This design comes from an exercise in tuning for small area, a short achievable clock period and few clock cycles per item on the open sky130 flow, not from production work.
At most, simulation tests tie the RTL to the original design; equivalence was not proved.
Not every run is shown, and edits may drop behaviour that the tests do not exercise.
The RTL of runs 1 and 6 to 9 was laid out without a check of its function.

<file path="flow/config.mk">
export PLATFORM = sky130hd
export DESIGN_NAME = Calu_Covariance_Top
export DESIGN_NICKNAME = Calu_Covariance_Top
export VERILOG_FILES = /design/flow/design.v
export SDC_FILE = /design/flow/constraint.sdc
export NUM_CORES = 8
export LEC_CHECK = 0
export CAP_MARGIN = 20
export CORE_MARGIN = 2
export CORE_UTILIZATION = 60
export CTS_CLUSTER_DIAMETER = 120
export CTS_CLUSTER_SIZE = 20
export PLACE_DENSITY = 0.68
export SLEW_MARGIN = 20
export SYNTH_HIERARCHICAL = 1
</file>
<file path="flow/constraint.sdc">
create_clock -name core_clock -period 9.0 [get_ports {iclk}]
set_input_delay 1.8000 -clock core_clock [delete_from_list [all_inputs] [get_ports {iclk}]]
set_output_delay 1.8000 -clock core_clock [all_outputs]
set_load 0.01 [all_outputs]
</file>
<file path="flow/design.v">
module pe_diag (
    input clk,
    input rst_n,
    input clr_pre,
    input [15:0] qin,
    input [15:0] iin,
    input dm_pre,
    output reg [32:0] dm,
    output reg [32:0] acc
);
    reg clr;
    always @(posedge clk or negedge rst_n) begin
        if (!rst_n) begin
            clr <= 1'b0;
        end else begin
            clr <= clr_pre;
        end
    end
    reg [15:0] xqn, xin;
    always @(posedge clk) begin xqn <= ~qin; xin <= ~iin; end
    wire ts1, tc1;
    wire ts2, tc2;
    wire ts3, tc3;
    wire ts4, tc4;
    wire ts5, tc5;
    wire ts6, tc6;
    wire ts7, tc7;
    wire ts8, tc8;
    wire ts9, tc9;
    wire ts10, tc10;
    wire ts11, tc11;
    wire ts12, tc12;
    wire ts13, tc13;
    wire ts14, tc14;
    wire ts15, tc15;
    wire ts16, tc16;
    wire ts17, tc17;
    wire ts18, tc18;
    wire ts19, tc19;
    wire ts20, tc20;
    wire ts21, tc21;
    wire ts22, tc22;
    wire ts23, tc23;
    wire ts24, tc24;
    wire ts25, tc25;
    wire ts26, tc26;
    wire ts27, tc27;
    wire ts28, tc28;
    wire ts29, tc29;
    wire ts30, tc30;
    wire ts31, tc31;
    wire ts32, tc32;
    wire ts33, tc33;
    wire ts34, tc34;
    wire ts35, tc35;
    wire ts36, tc36;
    wire ts37, tc37;
    wire ts38, tc38;
    wire ts39, tc39;
    wire ts40, tc40;
    wire ts41, tc41;
    wire ts42, tc42;
    wire ts43, tc43;
    wire ts44, tc44;
    wire ts45, tc45;
    wire ts46, tc46;
    wire ts47, tc47;
    wire ts48, tc48;
    wire ts49, tc49;
    wire ts50, tc50;
    wire ts51, tc51;
    wire ts52, tc52;
    wire ts53, tc53;
    wire ts54, tc54;
    wire ts55, tc55;
    wire ts56, tc56;
    wire ts57, tc57;
    wire ts58, tc58;
    wire ts59, tc59;
    wire ts60, tc60;
    wire ts61, tc61;
    wire ts62, tc62;
    wire ts63, tc63;
    wire ts64, tc64;
    wire ts65, tc65;
    wire ts66, tc66;
    wire ts67, tc67;
    wire ts68, tc68;
    wire ts69, tc69;
    wire ts70, tc70;
    wire ts71, tc71;
    wire ts72, tc72;
    wire ts73, tc73;
    wire ts74, tc74;
    wire ts75, tc75;
    wire ts76, tc76;
    wire ts77, tc77;
    wire ts78, tc78;
    wire ts79, tc79;
    wire ts80, tc80;
    wire ts81, tc81;
    wire ts82, tc82;
    wire ts83, tc83;
    wire ts84, tc84;
    wire ts85, tc85;
    wire ts86, tc86;
    wire ts87, tc87;
    wire ts88, tc88;
    wire ts89, tc89;
    wire ts90, tc90;
    wire ts91, tc91;
    wire ts92, tc92;
    wire ts93, tc93;
    wire ts94, tc94;
    wire ts95, tc95;
    wire ts96, tc96;
    wire ts97, tc97;
    wire ts98, tc98;
    wire ts99, tc99;
    wire ts100, tc100;
    wire ts101, tc101;
    wire ts102, tc102;
    wire ts103, tc103;
    wire ts104, tc104;
    wire ts105, tc105;
    wire ts106, tc106;
    wire ts107, tc107;
    wire ts108, tc108;
    wire ts109, tc109;
    wire ts110, tc110;
    wire ts111, tc111;
    wire ts112, tc112;
    wire ts113, tc113;
    wire ts114, tc114;
    wire ts115, tc115;
    wire ts116, tc116;
    wire ts117, tc117;
    wire ts118, tc118;
    wire ts119, tc119;
    wire ts120, tc120;
    wire ts121, tc121;
    wire ts122, tc122;
    wire ts123, tc123;
    wire ts124, tc124;
    wire ts125, tc125;
    wire ts126, tc126;
    wire ts127, tc127;
    wire ts128, tc128;
    wire ts129, tc129;
    wire ts130, tc130;
    wire ts131, tc131;
    wire ts132, tc132;
    wire ts133, tc133;
    wire ts134, tc134;
    wire ts135, tc135;
    wire ts136, tc136;
    wire ts137, tc137;
    wire ts138, tc138;
    wire ts139, tc139;
    wire ts140, tc140;
    wire ts141, tc141;
    wire ts142, tc142;
    wire ts143, tc143;
    wire ts144, tc144;
    wire ts145, tc145;
    wire ts146, tc146;
    wire ts147, tc147;
    wire ts148, tc148;
    wire ts149, tc149;
    wire ts150, tc150;
    wire ts151, tc151;
    wire ts152, tc152;
    wire ts153, tc153;
    wire ts154, tc154;
    wire ts155, tc155;
    wire ts156, tc156;
    wire ts157, tc157;
    wire ts158, tc158;
    wire ts159, tc159;
    wire ts160, tc160;
    wire ts161, tc161;
    wire ts162, tc162;
    wire ts163, tc163;
    wire ts164, tc164;
    wire ts165, tc165;
    wire ts166, tc166;
    wire ts167, tc167;
    wire ts168, tc168;
    wire ts169, tc169;
    wire ts170, tc170;
    wire ts171, tc171;
    wire ts172, tc172;
    wire ts173, tc173;
    wire ts174, tc174;
    wire ts175, tc175;
    wire ts176, tc176;
    wire ts177, tc177;
    wire ts178, tc178;
    wire ts179, tc179;
    wire ts180, tc180;
    wire ts181, tc181;
    wire ts182, tc182;
    wire ts183, tc183;
    wire ts184, tc184;
    wire ts185, tc185;
    wire ts186, tc186;
    wire ts187, tc187;
    wire ts188, tc188;
    wire ts189, tc189;
    wire ts190, tc190;
    wire ts191, tc191;
    wire ts192, tc192;
    wire ts193, tc193;
    wire ts194, tc194;
    wire ts195, tc195;
    wire ts196, tc196;
    wire ts197, tc197;
    wire ts198, tc198;
    wire ts199, tc199;
    wire ts200, tc200;
    wire ts201, tc201;
    wire ts202, tc202;
    wire ts203, tc203;
    wire ts204, tc204;
    wire ts205, tc205;
    wire ts206, tc206;
    wire ts207, tc207;
    wire ts208, tc208;
    wire ts209, tc209;
    wire ts210, tc210;
    wire ts211, tc211;
    wire ts212, tc212;
    wire ts213, tc213;
    wire ts214, tc214;
    wire ts215, tc215;
    wire ts216, tc216;
    wire ts217, tc217;
    wire ts218, tc218;
    wire ts219, tc219;
    wire ts220, tc220;
    wire ts221, tc221;
    wire ts222, tc222;
    wire ts223, tc223;
    wire ts224, tc224;
    wire ts225, tc225;
    wire ts226, tc226;
    wire ts227, tc227;
    wire ts228, tc228;
    wire ts229, tc229;
    wire ts230, tc230;
    cov_fa f1 (.a(~xqn[1]), .b(~xin[1]), .c(~(xqn[0] | xqn[1])), .s(ts1), .co(tc1));
    cov_ha h2 (.a(~(xqn[0] | xqn[2])), .b(~(xin[0] | xin[2])), .s(ts2), .co(tc2));
    cov_fa f3 (.a(~xqn[2]), .b(~xin[2]), .c(~(xqn[0] | xqn[3])), .s(ts3), .co(tc3));
    cov_fa f4 (.a(~(xqn[1] | xqn[2])), .b(~(xin[0] | xin[3])), .c(~(xin[1] | xin[2])), .s(ts4), .co(tc4));
    cov_ha h5 (.a(tc2), .b(ts3), .s(ts5), .co(tc5));
    cov_fa f6 (.a(~(xqn[0] | xqn[4])), .b(~(xqn[1] | xqn[3])), .c(~(xin[0] | xin[4])), .s(ts6), .co(tc6));
    cov_fa f7 (.a(~(xin[1] | xin[3])), .b(tc3), .c(tc4), .s(ts7), .co(tc7));
    cov_ha h8 (.a(ts6), .b(tc5), .s(ts8), .co(tc8));
    cov_fa f9 (.a(~xqn[3]), .b(~xin[3]), .c(~(xqn[0] | xqn[5])), .s(ts9), .co(tc9));
    cov_fa f10 (.a(~(xqn[1] | xqn[4])), .b(~(xqn[2] | xqn[3])), .c(~(xin[0] | xin[5])), .s(ts10), .co(tc10));
    cov_fa f11 (.a(~(xin[1] | xin[4])), .b(~(xin[2] | xin[3])), .c(tc6), .s(ts11), .co(tc11));
    cov_fa f12 (.a(ts9), .b(ts10), .c(ts11), .s(ts12), .co(tc12));
    cov_ha h13 (.a(tc7), .b(tc8), .s(ts13), .co(tc13));
    cov_fa f14 (.a(~(xqn[0] | xqn[6])), .b(~(xqn[1] | xqn[5])), .c(~(xqn[2] | xqn[4])), .s(ts14), .co(tc14));
    cov_fa f15 (.a(~(xin[0] | xin[6])), .b(~(xin[1] | xin[5])), .c(~(xin[2] | xin[4])), .s(ts15), .co(tc15));
    cov_fa f16 (.a(tc9), .b(tc10), .c(ts14), .s(ts16), .co(tc16));
    cov_fa f17 (.a(ts15), .b(tc11), .c(ts16), .s(ts17), .co(tc17));
    cov_ha h18 (.a(tc12), .b(tc13), .s(ts18), .co(tc18));
    cov_fa f19 (.a(~xqn[4]), .b(~xin[4]), .c(~(xqn[0] | xqn[7])), .s(ts19), .co(tc19));
    cov_fa f20 (.a(~(xqn[1] | xqn[6])), .b(~(xqn[2] | xqn[5])), .c(~(xqn[3] | xqn[4])), .s(ts20), .co(tc20));
    cov_fa f21 (.a(~(xin[0] | xin[7])), .b(~(xin[1] | xin[6])), .c(~(xin[2] | xin[5])), .s(ts21), .co(tc21));
    cov_fa f22 (.a(~(xin[3] | xin[4])), .b(tc14), .c(tc15), .s(ts22), .co(tc22));
    cov_fa f23 (.a(ts19), .b(ts20), .c(ts21), .s(ts23), .co(tc23));
    cov_fa f24 (.a(tc16), .b(ts22), .c(ts23), .s(ts24), .co(tc24));
    cov_ha h25 (.a(tc17), .b(tc18), .s(ts25), .co(tc25));
    cov_fa f26 (.a(~(xqn[0] | xqn[8])), .b(~(xqn[1] | xqn[7])), .c(~(xqn[2] | xqn[6])), .s(ts26), .co(tc26));
    cov_fa f27 (.a(~(xqn[3] | xqn[5])), .b(~(xin[0] | xin[8])), .c(~(xin[1] | xin[7])), .s(ts27), .co(tc27));
    cov_fa f28 (.a(~(xin[2] | xin[6])), .b(~(xin[3] | xin[5])), .c(tc19), .s(ts28), .co(tc28));
    cov_fa f29 (.a(tc20), .b(tc21), .c(ts26), .s(ts29), .co(tc29));
    cov_fa f30 (.a(ts27), .b(ts28), .c(tc22), .s(ts30), .co(tc30));
    cov_fa f31 (.a(tc23), .b(ts29), .c(ts30), .s(ts31), .co(tc31));
    cov_ha h32 (.a(tc24), .b(ts31), .s(ts32), .co(tc32));
    cov_fx f33 (.a(~xqn[5]), .b(~xin[5]), .c(~(xqn[0] | xqn[9])), .s(ts33), .co(tc33));
    cov_fa f34 (.a(~(xqn[1] | xqn[8])), .b(~(xqn[2] | xqn[7])), .c(~(xqn[3] | xqn[6])), .s(ts34), .co(tc34));
    cov_fa f35 (.a(~(xqn[4] | xqn[5])), .b(~(xin[0] | xin[9])), .c(~(xin[1] | xin[8])), .s(ts35), .co(tc35));
    cov_fa f36 (.a(~(xin[2] | xin[7])), .b(~(xin[3] | xin[6])), .c(~(xin[4] | xin[5])), .s(ts36), .co(tc36));
    cov_fa f37 (.a(tc26), .b(tc27), .c(ts33), .s(ts37), .co(tc37));
    cov_fa f38 (.a(ts34), .b(ts35), .c(ts36), .s(ts38), .co(tc38));
    cov_fa f39 (.a(tc28), .b(tc29), .c(ts37), .s(ts39), .co(tc39));
    cov_fa f40 (.a(ts38), .b(tc30), .c(ts39), .s(ts40), .co(tc40));
    cov_ha h41 (.a(tc31), .b(tc32), .s(ts41), .co(tc41));
    cov_fa f42 (.a(~(xqn[0] | xqn[10])), .b(~(xqn[1] | xqn[9])), .c(~(xqn[2] | xqn[8])), .s(ts42), .co(tc42));
    cov_fa f43 (.a(~(xqn[3] | xqn[7])), .b(~(xqn[4] | xqn[6])), .c(~(xin[0] | xin[10])), .s(ts43), .co(tc43));
    cov_fa f44 (.a(~(xin[1] | xin[9])), .b(~(xin[2] | xin[8])), .c(~(xin[3] | xin[7])), .s(ts44), .co(tc44));
    cov_fa f45 (.a(~(xin[4] | xin[6])), .b(tc33), .c(tc34), .s(ts45), .co(tc45));
    cov_fa f46 (.a(tc35), .b(tc36), .c(ts42), .s(ts46), .co(tc46));
    cov_fa f47 (.a(ts43), .b(ts44), .c(tc37), .s(ts47), .co(tc47));
    cov_fa f48 (.a(tc38), .b(ts45), .c(ts46), .s(ts48), .co(tc48));
    cov_fa f49 (.a(ts47), .b(tc39), .c(ts48), .s(ts49), .co(tc49));
    cov_ha h50 (.a(tc40), .b(ts49), .s(ts50), .co(tc50));
    cov_fx f51 (.a(~xqn[6]), .b(~xin[6]), .c(~(xqn[0] | xqn[11])), .s(ts51), .co(tc51));
    cov_fx f52 (.a(~(xqn[1] | xqn[10])), .b(~(xqn[2] | xqn[9])), .c(~(xqn[3] | xqn[8])), .s(ts52), .co(tc52));
    cov_fx f53 (.a(~(xqn[4] | xqn[7])), .b(~(xqn[5] | xqn[6])), .c(~(xin[0] | xin[11])), .s(ts53), .co(tc53));
    cov_fx f54 (.a(~(xin[1] | xin[10])), .b(~(xin[2] | xin[9])), .c(~(xin[3] | xin[8])), .s(ts54), .co(tc54));
    cov_fa f55 (.a(~(xin[4] | xin[7])), .b(~(xin[5] | xin[6])), .c(tc42), .s(ts55), .co(tc55));
    cov_fa f56 (.a(tc43), .b(tc44), .c(ts51), .s(ts56), .co(tc56));
    cov_fa f57 (.a(ts52), .b(ts53), .c(ts54), .s(ts57), .co(tc57));
    cov_fa f58 (.a(ts55), .b(tc45), .c(tc46), .s(ts58), .co(tc58));
    cov_fa f59 (.a(ts56), .b(ts57), .c(tc47), .s(ts59), .co(tc59));
    cov_fa f60 (.a(tc48), .b(ts58), .c(ts59), .s(ts60), .co(tc60));
    cov_ha h61 (.a(tc49), .b(ts60), .s(ts61), .co(tc61));
    cov_fa f62 (.a(~(xqn[0] | xqn[12])), .b(~(xqn[1] | xqn[11])), .c(~(xqn[2] | xqn[10])), .s(ts62), .co(tc62));
    cov_fa f63 (.a(~(xqn[3] | xqn[9])), .b(~(xqn[4] | xqn[8])), .c(~(xqn[5] | xqn[7])), .s(ts63), .co(tc63));
    cov_fa f64 (.a(~(xin[0] | xin[12])), .b(~(xin[1] | xin[11])), .c(~(xin[2] | xin[10])), .s(ts64), .co(tc64));
    cov_fa f65 (.a(~(xin[3] | xin[9])), .b(~(xin[4] | xin[8])), .c(~(xin[5] | xin[7])), .s(ts65), .co(tc65));
    cov_fa f66 (.a(tc51), .b(tc52), .c(tc53), .s(ts66), .co(tc66));
    cov_fa f67 (.a(tc54), .b(ts62), .c(ts63), .s(ts67), .co(tc67));
    cov_fm f68 (.a(ts64), .b(ts65), .c(tc55), .s(ts68), .co(tc68));
    cov_fa f69 (.a(tc56), .b(tc57), .c(ts66), .s(ts69), .co(tc69));
    cov_fm f70 (.a(ts67), .b(ts68), .c(tc58), .s(ts70), .co(tc70));
    cov_fa f71 (.a(ts69), .b(tc59), .c(ts70), .s(ts71), .co(tc71));
    cov_ha h72 (.a(tc60), .b(ts71), .s(ts72), .co(tc72));
    cov_fx f73 (.a(~xqn[7]), .b(~xin[7]), .c(~(xqn[0] | xqn[13])), .s(ts73), .co(tc73));
    cov_fx f74 (.a(~(xqn[1] | xqn[12])), .b(~(xqn[2] | xqn[11])), .c(~(xqn[3] | xqn[10])), .s(ts74), .co(tc74));
    cov_fx f75 (.a(~(xqn[4] | xqn[9])), .b(~(xqn[5] | xqn[8])), .c(~(xqn[6] | xqn[7])), .s(ts75), .co(tc75));
    cov_fa f76 (.a(~(xin[0] | xin[13])), .b(~(xin[1] | xin[12])), .c(~(xin[2] | xin[11])), .s(ts76), .co(tc76));
    cov_fa f77 (.a(~(xin[3] | xin[10])), .b(~(xin[4] | xin[9])), .c(~(xin[5] | xin[8])), .s(ts77), .co(tc77));
    cov_fa f78 (.a(~(xin[6] | xin[7])), .b(tc62), .c(tc63), .s(ts78), .co(tc78));
    cov_fa f79 (.a(tc64), .b(tc65), .c(ts73), .s(ts79), .co(tc79));
    cov_fx f80 (.a(ts74), .b(ts75), .c(ts76), .s(ts80), .co(tc80));
    cov_fx f81 (.a(ts77), .b(tc66), .c(tc67), .s(ts81), .co(tc81));
    cov_fa f82 (.a(ts78), .b(ts79), .c(ts80), .s(ts82), .co(tc82));
    cov_fa f83 (.a(tc68), .b(tc69), .c(ts81), .s(ts83), .co(tc83));
    cov_fa f84 (.a(ts82), .b(tc70), .c(ts83), .s(ts84), .co(tc84));
    cov_ha h85 (.a(tc71), .b(ts84), .s(ts85), .co(tc85));
    cov_fa f86 (.a(~xqn[8]), .b(~xqn[15]), .c(~xqn[8]), .s(ts86), .co(tc86));
    cov_fa f87 (.a(~xqn[15]), .b(~(xqn[0] | xqn[14])), .c(~(xqn[1] | xqn[13])), .s(ts87), .co(tc87));
    cov_fa f88 (.a(~(xqn[2] | xqn[12])), .b(~(xqn[3] | xqn[11])), .c(~(xqn[4] | xqn[10])), .s(ts88), .co(tc88));
    cov_fa f89 (.a(~(xqn[5] | xqn[9])), .b(~(xqn[6] | xqn[8])), .c(~(xin[0] | xin[14])), .s(ts89), .co(tc89));
    cov_fa f90 (.a(~(xin[1] | xin[13])), .b(~(xin[2] | xin[12])), .c(~(xin[3] | xin[11])), .s(ts90), .co(tc90));
    cov_fa f91 (.a(~(xin[4] | xin[10])), .b(~(xin[5] | xin[9])), .c(~(xin[6] | xin[8])), .s(ts91), .co(tc91));
    cov_fa f92 (.a(tc73), .b(tc74), .c(tc75), .s(ts92), .co(tc92));
    cov_fa f93 (.a(tc76), .b(tc77), .c(ts86), .s(ts93), .co(tc93));
    cov_fa f94 (.a(ts87), .b(ts88), .c(ts89), .s(ts94), .co(tc94));
    cov_fm f95 (.a(ts90), .b(ts91), .c(tc78), .s(ts95), .co(tc95));
    cov_fx f96 (.a(tc79), .b(tc80), .c(ts92), .s(ts96), .co(tc96));
    cov_fa f97 (.a(ts93), .b(ts94), .c(ts95), .s(ts97), .co(tc97));
    cov_fx f98 (.a(tc81), .b(ts96), .c(tc82), .s(ts98), .co(tc98));
    cov_fa f99 (.a(ts97), .b(tc83), .c(ts98), .s(ts99), .co(tc99));
    cov_ha h100 (.a(tc84), .b(ts99), .s(ts100), .co(tc100));
    cov_fa f101 (.a(~xin[8]), .b(~xin[15]), .c(~(xqn[1] | xqn[14])), .s(ts101), .co(tc101));
    cov_fa f102 (.a(~(xqn[2] | xqn[13])), .b(~(xqn[3] | xqn[12])), .c(~(xqn[4] | xqn[11])), .s(ts102), .co(tc102));
    cov_fa f103 (.a(~(xqn[5] | xqn[10])), .b(~(xqn[6] | xqn[9])), .c(~(xqn[7] | xqn[8])), .s(ts103), .co(tc103));
    cov_fa f104 (.a(~(xin[1] | xin[14])), .b(~(xin[2] | xin[13])), .c(~(xin[3] | xin[12])), .s(ts104), .co(tc104));
    cov_fa f105 (.a(~(xin[4] | xin[11])), .b(~(xin[5] | xin[10])), .c(~(xin[6] | xin[9])), .s(ts105), .co(tc105));
    cov_fa f106 (.a(~(xin[7] | xin[8])), .b((xqn[0] & ~xqn[15])), .c((xin[0] & ~xin[15])), .s(ts106), .co(tc106));
    cov_fa f107 (.a(tc86), .b(tc87), .c(tc88), .s(ts107), .co(tc107));
    cov_fa f108 (.a(tc89), .b(tc90), .c(tc91), .s(ts108), .co(tc108));
    cov_fa f109 (.a(ts101), .b(ts102), .c(ts103), .s(ts109), .co(tc109));
    cov_fa f110 (.a(ts104), .b(ts105), .c(ts106), .s(ts110), .co(tc110));
    cov_fx f111 (.a(tc92), .b(tc93), .c(tc94), .s(ts111), .co(tc111));
    cov_fx f112 (.a(ts107), .b(ts108), .c(ts109), .s(ts112), .co(tc112));
    cov_fa f113 (.a(ts110), .b(tc95), .c(tc96), .s(ts113), .co(tc113));
    cov_fx f114 (.a(ts111), .b(ts112), .c(tc97), .s(ts114), .co(tc114));
    cov_fx f115 (.a(ts113), .b(tc98), .c(ts114), .s(ts115), .co(tc115));
    cov_ha h116 (.a(tc99), .b(ts115), .s(ts116), .co(tc116));
    cov_fx f117 (.a(~(xqn[2] | xqn[14])), .b(~(xqn[3] | xqn[13])), .c(~(xqn[4] | xqn[12])), .s(ts117), .co(tc117));
    cov_fx f118 (.a(~(xqn[5] | xqn[11])), .b(~(xqn[6] | xqn[10])), .c(~(xqn[7] | xqn[9])), .s(ts118), .co(tc118));
    cov_fa f119 (.a(~(xin[2] | xin[14])), .b(~(xin[3] | xin[13])), .c(~(xin[4] | xin[12])), .s(ts119), .co(tc119));
    cov_fa f120 (.a(~(xin[5] | xin[11])), .b(~(xin[6] | xin[10])), .c(~(xin[7] | xin[9])), .s(ts120), .co(tc120));
    cov_fm f121 (.a((xqn[1] & ~xqn[15])), .b((xin[1] & ~xin[15])), .c(tc101), .s(ts121), .co(tc121));
    cov_fa f122 (.a(tc102), .b(tc103), .c(tc104), .s(ts122), .co(tc122));
    cov_fa f123 (.a(tc105), .b(tc106), .c(ts117), .s(ts123), .co(tc123));
    cov_fx f124 (.a(ts118), .b(ts119), .c(ts120), .s(ts124), .co(tc124));
    cov_fa f125 (.a(ts121), .b(tc107), .c(tc108), .s(ts125), .co(tc125));
    cov_fa f126 (.a(tc109), .b(ts122), .c(tc110), .s(ts126), .co(tc126));
    cov_fm f127 (.a(ts123), .b(ts124), .c(tc111), .s(ts127), .co(tc127));
    cov_fx f128 (.a(ts125), .b(ts126), .c(tc112), .s(ts128), .co(tc128));
    cov_fm f129 (.a(ts127), .b(tc113), .c(ts128), .s(ts129), .co(tc129));
    cov_fx f130 (.a(tc114), .b(ts129), .c(tc115), .s(ts130), .co(tc130));
    cov_fa f131 (.a(~xqn[9]), .b(~xin[9]), .c(~(xqn[3] | xqn[14])), .s(ts131), .co(tc131));
    cov_fa f132 (.a(~(xqn[4] | xqn[13])), .b(~(xqn[5] | xqn[12])), .c(~(xqn[6] | xqn[11])), .s(ts132), .co(tc132));
    cov_fa f133 (.a(~(xqn[7] | xqn[10])), .b(~(xqn[8] | xqn[9])), .c(~(xin[3] | xin[14])), .s(ts133), .co(tc133));
    cov_fa f134 (.a(~(xin[4] | xin[13])), .b(~(xin[5] | xin[12])), .c(~(xin[6] | xin[11])), .s(ts134), .co(tc134));
    cov_fa f135 (.a(~(xin[7] | xin[10])), .b(~(xin[8] | xin[9])), .c((xqn[2] & ~xqn[15])), .s(ts135), .co(tc135));
    cov_fa f136 (.a((xin[2] & ~xin[15])), .b(tc117), .c(tc118), .s(ts136), .co(tc136));
    cov_fa f137 (.a(tc119), .b(tc120), .c(ts131), .s(ts137), .co(tc137));
    cov_fa f138 (.a(ts132), .b(ts133), .c(ts134), .s(ts138), .co(tc138));
    cov_fm f139 (.a(ts135), .b(tc121), .c(tc122), .s(ts139), .co(tc139));
    cov_fa f140 (.a(tc123), .b(tc124), .c(ts136), .s(ts140), .co(tc140));
    cov_fa f141 (.a(ts137), .b(ts138), .c(ts139), .s(ts141), .co(tc141));
    cov_fa f142 (.a(tc125), .b(tc126), .c(ts140), .s(ts142), .co(tc142));
    cov_fm f143 (.a(ts141), .b(tc127), .c(tc128), .s(ts143), .co(tc143));
    cov_fm f144 (.a(ts142), .b(ts143), .c(tc129), .s(ts144), .co(tc144));
    cov_fx f145 (.a(~(xqn[4] | xqn[14])), .b(~(xqn[5] | xqn[13])), .c(~(xqn[6] | xqn[12])), .s(ts145), .co(tc145));
    cov_fa f146 (.a(~(xqn[7] | xqn[11])), .b(~(xqn[8] | xqn[10])), .c(~(xin[4] | xin[14])), .s(ts146), .co(tc146));
    cov_fa f147 (.a(~(xin[5] | xin[13])), .b(~(xin[6] | xin[12])), .c(~(xin[7] | xin[11])), .s(ts147), .co(tc147));
    cov_fa f148 (.a(~(xin[8] | xin[10])), .b((xqn[3] & ~xqn[15])), .c((xin[3] & ~xin[15])), .s(ts148), .co(tc148));
    cov_fa f149 (.a(tc131), .b(tc132), .c(tc133), .s(ts149), .co(tc149));
    cov_fa f150 (.a(tc134), .b(tc135), .c(ts145), .s(ts150), .co(tc150));
    cov_fa f151 (.a(ts146), .b(ts147), .c(ts148), .s(ts151), .co(tc151));
    cov_fa f152 (.a(tc136), .b(tc137), .c(tc138), .s(ts152), .co(tc152));
    cov_fa f153 (.a(ts149), .b(ts150), .c(ts151), .s(ts153), .co(tc153));
    cov_fa f154 (.a(tc139), .b(tc140), .c(ts152), .s(ts154), .co(tc154));
    cov_fm f155 (.a(ts153), .b(tc141), .c(tc142), .s(ts155), .co(tc155));
    cov_fx f156 (.a(ts154), .b(ts155), .c(tc143), .s(ts156), .co(tc156));
    cov_fa f157 (.a(~xqn[10]), .b(~xin[10]), .c(~(xqn[5] | xqn[14])), .s(ts157), .co(tc157));
    cov_fa f158 (.a(~(xqn[6] | xqn[13])), .b(~(xqn[7] | xqn[12])), .c(~(xqn[8] | xqn[11])), .s(ts158), .co(tc158));
    cov_fa f159 (.a(~(xqn[9] | xqn[10])), .b(~(xin[5] | xin[14])), .c(~(xin[6] | xin[13])), .s(ts159), .co(tc159));
    cov_fa f160 (.a(~(xin[7] | xin[12])), .b(~(xin[8] | xin[11])), .c(~(xin[9] | xin[10])), .s(ts160), .co(tc160));
    cov_fm f161 (.a((xqn[4] & ~xqn[15])), .b((xin[4] & ~xin[15])), .c(tc145), .s(ts161), .co(tc161));
    cov_fa f162 (.a(tc146), .b(tc147), .c(ts157), .s(ts162), .co(tc162));
    cov_fa f163 (.a(tc148), .b(ts158), .c(ts159), .s(ts163), .co(tc163));
    cov_fm f164 (.a(ts160), .b(ts161), .c(tc149), .s(ts164), .co(tc164));
    cov_fa f165 (.a(tc150), .b(ts162), .c(tc151), .s(ts165), .co(tc165));
    cov_fa f166 (.a(ts163), .b(ts164), .c(tc152), .s(ts166), .co(tc166));
    cov_fm f167 (.a(ts165), .b(tc153), .c(ts166), .s(ts167), .co(tc167));
    cov_fa f168 (.a(tc154), .b(ts167), .c(tc155), .s(ts168), .co(tc168));
    cov_fa f169 (.a(~(xqn[6] | xqn[14])), .b(~(xqn[7] | xqn[13])), .c(~(xqn[8] | xqn[12])), .s(ts169), .co(tc169));
    cov_fa f170 (.a(~(xqn[9] | xqn[11])), .b(~(xin[6] | xin[14])), .c(~(xin[7] | xin[13])), .s(ts170), .co(tc170));
    cov_fa f171 (.a(~(xin[8] | xin[12])), .b(~(xin[9] | xin[11])), .c((xqn[5] & ~xqn[15])), .s(ts171), .co(tc171));
    cov_fa f172 (.a((xin[5] & ~xin[15])), .b(tc157), .c(tc158), .s(ts172), .co(tc172));
    cov_fa f173 (.a(tc159), .b(tc160), .c(ts169), .s(ts173), .co(tc173));
    cov_fa f174 (.a(ts170), .b(ts171), .c(tc161), .s(ts174), .co(tc174));
    cov_fa f175 (.a(tc162), .b(tc163), .c(ts172), .s(ts175), .co(tc175));
    cov_fa f176 (.a(ts173), .b(ts174), .c(tc164), .s(ts176), .co(tc176));
    cov_fa f177 (.a(tc165), .b(ts175), .c(ts176), .s(ts177), .co(tc177));
    cov_fx f178 (.a(tc166), .b(ts177), .c(tc167), .s(ts178), .co(tc178));
    cov_fa f179 (.a(~xqn[11]), .b(~xin[11]), .c(~(xqn[7] | xqn[14])), .s(ts179), .co(tc179));
    cov_fa f180 (.a(~(xqn[8] | xqn[13])), .b(~(xqn[9] | xqn[12])), .c(~(xqn[10] | xqn[11])), .s(ts180), .co(tc180));
    cov_fa f181 (.a(~(xin[7] | xin[14])), .b(~(xin[8] | xin[13])), .c(~(xin[9] | xin[12])), .s(ts181), .co(tc181));
    cov_fa f182 (.a(~(xin[10] | xin[11])), .b((xqn[6] & ~xqn[15])), .c((xin[6] & ~xin[15])), .s(ts182), .co(tc182));
    cov_fa f183 (.a(tc169), .b(tc170), .c(ts179), .s(ts183), .co(tc183));
    cov_fa f184 (.a(tc171), .b(ts180), .c(ts181), .s(ts184), .co(tc184));
    cov_fa f185 (.a(ts182), .b(tc172), .c(tc173), .s(ts185), .co(tc185));
    cov_fa f186 (.a(ts183), .b(ts184), .c(tc174), .s(ts186), .co(tc186));
    cov_fa f187 (.a(tc175), .b(ts185), .c(ts186), .s(ts187), .co(tc187));
    cov_fa f188 (.a(tc176), .b(ts187), .c(tc177), .s(ts188), .co(tc188));
    cov_fa f189 (.a(~(xqn[8] | xqn[14])), .b(~(xqn[9] | xqn[13])), .c(~(xqn[10] | xqn[12])), .s(ts189), .co(tc189));
    cov_fa f190 (.a(~(xin[8] | xin[14])), .b(~(xin[9] | xin[13])), .c(~(xin[10] | xin[12])), .s(ts190), .co(tc190));
    cov_fa f191 (.a((xqn[7] & ~xqn[15])), .b((xin[7] & ~xin[15])), .c(tc179), .s(ts191), .co(tc191));
    cov_fa f192 (.a(tc180), .b(tc181), .c(tc182), .s(ts192), .co(tc192));
    cov_fa f193 (.a(ts189), .b(ts190), .c(ts191), .s(ts193), .co(tc193));
    cov_fa f194 (.a(tc183), .b(tc184), .c(ts192), .s(ts194), .co(tc194));
    cov_fa f195 (.a(ts193), .b(tc185), .c(ts194), .s(ts195), .co(tc195));
    cov_fa f196 (.a(tc186), .b(ts195), .c(tc187), .s(ts196), .co(tc196));
    cov_fa f197 (.a(~xqn[12]), .b(~xin[12]), .c(~(xqn[9] | xqn[14])), .s(ts197), .co(tc197));
    cov_fa f198 (.a(~(xqn[10] | xqn[13])), .b(~(xqn[11] | xqn[12])), .c(~(xin[9] | xin[14])), .s(ts198), .co(tc198));
    cov_fa f199 (.a(~(xin[10] | xin[13])), .b(~(xin[11] | xin[12])), .c((xqn[8] & ~xqn[15])), .s(ts199), .co(tc199));
    cov_fa f200 (.a((xin[8] & ~xin[15])), .b(tc189), .c(tc190), .s(ts200), .co(tc200));
    cov_fa f201 (.a(ts197), .b(ts198), .c(ts199), .s(ts201), .co(tc201));
    cov_fa f202 (.a(tc191), .b(tc192), .c(ts200), .s(ts202), .co(tc202));
    cov_fa f203 (.a(ts201), .b(tc193), .c(tc194), .s(ts203), .co(tc203));
    cov_fa f204 (.a(ts202), .b(ts203), .c(tc195), .s(ts204), .co(tc204));
    cov_fa f205 (.a(~(xqn[10] | xqn[14])), .b(~(xqn[11] | xqn[13])), .c(~(xin[10] | xin[14])), .s(ts205), .co(tc205));
    cov_fa f206 (.a(~(xin[11] | xin[13])), .b((xqn[9] & ~xqn[15])), .c((xin[9] & ~xin[15])), .s(ts206), .co(tc206));
    cov_fa f207 (.a(tc197), .b(tc198), .c(tc199), .s(ts207), .co(tc207));
    cov_fa f208 (.a(ts205), .b(ts206), .c(tc200), .s(ts208), .co(tc208));
    cov_fa f209 (.a(tc201), .b(ts207), .c(ts208), .s(ts209), .co(tc209));
    cov_fa f210 (.a(tc202), .b(ts209), .c(tc203), .s(ts210), .co(tc210));
    cov_fa f211 (.a(~xqn[13]), .b(~xin[13]), .c(~(xqn[11] | xqn[14])), .s(ts211), .co(tc211));
    cov_fa f212 (.a(~(xqn[12] | xqn[13])), .b(~(xin[11] | xin[14])), .c(~(xin[12] | xin[13])), .s(ts212), .co(tc212));
    cov_fa f213 (.a((xqn[10] & ~xqn[15])), .b((xin[10] & ~xin[15])), .c(tc205), .s(ts213), .co(tc213));
    cov_fa f214 (.a(ts211), .b(tc206), .c(ts212), .s(ts214), .co(tc214));
    cov_fa f215 (.a(ts213), .b(tc207), .c(ts214), .s(ts215), .co(tc215));
    cov_fa f216 (.a(tc208), .b(ts215), .c(tc209), .s(ts216), .co(tc216));
    cov_fa f217 (.a(~(xqn[12] | xqn[14])), .b(~(xin[12] | xin[14])), .c((xqn[11] & ~xqn[15])), .s(ts217), .co(tc217));
    cov_fa f218 (.a((xin[11] & ~xin[15])), .b(tc211), .c(tc212), .s(ts218), .co(tc218));
    cov_fa f219 (.a(ts217), .b(tc213), .c(tc214), .s(ts219), .co(tc219));
    cov_fa f220 (.a(ts218), .b(ts219), .c(tc215), .s(ts220), .co(tc220));
    cov_fa f221 (.a(~xqn[14]), .b(~xin[14]), .c(~(xqn[13] | xqn[14])), .s(ts221), .co(tc221));
    cov_fa f222 (.a(~(xin[13] | xin[14])), .b((xqn[12] & ~xqn[15])), .c((xin[12] & ~xin[15])), .s(ts222), .co(tc222));
    cov_fa f223 (.a(ts221), .b(tc217), .c(ts222), .s(ts223), .co(tc223));
    cov_fa f224 (.a(tc218), .b(ts223), .c(tc219), .s(ts224), .co(tc224));
    cov_fa f225 (.a((xqn[13] & ~xqn[15])), .b((xin[13] & ~xin[15])), .c(tc221), .s(ts225), .co(tc225));
    cov_fa f226 (.a(tc222), .b(ts225), .c(tc223), .s(ts226), .co(tc226));
    cov_fa f227 (.a(~xqn[15]), .b(~xin[15]), .c((xqn[14] & ~xqn[15])), .s(ts227), .co(tc227));
    cov_fa f228 (.a((xin[14] & ~xin[15])), .b(ts227), .c(tc225), .s(ts228), .co(tc228));
    cov_fa f229 (.a(~xqn[15]), .b(~xin[15]), .c(tc227), .s(ts229), .co(tc229));
    cov_ha h230 (.a(~xqn[15]), .b(~xin[15]), .s(ts230), .co(tc230));
    reg [32:0] ra, rb;
    always @(posedge clk) begin
        ra <= {tc229, tc228, tc226, tc224, tc220, tc216, tc210, tc204, tc196, tc188, tc178, tc168, tc156, tc144, tc130, tc116, tc100, tc85, tc72, tc61, tc50, tc41, ts40, tc25, ts24, ts17, ts12, ts7, ts4, tc1, ~(xin[0] | xin[1]), 1'b0, ~xqn[0]};
        rb <= {ts230, ts229, ts228, ts226, ts224, ts220, ts216, ts210, ts204, ts196, ts188, ts178, ts168, ts156, ts144, ts130, ts116, ts100, ts85, ts72, ts61, ts50, ts41, ts32, ts25, ts18, ts13, ts8, ts5, ts2, ts1, 1'b0, ~xin[0]};
    end
    wire [32:0] s2, c2;
    genvar j;
    generate for (j = 0; j < 33; j = j + 1) begin : g_csa
        cov_fa fs (.a(ra[j]), .b(rb[j]), .c(acc[j]), .s(s2[j]), .co(c2[j]));
    end endgenerate
    wire [32:0] sum;
    assign sum[0] = s2[0];
    cov_cpa u_cpa (.a(s2[32:1]), .b(c2[31:0]), .s(sum[32:1]));
    always @(posedge clk) acc <= sum & {33{~clr}};
    always @(posedge clk) dm <= ~sum & {33{dm_pre}};
endmodule
module cov_fa (input a, input b, input c, output s, output co);
    assign s = a ^ b ^ c;
    assign co = (a & b) | (a & c) | (b & c);
endmodule
module cov_fx (input a, input b, input c, output s, output co);
    wire x;
    cov_xor2 u_x (.a(a), .b(b), .y(x));
    cov_xor2 u_s (.a(x), .b(c), .y(s));
    cov_maj3 u_c (.a(a), .b(b), .c(c), .y(co));
endmodule
module cov_fm (input a, input b, input c, output s, output co);
    wire x;
    cov_xor2 u_x (.a(a), .b(b), .y(x));
    cov_xor2 u_s (.a(x), .b(c), .y(s));
    cov_mux2 u_c (.s(x), .a0(a), .a1(c), .y(co));
endmodule
module cov_mux2 (input s, input a0, input a1, output y);
    assign y = s ? a1 : a0;
endmodule
module cov_xor2 (input a, input b, output y);
    assign y = a ^ b;
endmodule
module cov_maj3 (input a, input b, input c, output y);
    assign y = (a & b) | (a & c) | (b & c);
endmodule
module cov_ha (input a, input b, output s, output co);
    assign s = a ^ b;
    assign co = a & b;
endmodule
module cov_g0 (input a, input b, input c, output y);
    assign y = (a & b) | c;
endmodule
module cov_g1 (input a, input b, output y);
    assign y = a & b;
endmodule
module cov_g2 (input a, input b, output y);
    assign y = a ^ b;
endmodule
module cov_g3 (input a, input b, output y);
    assign y = ~(a ^ b);
endmodule
module cov_g4 (input a, input b, output y);
    assign y = ~(a | b);
endmodule
module cov_g5 (input a, output y);
    assign y = ~a;
endmodule
module pe_offdiag (
    input clk,
    input rst_n,
    input clr_pre,
    input corr_pre,
    input [16:0] y1n,
    input [16:0] y2n,
    input [32:0] dr,
    input [32:0] dc,
    output reg [32:0] acc
);
    reg clr;
    reg corr;
    always @(posedge clk or negedge rst_n) begin
        if (!rst_n) begin
            clr <= 1'b0;
            corr <= 1'b0;
        end else begin
            clr <= clr_pre;
            corr <= corr_pre;
        end
    end
    wire ts1, tc1;
    wire ts2, tc2;
    wire ts3, tc3;
    wire ts4, tc4;
    wire ts5, tc5;
    wire ts6, tc6;
    wire ts7, tc7;
    wire ts8, tc8;
    wire ts9, tc9;
    wire ts10, tc10;
    wire ts11, tc11;
    wire ts12, tc12;
    wire ts13, tc13;
    wire ts14, tc14;
    wire ts15, tc15;
    wire ts16, tc16;
    wire ts17, tc17;
    wire ts18, tc18;
    wire ts19, tc19;
    wire ts20, tc20;
    wire ts21, tc21;
    wire ts22, tc22;
    wire ts23, tc23;
    wire ts24, tc24;
    wire ts25, tc25;
    wire ts26, tc26;
    wire ts27, tc27;
    wire ts28, tc28;
    wire ts29, tc29;
    wire ts30, tc30;
    wire ts31, tc31;
    wire ts32, tc32;
    wire ts33, tc33;
    wire ts34, tc34;
    wire ts35, tc35;
    wire ts36, tc36;
    wire ts37, tc37;
    wire ts38, tc38;
    wire ts39, tc39;
    wire ts40, tc40;
    wire ts41, tc41;
    wire ts42, tc42;
    wire ts43, tc43;
    wire ts44, tc44;
    wire ts45, tc45;
    wire ts46, tc46;
    wire ts47, tc47;
    wire ts48, tc48;
    wire ts49, tc49;
    wire ts50, tc50;
    wire ts51, tc51;
    wire ts52, tc52;
    wire ts53, tc53;
    wire ts54, tc54;
    wire ts55, tc55;
    wire ts56, tc56;
    wire ts57, tc57;
    wire ts58, tc58;
    wire ts59, tc59;
    wire ts60, tc60;
    wire ts61, tc61;
    wire ts62, tc62;
    wire ts63, tc63;
    wire ts64, tc64;
    wire ts65, tc65;
    wire ts66, tc66;
    wire ts67, tc67;
    wire ts68, tc68;
    wire ts69, tc69;
    wire ts70, tc70;
    wire ts71, tc71;
    wire ts72, tc72;
    wire ts73, tc73;
    wire ts74, tc74;
    wire ts75, tc75;
    wire ts76, tc76;
    wire ts77, tc77;
    wire ts78, tc78;
    wire ts79, tc79;
    wire ts80, tc80;
    wire ts81, tc81;
    wire ts82, tc82;
    wire ts83, tc83;
    wire ts84, tc84;
    wire ts85, tc85;
    wire ts86, tc86;
    wire ts87, tc87;
    wire ts88, tc88;
    wire ts89, tc89;
    wire ts90, tc90;
    wire ts91, tc91;
    wire ts92, tc92;
    wire ts93, tc93;
    wire ts94, tc94;
    wire ts95, tc95;
    wire ts96, tc96;
    wire ts97, tc97;
    wire ts98, tc98;
    wire ts99, tc99;
    wire ts100, tc100;
    wire ts101, tc101;
    wire ts102, tc102;
    wire ts103, tc103;
    wire ts104, tc104;
    wire ts105, tc105;
    wire ts106, tc106;
    wire ts107, tc107;
    wire ts108, tc108;
    wire ts109, tc109;
    wire ts110, tc110;
    wire ts111, tc111;
    wire ts112, tc112;
    wire ts113, tc113;
    wire ts114, tc114;
    wire ts115, tc115;
    wire ts116, tc116;
    wire ts117, tc117;
    wire ts118, tc118;
    wire ts119, tc119;
    wire ts120, tc120;
    wire ts121, tc121;
    wire ts122, tc122;
    wire ts123, tc123;
    wire ts124, tc124;
    wire ts125, tc125;
    wire ts126, tc126;
    wire ts127, tc127;
    wire ts128, tc128;
    wire ts129, tc129;
    wire ts130, tc130;
    wire ts131, tc131;
    wire ts132, tc132;
    wire ts133, tc133;
    wire ts134, tc134;
    wire ts135, tc135;
    wire ts136, tc136;
    wire ts137, tc137;
    wire ts138, tc138;
    wire ts139, tc139;
    wire ts140, tc140;
    wire ts141, tc141;
    wire ts142, tc142;
    wire ts143, tc143;
    wire ts144, tc144;
    wire ts145, tc145;
    wire ts146, tc146;
    wire ts147, tc147;
    wire ts148, tc148;
    wire ts149, tc149;
    wire ts150, tc150;
    wire ts151, tc151;
    wire ts152, tc152;
    wire ts153, tc153;
    wire ts154, tc154;
    wire ts155, tc155;
    wire ts156, tc156;
    wire ts157, tc157;
    wire ts158, tc158;
    wire ts159, tc159;
    wire ts160, tc160;
    wire ts161, tc161;
    wire ts162, tc162;
    wire ts163, tc163;
    wire ts164, tc164;
    wire ts165, tc165;
    wire ts166, tc166;
    wire ts167, tc167;
    wire ts168, tc168;
    wire ts169, tc169;
    wire ts170, tc170;
    wire ts171, tc171;
    wire ts172, tc172;
    wire ts173, tc173;
    wire ts174, tc174;
    wire ts175, tc175;
    wire ts176, tc176;
    wire ts177, tc177;
    wire ts178, tc178;
    wire ts179, tc179;
    wire ts180, tc180;
    wire ts181, tc181;
    wire ts182, tc182;
    wire ts183, tc183;
    wire ts184, tc184;
    wire ts185, tc185;
    wire ts186, tc186;
    wire ts187, tc187;
    wire ts188, tc188;
    wire ts189, tc189;
    wire ts190, tc190;
    wire ts191, tc191;
    wire ts192, tc192;
    wire ts193, tc193;
    wire ts194, tc194;
    wire ts195, tc195;
    wire ts196, tc196;
    wire ts197, tc197;
    wire ts198, tc198;
    wire ts199, tc199;
    wire ts200, tc200;
    wire ts201, tc201;
    wire ts202, tc202;
    wire ts203, tc203;
    wire ts204, tc204;
    wire ts205, tc205;
    wire ts206, tc206;
    wire ts207, tc207;
    wire ts208, tc208;
    wire ts209, tc209;
    wire ts210, tc210;
    wire ts211, tc211;
    wire ts212, tc212;
    wire ts213, tc213;
    wire ts214, tc214;
    wire ts215, tc215;
    wire ts216, tc216;
    wire ts217, tc217;
    wire ts218, tc218;
    wire ts219, tc219;
    wire ts220, tc220;
    wire ts221, tc221;
    wire ts222, tc222;
    wire ts223, tc223;
    wire ts224, tc224;
    wire ts225, tc225;
    wire ts226, tc226;
    wire ts227, tc227;
    wire ts228, tc228;
    wire ts229, tc229;
    wire ts230, tc230;
    wire ts231, tc231;
    wire ts232, tc232;
    wire ts233, tc233;
    wire ts234, tc234;
    wire ts235, tc235;
    wire ts236, tc236;
    wire ts237, tc237;
    wire ts238, tc238;
    wire ts239, tc239;
    wire ts240, tc240;
    wire ts241, tc241;
    wire ts242, tc242;
    wire ts243, tc243;
    wire ts244, tc244;
    wire ts245, tc245;
    wire ts246, tc246;
    wire ts247, tc247;
    wire ts248, tc248;
    wire ts249, tc249;
    wire ts250, tc250;
    wire ts251, tc251;
    wire ts252, tc252;
    wire ts253, tc253;
    wire ts254, tc254;
    wire ts255, tc255;
    wire ts256, tc256;
    wire ts257, tc257;
    wire ts258, tc258;
    wire ts259, tc259;
    wire ts260, tc260;
    wire ts261, tc261;
    wire ts262, tc262;
    cov_ha h1 (.a(corr), .b(dr[1]), .s(ts1), .co(tc1));
    cov_fa f2 (.a(~y1n[1]), .b(~y2n[1]), .c((~(y1n[0] | y1n[1]) | dr[2])), .s(ts2), .co(tc2));
    cov_ha h3 (.a((~(y2n[0] | y2n[1]) | dc[2])), .b(tc1), .s(ts3), .co(tc3));
    cov_fa f4 (.a((~(y1n[0] | y1n[2]) | dr[3])), .b((~(y2n[0] | y2n[2]) | dc[3])), .c(tc2), .s(ts4), .co(tc4));
    cov_fa f5 (.a(~y1n[2]), .b(~y2n[2]), .c(~(y2n[0] | y2n[3])), .s(ts5), .co(tc5));
    cov_fa f6 (.a(~(y2n[1] | y2n[2])), .b(ts5), .c((~(y1n[0] | y1n[3]) | dr[4])), .s(ts6), .co(tc6));
    cov_ha h7 (.a((~(y1n[1] | y1n[2]) | dc[4])), .b(ts6), .s(ts7), .co(tc7));
    cov_fa f8 (.a(~(y2n[0] | y2n[4])), .b(~(y2n[1] | y2n[3])), .c(tc5), .s(ts8), .co(tc8));
    cov_fa f9 (.a((~(y1n[0] | y1n[4]) | dr[5])), .b((~(y1n[1] | y1n[3]) | dc[5])), .c(ts8), .s(ts9), .co(tc9));
    cov_ha h10 (.a(tc6), .b(ts9), .s(ts10), .co(tc10));
    cov_fa f11 (.a(~y1n[3]), .b(~y2n[3]), .c(~(y1n[2] | y1n[3])), .s(ts11), .co(tc11));
    cov_fa f12 (.a(~(y2n[0] | y2n[5])), .b(~(y2n[1] | y2n[4])), .c(~(y2n[2] | y2n[3])), .s(ts12), .co(tc12));
    cov_fa f13 (.a(ts11), .b((~(y1n[0] | y1n[5]) | dr[6])), .c((~(y1n[1] | y1n[4]) | dc[6])), .s(ts13), .co(tc13));
    cov_fa f14 (.a(ts12), .b(tc8), .c(ts13), .s(ts14), .co(tc14));
    cov_ha h15 (.a(tc9), .b(tc10), .s(ts15), .co(tc15));
    cov_fa f16 (.a(~(y1n[2] | y1n[4])), .b(~(y2n[0] | y2n[6])), .c(~(y2n[1] | y2n[5])), .s(ts16), .co(tc16));
    cov_fa f17 (.a(~(y2n[2] | y2n[4])), .b(tc11), .c(tc12), .s(ts17), .co(tc17));
    cov_fa f18 (.a((~(y1n[0] | y1n[6]) | dr[7])), .b((~(y1n[1] | y1n[5]) | dc[7])), .c(ts16), .s(ts18), .co(tc18));
    cov_fa f19 (.a(tc13), .b(ts17), .c(ts18), .s(ts19), .co(tc19));
    cov_ha h20 (.a(tc14), .b(ts19), .s(ts20), .co(tc20));
    cov_fa f21 (.a(~y1n[4]), .b(~y2n[4]), .c(~(y1n[2] | y1n[5])), .s(ts21), .co(tc21));
    cov_fa f22 (.a(~(y1n[3] | y1n[4])), .b(~(y2n[0] | y2n[7])), .c(~(y2n[1] | y2n[6])), .s(ts22), .co(tc22));
    cov_fa f23 (.a(~(y2n[2] | y2n[5])), .b(~(y2n[3] | y2n[4])), .c(tc16), .s(ts23), .co(tc23));
    cov_fa f24 (.a(ts21), .b((~(y1n[0] | y1n[7]) | dr[8])), .c((~(y1n[1] | y1n[6]) | dc[8])), .s(ts24), .co(tc24));
    cov_fa f25 (.a(ts22), .b(ts23), .c(tc17), .s(ts25), .co(tc25));
    cov_fa f26 (.a(tc18), .b(ts24), .c(ts25), .s(ts26), .co(tc26));
    cov_ha h27 (.a(tc19), .b(ts26), .s(ts27), .co(tc27));
    cov_fa f28 (.a(~(y1n[2] | y1n[6])), .b(~(y1n[3] | y1n[5])), .c(~(y2n[0] | y2n[8])), .s(ts28), .co(tc28));
    cov_fa f29 (.a(~(y2n[1] | y2n[7])), .b(~(y2n[2] | y2n[6])), .c(~(y2n[3] | y2n[5])), .s(ts29), .co(tc29));
    cov_fa f30 (.a(tc21), .b(tc22), .c((~(y1n[0] | y1n[8]) | dr[9])), .s(ts30), .co(tc30));
    cov_fa f31 (.a((~(y1n[1] | y1n[7]) | dc[9])), .b(ts28), .c(ts29), .s(ts31), .co(tc31));
    cov_fa f32 (.a(tc23), .b(tc24), .c(ts30), .s(ts32), .co(tc32));
    cov_fa f33 (.a(ts31), .b(tc25), .c(ts32), .s(ts33), .co(tc33));
    cov_ha h34 (.a(tc26), .b(tc27), .s(ts34), .co(tc34));
    cov_fa f35 (.a(~y1n[5]), .b(~y2n[5]), .c(~(y1n[2] | y1n[7])), .s(ts35), .co(tc35));
    cov_fa f36 (.a(~(y1n[3] | y1n[6])), .b(~(y1n[4] | y1n[5])), .c(~(y2n[0] | y2n[9])), .s(ts36), .co(tc36));
    cov_fa f37 (.a(~(y2n[1] | y2n[8])), .b(~(y2n[2] | y2n[7])), .c(~(y2n[3] | y2n[6])), .s(ts37), .co(tc37));
    cov_fa f38 (.a(~(y2n[4] | y2n[5])), .b(tc28), .c(tc29), .s(ts38), .co(tc38));
    cov_fa f39 (.a(ts35), .b((~(y1n[0] | y1n[9]) | dr[10])), .c((~(y1n[1] | y1n[8]) | dc[10])), .s(ts39), .co(tc39));
    cov_fa f40 (.a(ts36), .b(ts37), .c(tc30), .s(ts40), .co(tc40));
    cov_fa f41 (.a(tc31), .b(ts38), .c(ts39), .s(ts41), .co(tc41));
    cov_fa f42 (.a(ts40), .b(tc32), .c(ts41), .s(ts42), .co(tc42));
    cov_ha h43 (.a(tc33), .b(ts42), .s(ts43), .co(tc43));
    cov_fa f44 (.a(~(y1n[2] | y1n[8])), .b(~(y1n[3] | y1n[7])), .c(~(y1n[4] | y1n[6])), .s(ts44), .co(tc44));
    cov_fa f45 (.a(~(y2n[0] | y2n[10])), .b(~(y2n[1] | y2n[9])), .c(~(y2n[2] | y2n[8])), .s(ts45), .co(tc45));
    cov_fa f46 (.a(~(y2n[3] | y2n[7])), .b(~(y2n[4] | y2n[6])), .c(tc35), .s(ts46), .co(tc46));
    cov_fa f47 (.a(tc36), .b(tc37), .c((~(y1n[0] | y1n[10]) | dr[11])), .s(ts47), .co(tc47));
    cov_fa f48 (.a((~(y1n[1] | y1n[9]) | dc[11])), .b(ts44), .c(ts45), .s(ts48), .co(tc48));
    cov_fa f49 (.a(ts46), .b(tc38), .c(tc39), .s(ts49), .co(tc49));
    cov_fa f50 (.a(ts47), .b(ts48), .c(tc40), .s(ts50), .co(tc50));
    cov_fa f51 (.a(ts49), .b(tc41), .c(ts50), .s(ts51), .co(tc51));
    cov_ha h52 (.a(tc42), .b(ts51), .s(ts52), .co(tc52));
    cov_fa f53 (.a(~y1n[6]), .b(~y2n[6]), .c(~(y1n[2] | y1n[9])), .s(ts53), .co(tc53));
    cov_fa f54 (.a(~(y1n[3] | y1n[8])), .b(~(y1n[4] | y1n[7])), .c(~(y1n[5] | y1n[6])), .s(ts54), .co(tc54));
    cov_fa f55 (.a(~(y2n[0] | y2n[11])), .b(~(y2n[1] | y2n[10])), .c(~(y2n[2] | y2n[9])), .s(ts55), .co(tc55));
    cov_fa f56 (.a(~(y2n[3] | y2n[8])), .b(~(y2n[4] | y2n[7])), .c(~(y2n[5] | y2n[6])), .s(ts56), .co(tc56));
    cov_fa f57 (.a(tc44), .b(tc45), .c(ts53), .s(ts57), .co(tc57));
    cov_fa f58 (.a((~(y1n[0] | y1n[11]) | dr[12])), .b((~(y1n[1] | y1n[10]) | dc[12])), .c(ts54), .s(ts58), .co(tc58));
    cov_fm f59 (.a(ts55), .b(ts56), .c(tc46), .s(ts59), .co(tc59));
    cov_fa f60 (.a(tc47), .b(tc48), .c(ts57), .s(ts60), .co(tc60));
    cov_fa f61 (.a(ts58), .b(ts59), .c(tc49), .s(ts61), .co(tc61));
    cov_fa f62 (.a(ts60), .b(tc50), .c(ts61), .s(ts62), .co(tc62));
    cov_ha h63 (.a(tc51), .b(ts62), .s(ts63), .co(tc63));
    cov_fa f64 (.a(~(y1n[2] | y1n[10])), .b(~(y1n[3] | y1n[9])), .c(~(y1n[4] | y1n[8])), .s(ts64), .co(tc64));
    cov_fa f65 (.a(~(y1n[5] | y1n[7])), .b(~(y2n[0] | y2n[12])), .c(~(y2n[1] | y2n[11])), .s(ts65), .co(tc65));
    cov_fa f66 (.a(~(y2n[2] | y2n[10])), .b(~(y2n[3] | y2n[9])), .c(~(y2n[4] | y2n[8])), .s(ts66), .co(tc66));
    cov_fa f67 (.a(~(y2n[5] | y2n[7])), .b(tc53), .c(tc54), .s(ts67), .co(tc67));
    cov_fa f68 (.a(tc55), .b(tc56), .c((~(y1n[0] | y1n[12]) | dr[13])), .s(ts68), .co(tc68));
    cov_fa f69 (.a((~(y1n[1] | y1n[11]) | dc[13])), .b(ts64), .c(ts65), .s(ts69), .co(tc69));
    cov_fa f70 (.a(ts66), .b(tc57), .c(tc58), .s(ts70), .co(tc70));
    cov_fa f71 (.a(ts67), .b(ts68), .c(ts69), .s(ts71), .co(tc71));
    cov_fx f72 (.a(tc59), .b(tc60), .c(ts70), .s(ts72), .co(tc72));
    cov_fa f73 (.a(ts71), .b(tc61), .c(ts72), .s(ts73), .co(tc73));
    cov_ha h74 (.a(tc62), .b(ts73), .s(ts74), .co(tc74));
    cov_fx f75 (.a(~y1n[7]), .b(~y2n[7]), .c(~(y1n[2] | y1n[11])), .s(ts75), .co(tc75));
    cov_fx f76 (.a(~(y1n[3] | y1n[10])), .b(~(y1n[4] | y1n[9])), .c(~(y1n[5] | y1n[8])), .s(ts76), .co(tc76));
    cov_fa f77 (.a(~(y1n[6] | y1n[7])), .b(~(y2n[0] | y2n[13])), .c(~(y2n[1] | y2n[12])), .s(ts77), .co(tc77));
    cov_fa f78 (.a(~(y2n[2] | y2n[11])), .b(~(y2n[3] | y2n[10])), .c(~(y2n[4] | y2n[9])), .s(ts78), .co(tc78));
    cov_fm f79 (.a(~(y2n[5] | y2n[8])), .b(~(y2n[6] | y2n[7])), .c(tc64), .s(ts79), .co(tc79));
    cov_fa f80 (.a(tc65), .b(tc66), .c(ts75), .s(ts80), .co(tc80));
    cov_fa f81 (.a((~(y1n[0] | y1n[13]) | dr[14])), .b((~(y1n[1] | y1n[12]) | dc[14])), .c(ts76), .s(ts81), .co(tc81));
    cov_fm f82 (.a(ts77), .b(ts78), .c(ts79), .s(ts82), .co(tc82));
    cov_fa f83 (.a(tc67), .b(tc68), .c(tc69), .s(ts83), .co(tc83));
    cov_fa f84 (.a(ts80), .b(ts81), .c(ts82), .s(ts84), .co(tc84));
    cov_fx f85 (.a(tc70), .b(ts83), .c(tc71), .s(ts85), .co(tc85));
    cov_fa f86 (.a(ts84), .b(tc72), .c(ts85), .s(ts86), .co(tc86));
    cov_ha h87 (.a(tc73), .b(ts86), .s(ts87), .co(tc87));
    cov_fx f88 (.a(~y1n[8]), .b(~y1n[8]), .c(~(y1n[2] | y1n[12])), .s(ts88), .co(tc88));
    cov_fa f89 (.a(~(y1n[3] | y1n[11])), .b(~(y1n[4] | y1n[10])), .c(~(y1n[5] | y1n[9])), .s(ts89), .co(tc89));
    cov_fa f90 (.a(~(y1n[6] | y1n[8])), .b(~(y2n[0] | y2n[14])), .c(~(y2n[1] | y2n[13])), .s(ts90), .co(tc90));
    cov_fa f91 (.a(~(y2n[2] | y2n[12])), .b(~(y2n[3] | y2n[11])), .c(~(y2n[4] | y2n[10])), .s(ts91), .co(tc91));
    cov_fm f92 (.a(~(y2n[5] | y2n[9])), .b(~(y2n[6] | y2n[8])), .c(tc75), .s(ts92), .co(tc92));
    cov_fx f93 (.a(tc76), .b(tc77), .c(tc78), .s(ts93), .co(tc93));
    cov_fx f94 (.a(ts88), .b((~(y1n[0] | y1n[14]) | dr[15])), .c((~(y1n[1] | y1n[13]) | dc[15])), .s(ts94), .co(tc94));
    cov_fx f95 (.a(ts89), .b(ts90), .c(ts91), .s(ts95), .co(tc95));
    cov_fa f96 (.a(ts92), .b(tc79), .c(tc80), .s(ts96), .co(tc96));
    cov_fa f97 (.a(tc81), .b(ts93), .c(ts94), .s(ts97), .co(tc97));
    cov_fm f98 (.a(ts95), .b(tc82), .c(ts96), .s(ts98), .co(tc98));
    cov_fa f99 (.a(tc83), .b(ts97), .c(tc84), .s(ts99), .co(tc99));
    cov_fa f100 (.a(ts98), .b(tc85), .c(ts99), .s(ts100), .co(tc100));
    cov_ha h101 (.a(tc86), .b(ts100), .s(ts101), .co(tc101));
    cov_fx f102 (.a(~y2n[8]), .b(~(y1n[2] | y1n[13])), .c(~(y1n[3] | y1n[12])), .s(ts102), .co(tc102));
    cov_fx f103 (.a(~(y1n[4] | y1n[11])), .b(~(y1n[5] | y1n[10])), .c(~(y1n[6] | y1n[9])), .s(ts103), .co(tc103));
    cov_fx f104 (.a(~(y1n[7] | y1n[8])), .b(~(y2n[0] | y2n[15])), .c(~(y2n[1] | y2n[14])), .s(ts104), .co(tc104));
    cov_fx f105 (.a(~(y2n[2] | y2n[13])), .b(~(y2n[3] | y2n[12])), .c(~(y2n[4] | y2n[11])), .s(ts105), .co(tc105));
    cov_fa f106 (.a(~(y2n[5] | y2n[10])), .b(~(y2n[6] | y2n[9])), .c(~(y2n[7] | y2n[8])), .s(ts106), .co(tc106));
    cov_fx f107 (.a(tc88), .b(tc89), .c(tc90), .s(ts107), .co(tc107));
    cov_fx f108 (.a(tc91), .b((~(y1n[0] | y1n[15]) | dr[16])), .c((~(y1n[1] | y1n[14]) | dc[16])), .s(ts108), .co(tc108));
    cov_fx f109 (.a(ts102), .b(ts103), .c(ts104), .s(ts109), .co(tc109));
    cov_fa f110 (.a(ts105), .b(ts106), .c(tc92), .s(ts110), .co(tc110));
    cov_fx f111 (.a(tc93), .b(tc94), .c(tc95), .s(ts111), .co(tc111));
    cov_fa f112 (.a(ts107), .b(ts108), .c(ts109), .s(ts112), .co(tc112));
    cov_fx f113 (.a(ts110), .b(tc96), .c(ts111), .s(ts113), .co(tc113));
    cov_fm f114 (.a(tc97), .b(ts112), .c(tc98), .s(ts114), .co(tc114));
    cov_fa f115 (.a(ts113), .b(tc99), .c(ts114), .s(ts115), .co(tc115));
    cov_ha h116 (.a(tc100), .b(ts115), .s(ts116), .co(tc116));
    cov_fx f117 (.a(~y1n[16]), .b(~y2n[16]), .c(~(y1n[3] | y1n[13])), .s(ts117), .co(tc117));
    cov_fx f118 (.a(~(y1n[4] | y1n[12])), .b(~(y1n[5] | y1n[11])), .c(~(y1n[6] | y1n[10])), .s(ts118), .co(tc118));
    cov_fa f119 (.a(~(y1n[7] | y1n[9])), .b(~(y2n[1] | y2n[15])), .c(~(y2n[2] | y2n[14])), .s(ts119), .co(tc119));
    cov_fa f120 (.a(~(y2n[3] | y2n[13])), .b(~(y2n[4] | y2n[12])), .c(~(y2n[5] | y2n[11])), .s(ts120), .co(tc120));
    cov_fa f121 (.a(~(y2n[6] | y2n[10])), .b(~(y2n[7] | y2n[9])), .c((y1n[0] & ~y1n[16])), .s(ts121), .co(tc121));
    cov_fx f122 (.a((y2n[0] & ~y2n[16])), .b(tc102), .c(tc103), .s(ts122), .co(tc122));
    cov_fx f123 (.a(tc104), .b(tc105), .c(tc106), .s(ts123), .co(tc123));
    cov_fa f124 (.a(ts117), .b((~(y1n[1] | y1n[15]) | dr[17])), .c((~(y1n[2] | y1n[14]) | dc[17])), .s(ts124), .co(tc124));
    cov_fx f125 (.a(ts118), .b(ts119), .c(ts120), .s(ts125), .co(tc125));
    cov_fx f126 (.a(ts121), .b(tc107), .c(tc108), .s(ts126), .co(tc126));
    cov_fx f127 (.a(tc109), .b(ts122), .c(ts123), .s(ts127), .co(tc127));
    cov_fx f128 (.a(ts124), .b(ts125), .c(tc110), .s(ts128), .co(tc128));
    cov_fx f129 (.a(tc111), .b(ts126), .c(ts127), .s(ts129), .co(tc129));
    cov_fm f130 (.a(tc112), .b(ts128), .c(tc113), .s(ts130), .co(tc130));
    cov_fx f131 (.a(ts129), .b(tc114), .c(ts130), .s(ts131), .co(tc131));
    cov_ha h132 (.a(tc115), .b(ts131), .s(ts132), .co(tc132));
    cov_fx f133 (.a(~y1n[9]), .b(~y2n[9]), .c(~(y1n[4] | y1n[13])), .s(ts133), .co(tc133));
    cov_fx f134 (.a(~(y1n[5] | y1n[12])), .b(~(y1n[6] | y1n[11])), .c(~(y1n[7] | y1n[10])), .s(ts134), .co(tc134));
    cov_fx f135 (.a(~(y1n[8] | y1n[9])), .b(~(y2n[2] | y2n[15])), .c(~(y2n[3] | y2n[14])), .s(ts135), .co(tc135));
    cov_fx f136 (.a(~(y2n[4] | y2n[13])), .b(~(y2n[5] | y2n[12])), .c(~(y2n[6] | y2n[11])), .s(ts136), .co(tc136));
    cov_fa f137 (.a(~(y2n[7] | y2n[10])), .b(~(y2n[8] | y2n[9])), .c((y1n[1] & ~y1n[16])), .s(ts137), .co(tc137));
    cov_fx f138 (.a((y2n[1] & ~y2n[16])), .b(tc117), .c(tc118), .s(ts138), .co(tc138));
    cov_fx f139 (.a(tc119), .b(tc120), .c(ts133), .s(ts139), .co(tc139));
    cov_fx f140 (.a(tc121), .b((~(y1n[2] | y1n[15]) | dr[18])), .c((~(y1n[3] | y1n[14]) | dc[18])), .s(ts140), .co(tc140));
    cov_fx f141 (.a(ts134), .b(ts135), .c(ts136), .s(ts141), .co(tc141));
    cov_fa f142 (.a(ts137), .b(tc122), .c(tc123), .s(ts142), .co(tc142));
    cov_fa f143 (.a(tc124), .b(tc125), .c(ts138), .s(ts143), .co(tc143));
    cov_fa f144 (.a(ts139), .b(ts140), .c(ts141), .s(ts144), .co(tc144));
    cov_fx f145 (.a(tc126), .b(tc127), .c(ts142), .s(ts145), .co(tc145));
    cov_fx f146 (.a(ts143), .b(ts144), .c(tc128), .s(ts146), .co(tc146));
    cov_fx f147 (.a(tc129), .b(ts145), .c(ts146), .s(ts147), .co(tc147));
    cov_fm f148 (.a(tc130), .b(ts147), .c(tc131), .s(ts148), .co(tc148));
    cov_fa f149 (.a(~(y1n[5] | y1n[13])), .b(~(y1n[6] | y1n[12])), .c(~(y1n[7] | y1n[11])), .s(ts149), .co(tc149));
    cov_fa f150 (.a(~(y1n[8] | y1n[10])), .b(~(y2n[3] | y2n[15])), .c(~(y2n[4] | y2n[14])), .s(ts150), .co(tc150));
    cov_fa f151 (.a(~(y2n[5] | y2n[13])), .b(~(y2n[6] | y2n[12])), .c(~(y2n[7] | y2n[11])), .s(ts151), .co(tc151));
    cov_fa f152 (.a(~(y2n[8] | y2n[10])), .b((y1n[2] & ~y1n[16])), .c((y2n[2] & ~y2n[16])), .s(ts152), .co(tc152));
    cov_fa f153 (.a(tc133), .b(tc134), .c(tc135), .s(ts153), .co(tc153));
    cov_fa f154 (.a(tc136), .b(tc137), .c((~(y1n[3] | y1n[15]) | dr[19])), .s(ts154), .co(tc154));
    cov_fa f155 (.a((~(y1n[4] | y1n[14]) | dc[19])), .b(ts149), .c(ts150), .s(ts155), .co(tc155));
    cov_fa f156 (.a(ts151), .b(ts152), .c(tc138), .s(ts156), .co(tc156));
    cov_fx f157 (.a(tc139), .b(tc140), .c(tc141), .s(ts157), .co(tc157));
    cov_fx f158 (.a(ts153), .b(ts154), .c(ts155), .s(ts158), .co(tc158));
    cov_fx f159 (.a(ts156), .b(tc142), .c(tc143), .s(ts159), .co(tc159));
    cov_fx f160 (.a(ts157), .b(tc144), .c(ts158), .s(ts160), .co(tc160));
    cov_fx f161 (.a(tc145), .b(ts159), .c(ts160), .s(ts161), .co(tc161));
    cov_fx f162 (.a(tc146), .b(ts161), .c(tc147), .s(ts162), .co(tc162));
    cov_fa f163 (.a(~y1n[10]), .b(~y2n[10]), .c(~(y1n[6] | y1n[13])), .s(ts163), .co(tc163));
    cov_fa f164 (.a(~(y1n[7] | y1n[12])), .b(~(y1n[8] | y1n[11])), .c(~(y1n[9] | y1n[10])), .s(ts164), .co(tc164));
    cov_fa f165 (.a(~(y2n[4] | y2n[15])), .b(~(y2n[5] | y2n[14])), .c(~(y2n[6] | y2n[13])), .s(ts165), .co(tc165));
    cov_fa f166 (.a(~(y2n[7] | y2n[12])), .b(~(y2n[8] | y2n[11])), .c(~(y2n[9] | y2n[10])), .s(ts166), .co(tc166));
    cov_fm f167 (.a((y1n[3] & ~y1n[16])), .b((y2n[3] & ~y2n[16])), .c(tc149), .s(ts167), .co(tc167));
    cov_fa f168 (.a(tc150), .b(tc151), .c(ts163), .s(ts168), .co(tc168));
    cov_fa f169 (.a(tc152), .b((~(y1n[4] | y1n[15]) | dr[20])), .c((~(y1n[5] | y1n[14]) | dc[20])), .s(ts169), .co(tc169));
    cov_fa f170 (.a(ts164), .b(ts165), .c(ts166), .s(ts170), .co(tc170));
    cov_fa f171 (.a(ts167), .b(tc153), .c(tc154), .s(ts171), .co(tc171));
    cov_fa f172 (.a(tc155), .b(ts168), .c(ts169), .s(ts172), .co(tc172));
    cov_fa f173 (.a(ts170), .b(tc156), .c(tc157), .s(ts173), .co(tc173));
    cov_fa f174 (.a(ts171), .b(ts172), .c(tc158), .s(ts174), .co(tc174));
    cov_fx f175 (.a(ts173), .b(tc159), .c(tc160), .s(ts175), .co(tc175));
    cov_fx f176 (.a(ts174), .b(ts175), .c(tc161), .s(ts176), .co(tc176));
    cov_fa f177 (.a(~(y1n[7] | y1n[13])), .b(~(y1n[8] | y1n[12])), .c(~(y1n[9] | y1n[11])), .s(ts177), .co(tc177));
    cov_fa f178 (.a(~(y2n[5] | y2n[15])), .b(~(y2n[6] | y2n[14])), .c(~(y2n[7] | y2n[13])), .s(ts178), .co(tc178));
    cov_fa f179 (.a(~(y2n[8] | y2n[12])), .b(~(y2n[9] | y2n[11])), .c((y1n[4] & ~y1n[16])), .s(ts179), .co(tc179));
    cov_fa f180 (.a((y2n[4] & ~y2n[16])), .b(tc163), .c(tc164), .s(ts180), .co(tc180));
    cov_fa f181 (.a(tc165), .b(tc166), .c((~(y1n[5] | y1n[15]) | dr[21])), .s(ts181), .co(tc181));
    cov_fa f182 (.a((~(y1n[6] | y1n[14]) | dc[21])), .b(ts177), .c(ts178), .s(ts182), .co(tc182));
    cov_fm f183 (.a(ts179), .b(tc167), .c(tc168), .s(ts183), .co(tc183));
    cov_fa f184 (.a(tc169), .b(tc170), .c(ts180), .s(ts184), .co(tc184));
    cov_fa f185 (.a(ts181), .b(ts182), .c(ts183), .s(ts185), .co(tc185));
    cov_fa f186 (.a(tc171), .b(ts184), .c(tc172), .s(ts186), .co(tc186));
    cov_fx f187 (.a(ts185), .b(tc173), .c(tc174), .s(ts187), .co(tc187));
    cov_fx f188 (.a(ts186), .b(ts187), .c(tc175), .s(ts188), .co(tc188));
    cov_fx f189 (.a(~y1n[11]), .b(~y2n[11]), .c(~(y1n[8] | y1n[13])), .s(ts189), .co(tc189));
    cov_fa f190 (.a(~(y1n[9] | y1n[12])), .b(~(y1n[10] | y1n[11])), .c(~(y2n[6] | y2n[15])), .s(ts190), .co(tc190));
    cov_fa f191 (.a(~(y2n[7] | y2n[14])), .b(~(y2n[8] | y2n[13])), .c(~(y2n[9] | y2n[12])), .s(ts191), .co(tc191));
    cov_fa f192 (.a(~(y2n[10] | y2n[11])), .b((y1n[5] & ~y1n[16])), .c((y2n[5] & ~y2n[16])), .s(ts192), .co(tc192));
    cov_fa f193 (.a(tc177), .b(tc178), .c(ts189), .s(ts193), .co(tc193));
    cov_fa f194 (.a(tc179), .b((~(y1n[6] | y1n[15]) | dr[22])), .c((~(y1n[7] | y1n[14]) | dc[22])), .s(ts194), .co(tc194));
    cov_fa f195 (.a(ts190), .b(ts191), .c(ts192), .s(ts195), .co(tc195));
    cov_fa f196 (.a(tc180), .b(tc181), .c(tc182), .s(ts196), .co(tc196));
    cov_fa f197 (.a(ts193), .b(ts194), .c(ts195), .s(ts197), .co(tc197));
    cov_fx f198 (.a(tc183), .b(tc184), .c(ts196), .s(ts198), .co(tc198));
    cov_fm f199 (.a(ts197), .b(tc185), .c(ts198), .s(ts199), .co(tc199));
    cov_fm f200 (.a(tc186), .b(ts199), .c(tc187), .s(ts200), .co(tc200));
    cov_fa f201 (.a(~(y1n[9] | y1n[13])), .b(~(y1n[10] | y1n[12])), .c(~(y2n[7] | y2n[15])), .s(ts201), .co(tc201));
    cov_fa f202 (.a(~(y2n[8] | y2n[14])), .b(~(y2n[9] | y2n[13])), .c(~(y2n[10] | y2n[12])), .s(ts202), .co(tc202));
    cov_fm f203 (.a((y1n[6] & ~y1n[16])), .b((y2n[6] & ~y2n[16])), .c(tc189), .s(ts203), .co(tc203));
    cov_fa f204 (.a(tc190), .b(tc191), .c(tc192), .s(ts204), .co(tc204));
    cov_fa f205 (.a((~(y1n[7] | y1n[15]) | dr[23])), .b((~(y1n[8] | y1n[14]) | dc[23])), .c(ts201), .s(ts205), .co(tc205));
    cov_fm f206 (.a(ts202), .b(ts203), .c(tc193), .s(ts206), .co(tc206));
    cov_fa f207 (.a(tc194), .b(ts204), .c(tc195), .s(ts207), .co(tc207));
    cov_fa f208 (.a(ts205), .b(ts206), .c(tc196), .s(ts208), .co(tc208));
    cov_fm f209 (.a(ts207), .b(tc197), .c(ts208), .s(ts209), .co(tc209));
    cov_fa f210 (.a(tc198), .b(ts209), .c(tc199), .s(ts210), .co(tc210));
    cov_fa f211 (.a(~y1n[12]), .b(~y2n[12]), .c(~(y1n[10] | y1n[13])), .s(ts211), .co(tc211));
    cov_fa f212 (.a(~(y1n[11] | y1n[12])), .b(~(y2n[8] | y2n[15])), .c(~(y2n[9] | y2n[14])), .s(ts212), .co(tc212));
    cov_fa f213 (.a(~(y2n[10] | y2n[13])), .b(~(y2n[11] | y2n[12])), .c((y1n[7] & ~y1n[16])), .s(ts213), .co(tc213));
    cov_fa f214 (.a((y2n[7] & ~y2n[16])), .b(tc201), .c(tc202), .s(ts214), .co(tc214));
    cov_fa f215 (.a(ts211), .b((~(y1n[8] | y1n[15]) | dr[24])), .c((~(y1n[9] | y1n[14]) | dc[24])), .s(ts215), .co(tc215));
    cov_fa f216 (.a(ts212), .b(ts213), .c(tc203), .s(ts216), .co(tc216));
    cov_fa f217 (.a(tc204), .b(tc205), .c(ts214), .s(ts217), .co(tc217));
    cov_fa f218 (.a(ts215), .b(ts216), .c(tc206), .s(ts218), .co(tc218));
    cov_fa f219 (.a(tc207), .b(ts217), .c(ts218), .s(ts219), .co(tc219));
    cov_fa f220 (.a(tc208), .b(ts219), .c(tc209), .s(ts220), .co(tc220));
    cov_fa f221 (.a(~(y1n[11] | y1n[13])), .b(~(y2n[9] | y2n[15])), .c(~(y2n[10] | y2n[14])), .s(ts221), .co(tc221));
    cov_fa f222 (.a(~(y2n[11] | y2n[13])), .b((y1n[8] & ~y1n[16])), .c((y2n[8] & ~y2n[16])), .s(ts222), .co(tc222));
    cov_fa f223 (.a(tc211), .b(tc212), .c(tc213), .s(ts223), .co(tc223));
    cov_fa f224 (.a((~(y1n[9] | y1n[15]) | dr[25])), .b((~(y1n[10] | y1n[14]) | dc[25])), .c(ts221), .s(ts224), .co(tc224));
    cov_fa f225 (.a(ts222), .b(tc214), .c(tc215), .s(ts225), .co(tc225));
    cov_fa f226 (.a(ts223), .b(ts224), .c(tc216), .s(ts226), .co(tc226));
    cov_fa f227 (.a(tc217), .b(ts225), .c(ts226), .s(ts227), .co(tc227));
    cov_fa f228 (.a(tc218), .b(ts227), .c(tc219), .s(ts228), .co(tc228));
    cov_fa f229 (.a(~y1n[13]), .b(~y2n[13]), .c(~(y1n[12] | y1n[13])), .s(ts229), .co(tc229));
    cov_fa f230 (.a(~(y2n[10] | y2n[15])), .b(~(y2n[11] | y2n[14])), .c(~(y2n[12] | y2n[13])), .s(ts230), .co(tc230));
    cov_fa f231 (.a((y1n[9] & ~y1n[16])), .b((y2n[9] & ~y2n[16])), .c(tc221), .s(ts231), .co(tc231));
    cov_fa f232 (.a(ts229), .b(tc222), .c((~(y1n[10] | y1n[15]) | dr[26])), .s(ts232), .co(tc232));
    cov_fa f233 (.a((~(y1n[11] | y1n[14]) | dc[26])), .b(ts230), .c(ts231), .s(ts233), .co(tc233));
    cov_fa f234 (.a(tc223), .b(tc224), .c(ts232), .s(ts234), .co(tc234));
    cov_fa f235 (.a(ts233), .b(tc225), .c(ts234), .s(ts235), .co(tc235));
    cov_fa f236 (.a(tc226), .b(ts235), .c(tc227), .s(ts236), .co(tc236));
    cov_fa f237 (.a(~(y2n[11] | y2n[15])), .b(~(y2n[12] | y2n[14])), .c((y1n[10] & ~y1n[16])), .s(ts237), .co(tc237));
    cov_fa f238 (.a((y2n[10] & ~y2n[16])), .b(tc229), .c(tc230), .s(ts238), .co(tc238));
    cov_fa f239 (.a((~(y1n[11] | y1n[15]) | dr[27])), .b((~(y1n[12] | y1n[14]) | dc[27])), .c(ts237), .s(ts239), .co(tc239));
    cov_fa f240 (.a(tc231), .b(tc232), .c(ts238), .s(ts240), .co(tc240));
    cov_fa f241 (.a(ts239), .b(tc233), .c(tc234), .s(ts241), .co(tc241));
    cov_fa f242 (.a(ts240), .b(ts241), .c(tc235), .s(ts242), .co(tc242));
    cov_fa f243 (.a(~y1n[14]), .b(~y2n[14]), .c(~(y2n[12] | y2n[15])), .s(ts243), .co(tc243));
    cov_fa f244 (.a(~(y2n[13] | y2n[14])), .b((y1n[11] & ~y1n[16])), .c((y2n[11] & ~y2n[16])), .s(ts244), .co(tc244));
    cov_fa f245 (.a(ts243), .b(tc237), .c((~(y1n[12] | y1n[15]) | dr[28])), .s(ts245), .co(tc245));
    cov_fa f246 (.a((~(y1n[13] | y1n[14]) | dc[28])), .b(ts244), .c(tc238), .s(ts246), .co(tc246));
    cov_fa f247 (.a(tc239), .b(ts245), .c(ts246), .s(ts247), .co(tc247));
    cov_fa f248 (.a(tc240), .b(ts247), .c(tc241), .s(ts248), .co(tc248));
    cov_fa f249 (.a((y1n[12] & ~y1n[16])), .b((y2n[12] & ~y2n[16])), .c(tc243), .s(ts249), .co(tc249));
    cov_fa f250 (.a(tc244), .b((~(y1n[13] | y1n[15]) | dr[29])), .c((~(y2n[13] | y2n[15]) | dc[29])), .s(ts250), .co(tc250));
    cov_fa f251 (.a(ts249), .b(tc245), .c(ts250), .s(ts251), .co(tc251));
    cov_fa f252 (.a(tc246), .b(ts251), .c(tc247), .s(ts252), .co(tc252));
    cov_fa f253 (.a(~y1n[15]), .b(~y2n[15]), .c((y1n[13] & ~y1n[16])), .s(ts253), .co(tc253));
    cov_fa f254 (.a((y2n[13] & ~y2n[16])), .b(ts253), .c((~(y1n[14] | y1n[15]) | dr[30])), .s(ts254), .co(tc254));
    cov_fa f255 (.a((~(y2n[14] | y2n[15]) | dc[30])), .b(tc249), .c(tc250), .s(ts255), .co(tc255));
    cov_fa f256 (.a(ts254), .b(ts255), .c(tc251), .s(ts256), .co(tc256));
    cov_fa f257 (.a((y1n[14] & ~y1n[16])), .b((y2n[14] & ~y2n[16])), .c(tc253), .s(ts257), .co(tc257));
    cov_fa f258 (.a(dr[31]), .b(dc[31]), .c(ts257), .s(ts258), .co(tc258));
    cov_fa f259 (.a(tc254), .b(ts258), .c(tc255), .s(ts259), .co(tc259));
    cov_fa f260 (.a((y1n[15] & ~y1n[16])), .b((y2n[15] & ~y2n[16])), .c((~y1n[16] | dr[32])), .s(ts260), .co(tc260));
    cov_fa f261 (.a((~y2n[16] | dc[32])), .b(ts260), .c(tc257), .s(ts261), .co(tc261));
    cov_ha h262 (.a(tc258), .b(ts261), .s(ts262), .co(tc262));
    reg [32:0] ra, rb;
    always @(posedge clk) begin
        ra <= {tc259, tc256, tc252, tc248, tc242, tc236, tc228, tc220, tc210, tc200, tc188, tc176, tc162, tc148, tc132, tc116, tc101, tc87, tc74, tc63, tc52, tc43, tc34, ts33, tc20, tc15, ts14, tc7, tc4, tc3, ts2, dc[1], (~y1n[0] | dr[0])};
        rb <= {ts262, ts259, ts256, ts252, ts248, ts242, ts236, ts228, ts220, ts210, ts200, ts188, ts176, ts162, ts148, ts132, ts116, ts101, ts87, ts74, ts63, ts52, ts43, ts34, ts27, ts20, ts15, ts10, ts7, ts4, ts3, ts1, (~y2n[0] | dc[0])};
    end
    wire [32:0] s2, c2;
    genvar j;
    generate for (j = 0; j < 33; j = j + 1) begin : g_csa
        cov_fa fs (.a(ra[j]), .b(rb[j]), .c(acc[j]), .s(s2[j]), .co(c2[j]));
    end endgenerate
    wire [32:0] sum;
    assign sum[0] = s2[0];
    cov_cpa u_cpa (.a(s2[32:1]), .b(c2[31:0]), .s(sum[32:1]));
    always @(posedge clk) acc <= sum & {33{~clr}};
endmodule
module cov_cpa (input [31:0] a, input [31:0] b, output [31:0] s);
    wire p0, g0_0;
    cov_ha ug0 (.a(a[0]), .b(b[0]), .s(p0), .co(g0_0));
    wire p1, g1_0;
    cov_ha ug1 (.a(a[1]), .b(b[1]), .s(p1), .co(g1_0));
    wire p2, g2_0;
    cov_ha ug2 (.a(a[2]), .b(b[2]), .s(p2), .co(g2_0));
    wire p3, g3_0;
    cov_ha ug3 (.a(a[3]), .b(b[3]), .s(p3), .co(g3_0));
    wire p4, g4_0;
    cov_ha ug4 (.a(a[4]), .b(b[4]), .s(p4), .co(g4_0));
    wire p5, g5_0;
    cov_ha ug5 (.a(a[5]), .b(b[5]), .s(p5), .co(g5_0));
    wire p6, g6_0;
    cov_ha ug6 (.a(a[6]), .b(b[6]), .s(p6), .co(g6_0));
    wire p7, g7_0;
    cov_ha ug7 (.a(a[7]), .b(b[7]), .s(p7), .co(g7_0));
    wire p8, g8_0;
    cov_ha ug8 (.a(a[8]), .b(b[8]), .s(p8), .co(g8_0));
    wire p9, g9_0;
    cov_ha ug9 (.a(a[9]), .b(b[9]), .s(p9), .co(g9_0));
    wire p10, g10_0;
    cov_ha ug10 (.a(a[10]), .b(b[10]), .s(p10), .co(g10_0));
    wire p11, g11_0;
    cov_ha ug11 (.a(a[11]), .b(b[11]), .s(p11), .co(g11_0));
    wire p12, g12_0;
    cov_ha ug12 (.a(a[12]), .b(b[12]), .s(p12), .co(g12_0));
    wire p13, g13_0;
    cov_ha ug13 (.a(a[13]), .b(b[13]), .s(p13), .co(g13_0));
    wire p14, g14_0;
    cov_ha ug14 (.a(a[14]), .b(b[14]), .s(p14), .co(g14_0));
    wire p15, g15_0;
    cov_ha ug15 (.a(a[15]), .b(b[15]), .s(p15), .co(g15_0));
    wire p16, g16_0;
    cov_ha ug16 (.a(a[16]), .b(b[16]), .s(p16), .co(g16_0));
    wire p17, g17_0;
    cov_ha ug17 (.a(a[17]), .b(b[17]), .s(p17), .co(g17_0));
    wire p18, g18_0;
    cov_ha ug18 (.a(a[18]), .b(b[18]), .s(p18), .co(g18_0));
    wire p19, g19_0;
    cov_ha ug19 (.a(a[19]), .b(b[19]), .s(p19), .co(g19_0));
    wire p20, g20_0;
    cov_ha ug20 (.a(a[20]), .b(b[20]), .s(p20), .co(g20_0));
    wire p21, g21_0;
    cov_ha ug21 (.a(a[21]), .b(b[21]), .s(p21), .co(g21_0));
    wire p22, g22_0;
    cov_ha ug22 (.a(a[22]), .b(b[22]), .s(p22), .co(g22_0));
    wire p23, g23_0;
    cov_ha ug23 (.a(a[23]), .b(b[23]), .s(p23), .co(g23_0));
    wire p24, g24_0;
    cov_ha ug24 (.a(a[24]), .b(b[24]), .s(p24), .co(g24_0));
    wire p25, g25_0;
    cov_ha ug25 (.a(a[25]), .b(b[25]), .s(p25), .co(g25_0));
    wire p26, g26_0;
    cov_ha ug26 (.a(a[26]), .b(b[26]), .s(p26), .co(g26_0));
    wire p27, g27_0;
    cov_ha ug27 (.a(a[27]), .b(b[27]), .s(p27), .co(g27_0));
    wire p28, g28_0;
    cov_ha ug28 (.a(a[28]), .b(b[28]), .s(p28), .co(g28_0));
    wire p29, g29_0;
    cov_ha ug29 (.a(a[29]), .b(b[29]), .s(p29), .co(g29_0));
    wire p30, g30_0;
    cov_ha ug30 (.a(a[30]), .b(b[30]), .s(p30), .co(g30_0));
    wire p31, g31_0;
    cov_ha ug31 (.a(a[31]), .b(b[31]), .s(p31), .co(g31_0));
    wire g1_1;
    cov_g0 ua1_1 (.a(p1), .b(g0_0), .c(g1_0), .y(g1_1));
    wire g3_1;
    cov_g0 ua3_1 (.a(p3), .b(g2_0), .c(g3_0), .y(g3_1));
    wire pp3_1;
    cov_g1 um3_1 (.a(p3), .b(p2), .y(pp3_1));
    wire g5_1;
    cov_g0 ua5_1 (.a(p5), .b(g4_0), .c(g5_0), .y(g5_1));
    wire pp5_1;
    cov_g1 um5_1 (.a(p5), .b(p4), .y(pp5_1));
    wire g7_1;
    cov_g0 ua7_1 (.a(p7), .b(g6_0), .c(g7_0), .y(g7_1));
    wire pp7_1;
    cov_g1 um7_1 (.a(p7), .b(p6), .y(pp7_1));
    wire g9_1;
    cov_g0 ua9_1 (.a(p9), .b(g8_0), .c(g9_0), .y(g9_1));
    wire pp9_1;
    cov_g1 um9_1 (.a(p9), .b(p8), .y(pp9_1));
    wire g11_1;
    cov_g0 ua11_1 (.a(p11), .b(g10_0), .c(g11_0), .y(g11_1));
    wire pp11_1;
    cov_g1 um11_1 (.a(p11), .b(p10), .y(pp11_1));
    wire g13_1;
    cov_g0 ua13_1 (.a(p13), .b(g12_0), .c(g13_0), .y(g13_1));
    wire pp13_1;
    cov_g1 um13_1 (.a(p13), .b(p12), .y(pp13_1));
    wire g15_1;
    cov_g0 ua15_1 (.a(p15), .b(g14_0), .c(g15_0), .y(g15_1));
    wire pp15_1;
    cov_g1 um15_1 (.a(p15), .b(p14), .y(pp15_1));
    wire g17_1;
    cov_g0 ua17_1 (.a(p17), .b(g16_0), .c(g17_0), .y(g17_1));
    wire pp17_1;
    cov_g1 um17_1 (.a(p17), .b(p16), .y(pp17_1));
    wire g19_1;
    cov_g0 ua19_1 (.a(p19), .b(g18_0), .c(g19_0), .y(g19_1));
    wire pp19_1;
    cov_g1 um19_1 (.a(p19), .b(p18), .y(pp19_1));
    wire g21_1;
    cov_g0 ua21_1 (.a(p21), .b(g20_0), .c(g21_0), .y(g21_1));
    wire pp21_1;
    cov_g1 um21_1 (.a(p21), .b(p20), .y(pp21_1));
    wire g23_1;
    cov_g0 ua23_1 (.a(p23), .b(g22_0), .c(g23_0), .y(g23_1));
    wire pp23_1;
    cov_g1 um23_1 (.a(p23), .b(p22), .y(pp23_1));
    wire g25_1;
    cov_g0 ua25_1 (.a(p25), .b(g24_0), .c(g25_0), .y(g25_1));
    wire pp25_1;
    cov_g1 um25_1 (.a(p25), .b(p24), .y(pp25_1));
    wire g27_1;
    cov_g0 ua27_1 (.a(p27), .b(g26_0), .c(g27_0), .y(g27_1));
    wire pp27_1;
    cov_g1 um27_1 (.a(p27), .b(p26), .y(pp27_1));
    wire g29_1;
    cov_g0 ua29_1 (.a(p29), .b(g28_0), .c(g29_0), .y(g29_1));
    wire pp29_1;
    cov_g1 um29_1 (.a(p29), .b(p28), .y(pp29_1));
    wire g31_1;
    cov_g0 ua31_1 (.a(p31), .b(g30_0), .c(g31_0), .y(g31_1));
    wire pp31_1;
    cov_g1 um31_1 (.a(p31), .b(p30), .y(pp31_1));
    wire g3_2;
    cov_g0 ua3_2 (.a(pp3_1), .b(g1_1), .c(g3_1), .y(g3_2));
    wire g7_2;
    cov_g0 ua7_2 (.a(pp7_1), .b(g5_1), .c(g7_1), .y(g7_2));
    wire pp7_2;
    cov_g1 um7_2 (.a(pp7_1), .b(pp5_1), .y(pp7_2));
    wire g11_2;
    cov_g0 ua11_2 (.a(pp11_1), .b(g9_1), .c(g11_1), .y(g11_2));
    wire pp11_2;
    cov_g1 um11_2 (.a(pp11_1), .b(pp9_1), .y(pp11_2));
    wire g15_2;
    cov_g0 ua15_2 (.a(pp15_1), .b(g13_1), .c(g15_1), .y(g15_2));
    wire pp15_2;
    cov_g1 um15_2 (.a(pp15_1), .b(pp13_1), .y(pp15_2));
    wire g19_2;
    cov_g0 ua19_2 (.a(pp19_1), .b(g17_1), .c(g19_1), .y(g19_2));
    wire pp19_2;
    cov_g1 um19_2 (.a(pp19_1), .b(pp17_1), .y(pp19_2));
    wire g23_2;
    cov_g0 ua23_2 (.a(pp23_1), .b(g21_1), .c(g23_1), .y(g23_2));
    wire pp23_2;
    cov_g1 um23_2 (.a(pp23_1), .b(pp21_1), .y(pp23_2));
    wire g27_2;
    cov_g0 ua27_2 (.a(pp27_1), .b(g25_1), .c(g27_1), .y(g27_2));
    wire pp27_2;
    cov_g1 um27_2 (.a(pp27_1), .b(pp25_1), .y(pp27_2));
    wire g31_2;
    cov_g0 ua31_2 (.a(pp31_1), .b(g29_1), .c(g31_1), .y(g31_2));
    wire pp31_2;
    cov_g1 um31_2 (.a(pp31_1), .b(pp29_1), .y(pp31_2));
    wire g7_3;
    cov_g0 ua7_3 (.a(pp7_2), .b(g3_2), .c(g7_2), .y(g7_3));
    wire g15_3;
    cov_g0 ua15_3 (.a(pp15_2), .b(g11_2), .c(g15_2), .y(g15_3));
    wire pp15_3;
    cov_g1 um15_3 (.a(pp15_2), .b(pp11_2), .y(pp15_3));
    wire g23_3;
    cov_g0 ua23_3 (.a(pp23_2), .b(g19_2), .c(g23_2), .y(g23_3));
    wire pp23_3;
    cov_g1 um23_3 (.a(pp23_2), .b(pp19_2), .y(pp23_3));
    wire g31_3;
    cov_g0 ua31_3 (.a(pp31_2), .b(g27_2), .c(g31_2), .y(g31_3));
    wire pp31_3;
    cov_g1 um31_3 (.a(pp31_2), .b(pp27_2), .y(pp31_3));
    wire g15_4;
    cov_g0 ua15_4 (.a(pp15_3), .b(g7_3), .c(g15_3), .y(g15_4));
    wire g31_4;
    cov_g0 ua31_4 (.a(pp31_3), .b(g23_3), .c(g31_3), .y(g31_4));
    wire pp31_4;
    cov_g1 um31_4 (.a(pp31_3), .b(pp23_3), .y(pp31_4));
    wire g31_5;
    cov_g0 ua31_5 (.a(pp31_4), .b(g15_4), .c(g31_4), .y(g31_5));
    wire g23_6;
    cov_g0 ua23_6 (.a(pp23_3), .b(g15_4), .c(g23_3), .y(g23_6));
    wire g11_7;
    cov_g0 ua11_7 (.a(pp11_2), .b(g7_3), .c(g11_2), .y(g11_7));
    wire g19_7;
    cov_g0 ua19_7 (.a(pp19_2), .b(g15_4), .c(g19_2), .y(g19_7));
    wire g27_7;
    cov_g0 ua27_7 (.a(pp27_2), .b(g23_6), .c(g27_2), .y(g27_7));
    wire g5_8;
    cov_g0 ua5_8 (.a(pp5_1), .b(g3_2), .c(g5_1), .y(g5_8));
    wire g9_8;
    cov_g0 ua9_8 (.a(pp9_1), .b(g7_3), .c(g9_1), .y(g9_8));
    wire g13_8;
    cov_g0 ua13_8 (.a(pp13_1), .b(g11_7), .c(g13_1), .y(g13_8));
    wire g17_8;
    cov_g0 ua17_8 (.a(pp17_1), .b(g15_4), .c(g17_1), .y(g17_8));
    wire g21_8;
    cov_g0 ua21_8 (.a(pp21_1), .b(g19_7), .c(g21_1), .y(g21_8));
    wire g25_8;
    cov_g0 ua25_8 (.a(pp25_1), .b(g23_6), .c(g25_1), .y(g25_8));
    wire g29_8;
    cov_g0 ua29_8 (.a(pp29_1), .b(g27_7), .c(g29_1), .y(g29_8));
    wire g2_9;
    cov_g0 ua2_9 (.a(p2), .b(g1_1), .c(g2_0), .y(g2_9));
    wire g4_9;
    cov_g0 ua4_9 (.a(p4), .b(g3_2), .c(g4_0), .y(g4_9));
    wire g6_9;
    cov_g0 ua6_9 (.a(p6), .b(g5_8), .c(g6_0), .y(g6_9));
    wire g8_9;
    cov_g0 ua8_9 (.a(p8), .b(g7_3), .c(g8_0), .y(g8_9));
    wire g10_9;
    cov_g0 ua10_9 (.a(p10), .b(g9_8), .c(g10_0), .y(g10_9));
    wire g12_9;
    cov_g0 ua12_9 (.a(p12), .b(g11_7), .c(g12_0), .y(g12_9));
    wire g14_9;
    cov_g0 ua14_9 (.a(p14), .b(g13_8), .c(g14_0), .y(g14_9));
    wire g16_9;
    cov_g0 ua16_9 (.a(p16), .b(g15_4), .c(g16_0), .y(g16_9));
    wire g18_9;
    cov_g0 ua18_9 (.a(p18), .b(g17_8), .c(g18_0), .y(g18_9));
    wire g20_9;
    cov_g0 ua20_9 (.a(p20), .b(g19_7), .c(g20_0), .y(g20_9));
    wire g22_9;
    cov_g0 ua22_9 (.a(p22), .b(g21_8), .c(g22_0), .y(g22_9));
    wire g24_9;
    cov_g0 ua24_9 (.a(p24), .b(g23_6), .c(g24_0), .y(g24_9));
    wire g26_9;
    cov_g0 ua26_9 (.a(p26), .b(g25_8), .c(g26_0), .y(g26_9));
    wire g28_9;
    cov_g0 ua28_9 (.a(p28), .b(g27_7), .c(g28_0), .y(g28_9));
    wire g30_9;
    cov_g0 ua30_9 (.a(p30), .b(g29_8), .c(g30_0), .y(g30_9));
    assign s[0] = p0;
    cov_g2 us1 (.a(p1), .b(g0_0), .y(s[1]));
    cov_g2 us2 (.a(p2), .b(g1_1), .y(s[2]));
    cov_g2 us3 (.a(p3), .b(g2_9), .y(s[3]));
    cov_g2 us4 (.a(p4), .b(g3_2), .y(s[4]));
    cov_g2 us5 (.a(p5), .b(g4_9), .y(s[5]));
    cov_g2 us6 (.a(p6), .b(g5_8), .y(s[6]));
    cov_g2 us7 (.a(p7), .b(g6_9), .y(s[7]));
    cov_g2 us8 (.a(p8), .b(g7_3), .y(s[8]));
    cov_g2 us9 (.a(p9), .b(g8_9), .y(s[9]));
    cov_g2 us10 (.a(p10), .b(g9_8), .y(s[10]));
    cov_g2 us11 (.a(p11), .b(g10_9), .y(s[11]));
    cov_g2 us12 (.a(p12), .b(g11_7), .y(s[12]));
    cov_g2 us13 (.a(p13), .b(g12_9), .y(s[13]));
    cov_g2 us14 (.a(p14), .b(g13_8), .y(s[14]));
    cov_g2 us15 (.a(p15), .b(g14_9), .y(s[15]));
    cov_g2 us16 (.a(p16), .b(g15_4), .y(s[16]));
    cov_g2 us17 (.a(p17), .b(g16_9), .y(s[17]));
    cov_g2 us18 (.a(p18), .b(g17_8), .y(s[18]));
    cov_g2 us19 (.a(p19), .b(g18_9), .y(s[19]));
    cov_g2 us20 (.a(p20), .b(g19_7), .y(s[20]));
    cov_g2 us21 (.a(p21), .b(g20_9), .y(s[21]));
    cov_g2 us22 (.a(p22), .b(g21_8), .y(s[22]));
    cov_g2 us23 (.a(p23), .b(g22_9), .y(s[23]));
    cov_g2 us24 (.a(p24), .b(g23_6), .y(s[24]));
    cov_g2 us25 (.a(p25), .b(g24_9), .y(s[25]));
    cov_g2 us26 (.a(p26), .b(g25_8), .y(s[26]));
    cov_g2 us27 (.a(p27), .b(g26_9), .y(s[27]));
    cov_g2 us28 (.a(p28), .b(g27_7), .y(s[28]));
    cov_g2 us29 (.a(p29), .b(g28_9), .y(s[29]));
    cov_g2 us30 (.a(p30), .b(g29_8), .y(s[30]));
    cov_g2 us31 (.a(p31), .b(g30_9), .y(s[31]));
endmodule
module Calu_Covariance_Top #(
    parameter N           = 4,
    parameter DATA_WIDTH  = 16,
    parameter ACC_WIDTH   = 32,
    parameter SAMPLES_NUM = 128,
    parameter DONE_WAIT_CYCLES = 10
)(
    input  wire                       iclk,
    input  wire                       irst_n,
    input  wire                       istart,
    input  wire                       idata_valid,
    input  wire [N*DATA_WIDTH-1:0]    idata_i,
    input  wire [N*DATA_WIDTH-1:0]    idata_q,
    output wire [N*ACC_WIDTH-1:0]           oresult_diag,
    output wire [(N*(N-1)/2)*ACC_WIDTH-1:0] oresult_upper_q,
    output wire [(N*(N-1)/2)*ACC_WIDTH-1:0] oresult_upper_i,
    output wire                       oresult_valid,
    output wire                       ocalu_done
);
    localparam [2:0] S_IDLE = 3'd0, S_SKIP = 3'd1, S_COLL = 3'd2, S_DRAIN = 3'd3, S_DONE = 3'd4;
    localparam [2:0] NDRAIN = 3'd4;
    reg [2:0] st;
    reg [6:0] cnt;
    reg [2:0] pcnt;
    reg [3:0] dcnt;
    reg       done_r;
    reg       coll;       
    wire idle  = (st == S_IDLE) || (st == S_DONE && dcnt == 4'd10);
    wire take  = coll && idata_valid;
    wire start = idle && istart;
    always @(posedge iclk or negedge irst_n) begin
        if (!irst_n) begin
            st <= S_IDLE;
            cnt <= 7'd0;
            pcnt <= 3'd0;
            dcnt <= 4'd0;
            done_r <= 1'b0;
            coll <= 1'b0;
        end else begin
            if (start) begin
                st <= S_SKIP;
                done_r <= 1'b0;
            end else begin
                case (st)
                    S_SKIP: begin st <= S_COLL; cnt <= 7'd0; coll <= 1'b1; end
                    S_COLL: if (idata_valid) begin
                                cnt <= cnt + 7'd1;
                                if (cnt == 7'd127) begin st <= S_DRAIN; pcnt <= 3'd0; coll <= 1'b0; end
                            end
                    S_DRAIN: begin
                                pcnt <= pcnt + 3'd1;
                                if (pcnt == NDRAIN - 3'd1) begin st <= S_DONE; dcnt <= 4'd0; done_r <= 1'b1; end
                            end
                    S_DONE: begin
                                dcnt <= dcnt + 4'd1;
                                if (dcnt == 4'd10) begin st <= S_IDLE; done_r <= 1'b0; end
                            end
                    default: st <= S_IDLE;
                endcase
            end
        end
    end
    assign ocalu_done = done_r;
    assign oresult_valid = done_r;
    wire clr_pre  = (st == S_SKIP);
    reg [15:0] xq [0:3];
    reg [15:0] xi [0:3];
    wire [15:0] q [0:3];
    wire [15:0] i [0:3];
    wire [15:0] gq [0:3];
    wire [15:0] gi [0:3];
    genvar k;
    generate
        for (k = 0; k < 4; k = k + 1) begin : g_in
            assign gq[k] = idata_q[16*k +: 16] & {16{take}};
            assign gi[k] = idata_i[16*k +: 16] & {16{take}};
            always @(posedge iclk) begin
                xq[k] <= ~gq[k];
                xi[k] <= ~gi[k];
            end
            assign q[k] = ~xq[k];
            assign i[k] = ~xi[k];
        end
    endgenerate
    reg [16:0] ya0, yb0, yc0, yd0;
    always @(posedge iclk) begin
        ya0 <= sa0; yb0 <= sb0; yc0 <= sc0; yd0 <= sd0;
    end
    wire [16:0] sa0, sb0, sc0, sd0;
    cov_add_nn u_sa0 (.a({xq[0][15], xq[0]}), .b({xq[1][15], xq[1]}), .s(sa0));
    cov_add_nn u_sb0 (.a({xi[0][15], xi[0]}), .b({xi[1][15], xi[1]}), .s(sb0));
    cov_add_pn u_sc0 (.a({xq[0][15], xq[0]}), .b({xi[1][15], xi[1]}), .s(sc0));
    cov_add_nn u_sd0 (.a({xi[0][15], xi[0]}), .b({xq[1][15], xq[1]}), .s(sd0));
    reg [16:0] ya1, yb1, yc1, yd1;
    always @(posedge iclk) begin
        ya1 <= sa1; yb1 <= sb1; yc1 <= sc1; yd1 <= sd1;
    end
    wire [16:0] sa1, sb1, sc1, sd1;
    cov_add_nn u_sa1 (.a({xq[0][15], xq[0]}), .b({xq[2][15], xq[2]}), .s(sa1));
    cov_add_nn u_sb1 (.a({xi[0][15], xi[0]}), .b({xi[2][15], xi[2]}), .s(sb1));
    cov_add_pn u_sc1 (.a({xq[0][15], xq[0]}), .b({xi[2][15], xi[2]}), .s(sc1));
    cov_add_nn u_sd1 (.a({xi[0][15], xi[0]}), .b({xq[2][15], xq[2]}), .s(sd1));
    reg [16:0] ya2, yb2, yc2, yd2;
    always @(posedge iclk) begin
        ya2 <= sa2; yb2 <= sb2; yc2 <= sc2; yd2 <= sd2;
    end
    wire [16:0] sa2, sb2, sc2, sd2;
    cov_add_nn u_sa2 (.a({xq[0][15], xq[0]}), .b({xq[3][15], xq[3]}), .s(sa2));
    cov_add_nn u_sb2 (.a({xi[0][15], xi[0]}), .b({xi[3][15], xi[3]}), .s(sb2));
    cov_add_pn u_sc2 (.a({xq[0][15], xq[0]}), .b({xi[3][15], xi[3]}), .s(sc2));
    cov_add_nn u_sd2 (.a({xi[0][15], xi[0]}), .b({xq[3][15], xq[3]}), .s(sd2));
    reg [16:0] ya3, yb3, yc3, yd3;
    always @(posedge iclk) begin
        ya3 <= sa3; yb3 <= sb3; yc3 <= sc3; yd3 <= sd3;
    end
    wire [16:0] sa3, sb3, sc3, sd3;
    cov_add_nn u_sa3 (.a({xq[1][15], xq[1]}), .b({xq[2][15], xq[2]}), .s(sa3));
    cov_add_nn u_sb3 (.a({xi[1][15], xi[1]}), .b({xi[2][15], xi[2]}), .s(sb3));
    cov_add_pn u_sc3 (.a({xq[1][15], xq[1]}), .b({xi[2][15], xi[2]}), .s(sc3));
    cov_add_nn u_sd3 (.a({xi[1][15], xi[1]}), .b({xq[2][15], xq[2]}), .s(sd3));
    reg [16:0] ya4, yb4, yc4, yd4;
    always @(posedge iclk) begin
        ya4 <= sa4; yb4 <= sb4; yc4 <= sc4; yd4 <= sd4;
    end
    wire [16:0] sa4, sb4, sc4, sd4;
    cov_add_nn u_sa4 (.a({xq[1][15], xq[1]}), .b({xq[3][15], xq[3]}), .s(sa4));
    cov_add_nn u_sb4 (.a({xi[1][15], xi[1]}), .b({xi[3][15], xi[3]}), .s(sb4));
    cov_add_pn u_sc4 (.a({xq[1][15], xq[1]}), .b({xi[3][15], xi[3]}), .s(sc4));
    cov_add_nn u_sd4 (.a({xi[1][15], xi[1]}), .b({xq[3][15], xq[3]}), .s(sd4));
    reg [16:0] ya5, yb5, yc5, yd5;
    always @(posedge iclk) begin
        ya5 <= sa5; yb5 <= sb5; yc5 <= sc5; yd5 <= sd5;
    end
    wire [16:0] sa5, sb5, sc5, sd5;
    cov_add_nn u_sa5 (.a({xq[2][15], xq[2]}), .b({xq[3][15], xq[3]}), .s(sa5));
    cov_add_nn u_sb5 (.a({xi[2][15], xi[2]}), .b({xi[3][15], xi[3]}), .s(sb5));
    cov_add_pn u_sc5 (.a({xq[2][15], xq[2]}), .b({xi[3][15], xi[3]}), .s(sc5));
    cov_add_nn u_sd5 (.a({xi[2][15], xi[2]}), .b({xq[3][15], xq[3]}), .s(sd5));
    wire [32:0] d0;
    wire [32:0] dm0;
    pe_diag u_d0 (.clk(iclk), .rst_n(irst_n), .clr_pre(clr_pre), .dm_pre(dm_pre), .dm(dm0), .qin(gq[0]), .iin(gi[0]), .acc(d0));
    wire [32:0] d1;
    wire [32:0] dm1;
    pe_diag u_d1 (.clk(iclk), .rst_n(irst_n), .clr_pre(clr_pre), .dm_pre(dm_pre), .dm(dm1), .qin(gq[1]), .iin(gi[1]), .acc(d1));
    wire [32:0] d2;
    wire [32:0] dm2;
    pe_diag u_d2 (.clk(iclk), .rst_n(irst_n), .clr_pre(clr_pre), .dm_pre(dm_pre), .dm(dm2), .qin(gq[2]), .iin(gi[2]), .acc(d2));
    wire [32:0] d3;
    wire [32:0] dm3;
    pe_diag u_d3 (.clk(iclk), .rst_n(irst_n), .clr_pre(clr_pre), .dm_pre(dm_pre), .dm(dm3), .qin(gq[3]), .iin(gi[3]), .acc(d3));
    wire dm_pre = (st == S_DRAIN) && (pcnt == 3'd1);
    wire corr_pre = dm_pre;
    wire [32:0] re0, im0;
    pe_offdiag u_re0 (.clk(iclk), .rst_n(irst_n), .clr_pre(clr_pre), .corr_pre(corr_pre), .y1n(ya0), .y2n(yb0), .dr(dm0), .dc(dm1), .acc(re0));
    pe_offdiag u_im0 (.clk(iclk), .rst_n(irst_n), .clr_pre(clr_pre), .corr_pre(corr_pre), .y1n(yc0), .y2n(yd0), .dr(dm0), .dc(dm1), .acc(im0));
    wire [32:0] re1, im1;
    pe_offdiag u_re1 (.clk(iclk), .rst_n(irst_n), .clr_pre(clr_pre), .corr_pre(corr_pre), .y1n(ya1), .y2n(yb1), .dr(dm0), .dc(dm2), .acc(re1));
    pe_offdiag u_im1 (.clk(iclk), .rst_n(irst_n), .clr_pre(clr_pre), .corr_pre(corr_pre), .y1n(yc1), .y2n(yd1), .dr(dm0), .dc(dm2), .acc(im1));
    wire [32:0] re2, im2;
    pe_offdiag u_re2 (.clk(iclk), .rst_n(irst_n), .clr_pre(clr_pre), .corr_pre(corr_pre), .y1n(ya2), .y2n(yb2), .dr(dm0), .dc(dm3), .acc(re2));
    pe_offdiag u_im2 (.clk(iclk), .rst_n(irst_n), .clr_pre(clr_pre), .corr_pre(corr_pre), .y1n(yc2), .y2n(yd2), .dr(dm0), .dc(dm3), .acc(im2));
    wire [32:0] re3, im3;
    pe_offdiag u_re3 (.clk(iclk), .rst_n(irst_n), .clr_pre(clr_pre), .corr_pre(corr_pre), .y1n(ya3), .y2n(yb3), .dr(dm1), .dc(dm2), .acc(re3));
    pe_offdiag u_im3 (.clk(iclk), .rst_n(irst_n), .clr_pre(clr_pre), .corr_pre(corr_pre), .y1n(yc3), .y2n(yd3), .dr(dm1), .dc(dm2), .acc(im3));
    wire [32:0] re4, im4;
    pe_offdiag u_re4 (.clk(iclk), .rst_n(irst_n), .clr_pre(clr_pre), .corr_pre(corr_pre), .y1n(ya4), .y2n(yb4), .dr(dm1), .dc(dm3), .acc(re4));
    pe_offdiag u_im4 (.clk(iclk), .rst_n(irst_n), .clr_pre(clr_pre), .corr_pre(corr_pre), .y1n(yc4), .y2n(yd4), .dr(dm1), .dc(dm3), .acc(im4));
    wire [32:0] re5, im5;
    pe_offdiag u_re5 (.clk(iclk), .rst_n(irst_n), .clr_pre(clr_pre), .corr_pre(corr_pre), .y1n(ya5), .y2n(yb5), .dr(dm2), .dc(dm3), .acc(re5));
    pe_offdiag u_im5 (.clk(iclk), .rst_n(irst_n), .clr_pre(clr_pre), .corr_pre(corr_pre), .y1n(yc5), .y2n(yd5), .dr(dm2), .dc(dm3), .acc(im5));
    assign oresult_diag[0 +: 32] = {{7{d0[31]}}, d0[31:7]};
    assign oresult_diag[32 +: 32] = {{7{d1[31]}}, d1[31:7]};
    assign oresult_diag[64 +: 32] = {{7{d2[31]}}, d2[31:7]};
    assign oresult_diag[96 +: 32] = {{7{d3[31]}}, d3[31:7]};
    assign oresult_upper_q[0 +: 32] = {{7{re0[32]}}, re0[32:8]};
    assign oresult_upper_i[0 +: 32] = {{7{im0[32]}}, im0[32:8]};
    assign oresult_upper_q[32 +: 32] = {{7{re1[32]}}, re1[32:8]};
    assign oresult_upper_i[32 +: 32] = {{7{im1[32]}}, im1[32:8]};
    assign oresult_upper_q[64 +: 32] = {{7{re2[32]}}, re2[32:8]};
    assign oresult_upper_i[64 +: 32] = {{7{im2[32]}}, im2[32:8]};
    assign oresult_upper_q[96 +: 32] = {{7{re3[32]}}, re3[32:8]};
    assign oresult_upper_i[96 +: 32] = {{7{im3[32]}}, im3[32:8]};
    assign oresult_upper_q[128 +: 32] = {{7{re4[32]}}, re4[32:8]};
    assign oresult_upper_i[128 +: 32] = {{7{im4[32]}}, im4[32:8]};
    assign oresult_upper_q[160 +: 32] = {{7{re5[32]}}, re5[32:8]};
    assign oresult_upper_i[160 +: 32] = {{7{im5[32]}}, im5[32:8]};
endmodule
module cov_add_nn (input [16:0] a, input [16:0] b, output [16:0] s);
    wire p0, g0_0;
    cov_g2 up0 (.a(a[0]), .b(b[0]), .y(p0));
    cov_g4 ug0 (.a(a[0]), .b(b[0]), .y(g0_0));
    wire p1, g1_0;
    cov_g2 up1 (.a(a[1]), .b(b[1]), .y(p1));
    cov_g4 ug1 (.a(a[1]), .b(b[1]), .y(g1_0));
    wire p2, g2_0;
    cov_g2 up2 (.a(a[2]), .b(b[2]), .y(p2));
    cov_g4 ug2 (.a(a[2]), .b(b[2]), .y(g2_0));
    wire p3, g3_0;
    cov_g2 up3 (.a(a[3]), .b(b[3]), .y(p3));
    cov_g4 ug3 (.a(a[3]), .b(b[3]), .y(g3_0));
    wire p4, g4_0;
    cov_g2 up4 (.a(a[4]), .b(b[4]), .y(p4));
    cov_g4 ug4 (.a(a[4]), .b(b[4]), .y(g4_0));
    wire p5, g5_0;
    cov_g2 up5 (.a(a[5]), .b(b[5]), .y(p5));
    cov_g4 ug5 (.a(a[5]), .b(b[5]), .y(g5_0));
    wire p6, g6_0;
    cov_g2 up6 (.a(a[6]), .b(b[6]), .y(p6));
    cov_g4 ug6 (.a(a[6]), .b(b[6]), .y(g6_0));
    wire p7, g7_0;
    cov_g2 up7 (.a(a[7]), .b(b[7]), .y(p7));
    cov_g4 ug7 (.a(a[7]), .b(b[7]), .y(g7_0));
    wire p8, g8_0;
    cov_g2 up8 (.a(a[8]), .b(b[8]), .y(p8));
    cov_g4 ug8 (.a(a[8]), .b(b[8]), .y(g8_0));
    wire p9, g9_0;
    cov_g2 up9 (.a(a[9]), .b(b[9]), .y(p9));
    cov_g4 ug9 (.a(a[9]), .b(b[9]), .y(g9_0));
    wire p10, g10_0;
    cov_g2 up10 (.a(a[10]), .b(b[10]), .y(p10));
    cov_g4 ug10 (.a(a[10]), .b(b[10]), .y(g10_0));
    wire p11, g11_0;
    cov_g2 up11 (.a(a[11]), .b(b[11]), .y(p11));
    cov_g4 ug11 (.a(a[11]), .b(b[11]), .y(g11_0));
    wire p12, g12_0;
    cov_g2 up12 (.a(a[12]), .b(b[12]), .y(p12));
    cov_g4 ug12 (.a(a[12]), .b(b[12]), .y(g12_0));
    wire p13, g13_0;
    cov_g2 up13 (.a(a[13]), .b(b[13]), .y(p13));
    cov_g4 ug13 (.a(a[13]), .b(b[13]), .y(g13_0));
    wire p14, g14_0;
    cov_g2 up14 (.a(a[14]), .b(b[14]), .y(p14));
    cov_g4 ug14 (.a(a[14]), .b(b[14]), .y(g14_0));
    wire p15, g15_0;
    cov_g2 up15 (.a(a[15]), .b(b[15]), .y(p15));
    cov_g4 ug15 (.a(a[15]), .b(b[15]), .y(g15_0));
    wire p16, g16_0;
    cov_g2 up16 (.a(a[16]), .b(b[16]), .y(p16));
    cov_g4 ug16 (.a(a[16]), .b(b[16]), .y(g16_0));
    wire g1_1;
    cov_g0 ua1_1 (.a(p1), .b(g0_0), .c(g1_0), .y(g1_1));
    wire g3_1;
    cov_g0 ua3_1 (.a(p3), .b(g2_0), .c(g3_0), .y(g3_1));
    wire pp3_1;
    cov_g1 um3_1 (.a(p3), .b(p2), .y(pp3_1));
    wire g5_1;
    cov_g0 ua5_1 (.a(p5), .b(g4_0), .c(g5_0), .y(g5_1));
    wire pp5_1;
    cov_g1 um5_1 (.a(p5), .b(p4), .y(pp5_1));
    wire g7_1;
    cov_g0 ua7_1 (.a(p7), .b(g6_0), .c(g7_0), .y(g7_1));
    wire pp7_1;
    cov_g1 um7_1 (.a(p7), .b(p6), .y(pp7_1));
    wire g9_1;
    cov_g0 ua9_1 (.a(p9), .b(g8_0), .c(g9_0), .y(g9_1));
    wire pp9_1;
    cov_g1 um9_1 (.a(p9), .b(p8), .y(pp9_1));
    wire g11_1;
    cov_g0 ua11_1 (.a(p11), .b(g10_0), .c(g11_0), .y(g11_1));
    wire pp11_1;
    cov_g1 um11_1 (.a(p11), .b(p10), .y(pp11_1));
    wire g13_1;
    cov_g0 ua13_1 (.a(p13), .b(g12_0), .c(g13_0), .y(g13_1));
    wire pp13_1;
    cov_g1 um13_1 (.a(p13), .b(p12), .y(pp13_1));
    wire g15_1;
    cov_g0 ua15_1 (.a(p15), .b(g14_0), .c(g15_0), .y(g15_1));
    wire pp15_1;
    cov_g1 um15_1 (.a(p15), .b(p14), .y(pp15_1));
    wire g3_2;
    cov_g0 ua3_2 (.a(pp3_1), .b(g1_1), .c(g3_1), .y(g3_2));
    wire g7_2;
    cov_g0 ua7_2 (.a(pp7_1), .b(g5_1), .c(g7_1), .y(g7_2));
    wire pp7_2;
    cov_g1 um7_2 (.a(pp7_1), .b(pp5_1), .y(pp7_2));
    wire g11_2;
    cov_g0 ua11_2 (.a(pp11_1), .b(g9_1), .c(g11_1), .y(g11_2));
    wire pp11_2;
    cov_g1 um11_2 (.a(pp11_1), .b(pp9_1), .y(pp11_2));
    wire g15_2;
    cov_g0 ua15_2 (.a(pp15_1), .b(g13_1), .c(g15_1), .y(g15_2));
    wire pp15_2;
    cov_g1 um15_2 (.a(pp15_1), .b(pp13_1), .y(pp15_2));
    wire g7_3;
    cov_g0 ua7_3 (.a(pp7_2), .b(g3_2), .c(g7_2), .y(g7_3));
    wire g15_3;
    cov_g0 ua15_3 (.a(pp15_2), .b(g11_2), .c(g15_2), .y(g15_3));
    wire pp15_3;
    cov_g1 um15_3 (.a(pp15_2), .b(pp11_2), .y(pp15_3));
    wire g15_4;
    cov_g0 ua15_4 (.a(pp15_3), .b(g7_3), .c(g15_3), .y(g15_4));
    wire g11_5;
    cov_g0 ua11_5 (.a(pp11_2), .b(g7_3), .c(g11_2), .y(g11_5));
    wire g5_6;
    cov_g0 ua5_6 (.a(pp5_1), .b(g3_2), .c(g5_1), .y(g5_6));
    wire g9_6;
    cov_g0 ua9_6 (.a(pp9_1), .b(g7_3), .c(g9_1), .y(g9_6));
    wire g13_6;
    cov_g0 ua13_6 (.a(pp13_1), .b(g11_5), .c(g13_1), .y(g13_6));
    wire g2_7;
    cov_g0 ua2_7 (.a(p2), .b(g1_1), .c(g2_0), .y(g2_7));
    wire g4_7;
    cov_g0 ua4_7 (.a(p4), .b(g3_2), .c(g4_0), .y(g4_7));
    wire g6_7;
    cov_g0 ua6_7 (.a(p6), .b(g5_6), .c(g6_0), .y(g6_7));
    wire g8_7;
    cov_g0 ua8_7 (.a(p8), .b(g7_3), .c(g8_0), .y(g8_7));
    wire g10_7;
    cov_g0 ua10_7 (.a(p10), .b(g9_6), .c(g10_0), .y(g10_7));
    wire g12_7;
    cov_g0 ua12_7 (.a(p12), .b(g11_5), .c(g12_0), .y(g12_7));
    wire g14_7;
    cov_g0 ua14_7 (.a(p14), .b(g13_6), .c(g14_0), .y(g14_7));
    wire g16_7;
    cov_g0 ua16_7 (.a(p16), .b(g15_4), .c(g16_0), .y(g16_7));
    cov_g5 us0 (.a(p0), .y(s[0]));
    cov_g3 us1 (.a(p1), .b(g0_0), .y(s[1]));
    cov_g3 us2 (.a(p2), .b(g1_1), .y(s[2]));
    cov_g3 us3 (.a(p3), .b(g2_7), .y(s[3]));
    cov_g3 us4 (.a(p4), .b(g3_2), .y(s[4]));
    cov_g3 us5 (.a(p5), .b(g4_7), .y(s[5]));
    cov_g3 us6 (.a(p6), .b(g5_6), .y(s[6]));
    cov_g3 us7 (.a(p7), .b(g6_7), .y(s[7]));
    cov_g3 us8 (.a(p8), .b(g7_3), .y(s[8]));
    cov_g3 us9 (.a(p9), .b(g8_7), .y(s[9]));
    cov_g3 us10 (.a(p10), .b(g9_6), .y(s[10]));
    cov_g3 us11 (.a(p11), .b(g10_7), .y(s[11]));
    cov_g3 us12 (.a(p12), .b(g11_5), .y(s[12]));
    cov_g3 us13 (.a(p13), .b(g12_7), .y(s[13]));
    cov_g3 us14 (.a(p14), .b(g13_6), .y(s[14]));
    cov_g3 us15 (.a(p15), .b(g14_7), .y(s[15]));
    cov_g3 us16 (.a(p16), .b(g15_4), .y(s[16]));
endmodule
module cov_add_pn (input [16:0] a, input [16:0] b, output [16:0] s);
    wire p0, g0_0;
    wire bn0;
    cov_g5 ui0 (.a(b[0]), .y(bn0));
    cov_ha ug0 (.a(a[0]), .b(bn0), .s(p0), .co(g0_0));
    wire p1, g1_0;
    wire bn1;
    cov_g5 ui1 (.a(b[1]), .y(bn1));
    cov_ha ug1 (.a(a[1]), .b(bn1), .s(p1), .co(g1_0));
    wire p2, g2_0;
    wire bn2;
    cov_g5 ui2 (.a(b[2]), .y(bn2));
    cov_ha ug2 (.a(a[2]), .b(bn2), .s(p2), .co(g2_0));
    wire p3, g3_0;
    wire bn3;
    cov_g5 ui3 (.a(b[3]), .y(bn3));
    cov_ha ug3 (.a(a[3]), .b(bn3), .s(p3), .co(g3_0));
    wire p4, g4_0;
    wire bn4;
    cov_g5 ui4 (.a(b[4]), .y(bn4));
    cov_ha ug4 (.a(a[4]), .b(bn4), .s(p4), .co(g4_0));
    wire p5, g5_0;
    wire bn5;
    cov_g5 ui5 (.a(b[5]), .y(bn5));
    cov_ha ug5 (.a(a[5]), .b(bn5), .s(p5), .co(g5_0));
    wire p6, g6_0;
    wire bn6;
    cov_g5 ui6 (.a(b[6]), .y(bn6));
    cov_ha ug6 (.a(a[6]), .b(bn6), .s(p6), .co(g6_0));
    wire p7, g7_0;
    wire bn7;
    cov_g5 ui7 (.a(b[7]), .y(bn7));
    cov_ha ug7 (.a(a[7]), .b(bn7), .s(p7), .co(g7_0));
    wire p8, g8_0;
    wire bn8;
    cov_g5 ui8 (.a(b[8]), .y(bn8));
    cov_ha ug8 (.a(a[8]), .b(bn8), .s(p8), .co(g8_0));
    wire p9, g9_0;
    wire bn9;
    cov_g5 ui9 (.a(b[9]), .y(bn9));
    cov_ha ug9 (.a(a[9]), .b(bn9), .s(p9), .co(g9_0));
    wire p10, g10_0;
    wire bn10;
    cov_g5 ui10 (.a(b[10]), .y(bn10));
    cov_ha ug10 (.a(a[10]), .b(bn10), .s(p10), .co(g10_0));
    wire p11, g11_0;
    wire bn11;
    cov_g5 ui11 (.a(b[11]), .y(bn11));
    cov_ha ug11 (.a(a[11]), .b(bn11), .s(p11), .co(g11_0));
    wire p12, g12_0;
    wire bn12;
    cov_g5 ui12 (.a(b[12]), .y(bn12));
    cov_ha ug12 (.a(a[12]), .b(bn12), .s(p12), .co(g12_0));
    wire p13, g13_0;
    wire bn13;
    cov_g5 ui13 (.a(b[13]), .y(bn13));
    cov_ha ug13 (.a(a[13]), .b(bn13), .s(p13), .co(g13_0));
    wire p14, g14_0;
    wire bn14;
    cov_g5 ui14 (.a(b[14]), .y(bn14));
    cov_ha ug14 (.a(a[14]), .b(bn14), .s(p14), .co(g14_0));
    wire p15, g15_0;
    wire bn15;
    cov_g5 ui15 (.a(b[15]), .y(bn15));
    cov_ha ug15 (.a(a[15]), .b(bn15), .s(p15), .co(g15_0));
    wire p16, g16_0;
    wire bn16;
    cov_g5 ui16 (.a(b[16]), .y(bn16));
    cov_ha ug16 (.a(a[16]), .b(bn16), .s(p16), .co(g16_0));
    wire g1_1;
    cov_g0 ua1_1 (.a(p1), .b(g0_0), .c(g1_0), .y(g1_1));
    wire g3_1;
    cov_g0 ua3_1 (.a(p3), .b(g2_0), .c(g3_0), .y(g3_1));
    wire pp3_1;
    cov_g1 um3_1 (.a(p3), .b(p2), .y(pp3_1));
    wire g5_1;
    cov_g0 ua5_1 (.a(p5), .b(g4_0), .c(g5_0), .y(g5_1));
    wire pp5_1;
    cov_g1 um5_1 (.a(p5), .b(p4), .y(pp5_1));
    wire g7_1;
    cov_g0 ua7_1 (.a(p7), .b(g6_0), .c(g7_0), .y(g7_1));
    wire pp7_1;
    cov_g1 um7_1 (.a(p7), .b(p6), .y(pp7_1));
    wire g9_1;
    cov_g0 ua9_1 (.a(p9), .b(g8_0), .c(g9_0), .y(g9_1));
    wire pp9_1;
    cov_g1 um9_1 (.a(p9), .b(p8), .y(pp9_1));
    wire g11_1;
    cov_g0 ua11_1 (.a(p11), .b(g10_0), .c(g11_0), .y(g11_1));
    wire pp11_1;
    cov_g1 um11_1 (.a(p11), .b(p10), .y(pp11_1));
    wire g13_1;
    cov_g0 ua13_1 (.a(p13), .b(g12_0), .c(g13_0), .y(g13_1));
    wire pp13_1;
    cov_g1 um13_1 (.a(p13), .b(p12), .y(pp13_1));
    wire g15_1;
    cov_g0 ua15_1 (.a(p15), .b(g14_0), .c(g15_0), .y(g15_1));
    wire pp15_1;
    cov_g1 um15_1 (.a(p15), .b(p14), .y(pp15_1));
    wire g3_2;
    cov_g0 ua3_2 (.a(pp3_1), .b(g1_1), .c(g3_1), .y(g3_2));
    wire g7_2;
    cov_g0 ua7_2 (.a(pp7_1), .b(g5_1), .c(g7_1), .y(g7_2));
    wire pp7_2;
    cov_g1 um7_2 (.a(pp7_1), .b(pp5_1), .y(pp7_2));
    wire g11_2;
    cov_g0 ua11_2 (.a(pp11_1), .b(g9_1), .c(g11_1), .y(g11_2));
    wire pp11_2;
    cov_g1 um11_2 (.a(pp11_1), .b(pp9_1), .y(pp11_2));
    wire g15_2;
    cov_g0 ua15_2 (.a(pp15_1), .b(g13_1), .c(g15_1), .y(g15_2));
    wire pp15_2;
    cov_g1 um15_2 (.a(pp15_1), .b(pp13_1), .y(pp15_2));
    wire g7_3;
    cov_g0 ua7_3 (.a(pp7_2), .b(g3_2), .c(g7_2), .y(g7_3));
    wire g15_3;
    cov_g0 ua15_3 (.a(pp15_2), .b(g11_2), .c(g15_2), .y(g15_3));
    wire pp15_3;
    cov_g1 um15_3 (.a(pp15_2), .b(pp11_2), .y(pp15_3));
    wire g15_4;
    cov_g0 ua15_4 (.a(pp15_3), .b(g7_3), .c(g15_3), .y(g15_4));
    wire g11_5;
    cov_g0 ua11_5 (.a(pp11_2), .b(g7_3), .c(g11_2), .y(g11_5));
    wire g5_6;
    cov_g0 ua5_6 (.a(pp5_1), .b(g3_2), .c(g5_1), .y(g5_6));
    wire g9_6;
    cov_g0 ua9_6 (.a(pp9_1), .b(g7_3), .c(g9_1), .y(g9_6));
    wire g13_6;
    cov_g0 ua13_6 (.a(pp13_1), .b(g11_5), .c(g13_1), .y(g13_6));
    wire g2_7;
    cov_g0 ua2_7 (.a(p2), .b(g1_1), .c(g2_0), .y(g2_7));
    wire g4_7;
    cov_g0 ua4_7 (.a(p4), .b(g3_2), .c(g4_0), .y(g4_7));
    wire g6_7;
    cov_g0 ua6_7 (.a(p6), .b(g5_6), .c(g6_0), .y(g6_7));
    wire g8_7;
    cov_g0 ua8_7 (.a(p8), .b(g7_3), .c(g8_0), .y(g8_7));
    wire g10_7;
    cov_g0 ua10_7 (.a(p10), .b(g9_6), .c(g10_0), .y(g10_7));
    wire g12_7;
    cov_g0 ua12_7 (.a(p12), .b(g11_5), .c(g12_0), .y(g12_7));
    wire g14_7;
    cov_g0 ua14_7 (.a(p14), .b(g13_6), .c(g14_0), .y(g14_7));
    wire g16_7;
    cov_g0 ua16_7 (.a(p16), .b(g15_4), .c(g16_0), .y(g16_7));
    assign s[0] = p0;
    cov_g2 us1 (.a(p1), .b(g0_0), .y(s[1]));
    cov_g2 us2 (.a(p2), .b(g1_1), .y(s[2]));
    cov_g2 us3 (.a(p3), .b(g2_7), .y(s[3]));
    cov_g2 us4 (.a(p4), .b(g3_2), .y(s[4]));
    cov_g2 us5 (.a(p5), .b(g4_7), .y(s[5]));
    cov_g2 us6 (.a(p6), .b(g5_6), .y(s[6]));
    cov_g2 us7 (.a(p7), .b(g6_7), .y(s[7]));
    cov_g2 us8 (.a(p8), .b(g7_3), .y(s[8]));
    cov_g2 us9 (.a(p9), .b(g8_7), .y(s[9]));
    cov_g2 us10 (.a(p10), .b(g9_6), .y(s[10]));
    cov_g2 us11 (.a(p11), .b(g10_7), .y(s[11]));
    cov_g2 us12 (.a(p12), .b(g11_5), .y(s[12]));
    cov_g2 us13 (.a(p13), .b(g12_7), .y(s[13]));
    cov_g2 us14 (.a(p14), .b(g13_6), .y(s[14]));
    cov_g2 us15 (.a(p15), .b(g14_7), .y(s[15]));
    cov_g2 us16 (.a(p16), .b(g15_4), .y(s[16]));
endmodule
</file>
<file path="flow/flow/run.sh">
#!/bin/bash
# Own layout flow: the standard layout (standard.sh, unchanged synthesis,
# floorplan, power grid, placement, CTS and routing), run with extra make
# settings on the command line:
#   SETUP_SLACK_MARGIN   timing repair aims for this much setup slack
#   BUFFER_PORTS_ARGS    port buffers are buf_4 cells, not delay buffers
#   MATCH_CELL_FOOTPRINT repair may swap a cell for any cell of the same function
#   MAX_REPAIR_ANTENNAS_ITER_* more antenna-repair rounds after routing
# The clock period and constraints are the standard flow's (constraint.sdc).
# make's full output goes to flow_make.log in this folder; ORFS's per-step
# logs stay under orfs/logs/.
set -euo pipefail
EXTRA="SETUP_SLACK_MARGIN=${FLOW_SETUP_MARGIN:-5.5} 'BUFFER_PORTS_ARGS=-buffer_cell sky130_fd_sc_hd__buf_4' MATCH_CELL_FOOTPRINT=0 MAX_REPAIR_ANTENNAS_ITER_DRT=20 MAX_REPAIR_ANTENNAS_ITER_GRT=20"
sed "s|CLKGATE_MAP_FILE= |CLKGATE_MAP_FILE= ${EXTRA} |" standard.sh > flow_standard.sh
grep -q "SETUP_SLACK_MARGIN=" flow_standard.sh
bash flow_standard.sh > flow_make.log 2>&1
test -s out/final.def
</file>
<file path="flow/standard.sh">
#!/bin/bash
# synth_recipe.tcl (not shown) runs the flow's synth.tcl, then flattens the netlist and writes it again
# the make line also repeats each setting of config.mk as NAME=value (left out here)
make -C /OpenROAD-flow-scripts/flow DESIGN_CONFIG=/design/flow/config.mk WORK_HOME=/design/flow/orfs CLKGATE_MAP_FILE= SYNTH_SCRIPT=/design/flow/synth_recipe.tcl "${@:-finish}"
</file>
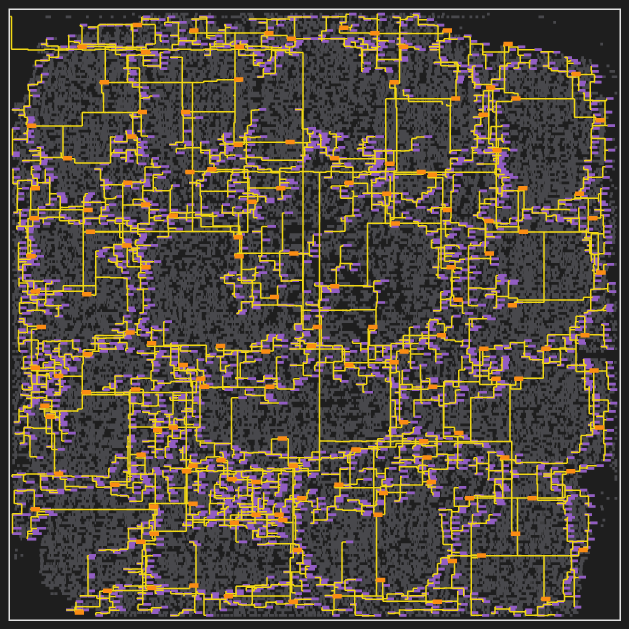
Fig. 1. Routed clock nets over the placement (run 1).
Drawn at 1 px/um.
[clock drivers] orange | count: 149
[clock wires] yellow | length: 31.6 mm
[flip-flops] purple | count: 2419
flops lie	spread over the die
routed clock nets	150
Skew-Pair Late Insertion Delay: 0.96 ns

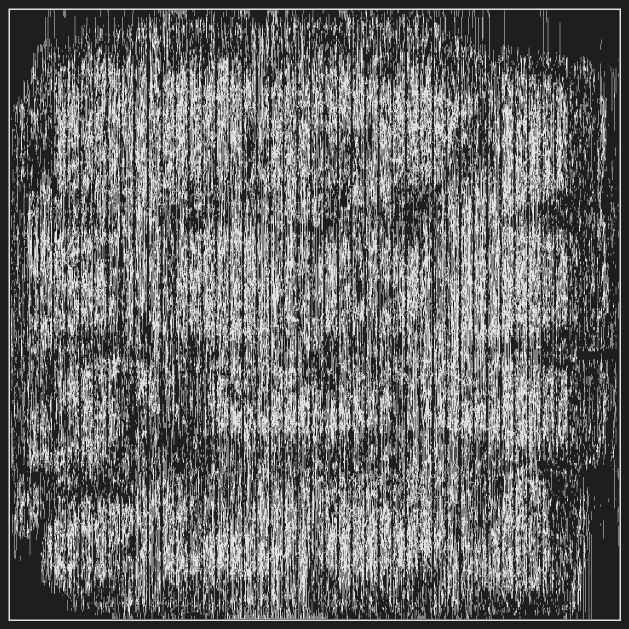
Fig. 2. Met2 routing (run 1).
Drawn at 1 px/um.
wire length on this layer	304 mm
longest straight run	195 um
share of all routed wire	41%
main direction	vertical
nets with wire on the layer	22514
GR Util met2: 0.5338
routed wire length: 742.0 mm
DR vias: 155235

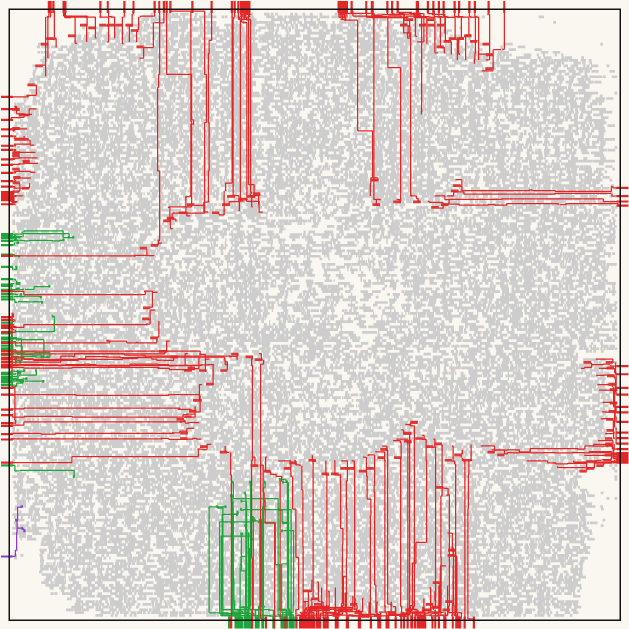
Fig. 3. Port wiring (run 1).
Drawn at 1 px/um.
port	colour	direction	end cells	wire
istart	purple	input	4	69.3 um
idata_q	green	input	64	4960 um
oresult_upper_i	red	output	150	18100 um
I/O Buffers: 645
# IOs: 646

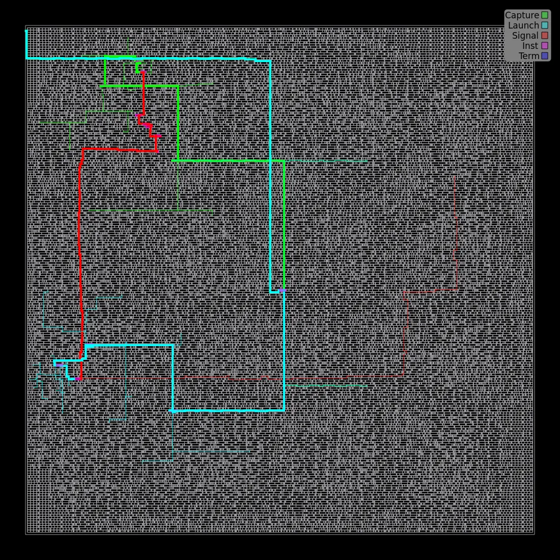
Fig. 4. Worst path highlighted (run 1).
Layout Cells excl Fill: 26051
setup TNS: 0 ns
setup ws final: 5.435 ns

==> impl_metrics.yaml, run 1 <==
sta:
  finalSetupViolCount: 0
  slew_headroom: 0.1517
  drv_slew: 0
  hold_ws_ns: 0.4605
  rsz0062_at_grt: "true"
worst_setup_path:
  critical_path_depth: 5
  r2r-start: "u_d1.dm[25]"
  path_common_cell: "fa_1"
  criticalPathCategory: "reg -> reg"
  crit_chain: "o21bai_1, fa_1, fa_1, fa_1, fa_1"
  critPathTopFamily: "adder cells"
  critPathCapture: "u_re0.rb[25]"
  reg2reg_slack_ns: 5.44
  path_buf_inv: 0
  cp.arrival_ns: 4.34
  crit_slowest_cell: "dfxtp_2"
  cp-end-kind: "flop"
  cpPeakStageDelay_ns: 1.05
final_layout:
  num-multi-input-gates: 15768
  design.seq.count: 2419
  n_all_inverters: 895
  nets: 25210
  buffer_area_frac: 0.05390
  multiInputGateArea_um2: 159800
  multi_input_area_share: 0.6712
  fin_util: 0.6520
  layout_commonest_cell: "fa_1"
  clock_buffers: 178
  largest_class: "multi-input combinational cells"
  clk_share: 0.01798
grt:
  antenna_found_initial: 155
  grt_usage: 0.3898
  use_met1: 0.4820
  grt_pass1_vias: 152351
  grt_max_degree: 145
synthesis:
  synth_area_um2: 219900
  synth.mux.area_fraction: 0.01607
  ys_seq_elements: 2419
  ys_seq_area_frac: 0.2213
  netlist_top_cells_count: "fa_1 (3400), nor2_1 (3303), xor2_1 (2754)"
  synth_ff_type: "dfxtp_1"
  ys_warn_count: 13
  synth_compound_area_frac: 0.07450
  synth_top_family_by_area: "adder cells"
route:
  postRouteAntennaNets: 0
  vias_per_cell: 5.959
  avgRoutedWirePerCell_um: 28.48
  first_iter_violations: 15632
  dr.pass1.iters: 8
  highest_layer: "met5"
  route.met2.wl_mm: 304.1
  met3_length_mm: 102.0
clock_network:
  clk_pin_slew_worst_paths_ns: 0.09
  cts_hold_buf: 0
  htree_levels: 4
  ctsResizeCount: 932
  clk_path_buf_depth: 4
hold_path:
  min_path_cells: 1
  hold_start: "u_d0.clr"
floorplanning:
  die_h_um: 609.4
  dieArea_um2: 371300
  die_w_um: 609.4
  rows: 222
placed_design:
  dpl_cell_area_um2: 222900
  place.gp.congestion: 1.003
  dpl.hpwl_mm: 522.8
flow_run:
  maxCapViolations: 0
run_status:
  status: "finished clean"
==> inputs of run 2 (changes only) <==
--- a/flow/design.v
+++ b/flow/design.v
@@ -280,7 +280,7 @@
     cov_fa f30 (.a(ts27), .b(ts28), .c(tc22), .s(ts30), .co(tc30));
     cov_fa f31 (.a(tc23), .b(ts29), .c(ts30), .s(ts31), .co(tc31));
     cov_ha h32 (.a(tc24), .b(ts31), .s(ts32), .co(tc32));
-    cov_fx f33 (.a(~xqn[5]), .b(~xin[5]), .c(~(xqn[0] | xqn[9])), .s(ts33), .co(tc33));
+    cov_fa f33 (.a(~xqn[5]), .b(~xin[5]), .c(~(xqn[0] | xqn[9])), .s(ts33), .co(tc33));
     cov_fa f34 (.a(~(xqn[1] | xqn[8])), .b(~(xqn[2] | xqn[7])), .c(~(xqn[3] | xqn[6])), .s(ts34), .co(tc34));
     cov_fa f35 (.a(~(xqn[4] | xqn[5])), .b(~(xin[0] | xin[9])), .c(~(xin[1] | xin[8])), .s(ts35), .co(tc35));
     cov_fa f36 (.a(~(xin[2] | xin[7])), .b(~(xin[3] | xin[6])), .c(~(xin[4] | xin[5])), .s(ts36), .co(tc36));
@@ -306,42 +306,42 @@
     cov_fa f56 (.a(tc43), .b(tc44), .c(ts51), .s(ts56), .co(tc56));
     cov_fa f57 (.a(ts52), .b(ts53), .c(ts54), .s(ts57), .co(tc57));
     cov_fa f58 (.a(ts55), .b(tc45), .c(tc46), .s(ts58), .co(tc58));
-    cov_fa f59 (.a(ts56), .b(ts57), .c(tc47), .s(ts59), .co(tc59));
+    cov_fm f59 (.a(ts56), .b(ts57), .c(tc47), .s(ts59), .co(tc59));
     cov_fa f60 (.a(tc48), .b(ts58), .c(ts59), .s(ts60), .co(tc60));
     cov_ha h61 (.a(tc49), .b(ts60), .s(ts61), .co(tc61));
-    cov_fa f62 (.a(~(xqn[0] | xqn[12])), .b(~(xqn[1] | xqn[11])), .c(~(xqn[2] | xqn[10])), .s(ts62), .co(tc62));
-    cov_fa f63 (.a(~(xqn[3] | xqn[9])), .b(~(xqn[4] | xqn[8])), .c(~(xqn[5] | xqn[7])), .s(ts63), .co(tc63));
+    cov_fx f62 (.a(~(xqn[0] | xqn[12])), .b(~(xqn[1] | xqn[11])), .c(~(xqn[2] | xqn[10])), .s(ts62), .co(tc62));
+    cov_fx f63 (.a(~(xqn[3] | xqn[9])), .b(~(xqn[4] | xqn[8])), .c(~(xqn[5] | xqn[7])), .s(ts63), .co(tc63));
     cov_fa f64 (.a(~(xin[0] | xin[12])), .b(~(xin[1] | xin[11])), .c(~(xin[2] | xin[10])), .s(ts64), .co(tc64));
     cov_fa f65 (.a(~(xin[3] | xin[9])), .b(~(xin[4] | xin[8])), .c(~(xin[5] | xin[7])), .s(ts65), .co(tc65));
     cov_fa f66 (.a(tc51), .b(tc52), .c(tc53), .s(ts66), .co(tc66));
     cov_fa f67 (.a(tc54), .b(ts62), .c(ts63), .s(ts67), .co(tc67));
     cov_fm f68 (.a(ts64), .b(ts65), .c(tc55), .s(ts68), .co(tc68));
-    cov_fa f69 (.a(tc56), .b(tc57), .c(ts66), .s(ts69), .co(tc69));
+    cov_fx f69 (.a(tc56), .b(tc57), .c(ts66), .s(ts69), .co(tc69));
     cov_fm f70 (.a(ts67), .b(ts68), .c(tc58), .s(ts70), .co(tc70));
     cov_fa f71 (.a(ts69), .b(tc59), .c(ts70), .s(ts71), .co(tc71));
     cov_ha h72 (.a(tc60), .b(ts71), .s(ts72), .co(tc72));
     cov_fx f73 (.a(~xqn[7]), .b(~xin[7]), .c(~(xqn[0] | xqn[13])), .s(ts73), .co(tc73));
     cov_fx f74 (.a(~(xqn[1] | xqn[12])), .b(~(xqn[2] | xqn[11])), .c(~(xqn[3] | xqn[10])), .s(ts74), .co(tc74));
     cov_fx f75 (.a(~(xqn[4] | xqn[9])), .b(~(xqn[5] | xqn[8])), .c(~(xqn[6] | xqn[7])), .s(ts75), .co(tc75));
-    cov_fa f76 (.a(~(xin[0] | xin[13])), .b(~(xin[1] | xin[12])), .c(~(xin[2] | xin[11])), .s(ts76), .co(tc76));
+    cov_fx f76 (.a(~(xin[0] | xin[13])), .b(~(xin[1] | xin[12])), .c(~(xin[2] | xin[11])), .s(ts76), .co(tc76));
     cov_fa f77 (.a(~(xin[3] | xin[10])), .b(~(xin[4] | xin[9])), .c(~(xin[5] | xin[8])), .s(ts77), .co(tc77));
-    cov_fa f78 (.a(~(xin[6] | xin[7])), .b(tc62), .c(tc63), .s(ts78), .co(tc78));
-    cov_fa f79 (.a(tc64), .b(tc65), .c(ts73), .s(ts79), .co(tc79));
+    cov_fx f78 (.a(~(xin[6] | xin[7])), .b(tc62), .c(tc63), .s(ts78), .co(tc78));
+    cov_fx f79 (.a(tc64), .b(tc65), .c(ts73), .s(ts79), .co(tc79));
     cov_fx f80 (.a(ts74), .b(ts75), .c(ts76), .s(ts80), .co(tc80));
     cov_fx f81 (.a(ts77), .b(tc66), .c(tc67), .s(ts81), .co(tc81));
     cov_fa f82 (.a(ts78), .b(ts79), .c(ts80), .s(ts82), .co(tc82));
-    cov_fa f83 (.a(tc68), .b(tc69), .c(ts81), .s(ts83), .co(tc83));
+    cov_fx f83 (.a(tc68), .b(tc69), .c(ts81), .s(ts83), .co(tc83));
     cov_fa f84 (.a(ts82), .b(tc70), .c(ts83), .s(ts84), .co(tc84));
     cov_ha h85 (.a(tc71), .b(ts84), .s(ts85), .co(tc85));
-    cov_fa f86 (.a(~xqn[8]), .b(~xqn[15]), .c(~xqn[8]), .s(ts86), .co(tc86));
-    cov_fa f87 (.a(~xqn[15]), .b(~(xqn[0] | xqn[14])), .c(~(xqn[1] | xqn[13])), .s(ts87), .co(tc87));
-    cov_fa f88 (.a(~(xqn[2] | xqn[12])), .b(~(xqn[3] | xqn[11])), .c(~(xqn[4] | xqn[10])), .s(ts88), .co(tc88));
-    cov_fa f89 (.a(~(xqn[5] | xqn[9])), .b(~(xqn[6] | xqn[8])), .c(~(xin[0] | xin[14])), .s(ts89), .co(tc89));
-    cov_fa f90 (.a(~(xin[1] | xin[13])), .b(~(xin[2] | xin[12])), .c(~(xin[3] | xin[11])), .s(ts90), .co(tc90));
+    cov_fx f86 (.a(~xqn[8]), .b(~xqn[15]), .c(~xqn[8]), .s(ts86), .co(tc86));
+    cov_fx f87 (.a(~xqn[15]), .b(~(xqn[0] | xqn[14])), .c(~(xqn[1] | xqn[13])), .s(ts87), .co(tc87));
+    cov_fx f88 (.a(~(xqn[2] | xqn[12])), .b(~(xqn[3] | xqn[11])), .c(~(xqn[4] | xqn[10])), .s(ts88), .co(tc88));
+    cov_fx f89 (.a(~(xqn[5] | xqn[9])), .b(~(xqn[6] | xqn[8])), .c(~(xin[0] | xin[14])), .s(ts89), .co(tc89));
+    cov_fx f90 (.a(~(xin[1] | xin[13])), .b(~(xin[2] | xin[12])), .c(~(xin[3] | xin[11])), .s(ts90), .co(tc90));
     cov_fa f91 (.a(~(xin[4] | xin[10])), .b(~(xin[5] | xin[9])), .c(~(xin[6] | xin[8])), .s(ts91), .co(tc91));
     cov_fa f92 (.a(tc73), .b(tc74), .c(tc75), .s(ts92), .co(tc92));
-    cov_fa f93 (.a(tc76), .b(tc77), .c(ts86), .s(ts93), .co(tc93));
-    cov_fa f94 (.a(ts87), .b(ts88), .c(ts89), .s(ts94), .co(tc94));
+    cov_fx f93 (.a(tc76), .b(tc77), .c(ts86), .s(ts93), .co(tc93));
+    cov_fx f94 (.a(ts87), .b(ts88), .c(ts89), .s(ts94), .co(tc94));
     cov_fm f95 (.a(ts90), .b(ts91), .c(tc78), .s(ts95), .co(tc95));
     cov_fx f96 (.a(tc79), .b(tc80), .c(ts92), .s(ts96), .co(tc96));
     cov_fa f97 (.a(ts93), .b(ts94), .c(ts95), .s(ts97), .co(tc97));
@@ -354,26 +354,26 @@
     cov_fa f104 (.a(~(xin[1] | xin[14])), .b(~(xin[2] | xin[13])), .c(~(xin[3] | xin[12])), .s(ts104), .co(tc104));
     cov_fa f105 (.a(~(xin[4] | xin[11])), .b(~(xin[5] | xin[10])), .c(~(xin[6] | xin[9])), .s(ts105), .co(tc105));
     cov_fa f106 (.a(~(xin[7] | xin[8])), .b((xqn[0] & ~xqn[15])), .c((xin[0] & ~xin[15])), .s(ts106), .co(tc106));
-    cov_fa f107 (.a(tc86), .b(tc87), .c(tc88), .s(ts107), .co(tc107));
-    cov_fa f108 (.a(tc89), .b(tc90), .c(tc91), .s(ts108), .co(tc108));
-    cov_fa f109 (.a(ts101), .b(ts102), .c(ts103), .s(ts109), .co(tc109));
+    cov_fx f107 (.a(tc86), .b(tc87), .c(tc88), .s(ts107), .co(tc107));
+    cov_fx f108 (.a(tc89), .b(tc90), .c(tc91), .s(ts108), .co(tc108));
+    cov_fx f109 (.a(ts101), .b(ts102), .c(ts103), .s(ts109), .co(tc109));
     cov_fa f110 (.a(ts104), .b(ts105), .c(ts106), .s(ts110), .co(tc110));
     cov_fx f111 (.a(tc92), .b(tc93), .c(tc94), .s(ts111), .co(tc111));
     cov_fx f112 (.a(ts107), .b(ts108), .c(ts109), .s(ts112), .co(tc112));
-    cov_fa f113 (.a(ts110), .b(tc95), .c(tc96), .s(ts113), .co(tc113));
+    cov_fm f113 (.a(ts110), .b(tc95), .c(tc96), .s(ts113), .co(tc113));
     cov_fx f114 (.a(ts111), .b(ts112), .c(tc97), .s(ts114), .co(tc114));
     cov_fx f115 (.a(ts113), .b(tc98), .c(ts114), .s(ts115), .co(tc115));
     cov_ha h116 (.a(tc99), .b(ts115), .s(ts116), .co(tc116));
-    cov_fx f117 (.a(~(xqn[2] | xqn[14])), .b(~(xqn[3] | xqn[13])), .c(~(xqn[4] | xqn[12])), .s(ts117), .co(tc117));
-    cov_fx f118 (.a(~(xqn[5] | xqn[11])), .b(~(xqn[6] | xqn[10])), .c(~(xqn[7] | xqn[9])), .s(ts118), .co(tc118));
+    cov_fa f117 (.a(~(xqn[2] | xqn[14])), .b(~(xqn[3] | xqn[13])), .c(~(xqn[4] | xqn[12])), .s(ts117), .co(tc117));
+    cov_fa f118 (.a(~(xqn[5] | xqn[11])), .b(~(xqn[6] | xqn[10])), .c(~(xqn[7] | xqn[9])), .s(ts118), .co(tc118));
     cov_fa f119 (.a(~(xin[2] | xin[14])), .b(~(xin[3] | xin[13])), .c(~(xin[4] | xin[12])), .s(ts119), .co(tc119));
     cov_fa f120 (.a(~(xin[5] | xin[11])), .b(~(xin[6] | xin[10])), .c(~(xin[7] | xin[9])), .s(ts120), .co(tc120));
     cov_fm f121 (.a((xqn[1] & ~xqn[15])), .b((xin[1] & ~xin[15])), .c(tc101), .s(ts121), .co(tc121));
-    cov_fa f122 (.a(tc102), .b(tc103), .c(tc104), .s(ts122), .co(tc122));
-    cov_fa f123 (.a(tc105), .b(tc106), .c(ts117), .s(ts123), .co(tc123));
+    cov_fx f122 (.a(tc102), .b(tc103), .c(tc104), .s(ts122), .co(tc122));
+    cov_fx f123 (.a(tc105), .b(tc106), .c(ts117), .s(ts123), .co(tc123));
     cov_fx f124 (.a(ts118), .b(ts119), .c(ts120), .s(ts124), .co(tc124));
     cov_fa f125 (.a(ts121), .b(tc107), .c(tc108), .s(ts125), .co(tc125));
-    cov_fa f126 (.a(tc109), .b(ts122), .c(tc110), .s(ts126), .co(tc126));
+    cov_fx f126 (.a(tc109), .b(ts122), .c(tc110), .s(ts126), .co(tc126));
     cov_fm f127 (.a(ts123), .b(ts124), .c(tc111), .s(ts127), .co(tc127));
     cov_fx f128 (.a(ts125), .b(ts126), .c(tc112), .s(ts128), .co(tc128));
     cov_fm f129 (.a(ts127), .b(tc113), .c(ts128), .s(ts129), .co(tc129));
@@ -387,9 +387,9 @@
     cov_fa f137 (.a(tc119), .b(tc120), .c(ts131), .s(ts137), .co(tc137));
     cov_fa f138 (.a(ts132), .b(ts133), .c(ts134), .s(ts138), .co(tc138));
     cov_fm f139 (.a(ts135), .b(tc121), .c(tc122), .s(ts139), .co(tc139));
-    cov_fa f140 (.a(tc123), .b(tc124), .c(ts136), .s(ts140), .co(tc140));
-    cov_fa f141 (.a(ts137), .b(ts138), .c(ts139), .s(ts141), .co(tc141));
-    cov_fa f142 (.a(tc125), .b(tc126), .c(ts140), .s(ts142), .co(tc142));
+    cov_fx f140 (.a(tc123), .b(tc124), .c(ts136), .s(ts140), .co(tc140));
+    cov_fm f141 (.a(ts137), .b(ts138), .c(ts139), .s(ts141), .co(tc141));
+    cov_fx f142 (.a(tc125), .b(tc126), .c(ts140), .s(ts142), .co(tc142));
     cov_fm f143 (.a(ts141), .b(tc127), .c(tc128), .s(ts143), .co(tc143));
     cov_fm f144 (.a(ts142), .b(ts143), .c(tc129), .s(ts144), .co(tc144));
     cov_fx f145 (.a(~(xqn[4] | xqn[14])), .b(~(xqn[5] | xqn[13])), .c(~(xqn[6] | xqn[12])), .s(ts145), .co(tc145));
@@ -403,7 +403,7 @@
     cov_fa f153 (.a(ts149), .b(ts150), .c(ts151), .s(ts153), .co(tc153));
     cov_fa f154 (.a(tc139), .b(tc140), .c(ts152), .s(ts154), .co(tc154));
     cov_fm f155 (.a(ts153), .b(tc141), .c(tc142), .s(ts155), .co(tc155));
-    cov_fx f156 (.a(ts154), .b(ts155), .c(tc143), .s(ts156), .co(tc156));
+    cov_fa f156 (.a(ts154), .b(ts155), .c(tc143), .s(ts156), .co(tc156));
     cov_fa f157 (.a(~xqn[10]), .b(~xin[10]), .c(~(xqn[5] | xqn[14])), .s(ts157), .co(tc157));
     cov_fa f158 (.a(~(xqn[6] | xqn[13])), .b(~(xqn[7] | xqn[12])), .c(~(xqn[8] | xqn[11])), .s(ts158), .co(tc158));
     cov_fa f159 (.a(~(xqn[9] | xqn[10])), .b(~(xin[5] | xin[14])), .c(~(xin[6] | xin[13])), .s(ts159), .co(tc159));
@@ -413,7 +413,7 @@
     cov_fa f163 (.a(tc148), .b(ts158), .c(ts159), .s(ts163), .co(tc163));
     cov_fm f164 (.a(ts160), .b(ts161), .c(tc149), .s(ts164), .co(tc164));
     cov_fa f165 (.a(tc150), .b(ts162), .c(tc151), .s(ts165), .co(tc165));
-    cov_fa f166 (.a(ts163), .b(ts164), .c(tc152), .s(ts166), .co(tc166));
+    cov_fm f166 (.a(ts163), .b(ts164), .c(tc152), .s(ts166), .co(tc166));
     cov_fm f167 (.a(ts165), .b(tc153), .c(ts166), .s(ts167), .co(tc167));
     cov_fa f168 (.a(tc154), .b(ts167), .c(tc155), .s(ts168), .co(tc168));
     cov_fa f169 (.a(~(xqn[6] | xqn[14])), .b(~(xqn[7] | xqn[13])), .c(~(xqn[8] | xqn[12])), .s(ts169), .co(tc169));
@@ -424,8 +424,8 @@
     cov_fa f174 (.a(ts170), .b(ts171), .c(tc161), .s(ts174), .co(tc174));
     cov_fa f175 (.a(tc162), .b(tc163), .c(ts172), .s(ts175), .co(tc175));
     cov_fa f176 (.a(ts173), .b(ts174), .c(tc164), .s(ts176), .co(tc176));
-    cov_fa f177 (.a(tc165), .b(ts175), .c(ts176), .s(ts177), .co(tc177));
-    cov_fx f178 (.a(tc166), .b(ts177), .c(tc167), .s(ts178), .co(tc178));
+    cov_fx f177 (.a(tc165), .b(ts175), .c(ts176), .s(ts177), .co(tc177));
+    cov_fa f178 (.a(tc166), .b(ts177), .c(tc167), .s(ts178), .co(tc178));
     cov_fa f179 (.a(~xqn[11]), .b(~xin[11]), .c(~(xqn[7] | xqn[14])), .s(ts179), .co(tc179));
     cov_fa f180 (.a(~(xqn[8] | xqn[13])), .b(~(xqn[9] | xqn[12])), .c(~(xqn[10] | xqn[11])), .s(ts180), .co(tc180));
     cov_fa f181 (.a(~(xin[7] | xin[14])), .b(~(xin[8] | xin[13])), .c(~(xin[9] | xin[12])), .s(ts181), .co(tc181));
@@ -434,8 +434,8 @@
     cov_fa f184 (.a(tc171), .b(ts180), .c(ts181), .s(ts184), .co(tc184));
     cov_fa f185 (.a(ts182), .b(tc172), .c(tc173), .s(ts185), .co(tc185));
     cov_fa f186 (.a(ts183), .b(ts184), .c(tc174), .s(ts186), .co(tc186));
-    cov_fa f187 (.a(tc175), .b(ts185), .c(ts186), .s(ts187), .co(tc187));
-    cov_fa f188 (.a(tc176), .b(ts187), .c(tc177), .s(ts188), .co(tc188));
+    cov_fx f187 (.a(tc175), .b(ts185), .c(ts186), .s(ts187), .co(tc187));
+    cov_fx f188 (.a(tc176), .b(ts187), .c(tc177), .s(ts188), .co(tc188));
     cov_fa f189 (.a(~(xqn[8] | xqn[14])), .b(~(xqn[9] | xqn[13])), .c(~(xqn[10] | xqn[12])), .s(ts189), .co(tc189));
     cov_fa f190 (.a(~(xin[8] | xin[14])), .b(~(xin[9] | xin[13])), .c(~(xin[10] | xin[12])), .s(ts190), .co(tc190));
     cov_fa f191 (.a((xqn[7] & ~xqn[15])), .b((xin[7] & ~xin[15])), .c(tc179), .s(ts191), .co(tc191));
--- a/flow/config.mk
+++ b/flow/config.mk
@@ -7,9 +7,9 @@
 export LEC_CHECK = 0
 export CAP_MARGIN = 20
 export CORE_MARGIN = 2
-export CORE_UTILIZATION = 60
+export CORE_UTILIZATION = 66
 export CTS_CLUSTER_DIAMETER = 120
 export CTS_CLUSTER_SIZE = 20
-export PLACE_DENSITY = 0.68
+export PLACE_DENSITY = 0.74
 export SLEW_MARGIN = 20
 export SYNTH_HIERARCHICAL = 1
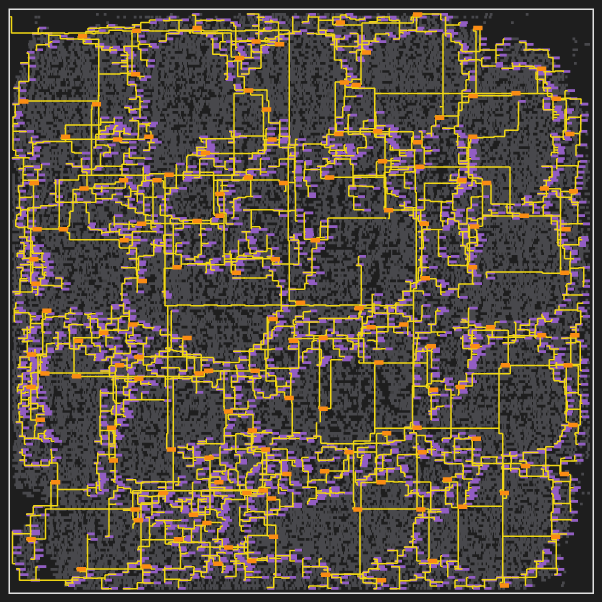
Fig. 5. Routed clock nets over the placement (run 2).
Drawn at 1 px/um.
[clock drivers] orange | count: 149
[flip-flops] purple | count: 2419
[clock wires] yellow | length: 30.5 mm
routed clock nets	150
flops lie	spread over the die
Skew-Pair Late Insertion Delay: 0.97 ns

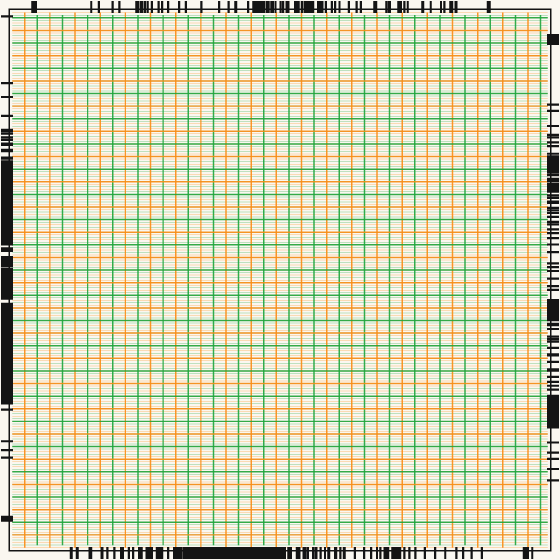
Fig. 6. Power grid (run 2).
Pins as bars on the die edge.
net	colour
VSS	orange
VDD	green
met5 straps	42
met4 straps	42
height of the chip: 582.4 um
core area: 333200 um^2

==> run 2 against run 1 <==
Against the previous run: still clean; synthesized cell count grew 0.95%; sequential share of layout area grew 0.16 points; sequential cell count is the same; final cell count shrank 1.4%; first-iteration DRC count grew 7.2%; count of clock-buffer cells in the layout shrank 4; clock skew shrank 0.018 ns; largest cell class unchanged; highest routed layer unchanged.
==> impl_metrics.yaml, run 2 <==
synthesis:
  synth_top_family_by_area: "adder cells"
  ys_warn_count: 13
  synth_ff_type: "dfxtp_1"
  synth_area_um2: 220800
  ys_seq_area_frac: 0.2204
  netlist_top_cells_count: "fa_1 (3304), nor2_1 (3303), xor2_1 (2946)"
floorplanning:
  dieArea_um2: 339200
  io_pins: 646
final_layout:
  fin_util: 0.7086
  design.seq.count: 2419
  n_all_inverters: 895
  clk_share: 0.01783
  multiInputGateArea_um2: 160400
  largest_class: "multi-input combinational cells"
  layout_commonest_cell: "fa_1"
  clock_buffers: 174
  num-multi-input-gates: 15960
  multi_input_area_share: 0.6796
route:
  postRouteAntennaNets: 0
  dr.pass1.iters: 11
  highest_layer: "met5"
  avgRoutedWirePerCell_um: 28.45
  met3_length_mm: 111.6
  route.met2.wl_mm: 299.7
placed_design:
  dpl_cell_area_um2: 223200
  dpl.hpwl_mm: 509.6
worst_setup_path:
  r2r-start: "u_d1.dm[25]"
  critPathCapture: "u_re4.rb[25]"
  path_common_cell: "fa_1"
  cpPeakStageDelay_ns: 1.11
  critPathTopFamily: "adder cells"
  cp.arrival_ns: 4.41
  cp-end-kind: "flop"
  crit_slowest_cell: "dfxtp_2"
grt:
  grt_max_degree: 145
  antenna_found_initial: 155
  use_met1: 0.5009
clock_network:
  clk_pin_slew_worst_paths_ns: 0.09
  htree_levels: 4
run_status:
  status: "finished clean"
sta:
  finalSetupViolCount: 0
  rsz0062_at_grt: "true"
  hold_ws_ns: 0.4691
  worst_slack_ns: 5.356
flow_run:
  maxCapViolations: 0
hold_path:
  hold_start: "u_im3.corr"
Testbench counts for the RTL of run 2, summed over its fixed seeds: cycles 18,352, frames 128.
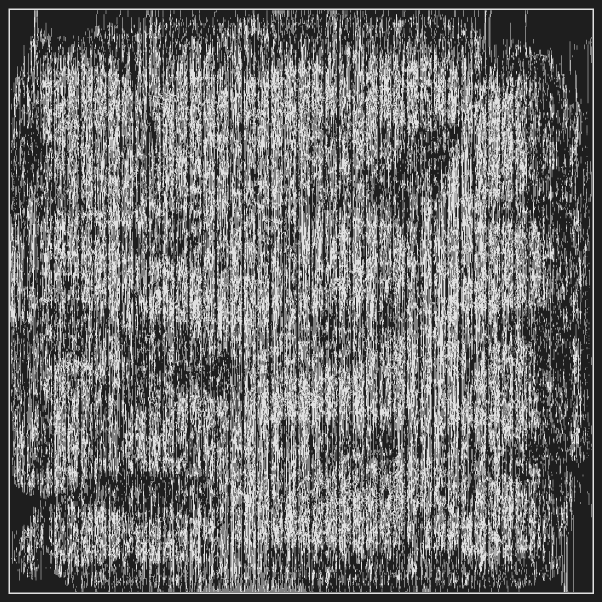
Fig. 7. Met2 routing (run 2).
Drawn at 1 px/um.
wire length on this layer	300 mm
nets with wire on the layer	22439
routed wire length: 730.4 mm
GR Util met2: 0.5792
DR vias: 157395

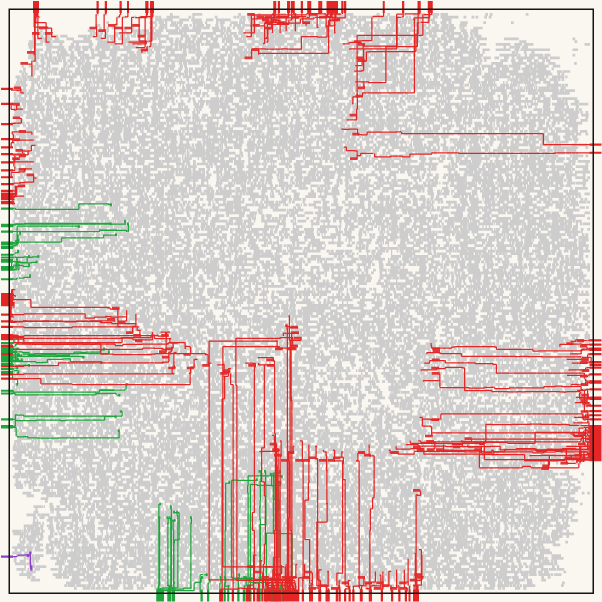
Fig. 8. Port wiring (run 2).
Drawn at 1 px/um.
port	colour	direction	end cells	wire
idata_q	green	input	64	4510 um
istart	purple	input	4	36.8 um
oresult_upper_i	red	output	150	16300 um

==> inputs of run 3 (changes only) <==
--- a/flow/config.mk
+++ b/flow/config.mk
@@ -7,9 +7,9 @@
 export LEC_CHECK = 0
 export CAP_MARGIN = 20
 export CORE_MARGIN = 2
-export CORE_UTILIZATION = 66
+export CORE_UTILIZATION = 60
 export CTS_CLUSTER_DIAMETER = 120
 export CTS_CLUSTER_SIZE = 20
-export PLACE_DENSITY = 0.74
+export PLACE_DENSITY = 0.68
 export SLEW_MARGIN = 20
 export SYNTH_HIERARCHICAL = 1
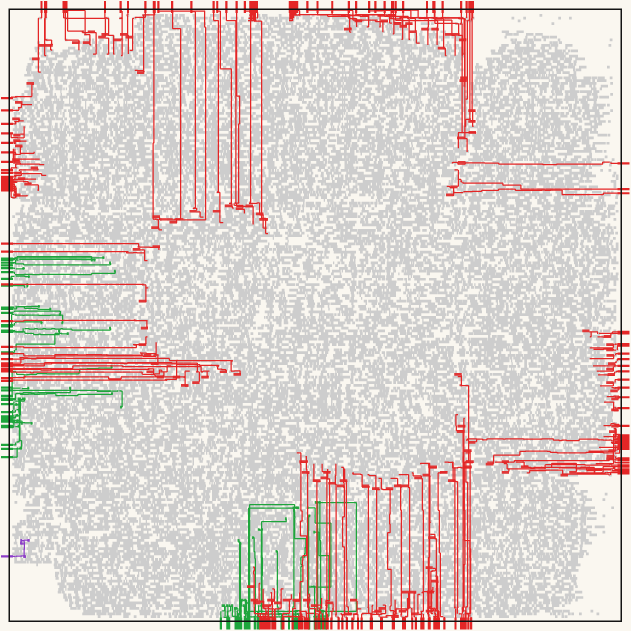
Fig. 9. Port wiring (run 3).
Drawn at 1 px/um.
port	colour	direction	end cells	wire
istart	purple	input	4	43.5 um
idata_q	green	input	64	4240 um
oresult_upper_i	red	output	150	15900 um

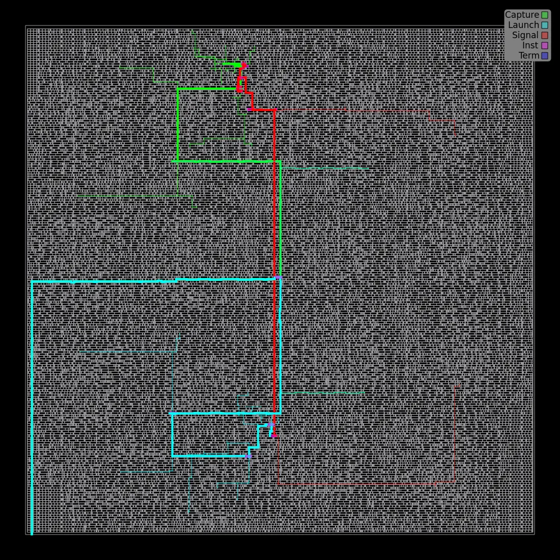
Fig. 10. Worst path highlighted (run 3).
Finished Core Util: 0.6488
min Tclk post-route: 3.541 ns
Layout Cells excl Fill: 26224

==> run 3 against run 2 <==
Against the previous run: critical path type unchanged; worst hold slack better by 0.015 ns; still clean on timing, DRC and antenna; routed wire length increased by 2.0%; design area rose by 0.62%; setup slack improved by 0.10 ns; die area up 9.9%; via count shrank 1.1%; maximum frequency increased by 2.9%.
==> impl_metrics.yaml, run 3 <==
hold_path:
  hold_start: "u_re0.corr"
  min_path_cells: 1
final_layout:
  clock_buffers: 178
  layout_commonest_cell: "fa_1"
  clk_share: 0.01834
  multiInputGateArea_um2: 160500
  n_all_inverters: 895
  multi_input_area_share: 0.6757
  design.seq.count: 2419
  num-multi-input-gates: 15960
  nets: 25161
  largest_class: "multi-input combinational cells"
clock_network:
  ctsResizeCount: 865
  clk_path_buf_depth: 4
  clk_pin_slew_worst_paths_ns: 0.09
  cts_hold_buf: 0
  htree_levels: 4
worst_setup_path:
  path_buf_inv: 0
  critPathTopFamily: "flip-flops"
  criticalPathCategory: "reg -> reg"
  crit_chain: "o21bai_1, fa_1, fa_1, xor2_2, xor2_1, xor2_1, mux2_4"
  cp-end-kind: "flop"
  cpPeakStageDelay_ns: 1.05
  critical_path_depth: 7
  r2r-start: "u_d2.dm[21]"
  critPathCapture: "u_re1.ra[23]"
  cp.arrival_ns: 4.35
  reg2reg_slack_ns: 5.46
  crit_slowest_cell: "dfxtp_2"
placed_design:
  port-buffer-count: 645
  place.gp.congestion: 1.015
  dpl.hpwl_mm: 522.4
synthesis:
  ys_warn_count: 13
  synth_compound_area_frac: 0.07420
  ys_seq_elements: 2419
  synth-async-reset-ratio: 0.01943
  synth_ff_type: "dfxtp_1"
  synth_area_um2: 220800
  synth_top_family_by_area: "adder cells"
sta:
  worst_slack_ns: 5.459
  finalSetupViolCount: 0
  drv_slew: 0
  slew_headroom: 0.1463
  rsz0062_at_grt: "true"
  tns_ns: 0
route:
  highest_layer: "met5"
  postRouteAntennaNets: 0
  first_iter_violations: 15623
  route.met2.wl_mm: 307.8
  vias_per_cell: 5.938
  met3_length_mm: 102.3
  avgRoutedWirePerCell_um: 28.42
  dr.pass1.iters: 12
grt:
  grt_max_degree: 145
  grt_pass1_vias: 153276
  grt_usage: 0.3923
  use_met1: 0.4714
floorplanning:
  die_h_um: 610.6
  core-area_um2: 366100
  dieArea_um2: 372900
  io_pins: 646
  die_w_um: 610.6
  rows: 222
run_status:
  status: "finished clean"
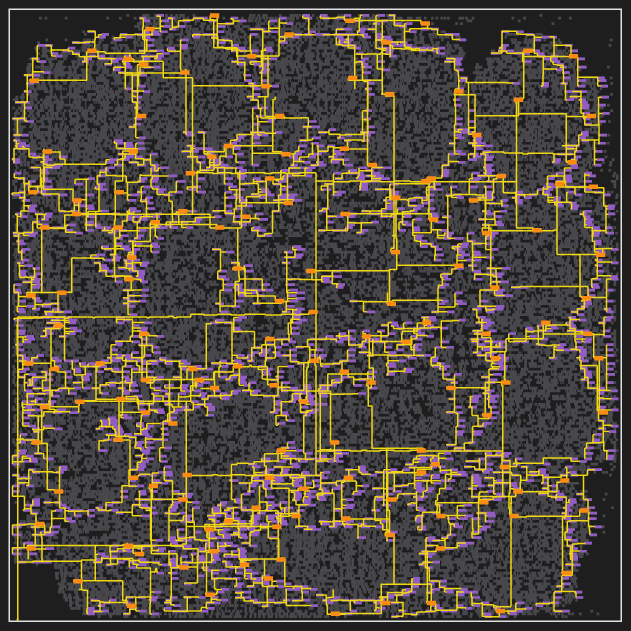
Fig. 11. Routed clock nets over the placement (run 3).
Drawn at 1 px/um.
[flip-flops] purple | count: 2419
[clock wires] yellow | length: 31.5 mm
[clock drivers] orange | count: 150
flops lie	spread over the die
Skew-Pair Late Insertion Delay: 0.95 ns
Setup Skew: 0.06524 ns

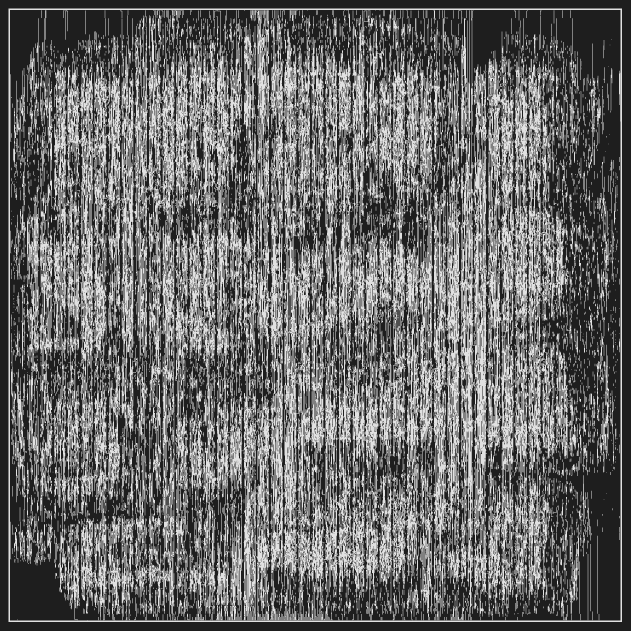
Fig. 12. Met2 routing (run 3).
Drawn at 1 px/um.
main direction	vertical
share of all routed wire	41%
GR Util met2: 0.5425
DR vias: 155706
routed wire length: 745.3 mm

==> inputs of run 4 (changes only) <==
--- a/flow/config.mk
+++ b/flow/config.mk
@@ -10,6 +10,7 @@
 export CORE_UTILIZATION = 60
 export CTS_CLUSTER_DIAMETER = 120
 export CTS_CLUSTER_SIZE = 20
+export GPL_ROUTABILITY_DRIVEN = 0
 export PLACE_DENSITY = 0.68
 export SLEW_MARGIN = 20
 export SYNTH_HIERARCHICAL = 1
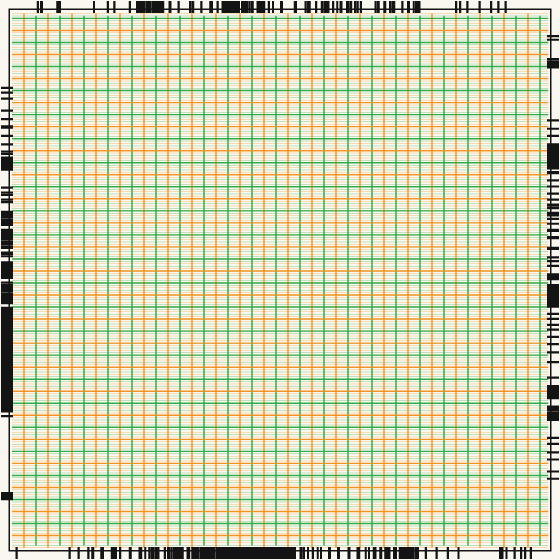
Fig. 13. Power grid (run 4).
Pins as bars on the die edge.
net	colour
VDD	green
VSS	orange
met5 straps	44
rows	222
met4 straps	44
met1 rails	223
signal pins	646
core area: 366100 um^2
Die Width: 610.6 um
height of the chip: 610.6 um

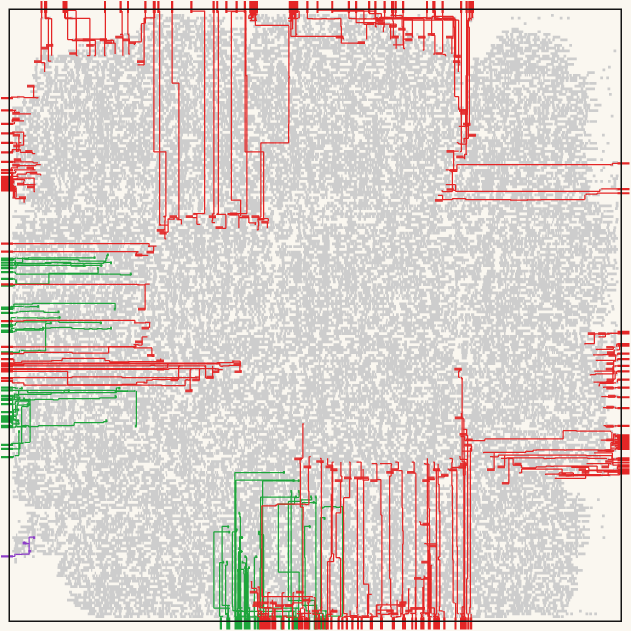
Fig. 14. Port wiring (run 4).
Drawn at 1 px/um.
port	colour	direction	end cells	wire
idata_q	green	input	64	5730 um
istart	purple	input	4	50.4 um
oresult_upper_i	red	output	150	16800 um

==> run 4 against run 3 <==
Against the previous run: still clean on timing, DRC and antenna; setup slack worse by 0.057 ns; critical path depth unchanged; die area stayed put; synthesized cell count unchanged; critical path type unchanged.
==> impl_metrics.yaml, run 4 <==
run_status:
  status: "finished clean"
synthesis:
  netlist_top_cells_count: "fa_1 (3304), nor2_1 (3303), xor2_1 (2946)"
  synth.mux.area_fraction: 0.01709
  synth-async-reset-ratio: 0.01943
worst_setup_path:
  critical_path_depth: 7
  criticalPathCategory: "reg -> reg"
  critPathCapture: "u_re1.ra[23]"
  cpPeakStageDelay_ns: 1.10
  crit_slowest_cell: "dfxtp_2"
  critPathTopFamily: "flip-flops"
sta:
  fin_crit_ns: 3.598
  hold_ws_ns: 0.4631
  worst_slack_ns: 5.402
  drv_slew: 0
  finalSetupViolCount: 0
  rsz0062_at_grt: "true"
final_layout:
  multi_input_area_share: 0.6722
  n_all_inverters: 895
  final_cells: 26360
  layout_commonest_cell: "fa_1"
  clk_share: 0.01783
  largest_class: "multi-input combinational cells"
  multiInputGateArea_um2: 160700
  buffer_area_frac: 0.05320
floorplanning:
  rows: 222
  dieArea_um2: 372900
route:
  route.met2.wl_mm: 305.6
  first_iter_violations: 15876
  highest_layer: "met5"
  avgRoutedWirePerCell_um: 28.33
grt:
  use_met1: 0.4611
  grt_max_degree: 145
  grt_pass1_vias: 153727
  antenna_found_initial: 151
hold_path:
  min_path_cells: 1
placed_design:
  port-buffer-count: 645
clock_network:
  clk_path_buf_depth: 4
flow_run:
  maxCapViolations: 0
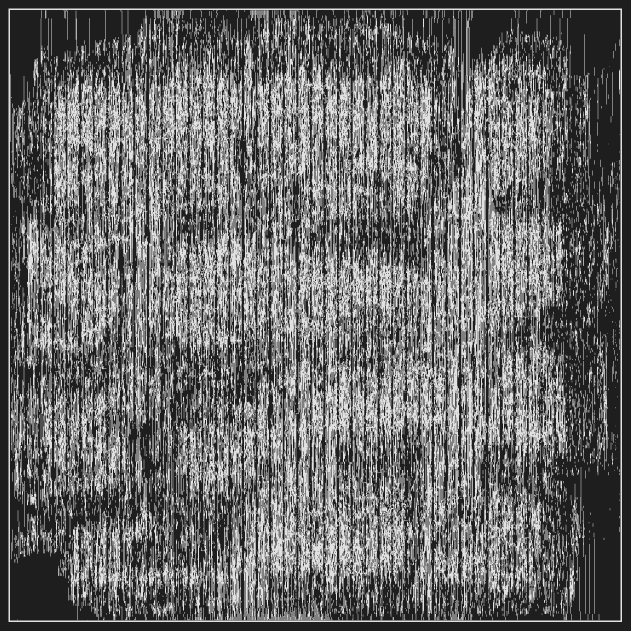
Fig. 15. Met2 routing (run 4).
Drawn at 1 px/um.
nets with wire on the layer	22578
longest straight run	197 um
wire length on this layer	306 mm
GR Util met2: 0.5353
DR vias: 157405
routed wire length: 746.7 mm

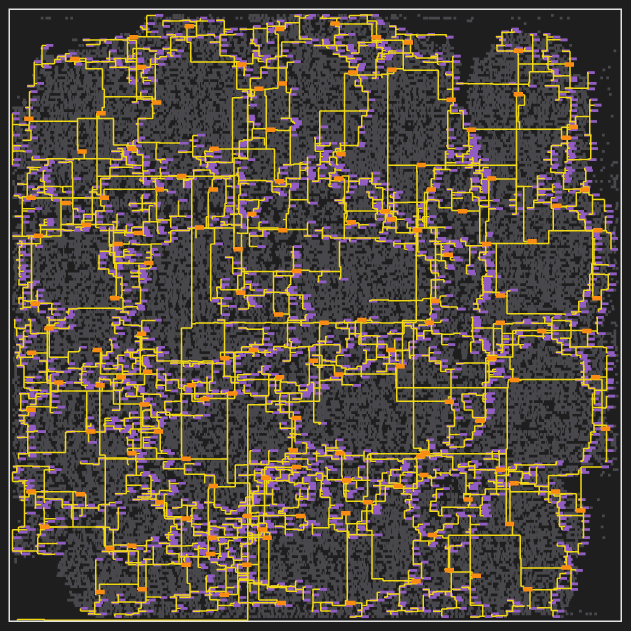
Fig. 16. Routed clock nets over the placement (run 4).
Drawn at 1 px/um.
[clock drivers] orange | count: 148
[flip-flops] purple | count: 2419
[clock wires] yellow | length: 31.9 mm
routed clock nets	149
flops lie	spread over the die
Setup Skew: 0.09201 ns
Skew-Pair Late Insertion Delay: 0.98 ns

==> inputs of run 5 (changes only) <==
--- a/flow/config.mk
+++ b/flow/config.mk
@@ -8,9 +8,8 @@
 export CAP_MARGIN = 20
 export CORE_MARGIN = 2
 export CORE_UTILIZATION = 60
-export CTS_CLUSTER_DIAMETER = 120
+export CTS_CLUSTER_DIAMETER = 150
 export CTS_CLUSTER_SIZE = 20
-export GPL_ROUTABILITY_DRIVEN = 0
 export PLACE_DENSITY = 0.68
 export SLEW_MARGIN = 20
 export SYNTH_HIERARCHICAL = 1
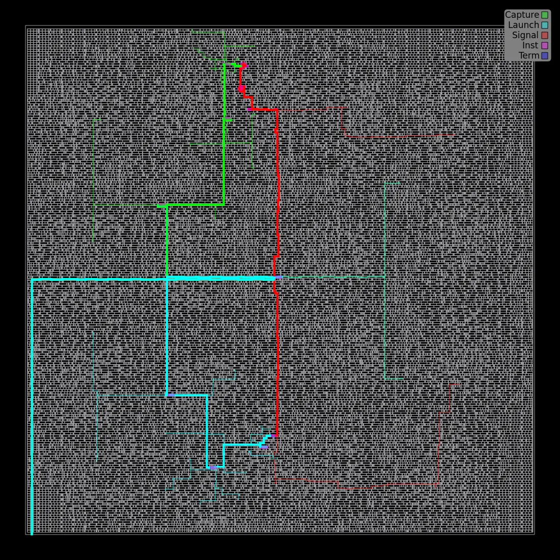
Fig. 17. Worst path highlighted (run 5).
Finished Core Util: 0.6492
min Tclk post-route: 3.617 ns
setup ws final: 5.383 ns

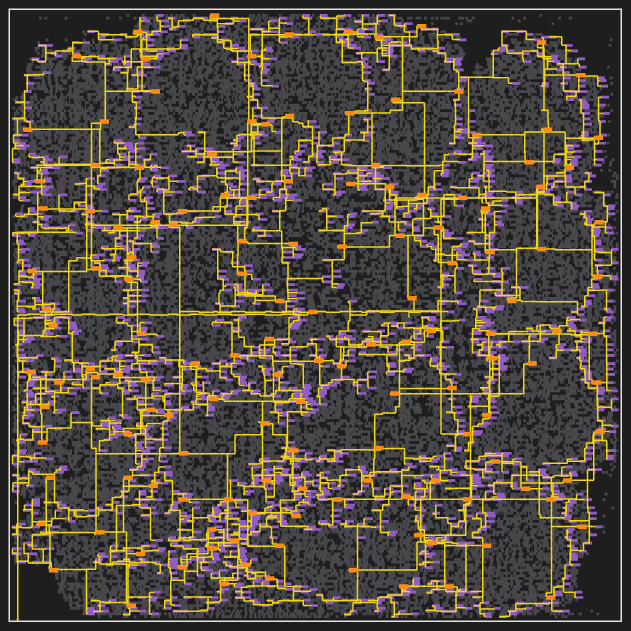
Fig. 18. Routed clock nets over the placement (run 5).
Drawn at 1 px/um.
[clock wires] yellow | length: 31.3 mm
[flip-flops] purple | count: 2419
[clock drivers] orange | count: 143
routed clock nets	144
flops lie	spread over the die
Setup Skew: 0.07303 ns
Skew-Pair Late Insertion Delay: 0.96 ns

==> run 5 against run 4 <==
Against the previous run: synthesized cell count unchanged; worst hold slack lost 0.017 ns; maximum frequency shrank 0.51%; design area down 0.58%; utilization fell by 0.38 points; critical endpoint unchanged.
==> impl_metrics.yaml, run 5 <==
route:
  route.met2.wl_mm: 308.7
  dr.pass1.iters: 7
  highest_layer: "met5"
  first_iter_violations: 14725
  vias_per_cell: 5.933
  avgRoutedWirePerCell_um: 28.45
  postRouteAntennaNets: 0
clock_network:
  clk_path_buf_depth: 4
  clk_pin_slew_worst_paths_ns: 0.09
  cts.sinks: 2419
  ctsResizeCount: 859
  htree_levels: 4
synthesis:
  ys_warn_count: 13
  synth.mux.area_fraction: 0.01709
  synth-async-reset-ratio: 0.01943
  synth_top_family_by_area: "adder cells"
  ys_seq_area_frac: 0.2204
  synth_ff_type: "dfxtp_1"
sta:
  tns_ns: 0
  drv_slew: 0
  hold_ws_ns: 0.4465
  slew_headroom: 0.1502
  finalSetupViolCount: 0
floorplanning:
  core-area_um2: 366100
  die_h_um: 610.6
  io_pins: 646
  die_w_um: 610.6
  dieArea_um2: 372900
  rows: 222
placed_design:
  dpl.hpwl_mm: 522.4
  dpl_cell_area_um2: 224000
  port-buffer-count: 645
  place.gp.congestion: 1.015
final_layout:
  num-multi-input-gates: 15960
  buffer_area_frac: 0.05006
  n_all_inverters: 895
  multiInputGateArea_um2: 160600
  nets: 25198
  clk_share: 0.01646
  largest_class: "multi-input combinational cells"
  clock_buffers: 169
  final_cells: 26210
  design.seq.count: 2419
  layout_commonest_cell: "fa_1"
worst_setup_path:
  r2r-start: "u_d2.dm[21]"
  crit_chain: "o21bai_1, fa_1, fa_1, xor2_2, xor2_1, xor2_1, mux2_4"
  criticalPathCategory: "reg -> reg"
  cp.arrival_ns: 4.42
  cpPeakStageDelay_ns: 1.12
  critical_path_depth: 7
  cp-end-kind: "flop"
  critPathCapture: "u_re1.ra[23]"
  reg2reg_slack_ns: 5.38
  critPathTopFamily: "flip-flops"
  startpoint: "u_d2.dm[21]"
grt:
  antenna_found_initial: 153
  grt_usage: 0.3924
  use_met1: 0.4735
  grt_max_degree: 145
run_status:
  status: "finished clean"
flow_run:
  maxCapViolations: 0
hold_path:
  hold_start: "u_re2.corr"
  min_path_cells: 1
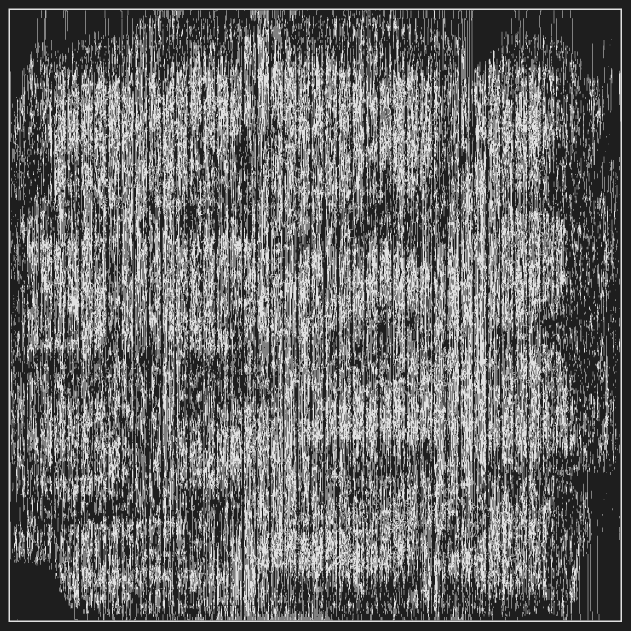
Fig. 19. Met2 routing (run 5).
Drawn at 1 px/um.
nets with wire on the layer	22345
longest straight run	233 um
main direction	vertical
share of all routed wire	41%
DR vias: 155492
GR Util met2: 0.5408
routed wire length: 745.7 mm

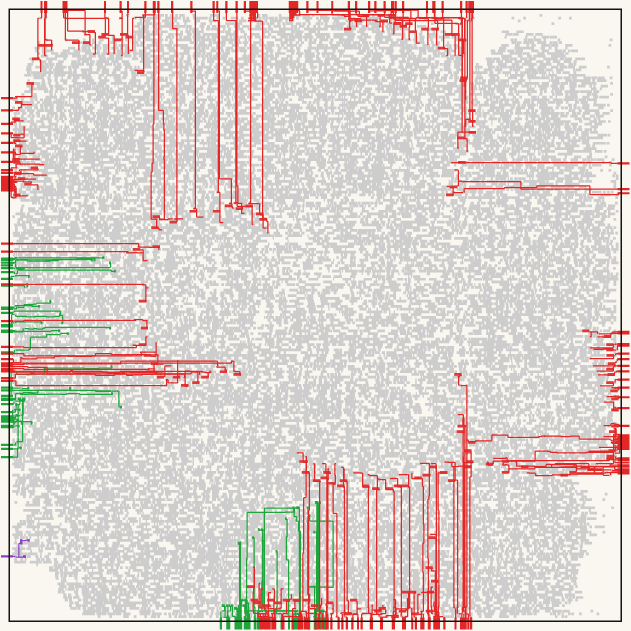
Fig. 20. Port wiring (run 5).
Drawn at 1 px/um.
port	colour	direction	end cells	wire
oresult_upper_i	red	output	150	15800 um
istart	purple	input	4	41.2 um
idata_q	green	input	64	4060 um

==> run 6: too many edits to list; what changed since run 5 <==
flow/design.v: 1864 -> 1856 lines; modules unchanged: 16
  pe_diag: edited, 496 -> 493 lines
  pe_offdiag: edited, 561 -> 561 lines
  Calu_Covariance_Top: edited, 187 -> 182 lines
==> module Calu_Covariance_Top as of run 6 <==
module Calu_Covariance_Top #(
    parameter N           = 4,
    parameter DATA_WIDTH  = 16,
    parameter ACC_WIDTH   = 32,
    parameter SAMPLES_NUM = 128,
    parameter DONE_WAIT_CYCLES = 10
)(
    input  wire                       iclk,
    input  wire                       irst_n,
    input  wire                       istart,
    input  wire                       idata_valid,
    input  wire [N*DATA_WIDTH-1:0]    idata_i,
    input  wire [N*DATA_WIDTH-1:0]    idata_q,
    output wire [N*ACC_WIDTH-1:0]           oresult_diag,
    output wire [(N*(N-1)/2)*ACC_WIDTH-1:0] oresult_upper_q,
    output wire [(N*(N-1)/2)*ACC_WIDTH-1:0] oresult_upper_i,
    output wire                       oresult_valid,
    output wire                       ocalu_done
);
    localparam [2:0] S_IDLE = 3'd0, S_SKIP = 3'd1, S_COLL = 3'd2, S_DRAIN = 3'd3, S_DONE = 3'd4;
    localparam [2:0] NDRAIN = 3'd4;
    reg [2:0] st;
    reg [6:0] cnt;
    reg [2:0] pcnt;
    reg [3:0] dcnt;
    reg       done_r;
    reg       coll;       
    wire idle  = (st == S_IDLE) || (st == S_DONE && dcnt == 4'd10);
    wire take  = coll && idata_valid;
    wire start = idle && istart;
    always @(posedge iclk or negedge irst_n) begin
        if (!irst_n) begin
            st <= S_IDLE;
            cnt <= 7'd0;
            pcnt <= 3'd0;
            dcnt <= 4'd0;
            done_r <= 1'b0;
            coll <= 1'b0;
        end else begin
            if (start) begin
                st <= S_SKIP;
                done_r <= 1'b0;
            end else begin
                case (st)
                    S_SKIP: begin st <= S_COLL; cnt <= 7'd0; coll <= 1'b1; end
                    S_COLL: if (idata_valid) begin
                                cnt <= cnt + 7'd1;
                                if (cnt == 7'd127) begin st <= S_DRAIN; pcnt <= 3'd0; coll <= 1'b0; end
                            end
                    S_DRAIN: begin
                                pcnt <= pcnt + 3'd1;
                                if (pcnt == NDRAIN - 3'd1) begin st <= S_DONE; dcnt <= 4'd0; done_r <= 1'b1; end
                            end
                    S_DONE: begin
                                dcnt <= dcnt + 4'd1;
                                if (dcnt == 4'd10) begin st <= S_IDLE; done_r <= 1'b0; end
                            end
                    default: st <= S_IDLE;
                endcase
            end
        end
    end
    assign ocalu_done = done_r;
    assign oresult_valid = done_r;
    wire clr_pre  = (st == S_SKIP);
    reg [15:0] xq [0:3];
    reg [15:0] xi [0:3];
    wire [15:0] q [0:3];
    wire [15:0] i [0:3];
    wire [15:0] gq [0:3];
    wire [15:0] gi [0:3];
    genvar k;
    generate
        for (k = 0; k < 4; k = k + 1) begin : g_in
            assign gq[k] = idata_q[16*k +: 16] & {16{take}};
            assign gi[k] = idata_i[16*k +: 16] & {16{take}};
            always @(posedge iclk) begin
                xq[k] <= ~gq[k];
                xi[k] <= ~gi[k];
            end
            assign q[k] = ~xq[k];
            assign i[k] = ~xi[k];
        end
    endgenerate
    reg [16:0] ya0, yb0, yc0, yd0;
    always @(posedge iclk) begin
        ya0 <= sa0; yb0 <= sb0; yc0 <= sc0; yd0 <= sd0;
    end
    wire [16:0] sa0, sb0, sc0, sd0;
    cov_add_nn u_sa0 (.a({xq[0][15], xq[0]}), .b({xq[1][15], xq[1]}), .s(sa0));
    cov_add_nn u_sb0 (.a({xi[0][15], xi[0]}), .b({xi[1][15], xi[1]}), .s(sb0));
    cov_add_pn u_sc0 (.a({xq[0][15], xq[0]}), .b({xi[1][15], xi[1]}), .s(sc0));
    cov_add_nn u_sd0 (.a({xi[0][15], xi[0]}), .b({xq[1][15], xq[1]}), .s(sd0));
    reg [16:0] ya1, yb1, yc1, yd1;
    always @(posedge iclk) begin
        ya1 <= sa1; yb1 <= sb1; yc1 <= sc1; yd1 <= sd1;
    end
    wire [16:0] sa1, sb1, sc1, sd1;
    cov_add_nn u_sa1 (.a({xq[0][15], xq[0]}), .b({xq[2][15], xq[2]}), .s(sa1));
    cov_add_nn u_sb1 (.a({xi[0][15], xi[0]}), .b({xi[2][15], xi[2]}), .s(sb1));
    cov_add_pn u_sc1 (.a({xq[0][15], xq[0]}), .b({xi[2][15], xi[2]}), .s(sc1));
    cov_add_nn u_sd1 (.a({xi[0][15], xi[0]}), .b({xq[2][15], xq[2]}), .s(sd1));
    reg [16:0] ya2, yb2, yc2, yd2;
    always @(posedge iclk) begin
        ya2 <= sa2; yb2 <= sb2; yc2 <= sc2; yd2 <= sd2;
    end
    wire [16:0] sa2, sb2, sc2, sd2;
    cov_add_nn u_sa2 (.a({xq[0][15], xq[0]}), .b({xq[3][15], xq[3]}), .s(sa2));
    cov_add_nn u_sb2 (.a({xi[0][15], xi[0]}), .b({xi[3][15], xi[3]}), .s(sb2));
    cov_add_pn u_sc2 (.a({xq[0][15], xq[0]}), .b({xi[3][15], xi[3]}), .s(sc2));
    cov_add_nn u_sd2 (.a({xi[0][15], xi[0]}), .b({xq[3][15], xq[3]}), .s(sd2));
    reg [16:0] ya3, yb3, yc3, yd3;
    always @(posedge iclk) begin
        ya3 <= sa3; yb3 <= sb3; yc3 <= sc3; yd3 <= sd3;
    end
    wire [16:0] sa3, sb3, sc3, sd3;
    cov_add_nn u_sa3 (.a({xq[1][15], xq[1]}), .b({xq[2][15], xq[2]}), .s(sa3));
    cov_add_nn u_sb3 (.a({xi[1][15], xi[1]}), .b({xi[2][15], xi[2]}), .s(sb3));
    cov_add_pn u_sc3 (.a({xq[1][15], xq[1]}), .b({xi[2][15], xi[2]}), .s(sc3));
    cov_add_nn u_sd3 (.a({xi[1][15], xi[1]}), .b({xq[2][15], xq[2]}), .s(sd3));
    reg [16:0] ya4, yb4, yc4, yd4;
    always @(posedge iclk) begin
        ya4 <= sa4; yb4 <= sb4; yc4 <= sc4; yd4 <= sd4;
    end
    wire [16:0] sa4, sb4, sc4, sd4;
    cov_add_nn u_sa4 (.a({xq[1][15], xq[1]}), .b({xq[3][15], xq[3]}), .s(sa4));
    cov_add_nn u_sb4 (.a({xi[1][15], xi[1]}), .b({xi[3][15], xi[3]}), .s(sb4));
    cov_add_pn u_sc4 (.a({xq[1][15], xq[1]}), .b({xi[3][15], xi[3]}), .s(sc4));
    cov_add_nn u_sd4 (.a({xi[1][15], xi[1]}), .b({xq[3][15], xq[3]}), .s(sd4));
    reg [16:0] ya5, yb5, yc5, yd5;
    always @(posedge iclk) begin
        ya5 <= sa5; yb5 <= sb5; yc5 <= sc5; yd5 <= sd5;
    end
    wire [16:0] sa5, sb5, sc5, sd5;
    cov_add_nn u_sa5 (.a({xq[2][15], xq[2]}), .b({xq[3][15], xq[3]}), .s(sa5));
    cov_add_nn u_sb5 (.a({xi[2][15], xi[2]}), .b({xi[3][15], xi[3]}), .s(sb5));
    cov_add_pn u_sc5 (.a({xq[2][15], xq[2]}), .b({xi[3][15], xi[3]}), .s(sc5));
    cov_add_nn u_sd5 (.a({xi[2][15], xi[2]}), .b({xq[3][15], xq[3]}), .s(sd5));
    wire [32:0] d0;
    pe_diag u_d0 (.clk(iclk), .rst_n(irst_n), .clr_pre(clr_pre), .qin(gq[0]), .iin(gi[0]), .acc(d0));
    wire [32:0] d1;
    pe_diag u_d1 (.clk(iclk), .rst_n(irst_n), .clr_pre(clr_pre), .qin(gq[1]), .iin(gi[1]), .acc(d1));
    wire [32:0] d2;
    pe_diag u_d2 (.clk(iclk), .rst_n(irst_n), .clr_pre(clr_pre), .qin(gq[2]), .iin(gi[2]), .acc(d2));
    wire [32:0] d3;
    pe_diag u_d3 (.clk(iclk), .rst_n(irst_n), .clr_pre(clr_pre), .qin(gq[3]), .iin(gi[3]), .acc(d3));
    wire corr_pre = (st == S_DRAIN) && (pcnt == 3'd1);
    wire [32:0] re0, im0;
    pe_offdiag u_re0 (.clk(iclk), .rst_n(irst_n), .clr_pre(clr_pre), .corr_pre(corr_pre), .y1n(ya0), .y2n(yb0), .dr(d0), .dc(d1), .acc(re0));
    pe_offdiag u_im0 (.clk(iclk), .rst_n(irst_n), .clr_pre(clr_pre), .corr_pre(corr_pre), .y1n(yc0), .y2n(yd0), .dr(d0), .dc(d1), .acc(im0));
    wire [32:0] re1, im1;
    pe_offdiag u_re1 (.clk(iclk), .rst_n(irst_n), .clr_pre(clr_pre), .corr_pre(corr_pre), .y1n(ya1), .y2n(yb1), .dr(d0), .dc(d2), .acc(re1));
    pe_offdiag u_im1 (.clk(iclk), .rst_n(irst_n), .clr_pre(clr_pre), .corr_pre(corr_pre), .y1n(yc1), .y2n(yd1), .dr(d0), .dc(d2), .acc(im1));
    wire [32:0] re2, im2;
    pe_offdiag u_re2 (.clk(iclk), .rst_n(irst_n), .clr_pre(clr_pre), .corr_pre(corr_pre), .y1n(ya2), .y2n(yb2), .dr(d0), .dc(d3), .acc(re2));
    pe_offdiag u_im2 (.clk(iclk), .rst_n(irst_n), .clr_pre(clr_pre), .corr_pre(corr_pre), .y1n(yc2), .y2n(yd2), .dr(d0), .dc(d3), .acc(im2));
    wire [32:0] re3, im3;
    pe_offdiag u_re3 (.clk(iclk), .rst_n(irst_n), .clr_pre(clr_pre), .corr_pre(corr_pre), .y1n(ya3), .y2n(yb3), .dr(d1), .dc(d2), .acc(re3));
    pe_offdiag u_im3 (.clk(iclk), .rst_n(irst_n), .clr_pre(clr_pre), .corr_pre(corr_pre), .y1n(yc3), .y2n(yd3), .dr(d1), .dc(d2), .acc(im3));
    wire [32:0] re4, im4;
    pe_offdiag u_re4 (.clk(iclk), .rst_n(irst_n), .clr_pre(clr_pre), .corr_pre(corr_pre), .y1n(ya4), .y2n(yb4), .dr(d1), .dc(d3), .acc(re4));
    pe_offdiag u_im4 (.clk(iclk), .rst_n(irst_n), .clr_pre(clr_pre), .corr_pre(corr_pre), .y1n(yc4), .y2n(yd4), .dr(d1), .dc(d3), .acc(im4));
    wire [32:0] re5, im5;
    pe_offdiag u_re5 (.clk(iclk), .rst_n(irst_n), .clr_pre(clr_pre), .corr_pre(corr_pre), .y1n(ya5), .y2n(yb5), .dr(d2), .dc(d3), .acc(re5));
    pe_offdiag u_im5 (.clk(iclk), .rst_n(irst_n), .clr_pre(clr_pre), .corr_pre(corr_pre), .y1n(yc5), .y2n(yd5), .dr(d2), .dc(d3), .acc(im5));
    assign oresult_diag[0 +: 32] = {{7{d0[31]}}, d0[31:7]};
    assign oresult_diag[32 +: 32] = {{7{d1[31]}}, d1[31:7]};
    assign oresult_diag[64 +: 32] = {{7{d2[31]}}, d2[31:7]};
    assign oresult_diag[96 +: 32] = {{7{d3[31]}}, d3[31:7]};
    assign oresult_upper_q[0 +: 32] = {{7{re0[32]}}, re0[32:8]};
    assign oresult_upper_i[0 +: 32] = {{7{im0[32]}}, im0[32:8]};
    assign oresult_upper_q[32 +: 32] = {{7{re1[32]}}, re1[32:8]};
    assign oresult_upper_i[32 +: 32] = {{7{im1[32]}}, im1[32:8]};
    assign oresult_upper_q[64 +: 32] = {{7{re2[32]}}, re2[32:8]};
    assign oresult_upper_i[64 +: 32] = {{7{im2[32]}}, im2[32:8]};
    assign oresult_upper_q[96 +: 32] = {{7{re3[32]}}, re3[32:8]};
    assign oresult_upper_i[96 +: 32] = {{7{im3[32]}}, im3[32:8]};
    assign oresult_upper_q[128 +: 32] = {{7{re4[32]}}, re4[32:8]};
    assign oresult_upper_i[128 +: 32] = {{7{im4[32]}}, im4[32:8]};
    assign oresult_upper_q[160 +: 32] = {{7{re5[32]}}, re5[32:8]};
    assign oresult_upper_i[160 +: 32] = {{7{im5[32]}}, im5[32:8]};
endmodule
--- a/flow/config.mk
+++ b/flow/config.mk
@@ -9,5 +9,5 @@
 export CORE_MARGIN = 2
 export CORE_UTILIZATION = 60
-export CTS_CLUSTER_DIAMETER = 150
+export CTS_CLUSTER_DIAMETER = 120
 export CTS_CLUSTER_SIZE = 20
 export PLACE_DENSITY = 0.68
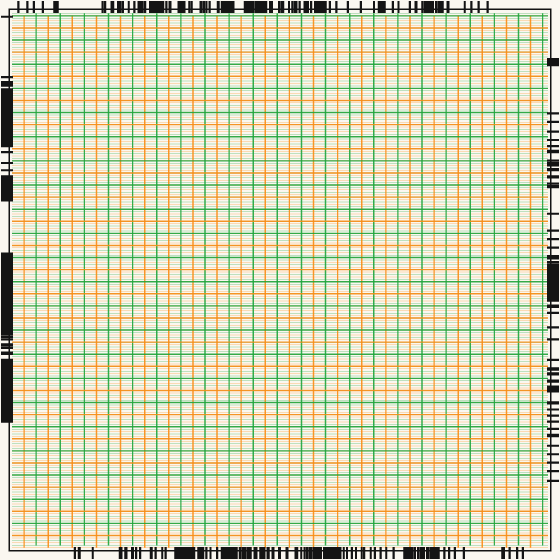
Fig. 21. Power grid (run 6).
Pins as bars on the die edge.
net	colour
VSS	orange
VDD	green
met1 rails	222
met4 straps	44
height of the chip: 607.7 um
core area: 362500 um^2
Die Width: 607.7 um

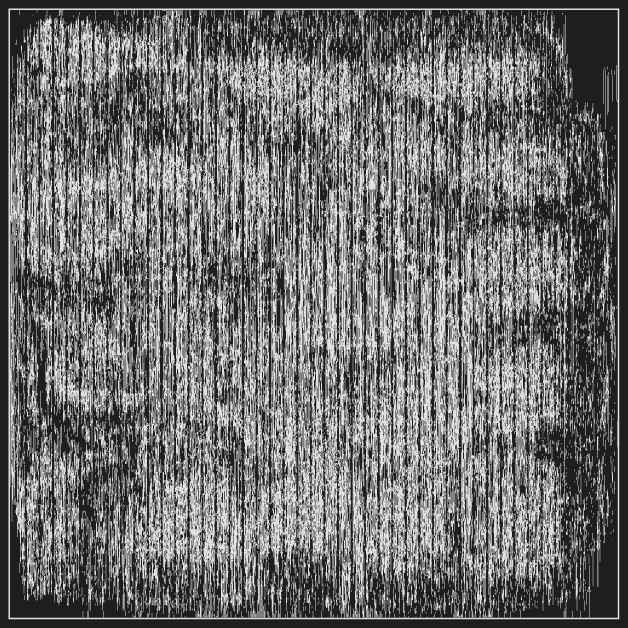
Fig. 22. Met2 routing (run 6).
Drawn at 1 px/um.
share of all routed wire	41%
longest straight run	270 um
DR vias: 160014
GR Util met2: 0.5884
routed wire length: 803.3 mm

==> run 6 against run 5 <==
Against the previous run: still clean; design area rose by 2.6%; count of clock-buffer cells in the layout rose by 9; final cell count rose by 0.58%; worst hold slack gained 0.081 ns; critical path depth up 2; via count up 2.9%; critical path type unchanged; critical endpoint is now u_re3.rb[11].
==> impl_metrics.yaml, run 6 <==
final_layout:
  clk_share: 0.01752
  layout_commonest_cell: "nor2_1"
  fin_area_um2: 243800
  design.seq.count: 2287
  buffer_area_frac: 0.07728
  final_cells: 26363
  clock_buffers: 178
  multi_input_area_share: 0.6679
  n_all_inverters: 907
  seq_area_um2: 48150
  largest_class: "multi-input combinational cells"
  num-multi-input-gates: 15948
  nets: 25695
worst_setup_path:
  cp-end-kind: "flop"
  critical_path_depth: 9
  crit_slowest_cell: "fa_1"
  worstRegToRegCells: 9
  startpoint: "ya3[5]"
  cp.arrival_ns: 4.39
  r2r-end: "u_re3.rb[11]"
  critPathTopFamily: "adder cells"
  crit_chain: "buf_4, buf_4, nor2_1, fa_1, fa_1, fa_1, fa_1, fa_1, ha_1"
  reg2reg_slack_ns: 5.41
  path_common_cell: "fa_1"
  cpPeakStageDelay_ns: 0.55
  critPathCapture: "u_re3.rb[11]"
  r2r-start: "ya3[5]"
  path_buf_inv: 2
route:
  dr.pass1.iters: 9
  met3_length_mm: 108.5
  route.met2.wl_mm: 326.5
  highest_layer: "met5"
grt:
  grt_usage: 0.4218
  grt_overflow: 0
  grt_max_degree: 85
  antenna_found_initial: 77
  use_met1: 0.5134
  grt_pass1_vias: 156146
synthesis:
  synth_top_family_by_area: "adder cells"
  netlist_top_cells_count: "nor2_1 (3723), fa_1 (3268), xor2_1 (3018)"
  ys_warn_count: 13
  synth_top_cell_area_share: 0.2992
  ys_seq_area_frac: 0.2105
  ys_seq_elements: 2287
  synth_compound_area_frac: 0.08577
  synth_ff_type: "dfxtp_1"
sta:
  drv_slew: 0
  hold_ws_ns: 0.5279
  skew_ns: 0.06618
  worst_slack_ns: 5.410
  tns_ns: 0
  finalSetupViolCount: 0
  slew_headroom: 0.1489
  rsz0062_at_grt: "true"
hold_path:
  hold_start: "u_re4.corr"
  min_path_cells: 1
clock_network:
  htree_levels: 4
  cts.sinks: 2287
  ctsResizeCount: 1366
  clk_pin_slew_worst_paths_ns: 0.09
  cts_hold_buf: 0
  root_buffer: "clkbuf_16"
  clk_path_buf_depth: 4
floorplanning:
  dieArea_um2: 369300
  rows: 221
  io_pins: 646
placed_design:
  place.gp.congestion: 1.011
  dpl_cell_area_um2: 222500
  port-buffer-count: 645
  dpl.hpwl_mm: 564.1
run_status:
  status: "finished clean"
flow_run:
  maxCapViolations: 0
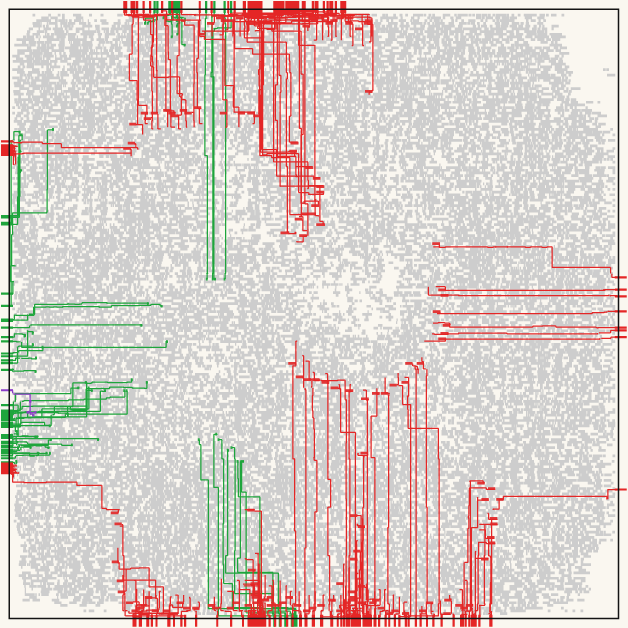
Fig. 23. Port wiring (run 6).
Drawn at 1 px/um.
port	colour	direction	end cells	wire
oresult_upper_i	red	output	150	17500 um
istart	purple	input	4	51.5 um
idata_q	green	input	64	6560 um

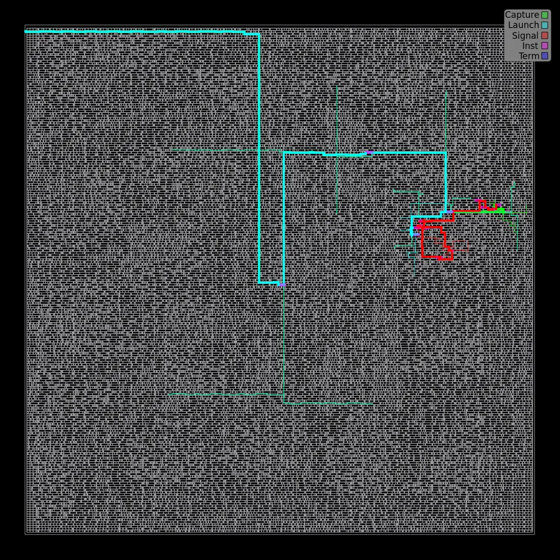
Fig. 24. Worst path highlighted (run 6).
min Tclk post-route: 3.590 ns
Finished Core Util: 0.6725

## Run 7: large edit since run 6, in outline
flow/design.v: 1856 -> 2123 lines; modules unchanged: 16
  pe_diag: edited, 493 -> 493 lines
  pe_offdiag: edited, 561 -> 553 lines
  cov_cpac: new, 266 lines
  Calu_Covariance_Top: edited, 182 -> 191 lines
==> module cov_cpac as of run 7 <==
module cov_cpac (input [31:0] a, input [31:0] b, input ci, output [31:0] s);
    wire p0, g0_0;
    wire s0c;
    cov_fa ug0 (.a(a[0]), .b(b[0]), .c(ci), .s(s0c), .co(g0_0));
    assign p0 = 1'b0;
    wire p1, g1_0;
    cov_ha ug1 (.a(a[1]), .b(b[1]), .s(p1), .co(g1_0));
    wire p2, g2_0;
    cov_ha ug2 (.a(a[2]), .b(b[2]), .s(p2), .co(g2_0));
    wire p3, g3_0;
    cov_ha ug3 (.a(a[3]), .b(b[3]), .s(p3), .co(g3_0));
    wire p4, g4_0;
    cov_ha ug4 (.a(a[4]), .b(b[4]), .s(p4), .co(g4_0));
    wire p5, g5_0;
    cov_ha ug5 (.a(a[5]), .b(b[5]), .s(p5), .co(g5_0));
    wire p6, g6_0;
    cov_ha ug6 (.a(a[6]), .b(b[6]), .s(p6), .co(g6_0));
    wire p7, g7_0;
    cov_ha ug7 (.a(a[7]), .b(b[7]), .s(p7), .co(g7_0));
    wire p8, g8_0;
    cov_ha ug8 (.a(a[8]), .b(b[8]), .s(p8), .co(g8_0));
    wire p9, g9_0;
    cov_ha ug9 (.a(a[9]), .b(b[9]), .s(p9), .co(g9_0));
    wire p10, g10_0;
    cov_ha ug10 (.a(a[10]), .b(b[10]), .s(p10), .co(g10_0));
    wire p11, g11_0;
    cov_ha ug11 (.a(a[11]), .b(b[11]), .s(p11), .co(g11_0));
    wire p12, g12_0;
    cov_ha ug12 (.a(a[12]), .b(b[12]), .s(p12), .co(g12_0));
    wire p13, g13_0;
    cov_ha ug13 (.a(a[13]), .b(b[13]), .s(p13), .co(g13_0));
    wire p14, g14_0;
    cov_ha ug14 (.a(a[14]), .b(b[14]), .s(p14), .co(g14_0));
    wire p15, g15_0;
    cov_ha ug15 (.a(a[15]), .b(b[15]), .s(p15), .co(g15_0));
    wire p16, g16_0;
    cov_ha ug16 (.a(a[16]), .b(b[16]), .s(p16), .co(g16_0));
    wire p17, g17_0;
    cov_ha ug17 (.a(a[17]), .b(b[17]), .s(p17), .co(g17_0));
    wire p18, g18_0;
    cov_ha ug18 (.a(a[18]), .b(b[18]), .s(p18), .co(g18_0));
    wire p19, g19_0;
    cov_ha ug19 (.a(a[19]), .b(b[19]), .s(p19), .co(g19_0));
    wire p20, g20_0;
    cov_ha ug20 (.a(a[20]), .b(b[20]), .s(p20), .co(g20_0));
    wire p21, g21_0;
    cov_ha ug21 (.a(a[21]), .b(b[21]), .s(p21), .co(g21_0));
    wire p22, g22_0;
    cov_ha ug22 (.a(a[22]), .b(b[22]), .s(p22), .co(g22_0));
    wire p23, g23_0;
    cov_ha ug23 (.a(a[23]), .b(b[23]), .s(p23), .co(g23_0));
    wire p24, g24_0;
    cov_ha ug24 (.a(a[24]), .b(b[24]), .s(p24), .co(g24_0));
    wire p25, g25_0;
    cov_ha ug25 (.a(a[25]), .b(b[25]), .s(p25), .co(g25_0));
    wire p26, g26_0;
    cov_ha ug26 (.a(a[26]), .b(b[26]), .s(p26), .co(g26_0));
    wire p27, g27_0;
    cov_ha ug27 (.a(a[27]), .b(b[27]), .s(p27), .co(g27_0));
    wire p28, g28_0;
    cov_ha ug28 (.a(a[28]), .b(b[28]), .s(p28), .co(g28_0));
    wire p29, g29_0;
    cov_ha ug29 (.a(a[29]), .b(b[29]), .s(p29), .co(g29_0));
    wire p30, g30_0;
    cov_ha ug30 (.a(a[30]), .b(b[30]), .s(p30), .co(g30_0));
    wire p31, g31_0;
    cov_ha ug31 (.a(a[31]), .b(b[31]), .s(p31), .co(g31_0));
    wire g1_1;
    cov_g0 ua1_1 (.a(p1), .b(g0_0), .c(g1_0), .y(g1_1));
    wire g3_1;
    cov_g0 ua3_1 (.a(p3), .b(g2_0), .c(g3_0), .y(g3_1));
    wire pp3_1;
    cov_g1 um3_1 (.a(p3), .b(p2), .y(pp3_1));
    wire g5_1;
    cov_g0 ua5_1 (.a(p5), .b(g4_0), .c(g5_0), .y(g5_1));
    wire pp5_1;
    cov_g1 um5_1 (.a(p5), .b(p4), .y(pp5_1));
    wire g7_1;
    cov_g0 ua7_1 (.a(p7), .b(g6_0), .c(g7_0), .y(g7_1));
    wire pp7_1;
    cov_g1 um7_1 (.a(p7), .b(p6), .y(pp7_1));
    wire g9_1;
    cov_g0 ua9_1 (.a(p9), .b(g8_0), .c(g9_0), .y(g9_1));
    wire pp9_1;
    cov_g1 um9_1 (.a(p9), .b(p8), .y(pp9_1));
    wire g11_1;
    cov_g0 ua11_1 (.a(p11), .b(g10_0), .c(g11_0), .y(g11_1));
    wire pp11_1;
    cov_g1 um11_1 (.a(p11), .b(p10), .y(pp11_1));
    wire g13_1;
    cov_g0 ua13_1 (.a(p13), .b(g12_0), .c(g13_0), .y(g13_1));
    wire pp13_1;
    cov_g1 um13_1 (.a(p13), .b(p12), .y(pp13_1));
    wire g15_1;
    cov_g0 ua15_1 (.a(p15), .b(g14_0), .c(g15_0), .y(g15_1));
    wire pp15_1;
    cov_g1 um15_1 (.a(p15), .b(p14), .y(pp15_1));
    wire g17_1;
    cov_g0 ua17_1 (.a(p17), .b(g16_0), .c(g17_0), .y(g17_1));
    wire pp17_1;
    cov_g1 um17_1 (.a(p17), .b(p16), .y(pp17_1));
    wire g19_1;
    cov_g0 ua19_1 (.a(p19), .b(g18_0), .c(g19_0), .y(g19_1));
    wire pp19_1;
    cov_g1 um19_1 (.a(p19), .b(p18), .y(pp19_1));
    wire g21_1;
    cov_g0 ua21_1 (.a(p21), .b(g20_0), .c(g21_0), .y(g21_1));
    wire pp21_1;
    cov_g1 um21_1 (.a(p21), .b(p20), .y(pp21_1));
    wire g23_1;
    cov_g0 ua23_1 (.a(p23), .b(g22_0), .c(g23_0), .y(g23_1));
    wire pp23_1;
    cov_g1 um23_1 (.a(p23), .b(p22), .y(pp23_1));
    wire g25_1;
    cov_g0 ua25_1 (.a(p25), .b(g24_0), .c(g25_0), .y(g25_1));
    wire pp25_1;
    cov_g1 um25_1 (.a(p25), .b(p24), .y(pp25_1));
    wire g27_1;
    cov_g0 ua27_1 (.a(p27), .b(g26_0), .c(g27_0), .y(g27_1));
    wire pp27_1;
    cov_g1 um27_1 (.a(p27), .b(p26), .y(pp27_1));
    wire g29_1;
    cov_g0 ua29_1 (.a(p29), .b(g28_0), .c(g29_0), .y(g29_1));
    wire pp29_1;
    cov_g1 um29_1 (.a(p29), .b(p28), .y(pp29_1));
    wire g31_1;
    cov_g0 ua31_1 (.a(p31), .b(g30_0), .c(g31_0), .y(g31_1));
    wire pp31_1;
    cov_g1 um31_1 (.a(p31), .b(p30), .y(pp31_1));
    wire g3_2;
    cov_g0 ua3_2 (.a(pp3_1), .b(g1_1), .c(g3_1), .y(g3_2));
    wire g7_2;
    cov_g0 ua7_2 (.a(pp7_1), .b(g5_1), .c(g7_1), .y(g7_2));
    wire pp7_2;
    cov_g1 um7_2 (.a(pp7_1), .b(pp5_1), .y(pp7_2));
    wire g11_2;
    cov_g0 ua11_2 (.a(pp11_1), .b(g9_1), .c(g11_1), .y(g11_2));
    wire pp11_2;
    cov_g1 um11_2 (.a(pp11_1), .b(pp9_1), .y(pp11_2));
    wire g15_2;
    cov_g0 ua15_2 (.a(pp15_1), .b(g13_1), .c(g15_1), .y(g15_2));
    wire pp15_2;
    cov_g1 um15_2 (.a(pp15_1), .b(pp13_1), .y(pp15_2));
    wire g19_2;
    cov_g0 ua19_2 (.a(pp19_1), .b(g17_1), .c(g19_1), .y(g19_2));
    wire pp19_2;
    cov_g1 um19_2 (.a(pp19_1), .b(pp17_1), .y(pp19_2));
    wire g23_2;
    cov_g0 ua23_2 (.a(pp23_1), .b(g21_1), .c(g23_1), .y(g23_2));
    wire pp23_2;
    cov_g1 um23_2 (.a(pp23_1), .b(pp21_1), .y(pp23_2));
    wire g27_2;
    cov_g0 ua27_2 (.a(pp27_1), .b(g25_1), .c(g27_1), .y(g27_2));
    wire pp27_2;
    cov_g1 um27_2 (.a(pp27_1), .b(pp25_1), .y(pp27_2));
    wire g31_2;
    cov_g0 ua31_2 (.a(pp31_1), .b(g29_1), .c(g31_1), .y(g31_2));
    wire pp31_2;
    cov_g1 um31_2 (.a(pp31_1), .b(pp29_1), .y(pp31_2));
    wire g7_3;
    cov_g0 ua7_3 (.a(pp7_2), .b(g3_2), .c(g7_2), .y(g7_3));
    wire g15_3;
    cov_g0 ua15_3 (.a(pp15_2), .b(g11_2), .c(g15_2), .y(g15_3));
    wire pp15_3;
    cov_g1 um15_3 (.a(pp15_2), .b(pp11_2), .y(pp15_3));
    wire g23_3;
    cov_g0 ua23_3 (.a(pp23_2), .b(g19_2), .c(g23_2), .y(g23_3));
    wire pp23_3;
    cov_g1 um23_3 (.a(pp23_2), .b(pp19_2), .y(pp23_3));
    wire g31_3;
    cov_g0 ua31_3 (.a(pp31_2), .b(g27_2), .c(g31_2), .y(g31_3));
    wire pp31_3;
    cov_g1 um31_3 (.a(pp31_2), .b(pp27_2), .y(pp31_3));
    wire g15_4;
    cov_g0 ua15_4 (.a(pp15_3), .b(g7_3), .c(g15_3), .y(g15_4));
    wire g31_4;
    cov_g0 ua31_4 (.a(pp31_3), .b(g23_3), .c(g31_3), .y(g31_4));
    wire pp31_4;
    cov_g1 um31_4 (.a(pp31_3), .b(pp23_3), .y(pp31_4));
    wire g31_5;
    cov_g0 ua31_5 (.a(pp31_4), .b(g15_4), .c(g31_4), .y(g31_5));
    wire g23_6;
    cov_g0 ua23_6 (.a(pp23_3), .b(g15_4), .c(g23_3), .y(g23_6));
    wire g11_7;
    cov_g0 ua11_7 (.a(pp11_2), .b(g7_3), .c(g11_2), .y(g11_7));
    wire g19_7;
    cov_g0 ua19_7 (.a(pp19_2), .b(g15_4), .c(g19_2), .y(g19_7));
    wire g27_7;
    cov_g0 ua27_7 (.a(pp27_2), .b(g23_6), .c(g27_2), .y(g27_7));
    wire g5_8;
    cov_g0 ua5_8 (.a(pp5_1), .b(g3_2), .c(g5_1), .y(g5_8));
    wire g9_8;
    cov_g0 ua9_8 (.a(pp9_1), .b(g7_3), .c(g9_1), .y(g9_8));
    wire g13_8;
    cov_g0 ua13_8 (.a(pp13_1), .b(g11_7), .c(g13_1), .y(g13_8));
    wire g17_8;
    cov_g0 ua17_8 (.a(pp17_1), .b(g15_4), .c(g17_1), .y(g17_8));
    wire g21_8;
    cov_g0 ua21_8 (.a(pp21_1), .b(g19_7), .c(g21_1), .y(g21_8));
    wire g25_8;
    cov_g0 ua25_8 (.a(pp25_1), .b(g23_6), .c(g25_1), .y(g25_8));
    wire g29_8;
    cov_g0 ua29_8 (.a(pp29_1), .b(g27_7), .c(g29_1), .y(g29_8));
    wire g2_9;
    cov_g0 ua2_9 (.a(p2), .b(g1_1), .c(g2_0), .y(g2_9));
    wire g4_9;
    cov_g0 ua4_9 (.a(p4), .b(g3_2), .c(g4_0), .y(g4_9));
    wire g6_9;
    cov_g0 ua6_9 (.a(p6), .b(g5_8), .c(g6_0), .y(g6_9));
    wire g8_9;
    cov_g0 ua8_9 (.a(p8), .b(g7_3), .c(g8_0), .y(g8_9));
    wire g10_9;
    cov_g0 ua10_9 (.a(p10), .b(g9_8), .c(g10_0), .y(g10_9));
    wire g12_9;
    cov_g0 ua12_9 (.a(p12), .b(g11_7), .c(g12_0), .y(g12_9));
    wire g14_9;
    cov_g0 ua14_9 (.a(p14), .b(g13_8), .c(g14_0), .y(g14_9));
    wire g16_9;
    cov_g0 ua16_9 (.a(p16), .b(g15_4), .c(g16_0), .y(g16_9));
    wire g18_9;
    cov_g0 ua18_9 (.a(p18), .b(g17_8), .c(g18_0), .y(g18_9));
    wire g20_9;
    cov_g0 ua20_9 (.a(p20), .b(g19_7), .c(g20_0), .y(g20_9));
    wire g22_9;
    cov_g0 ua22_9 (.a(p22), .b(g21_8), .c(g22_0), .y(g22_9));
    wire g24_9;
    cov_g0 ua24_9 (.a(p24), .b(g23_6), .c(g24_0), .y(g24_9));
    wire g26_9;
    cov_g0 ua26_9 (.a(p26), .b(g25_8), .c(g26_0), .y(g26_9));
    wire g28_9;
    cov_g0 ua28_9 (.a(p28), .b(g27_7), .c(g28_0), .y(g28_9));
    wire g30_9;
    cov_g0 ua30_9 (.a(p30), .b(g29_8), .c(g30_0), .y(g30_9));
    assign s[0] = s0c;
    cov_g2 us1 (.a(p1), .b(g0_0), .y(s[1]));
    cov_g2 us2 (.a(p2), .b(g1_1), .y(s[2]));
    cov_g2 us3 (.a(p3), .b(g2_9), .y(s[3]));
    cov_g2 us4 (.a(p4), .b(g3_2), .y(s[4]));
    cov_g2 us5 (.a(p5), .b(g4_9), .y(s[5]));
    cov_g2 us6 (.a(p6), .b(g5_8), .y(s[6]));
    cov_g2 us7 (.a(p7), .b(g6_9), .y(s[7]));
    cov_g2 us8 (.a(p8), .b(g7_3), .y(s[8]));
    cov_g2 us9 (.a(p9), .b(g8_9), .y(s[9]));
    cov_g2 us10 (.a(p10), .b(g9_8), .y(s[10]));
    cov_g2 us11 (.a(p11), .b(g10_9), .y(s[11]));
    cov_g2 us12 (.a(p12), .b(g11_7), .y(s[12]));
    cov_g2 us13 (.a(p13), .b(g12_9), .y(s[13]));
    cov_g2 us14 (.a(p14), .b(g13_8), .y(s[14]));
    cov_g2 us15 (.a(p15), .b(g14_9), .y(s[15]));
    cov_g2 us16 (.a(p16), .b(g15_4), .y(s[16]));
    cov_g2 us17 (.a(p17), .b(g16_9), .y(s[17]));
    cov_g2 us18 (.a(p18), .b(g17_8), .y(s[18]));
    cov_g2 us19 (.a(p19), .b(g18_9), .y(s[19]));
    cov_g2 us20 (.a(p20), .b(g19_7), .y(s[20]));
    cov_g2 us21 (.a(p21), .b(g20_9), .y(s[21]));
    cov_g2 us22 (.a(p22), .b(g21_8), .y(s[22]));
    cov_g2 us23 (.a(p23), .b(g22_9), .y(s[23]));
    cov_g2 us24 (.a(p24), .b(g23_6), .y(s[24]));
    cov_g2 us25 (.a(p25), .b(g24_9), .y(s[25]));
    cov_g2 us26 (.a(p26), .b(g25_8), .y(s[26]));
    cov_g2 us27 (.a(p27), .b(g26_9), .y(s[27]));
    cov_g2 us28 (.a(p28), .b(g27_7), .y(s[28]));
    cov_g2 us29 (.a(p29), .b(g28_9), .y(s[29]));
    cov_g2 us30 (.a(p30), .b(g29_8), .y(s[30]));
    cov_g2 us31 (.a(p31), .b(g30_9), .y(s[31]));
endmodule
==> flow/flow/run.sh (replaced) <==
#!/bin/bash
# Own layout flow: the standard layout (standard.sh, unchanged synthesis,
# floorplan, power grid, placement, CTS and routing), run with extra make
# settings on the command line:
#   SETUP_SLACK_MARGIN   timing repair aims for this much setup slack
#   BUFFER_PORTS_ARGS    port buffers are buf_4 cells, not delay buffers
#   MATCH_CELL_FOOTPRINT repair may swap a cell for any cell of the same function
# The clock period and constraints are the standard flow's (constraint.sdc).
# make's full output goes to flow_make.log in this folder; ORFS's per-step
# logs stay under orfs/logs/.
set -euo pipefail
EXTRA="SETUP_SLACK_MARGIN=${FLOW_SETUP_MARGIN:-5.5} 'BUFFER_PORTS_ARGS=-buffer_cell sky130_fd_sc_hd__buf_4' MATCH_CELL_FOOTPRINT=0"
sed "s|CLKGATE_MAP_FILE= |CLKGATE_MAP_FILE= ${EXTRA} |" standard.sh > flow_standard.sh
grep -q "SETUP_SLACK_MARGIN=" flow_standard.sh
bash flow_standard.sh > flow_make.log 2>&1
test -s out/final.def
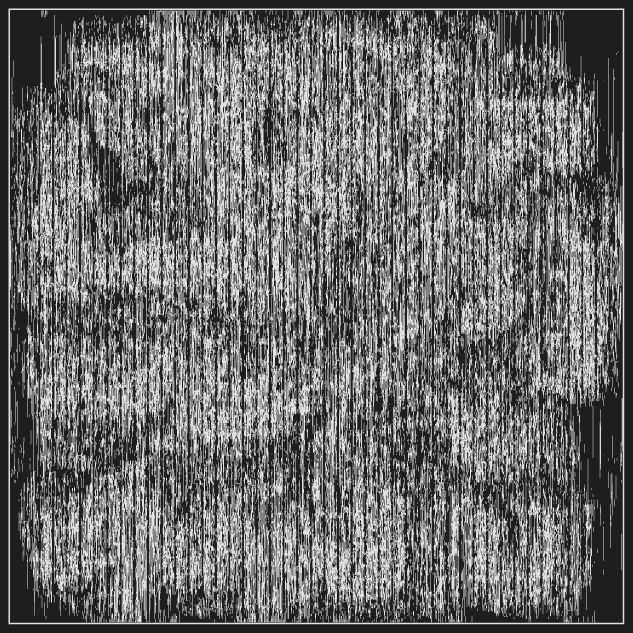
Fig. 25. Met2 routing (run 7).
Drawn at 1 px/um.
main direction	vertical
longest straight run	264 um
share of all routed wire	42%
nets with wire on the layer	23206
DR vias: 159271
GR Util met2: 0.5688

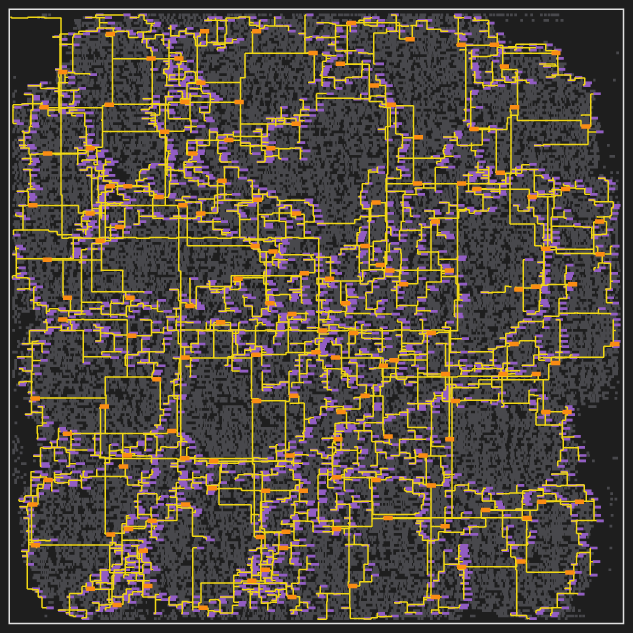
Fig. 26. Routed clock nets over the placement (run 7).
Drawn at 1 px/um.
[flip-flops] purple | count: 2395
[clock wires] yellow | length: 31.4 mm
[clock drivers] orange | count: 150
routed clock nets	151
flops lie	spread over the die
Setup Skew: 0.05939 ns

==> run 7 against run 6 <==
Against the previous run: the layout now fails its checks (antenna rules); design area increased by 0.35%; sequential share of layout area is 0.88 points higher; critical path type unchanged; worst hold slack got worse by 0.12 ns; register-to-register slack worse by 0.12 ns; via count fell by 0.46%; largest cell class unchanged; critical endpoint is now u_im1.acc[32]; non-clock buffer count is 572 lower; routed wire length shrank 4.9%; clock skew down 0.0068 ns; first-iteration DRC count down 20%.
==> impl_metrics.yaml, run 7 <==
final_layout:
  nets: 26099
  fin_util: 0.6633
  clock_buffers: 177
  num-multi-input-gates: 17003
  n_all_inverters: 919
  buffer_area_frac: 0.05631
  final_cells: 27291
  multiInputGateArea_um2: 165800
  design.seq.count: 2395
  clk_share: 0.01728
  fin_area_um2: 244700
  multi_input_area_share: 0.6779
  largest_class: "multi-input combinational cells"
  layout_commonest_cell: "nor2_1"
route:
  first_iter_violations: 14240
  route.met2.wl_mm: 318.6
  highest_layer: "met5"
  postRouteAntennaNets: 1
  dr.pass1.iters: 6
  vias_per_cell: 5.836
  wl_mm: 764.2
  avgRoutedWirePerCell_um: 28.00
placed_design:
  dpl.hpwl_mm: 544.9
  place.gp.congestion: 0.9516
  dpl_cell_area_um2: 226300
  port-buffer-count: 645
run_status:
  so_faults: "antenna rules"
  status: "complete, but fails checks"
sta:
  slew_headroom: 0.1162
  tns_ns: 0
  hold_ws_ns: 0.4092
  finalSetupViolCount: 0
  worst_slack_ns: 5.292
  drv_slew: 0
worst_setup_path:
  critical_path_depth: 13
  cp-end-kind: "flop"
  crit_chain: "or2_4, fa_1, ha_1, and2_1, and2_4, a21o_1, a21o_4, a21o_4, a21o_1, a21o_1, a21o_1, xor2_1, nor2b_1"
  crit_slowest_cell: "dfxtp_4"
  startpoint: "dm2[13]"
  r2r-start: "dm2[13]"
  critPathCapture: "u_im1.acc[32]"
  path_buf_inv: 0
  cp.arrival_ns: 4.52
  criticalPathCategory: "reg -> reg"
  critPathTopFamily: "compound AO/OA/AOI/OAI gates"
  worstRegToRegCells: 13
floorplanning:
  io_pins: 646
  dieArea_um2: 375500
  rows: 223
grt:
  grt_pass1_vias: 160251
  grt_max_degree: 68
  grt_usage: 0.4000
clock_network:
  cts_hold_buf: 0
  htree_levels: 4
  clk_path_buf_depth: 4
  insertion_delay_ns: 0.95
  root_buffer: "clkbuf_16"
  ctsResizeCount: 1510
  cts.sinks: 2395
flow_run:
  maxCapViolations: 0
synthesis:
  synth_compound_area_frac: 0.05001
  ys_warn_count: 13
  ys_seq_area_frac: 0.2167
  synth_top_cell_area_share: 0.2791
  synth_ff_type: "dfxtp_1"
hold_path:
  min_path_cells: 1
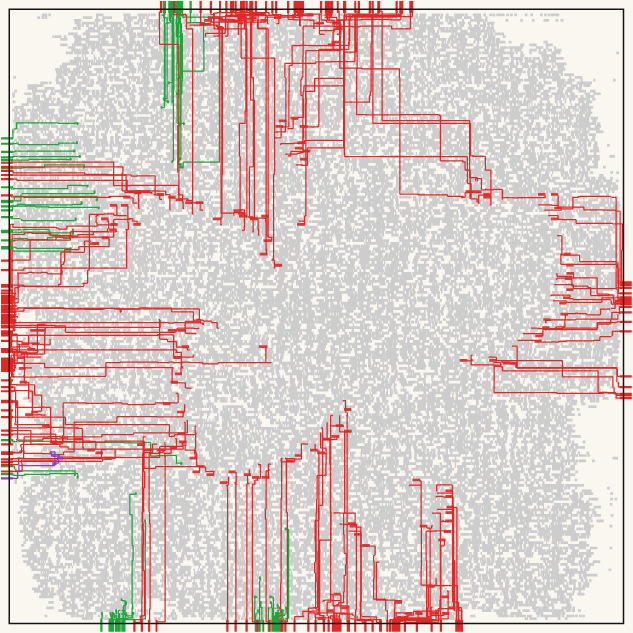
Fig. 27. Port wiring (run 7).
Drawn at 1 px/um.
port	colour	direction	end cells	wire
oresult_upper_i	red	output	150	24.2 mm
idata_q	green	input	64	4270 um
istart	purple	input	5	95.7 um

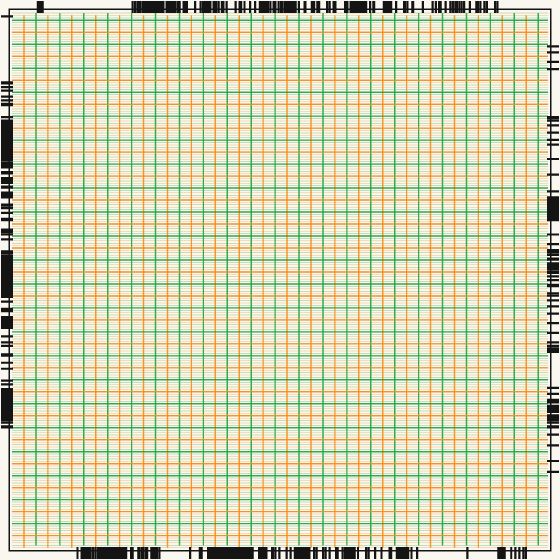
Fig. 28. Power grid (run 7).
Pins as bars on the die edge.
net	colour
VSS	orange
VDD	green
met1 rails	224
rows	223
met5 straps	44
height of the chip: 612.8 um
Die Width: 612.8 um
core area: 368900 um^2

==> inputs of run 8 (changes only) <==
--- a/flow/design.v
+++ b/flow/design.v
@@ -1894,68 +1894,92 @@
     cov_g0 ua15_1 (.a(p15), .b(g14_0), .c(g15_0), .y(g15_1));
     wire pp15_1;
     cov_g1 um15_1 (.a(p15), .b(p14), .y(pp15_1));
+    wire g2_2;
+    cov_g0 ua2_2 (.a(p2), .b(g1_1), .c(g2_0), .y(g2_2));
     wire g3_2;
     cov_g0 ua3_2 (.a(pp3_1), .b(g1_1), .c(g3_1), .y(g3_2));
+    wire g6_2;
+    cov_g0 ua6_2 (.a(p6), .b(g5_1), .c(g6_0), .y(g6_2));
+    wire pp6_2;
+    cov_g1 um6_2 (.a(p6), .b(pp5_1), .y(pp6_2));
     wire g7_2;
     cov_g0 ua7_2 (.a(pp7_1), .b(g5_1), .c(g7_1), .y(g7_2));
     wire pp7_2;
     cov_g1 um7_2 (.a(pp7_1), .b(pp5_1), .y(pp7_2));
+    wire g10_2;
+    cov_g0 ua10_2 (.a(p10), .b(g9_1), .c(g10_0), .y(g10_2));
+    wire pp10_2;
+    cov_g1 um10_2 (.a(p10), .b(pp9_1), .y(pp10_2));
     wire g11_2;
     cov_g0 ua11_2 (.a(pp11_1), .b(g9_1), .c(g11_1), .y(g11_2));
     wire pp11_2;
     cov_g1 um11_2 (.a(pp11_1), .b(pp9_1), .y(pp11_2));
+    wire g14_2;
+    cov_g0 ua14_2 (.a(p14), .b(g13_1), .c(g14_0), .y(g14_2));
+    wire pp14_2;
+    cov_g1 um14_2 (.a(p14), .b(pp13_1), .y(pp14_2));
     wire g15_2;
     cov_g0 ua15_2 (.a(pp15_1), .b(g13_1), .c(g15_1), .y(g15_2));
     wire pp15_2;
     cov_g1 um15_2 (.a(pp15_1), .b(pp13_1), .y(pp15_2));
+    wire g4_3;
+    cov_g0 ua4_3 (.a(p4), .b(g3_2), .c(g4_0), .y(g4_3));
+    wire g5_3;
+    cov_g0 ua5_3 (.a(pp5_1), .b(g3_2), .c(g5_1), .y(g5_3));
+    wire g6_3;
+    cov_g0 ua6_3 (.a(pp6_2), .b(g3_2), .c(g6_2), .y(g6_3));
     wire g7_3;
     cov_g0 ua7_3 (.a(pp7_2), .b(g3_2), .c(g7_2), .y(g7_3));
+    wire g12_3;
+    cov_g0 ua12_3 (.a(p12), .b(g11_2), .c(g12_0), .y(g12_3));
+    wire pp12_3;
+    cov_g1 um12_3 (.a(p12), .b(pp11_2), .y(pp12_3));
+    wire g13_3;
+    cov_g0 ua13_3 (.a(pp13_1), .b(g11_2), .c(g13_1), .y(g13_3));
+    wire pp13_3;
+    cov_g1 um13_3 (.a(pp13_1), .b(pp11_2), .y(pp13_3));
+    wire g14_3;
+    cov_g0 ua14_3 (.a(pp14_2), .b(g11_2), .c(g14_2), .y(g14_3));
+    wire pp14_3;
+    cov_g1 um14_3 (.a(pp14_2), .b(pp11_2), .y(pp14_3));
     wire g15_3;
     cov_g0 ua15_3 (.a(pp15_2), .b(g11_2), .c(g15_2), .y(g15_3));
     wire pp15_3;
     cov_g1 um15_3 (.a(pp15_2), .b(pp11_2), .y(pp15_3));
+    wire g8_4;
+    cov_g0 ua8_4 (.a(p8), .b(g7_3), .c(g8_0), .y(g8_4));
+    wire g9_4;
+    cov_g0 ua9_4 (.a(pp9_1), .b(g7_3), .c(g9_1), .y(g9_4));
+    wire g10_4;
+    cov_g0 ua10_4 (.a(pp10_2), .b(g7_3), .c(g10_2), .y(g10_4));
+    wire g11_4;
+    cov_g0 ua11_4 (.a(pp11_2), .b(g7_3), .c(g11_2), .y(g11_4));
+    wire g12_4;
+    cov_g0 ua12_4 (.a(pp12_3), .b(g7_3), .c(g12_3), .y(g12_4));
+    wire g13_4;
+    cov_g0 ua13_4 (.a(pp13_3), .b(g7_3), .c(g13_3), .y(g13_4));
+    wire g14_4;
+    cov_g0 ua14_4 (.a(pp14_3), .b(g7_3), .c(g14_3), .y(g14_4));
     wire g15_4;
     cov_g0 ua15_4 (.a(pp15_3), .b(g7_3), .c(g15_3), .y(g15_4));
-    wire g11_5;
-    cov_g0 ua11_5 (.a(pp11_2), .b(g7_3), .c(g11_2), .y(g11_5));
-    wire g5_6;
-    cov_g0 ua5_6 (.a(pp5_1), .b(g3_2), .c(g5_1), .y(g5_6));
-    wire g9_6;
-    cov_g0 ua9_6 (.a(pp9_1), .b(g7_3), .c(g9_1), .y(g9_6));
-    wire g13_6;
-    cov_g0 ua13_6 (.a(pp13_1), .b(g11_5), .c(g13_1), .y(g13_6));
-    wire g2_7;
-    cov_g0 ua2_7 (.a(p2), .b(g1_1), .c(g2_0), .y(g2_7));
-    wire g4_7;
-    cov_g0 ua4_7 (.a(p4), .b(g3_2), .c(g4_0), .y(g4_7));
-    wire g6_7;
-    cov_g0 ua6_7 (.a(p6), .b(g5_6), .c(g6_0), .y(g6_7));
-    wire g8_7;
-    cov_g0 ua8_7 (.a(p8), .b(g7_3), .c(g8_0), .y(g8_7));
-    wire g10_7;
-    cov_g0 ua10_7 (.a(p10), .b(g9_6), .c(g10_0), .y(g10_7));
-    wire g12_7;
-    cov_g0 ua12_7 (.a(p12), .b(g11_5), .c(g12_0), .y(g12_7));
-    wire g14_7;
-    cov_g0 ua14_7 (.a(p14), .b(g13_6), .c(g14_0), .y(g14_7));
-    wire g16_7;
-    cov_g0 ua16_7 (.a(p16), .b(g15_4), .c(g16_0), .y(g16_7));
+    wire g16_5;
+    cov_g0 ua16_5 (.a(p16), .b(g15_4), .c(g16_0), .y(g16_5));
     cov_g5 us0 (.a(p0), .y(s[0]));
     cov_g3 us1 (.a(p1), .b(g0_0), .y(s[1]));
     cov_g3 us2 (.a(p2), .b(g1_1), .y(s[2]));
-    cov_g3 us3 (.a(p3), .b(g2_7), .y(s[3]));
+    cov_g3 us3 (.a(p3), .b(g2_2), .y(s[3]));
     cov_g3 us4 (.a(p4), .b(g3_2), .y(s[4]));
-    cov_g3 us5 (.a(p5), .b(g4_7), .y(s[5]));
-    cov_g3 us6 (.a(p6), .b(g5_6), .y(s[6]));
-    cov_g3 us7 (.a(p7), .b(g6_7), .y(s[7]));
+    cov_g3 us5 (.a(p5), .b(g4_3), .y(s[5]));
+    cov_g3 us6 (.a(p6), .b(g5_3), .y(s[6]));
+    cov_g3 us7 (.a(p7), .b(g6_3), .y(s[7]));
     cov_g3 us8 (.a(p8), .b(g7_3), .y(s[8]));
-    cov_g3 us9 (.a(p9), .b(g8_7), .y(s[9]));
-    cov_g3 us10 (.a(p10), .b(g9_6), .y(s[10]));
-    cov_g3 us11 (.a(p11), .b(g10_7), .y(s[11]));
-    cov_g3 us12 (.a(p12), .b(g11_5), .y(s[12]));
-    cov_g3 us13 (.a(p13), .b(g12_7), .y(s[13]));
-    cov_g3 us14 (.a(p14), .b(g13_6), .y(s[14]));
-    cov_g3 us15 (.a(p15), .b(g14_7), .y(s[15]));
+    cov_g3 us9 (.a(p9), .b(g8_4), .y(s[9]));
+    cov_g3 us10 (.a(p10), .b(g9_4), .y(s[10]));
+    cov_g3 us11 (.a(p11), .b(g10_4), .y(s[11]));
+    cov_g3 us12 (.a(p12), .b(g11_4), .y(s[12]));
+    cov_g3 us13 (.a(p13), .b(g12_4), .y(s[13]));
+    cov_g3 us14 (.a(p14), .b(g13_4), .y(s[14]));
+    cov_g3 us15 (.a(p15), .b(g14_4), .y(s[15]));
     cov_g3 us16 (.a(p16), .b(g15_4), .y(s[16]));
 endmodule
 module cov_add_pn (input [16:0] a, input [16:0] b, output [16:0] s);
@@ -2057,67 +2081,91 @@
     cov_g0 ua15_1 (.a(p15), .b(g14_0), .c(g15_0), .y(g15_1));
     wire pp15_1;
     cov_g1 um15_1 (.a(p15), .b(p14), .y(pp15_1));
+    wire g2_2;
+    cov_g0 ua2_2 (.a(p2), .b(g1_1), .c(g2_0), .y(g2_2));
     wire g3_2;
     cov_g0 ua3_2 (.a(pp3_1), .b(g1_1), .c(g3_1), .y(g3_2));
+    wire g6_2;
+    cov_g0 ua6_2 (.a(p6), .b(g5_1), .c(g6_0), .y(g6_2));
+    wire pp6_2;
+    cov_g1 um6_2 (.a(p6), .b(pp5_1), .y(pp6_2));
     wire g7_2;
     cov_g0 ua7_2 (.a(pp7_1), .b(g5_1), .c(g7_1), .y(g7_2));
     wire pp7_2;
     cov_g1 um7_2 (.a(pp7_1), .b(pp5_1), .y(pp7_2));
+    wire g10_2;
+    cov_g0 ua10_2 (.a(p10), .b(g9_1), .c(g10_0), .y(g10_2));
+    wire pp10_2;
+    cov_g1 um10_2 (.a(p10), .b(pp9_1), .y(pp10_2));
     wire g11_2;
     cov_g0 ua11_2 (.a(pp11_1), .b(g9_1), .c(g11_1), .y(g11_2));
     wire pp11_2;
     cov_g1 um11_2 (.a(pp11_1), .b(pp9_1), .y(pp11_2));
+    wire g14_2;
+    cov_g0 ua14_2 (.a(p14), .b(g13_1), .c(g14_0), .y(g14_2));
+    wire pp14_2;
+    cov_g1 um14_2 (.a(p14), .b(pp13_1), .y(pp14_2));
     wire g15_2;
     cov_g0 ua15_2 (.a(pp15_1), .b(g13_1), .c(g15_1), .y(g15_2));
     wire pp15_2;
     cov_g1 um15_2 (.a(pp15_1), .b(pp13_1), .y(pp15_2));
+    wire g4_3;
+    cov_g0 ua4_3 (.a(p4), .b(g3_2), .c(g4_0), .y(g4_3));
+    wire g5_3;
+    cov_g0 ua5_3 (.a(pp5_1), .b(g3_2), .c(g5_1), .y(g5_3));
+    wire g6_3;
+    cov_g0 ua6_3 (.a(pp6_2), .b(g3_2), .c(g6_2), .y(g6_3));
     wire g7_3;
     cov_g0 ua7_3 (.a(pp7_2), .b(g3_2), .c(g7_2), .y(g7_3));
+    wire g12_3;
+    cov_g0 ua12_3 (.a(p12), .b(g11_2), .c(g12_0), .y(g12_3));
+    wire pp12_3;
+    cov_g1 um12_3 (.a(p12), .b(pp11_2), .y(pp12_3));
+    wire g13_3;
+    cov_g0 ua13_3 (.a(pp13_1), .b(g11_2), .c(g13_1), .y(g13_3));
+    wire pp13_3;
+    cov_g1 um13_3 (.a(pp13_1), .b(pp11_2), .y(pp13_3));
+    wire g14_3;
+    cov_g0 ua14_3 (.a(pp14_2), .b(g11_2), .c(g14_2), .y(g14_3));
+    wire pp14_3;
+    cov_g1 um14_3 (.a(pp14_2), .b(pp11_2), .y(pp14_3));
     wire g15_3;
     cov_g0 ua15_3 (.a(pp15_2), .b(g11_2), .c(g15_2), .y(g15_3));
     wire pp15_3;
     cov_g1 um15_3 (.a(pp15_2), .b(pp11_2), .y(pp15_3));
+    wire g8_4;
+    cov_g0 ua8_4 (.a(p8), .b(g7_3), .c(g8_0), .y(g8_4));
+    wire g9_4;
+    cov_g0 ua9_4 (.a(pp9_1), .b(g7_3), .c(g9_1), .y(g9_4));
+    wire g10_4;
+    cov_g0 ua10_4 (.a(pp10_2), .b(g7_3), .c(g10_2), .y(g10_4));
+    wire g11_4;
+    cov_g0 ua11_4 (.a(pp11_2), .b(g7_3), .c(g11_2), .y(g11_4));
+    wire g12_4;
+    cov_g0 ua12_4 (.a(pp12_3), .b(g7_3), .c(g12_3), .y(g12_4));
+    wire g13_4;
+    cov_g0 ua13_4 (.a(pp13_3), .b(g7_3), .c(g13_3), .y(g13_4));
+    wire g14_4;
+    cov_g0 ua14_4 (.a(pp14_3), .b(g7_3), .c(g14_3), .y(g14_4));
     wire g15_4;
     cov_g0 ua15_4 (.a(pp15_3), .b(g7_3), .c(g15_3), .y(g15_4));
-    wire g11_5;
-    cov_g0 ua11_5 (.a(pp11_2), .b(g7_3), .c(g11_2), .y(g11_5));
-    wire g5_6;
-    cov_g0 ua5_6 (.a(pp5_1), .b(g3_2), .c(g5_1), .y(g5_6));
-    wire g9_6;
-    cov_g0 ua9_6 (.a(pp9_1), .b(g7_3), .c(g9_1), .y(g9_6));
-    wire g13_6;
-    cov_g0 ua13_6 (.a(pp13_1), .b(g11_5), .c(g13_1), .y(g13_6));
-    wire g2_7;
-    cov_g0 ua2_7 (.a(p2), .b(g1_1), .c(g2_0), .y(g2_7));
-    wire g4_7;
-    cov_g0 ua4_7 (.a(p4), .b(g3_2), .c(g4_0), .y(g4_7));
-    wire g6_7;
-    cov_g0 ua6_7 (.a(p6), .b(g5_6), .c(g6_0), .y(g6_7));
-    wire g8_7;
-    cov_g0 ua8_7 (.a(p8), .b(g7_3), .c(g8_0), .y(g8_7));
-    wire g10_7;
-    cov_g0 ua10_7 (.a(p10), .b(g9_6), .c(g10_0), .y(g10_7));
-    wire g12_7;
-    cov_g0 ua12_7 (.a(p12), .b(g11_5), .c(g12_0), .y(g12_7));
-    wire g14_7;
-    cov_g0 ua14_7 (.a(p14), .b(g13_6), .c(g14_0), .y(g14_7));
-    wire g16_7;
-    cov_g0 ua16_7 (.a(p16), .b(g15_4), .c(g16_0), .y(g16_7));
+    wire g16_5;
+    cov_g0 ua16_5 (.a(p16), .b(g15_4), .c(g16_0), .y(g16_5));
     assign s[0] = p0;
     cov_g2 us1 (.a(p1), .b(g0_0), .y(s[1]));
     cov_g2 us2 (.a(p2), .b(g1_1), .y(s[2]));
-    cov_g2 us3 (.a(p3), .b(g2_7), .y(s[3]));
+    cov_g2 us3 (.a(p3), .b(g2_2), .y(s[3]));
     cov_g2 us4 (.a(p4), .b(g3_2), .y(s[4]));
-    cov_g2 us5 (.a(p5), .b(g4_7), .y(s[5]));
-    cov_g2 us6 (.a(p6), .b(g5_6), .y(s[6]));
-    cov_g2 us7 (.a(p7), .b(g6_7), .y(s[7]));
+    cov_g2 us5 (.a(p5), .b(g4_3), .y(s[5]));
+    cov_g2 us6 (.a(p6), .b(g5_3), .y(s[6]));
+    cov_g2 us7 (.a(p7), .b(g6_3), .y(s[7]));
     cov_g2 us8 (.a(p8), .b(g7_3), .y(s[8]));
-    cov_g2 us9 (.a(p9), .b(g8_7), .y(s[9]));
-    cov_g2 us10 (.a(p10), .b(g9_6), .y(s[10]));
-    cov_g2 us11 (.a(p11), .b(g10_7), .y(s[11]));
-    cov_g2 us12 (.a(p12), .b(g11_5), .y(s[12]));
-    cov_g2 us13 (.a(p13), .b(g12_7), .y(s[13]));
-    cov_g2 us14 (.a(p14), .b(g13_6), .y(s[14]));
-    cov_g2 us15 (.a(p15), .b(g14_7), .y(s[15]));
+    cov_g2 us9 (.a(p9), .b(g8_4), .y(s[9]));
+    cov_g2 us10 (.a(p10), .b(g9_4), .y(s[10]));
+    cov_g2 us11 (.a(p11), .b(g10_4), .y(s[11]));
+    cov_g2 us12 (.a(p12), .b(g11_4), .y(s[12]));
+    cov_g2 us13 (.a(p13), .b(g12_4), .y(s[13]));
+    cov_g2 us14 (.a(p14), .b(g13_4), .y(s[14]));
+    cov_g2 us15 (.a(p15), .b(g14_4), .y(s[15]));
     cov_g2 us16 (.a(p16), .b(g15_4), .y(s[16]));
 endmodule
--- a/flow/config.mk
+++ b/flow/config.mk
@@ -7,9 +7,9 @@
 export LEC_CHECK = 0
 export CAP_MARGIN = 20
 export CORE_MARGIN = 2
-export CORE_UTILIZATION = 60
+export CORE_UTILIZATION = 70
 export CTS_CLUSTER_DIAMETER = 120
 export CTS_CLUSTER_SIZE = 20
-export PLACE_DENSITY = 0.68
+export PLACE_DENSITY = 0.78
 export SLEW_MARGIN = 20
 export SYNTH_HIERARCHICAL = 1
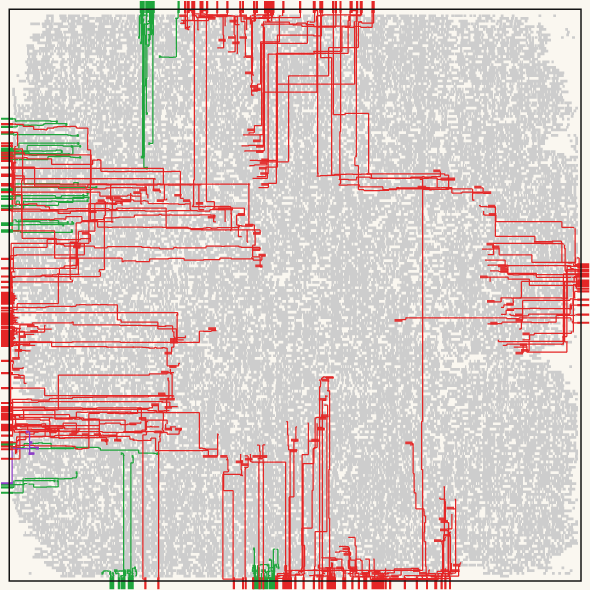
Fig. 29. Port wiring (run 8).
Drawn at 1 px/um.
port	colour	direction	end cells	wire
oresult_upper_i	red	output	150	23.2 mm
istart	purple	input	5	94.4 um
idata_q	green	input	64	3610 um

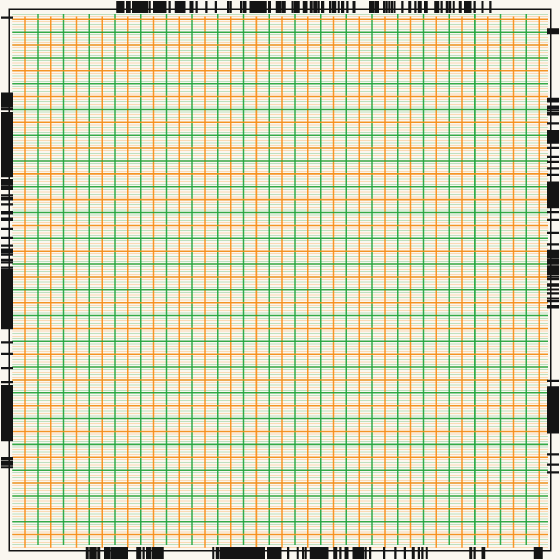
Fig. 30. Power grid (run 8).
Pins as bars on the die edge.
net	colour
VSS	orange
VDD	green
met1 rails	208
rows	207
signal pins	646
core area: 318600 um^2
Die Width: 570.1 um
height of the chip: 570.1 um

==> run 8 against run 7 <==
Against the previous run: the run now finishes clean; routed wire length fell by 1.7%; global-route usage rose by 5.3 points; final cell count fell by 2.5%; critical path depth rose by 2; sequential share of layout area rose by 0.11 points.
==> impl_metrics.yaml, run 8 <==
route:
  route.met2.wl_mm: 306.0
  first_iter_violations: 18006
  avgRoutedWirePerCell_um: 28.21
  highest_layer: "met5"
  dr.pass1.iters: 9
  postRouteAntennaNets: 0
  met3_length_mm: 116.3
  vias_per_cell: 6.166
worst_setup_path:
  path_buf_inv: 2
  crit_chain: "buf_12, buf_6, or2_4, fa_1, ha_4, a21o_1, a21o_1, a21o_1, a21o_4, a21o_4, a21o_1, a21o_1, a21o_1, xor2_1, nor2b_1"
  crit_slowest_cell: "fa_1"
  cp.arrival_ns: 4.49
  cpPeakStageDelay_ns: 0.60
  worstRegToRegCells: 15
  r2r-end: "u_re0.acc[32]"
  criticalPathCategory: "reg -> reg"
  cp-end-kind: "flop"
  startpoint: "dm1[10]"
  reg2reg_slack_ns: 5.23
  critPathTopFamily: "compound AO/OA/AOI/OAI gates"
  critical_path_depth: 15
  path_common_cell: "a21o_1"
  critPathCapture: "u_re0.acc[32]"
  r2r-start: "dm1[10]"
run_status:
  status: "finished clean"
clock_network:
  root_buffer: "clkbuf_16"
  htree_levels: 4
  cts.sinks: 2395
  cts_hold_buf: 0
  post_cts_buffers: 159
  ctsResizeCount: 1315
  clk_pin_slew_worst_paths_ns: 0.10
  insertion_delay_ns: 0.95
  cts_tree: "built"
floorplanning:
  io_pins: 646
  rows: 207
  dieArea_um2: 325100
placed_design:
  dpl.hpwl_mm: 532.4
  pre_cts_ws_ns: 4.663
  port-buffer-count: 645
  numPlacedInstances: 25625
  dpl_cell_area_um2: 227100
  place.gp.congestion: 0.9802
sta:
  finalSetupViolCount: 0
  skew_ns: 0.08712
  slew_headroom: 0.08392
  drv_slew: 0
  fin_crit_ns: 3.768
  tns_ns: 0
  hold_ws_ns: 0.4184
  worst_pin_slew_ns: 1.374
final_layout:
  multi_input_area_share: 0.6894
  design.seq.count: 2395
  layout_commonest_cell: "nor2_1"
  nets: 26208
  n_all_inverters: 919
  buffer_area_frac: 0.04807
  fin_area_um2: 243200
  largest_class: "multi-input combinational cells"
  clk_share: 0.01673
  final_cell_mix: "nor2_1 (4088), xor2_1 (3213), fa_1 (3060)"
  num-multi-input-gates: 17292
  n_fill_cell: 21533
  clock_buffers: 168
  multiInputGateArea_um2: 167700
  seq_area_um2: 50430
synthesis:
  ys_seq_elements: 2395
  ys_seq_area_frac: 0.2148
  netlist_top_cells_count: "nor2_1 (4123), xor2_1 (3333), fa_1 (3100)"
  ys_warn_count: 13
  synth_top_cell_area_share: 0.2766
  synth-async-reset-ratio: 0.01962
  synth_area_um2: 224400
  synth_ff_type: "dfxtp_1"
  synth_top_family_by_area: "adder cells"
  synth-adder-area-share: 0.3709
  synth_compound_area_frac: 0.05439
  synth.mux.area_fraction: 0.01888
grt:
  grt_max_degree: 69
  grt_pass1_vias: 165106
  grt_overflow: 0
  grt_usage: 0.4529
  antenna_found_initial: 114
  use_met1: 0.5345
flow_run:
  maxCapViolations: 0
hold_path:
  hold_start: "ya2[0]"
  whs_endpoint: "u_re2.ra[0]"
  min_path_cells: 1
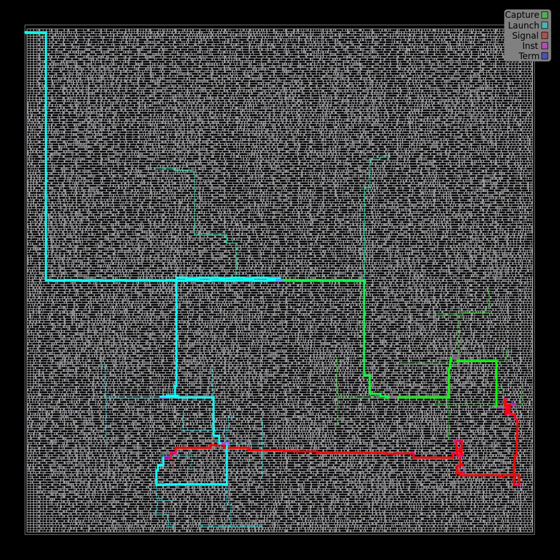
Fig. 31. Worst path highlighted (run 8).
setup ws final: 5.232 ns
Layout Cells excl Fill: 26614
Finished Core Util: 0.7635

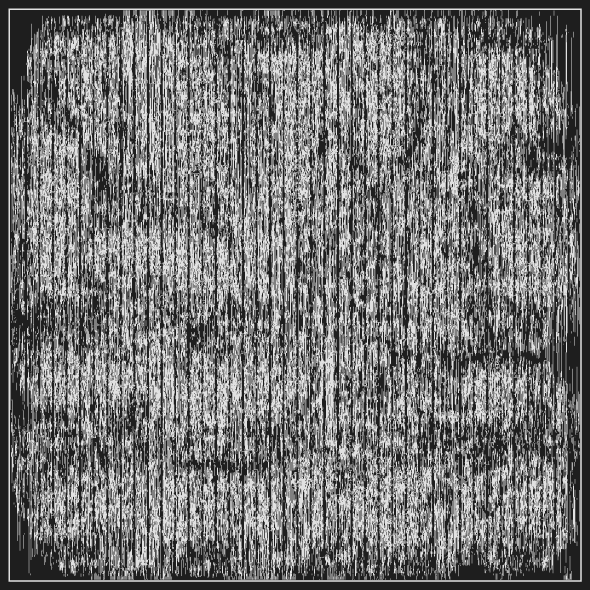
Fig. 32. Met2 routing (run 8).
Drawn at 1 px/um.
nets with wire on the layer	23617
main direction	vertical
share of all routed wire	41%
wire length on this layer	306 mm
GR Util met2: 0.6271
routed wire length: 750.9 mm
DR vias: 164096

## Run 9: large edit since run 8, in outline
flow/design.v: 2171 -> 1232 lines; modules unchanged: 5
  pe_diag: edited, 493 -> 489 lines
  pe_offdiag: edited, 553 -> 559 lines
  Calu_Covariance_Top: edited, 191 -> 164 lines
  removed: cov_fm, cov_mux2, cov_g0, cov_g1, cov_g2, cov_g3, cov_g4, cov_g5, cov_cpa, cov_cpac, cov_add_nn, cov_add_pn
==> flow/run.sh (new file) <==
#!/bin/bash
# synth_recipe.tcl (not shown) runs the flow's synth.tcl, then flattens the netlist and writes it again
# the make line also repeats each setting of config.mk as NAME=value (left out here)
make -C /OpenROAD-flow-scripts/flow DESIGN_CONFIG=/design/flow/config.mk WORK_HOME=/design/flow/orfs CLKGATE_MAP_FILE= SYNTH_SCRIPT=/design/flow/synth_recipe.tcl finish
--- a/flow/config.mk
+++ b/flow/config.mk
@@ -8,8 +8,9 @@
 export CAP_MARGIN = 20
 export CORE_MARGIN = 2
-export CORE_UTILIZATION = 70
+export CORE_UTILIZATION = 60
 export CTS_CLUSTER_DIAMETER = 120
 export CTS_CLUSTER_SIZE = 20
-export PLACE_DENSITY = 0.78
+export PLACE_DENSITY = 0.68
+export SETUP_SLACK_MARGIN = 5
 export SLEW_MARGIN = 20
 export SYNTH_HIERARCHICAL = 1
removed: flow/flow/run.sh
removed: flow/standard.sh
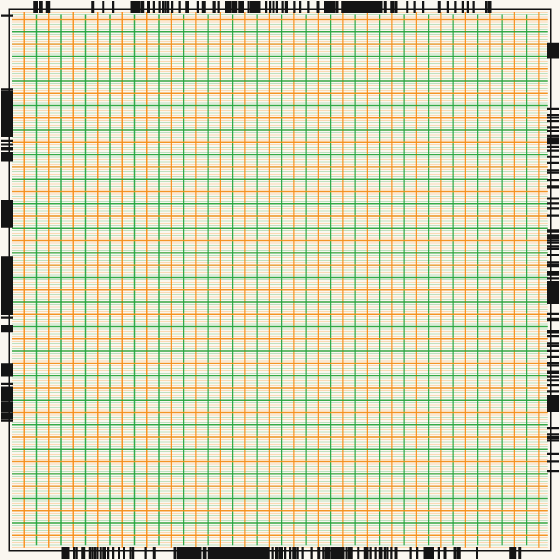
Fig. 33. Power grid (run 9).
Pins as bars on the die edge.
net	colour
VDD	green
VSS	orange
signal pins	646
met5 straps	43
height of the chip: 598.1 um
Die Width: 598.1 um
core area: 351900 um^2

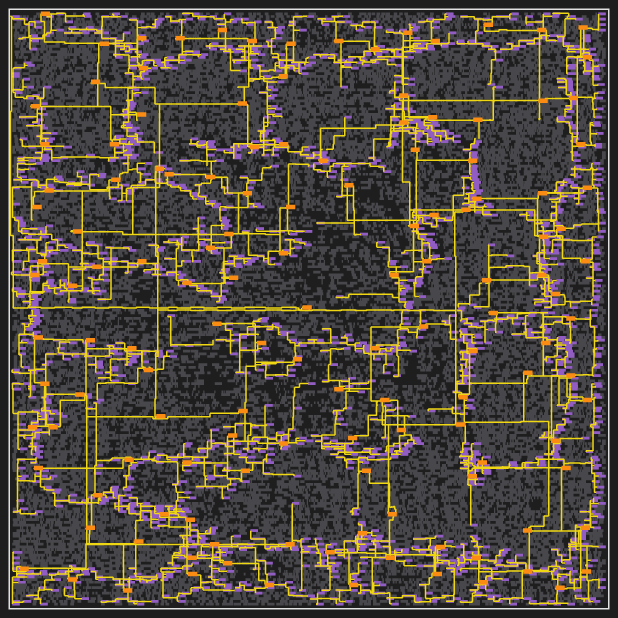
Fig. 34. Routed clock nets over the placement (run 9).
Drawn at 1 px/um.
[clock wires] yellow | length: 28.7 mm
[clock drivers] orange | count: 137
[flip-flops] purple | count: 2156
routed clock nets	138
Skew-Pair Late Insertion Delay: 0.95 ns
Setup Skew: 0.05119 ns

==> run 9 against run 8 <==
Against the previous run: first-iteration DRC count up 17%; global-route usage up 1.2 points; routed wire length up 11%; sequential cell count down 239; maximum frequency down 7.6%; critical path depth down 5; utilization down 12 points; design area down 6.3%; synthesized cell count down 4.7%; critical path type unchanged.
==> impl_metrics.yaml, run 9 <==
worst_setup_path:
  criticalPathCategory: "reg -> reg"
  cp-end-kind: "flop"
  crit_slowest_cell: "o41ai_1"
  startpoint: "xq[2][1]"
  r2r-end: "yc5[11]"
  reg2reg_slack_ns: 4.92
  cpPeakStageDelay_ns: 0.87
  critPathCapture: "yc5[11]"
  path_common_cell: "o21ai_0"
  worstRegToRegCells: 10
  path_buf_inv: 2
  cp.arrival_ns: 4.96
route:
  dr.pass1.iters: 9
  avgRoutedWirePerCell_um: 32.63
  first_iter_violations: 21005
  postRouteAntennaNets: 0
  route.met2.wl_mm: 332.7
clock_network:
  cts_tree: "built"
  cts.sinks: 2156
  post_cts_buffers: 75
  htree_levels: 4
  root_buffer: "clkbuf_16"
sta:
  rsz0062_at_grt: "true"
  tns_ns: 0
  slew_headroom: 0.1076
  finalSetupViolCount: 0
final_layout:
  fin_area_um2: 227800
  clk_share: 0.01712
  final_cell_mix: "nor2_1 (4032), fa_1 (3876), dfxtp_1 (1589)"
  multi_input_area_share: 0.7017
  clock_buffers: 165
  n_all_inverters: 851
  layout_commonest_cell: "nor2_1"
  seq_area_um2: 44240
  num-multi-input-gates: 16397
  n_fill_cell: 28542
hold_path:
  min_path_cells: 1
  hold_start: "u_d3.rb[0]"
synthesis:
  netlist_top_cells_count: "nor2_1 (4032), fa_1 (3876), dfxtp_1 (2112)"
  synth_ff_type: "dfxtp_1"
  ys_seq_elements: 2156
  synth-adder-area-share: 0.4603
  synth_area_um2: 211800
floorplanning:
  rows: 218
  dieArea_um2: 357700
placed_design:
  port-buffer-count: 645
  place.gp.congestion: 1.049
run_status:
  status: "finished clean"
grt:
  grt_usage: 0.4649
  antenna_found_initial: 182
  use_met1: 0.5629
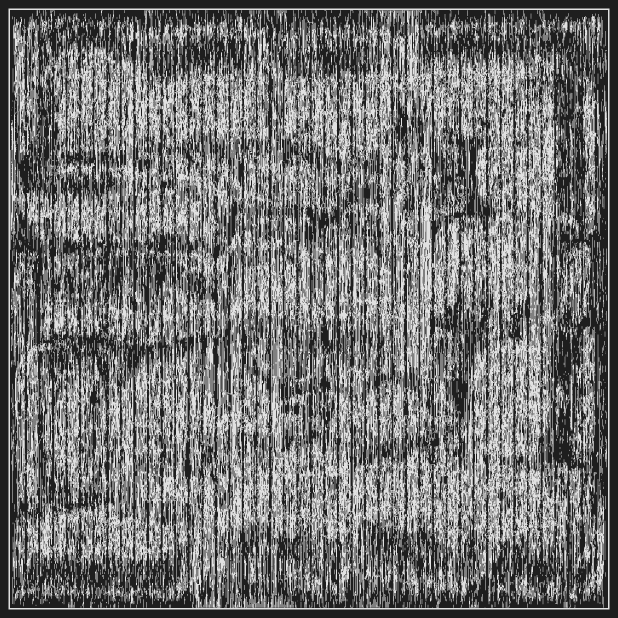
Fig. 35. Met2 routing (run 9).
Drawn at 1 px/um.
longest straight run	193 um
share of all routed wire	40%
wire length on this layer	333 mm
main direction	vertical
nets with wire on the layer	22984
routed wire length: 833.3 mm
GR Util met2: 0.6150
DR vias: 168987

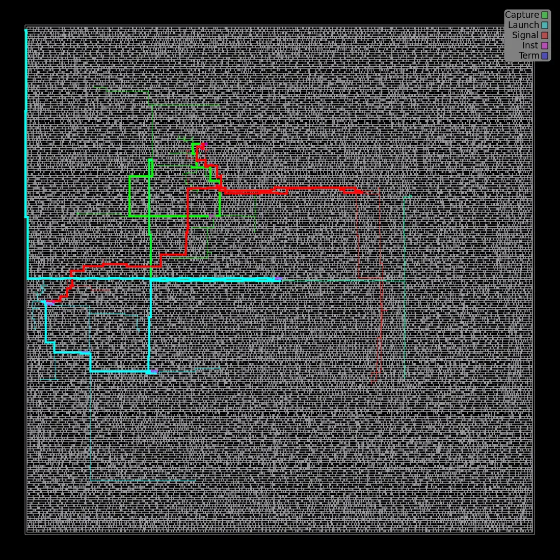
Fig. 36. Worst path highlighted (run 9).
Layout Cells excl Fill: 25538
min Tclk post-route: 4.079 ns
setup ws final: 4.921 ns
Finished Core Util: 0.6474

[separate check: timing with driven ports]
No port has a modelled driver above. Below, the same layouts with a new extraction and two added sets of constraints. Step 1, drivers: a clkbuf_16 drives iclk and a buf_2 each remaining input, both assumed. Step 2 adds t to the input delays and takes it off the output delays; t is the mean of the earliest and latest rising clock arrival at the registers after step 1. Input paths then give back, and output paths get back, about the clock's delay inside the block. a / b / c = ideal / step 1 / step 2; a / b = the first two.
| run | t (ns) | setup WS [ns] | worst setup path at the end | pins driven straight from the clock port |
|---|---|---|---|---|
| run 1 | 1.042 | 5.435 / 5.393 / 4.895 | input to register | 1 |
| run 2 | 1.053 | 5.356 / 5.356 / 5.099 | input to register | 1 |
| run 3 | 1.051 | 5.459 / 5.373 / 4.982 | input to register | 1 |
| run 4 | 1.050 | 5.402 / 5.374 / 5.076 | input to register | 1 |
| run 5 | 1.056 | 5.383 / 5.383 / 5.005 | input to register | 1 |
| run 6 | 1.058 | 5.410 / 5.351 / 5.018 | input to register | 1 |
| run 7 | 1.047 | 5.292 / 5.292 / 5.039 | input to register | 1 |
| run 8 | 1.030 | 5.232 / 5.232 / 4.959 | input to register | 1 |
| run 9 | 1.046 | 4.921 / 4.835 / 4.590 | input to register | 1 |
The setup slack of run 1, which loses most, moves by -0.042 ns with the drivers and by -0.540 ns with both steps.
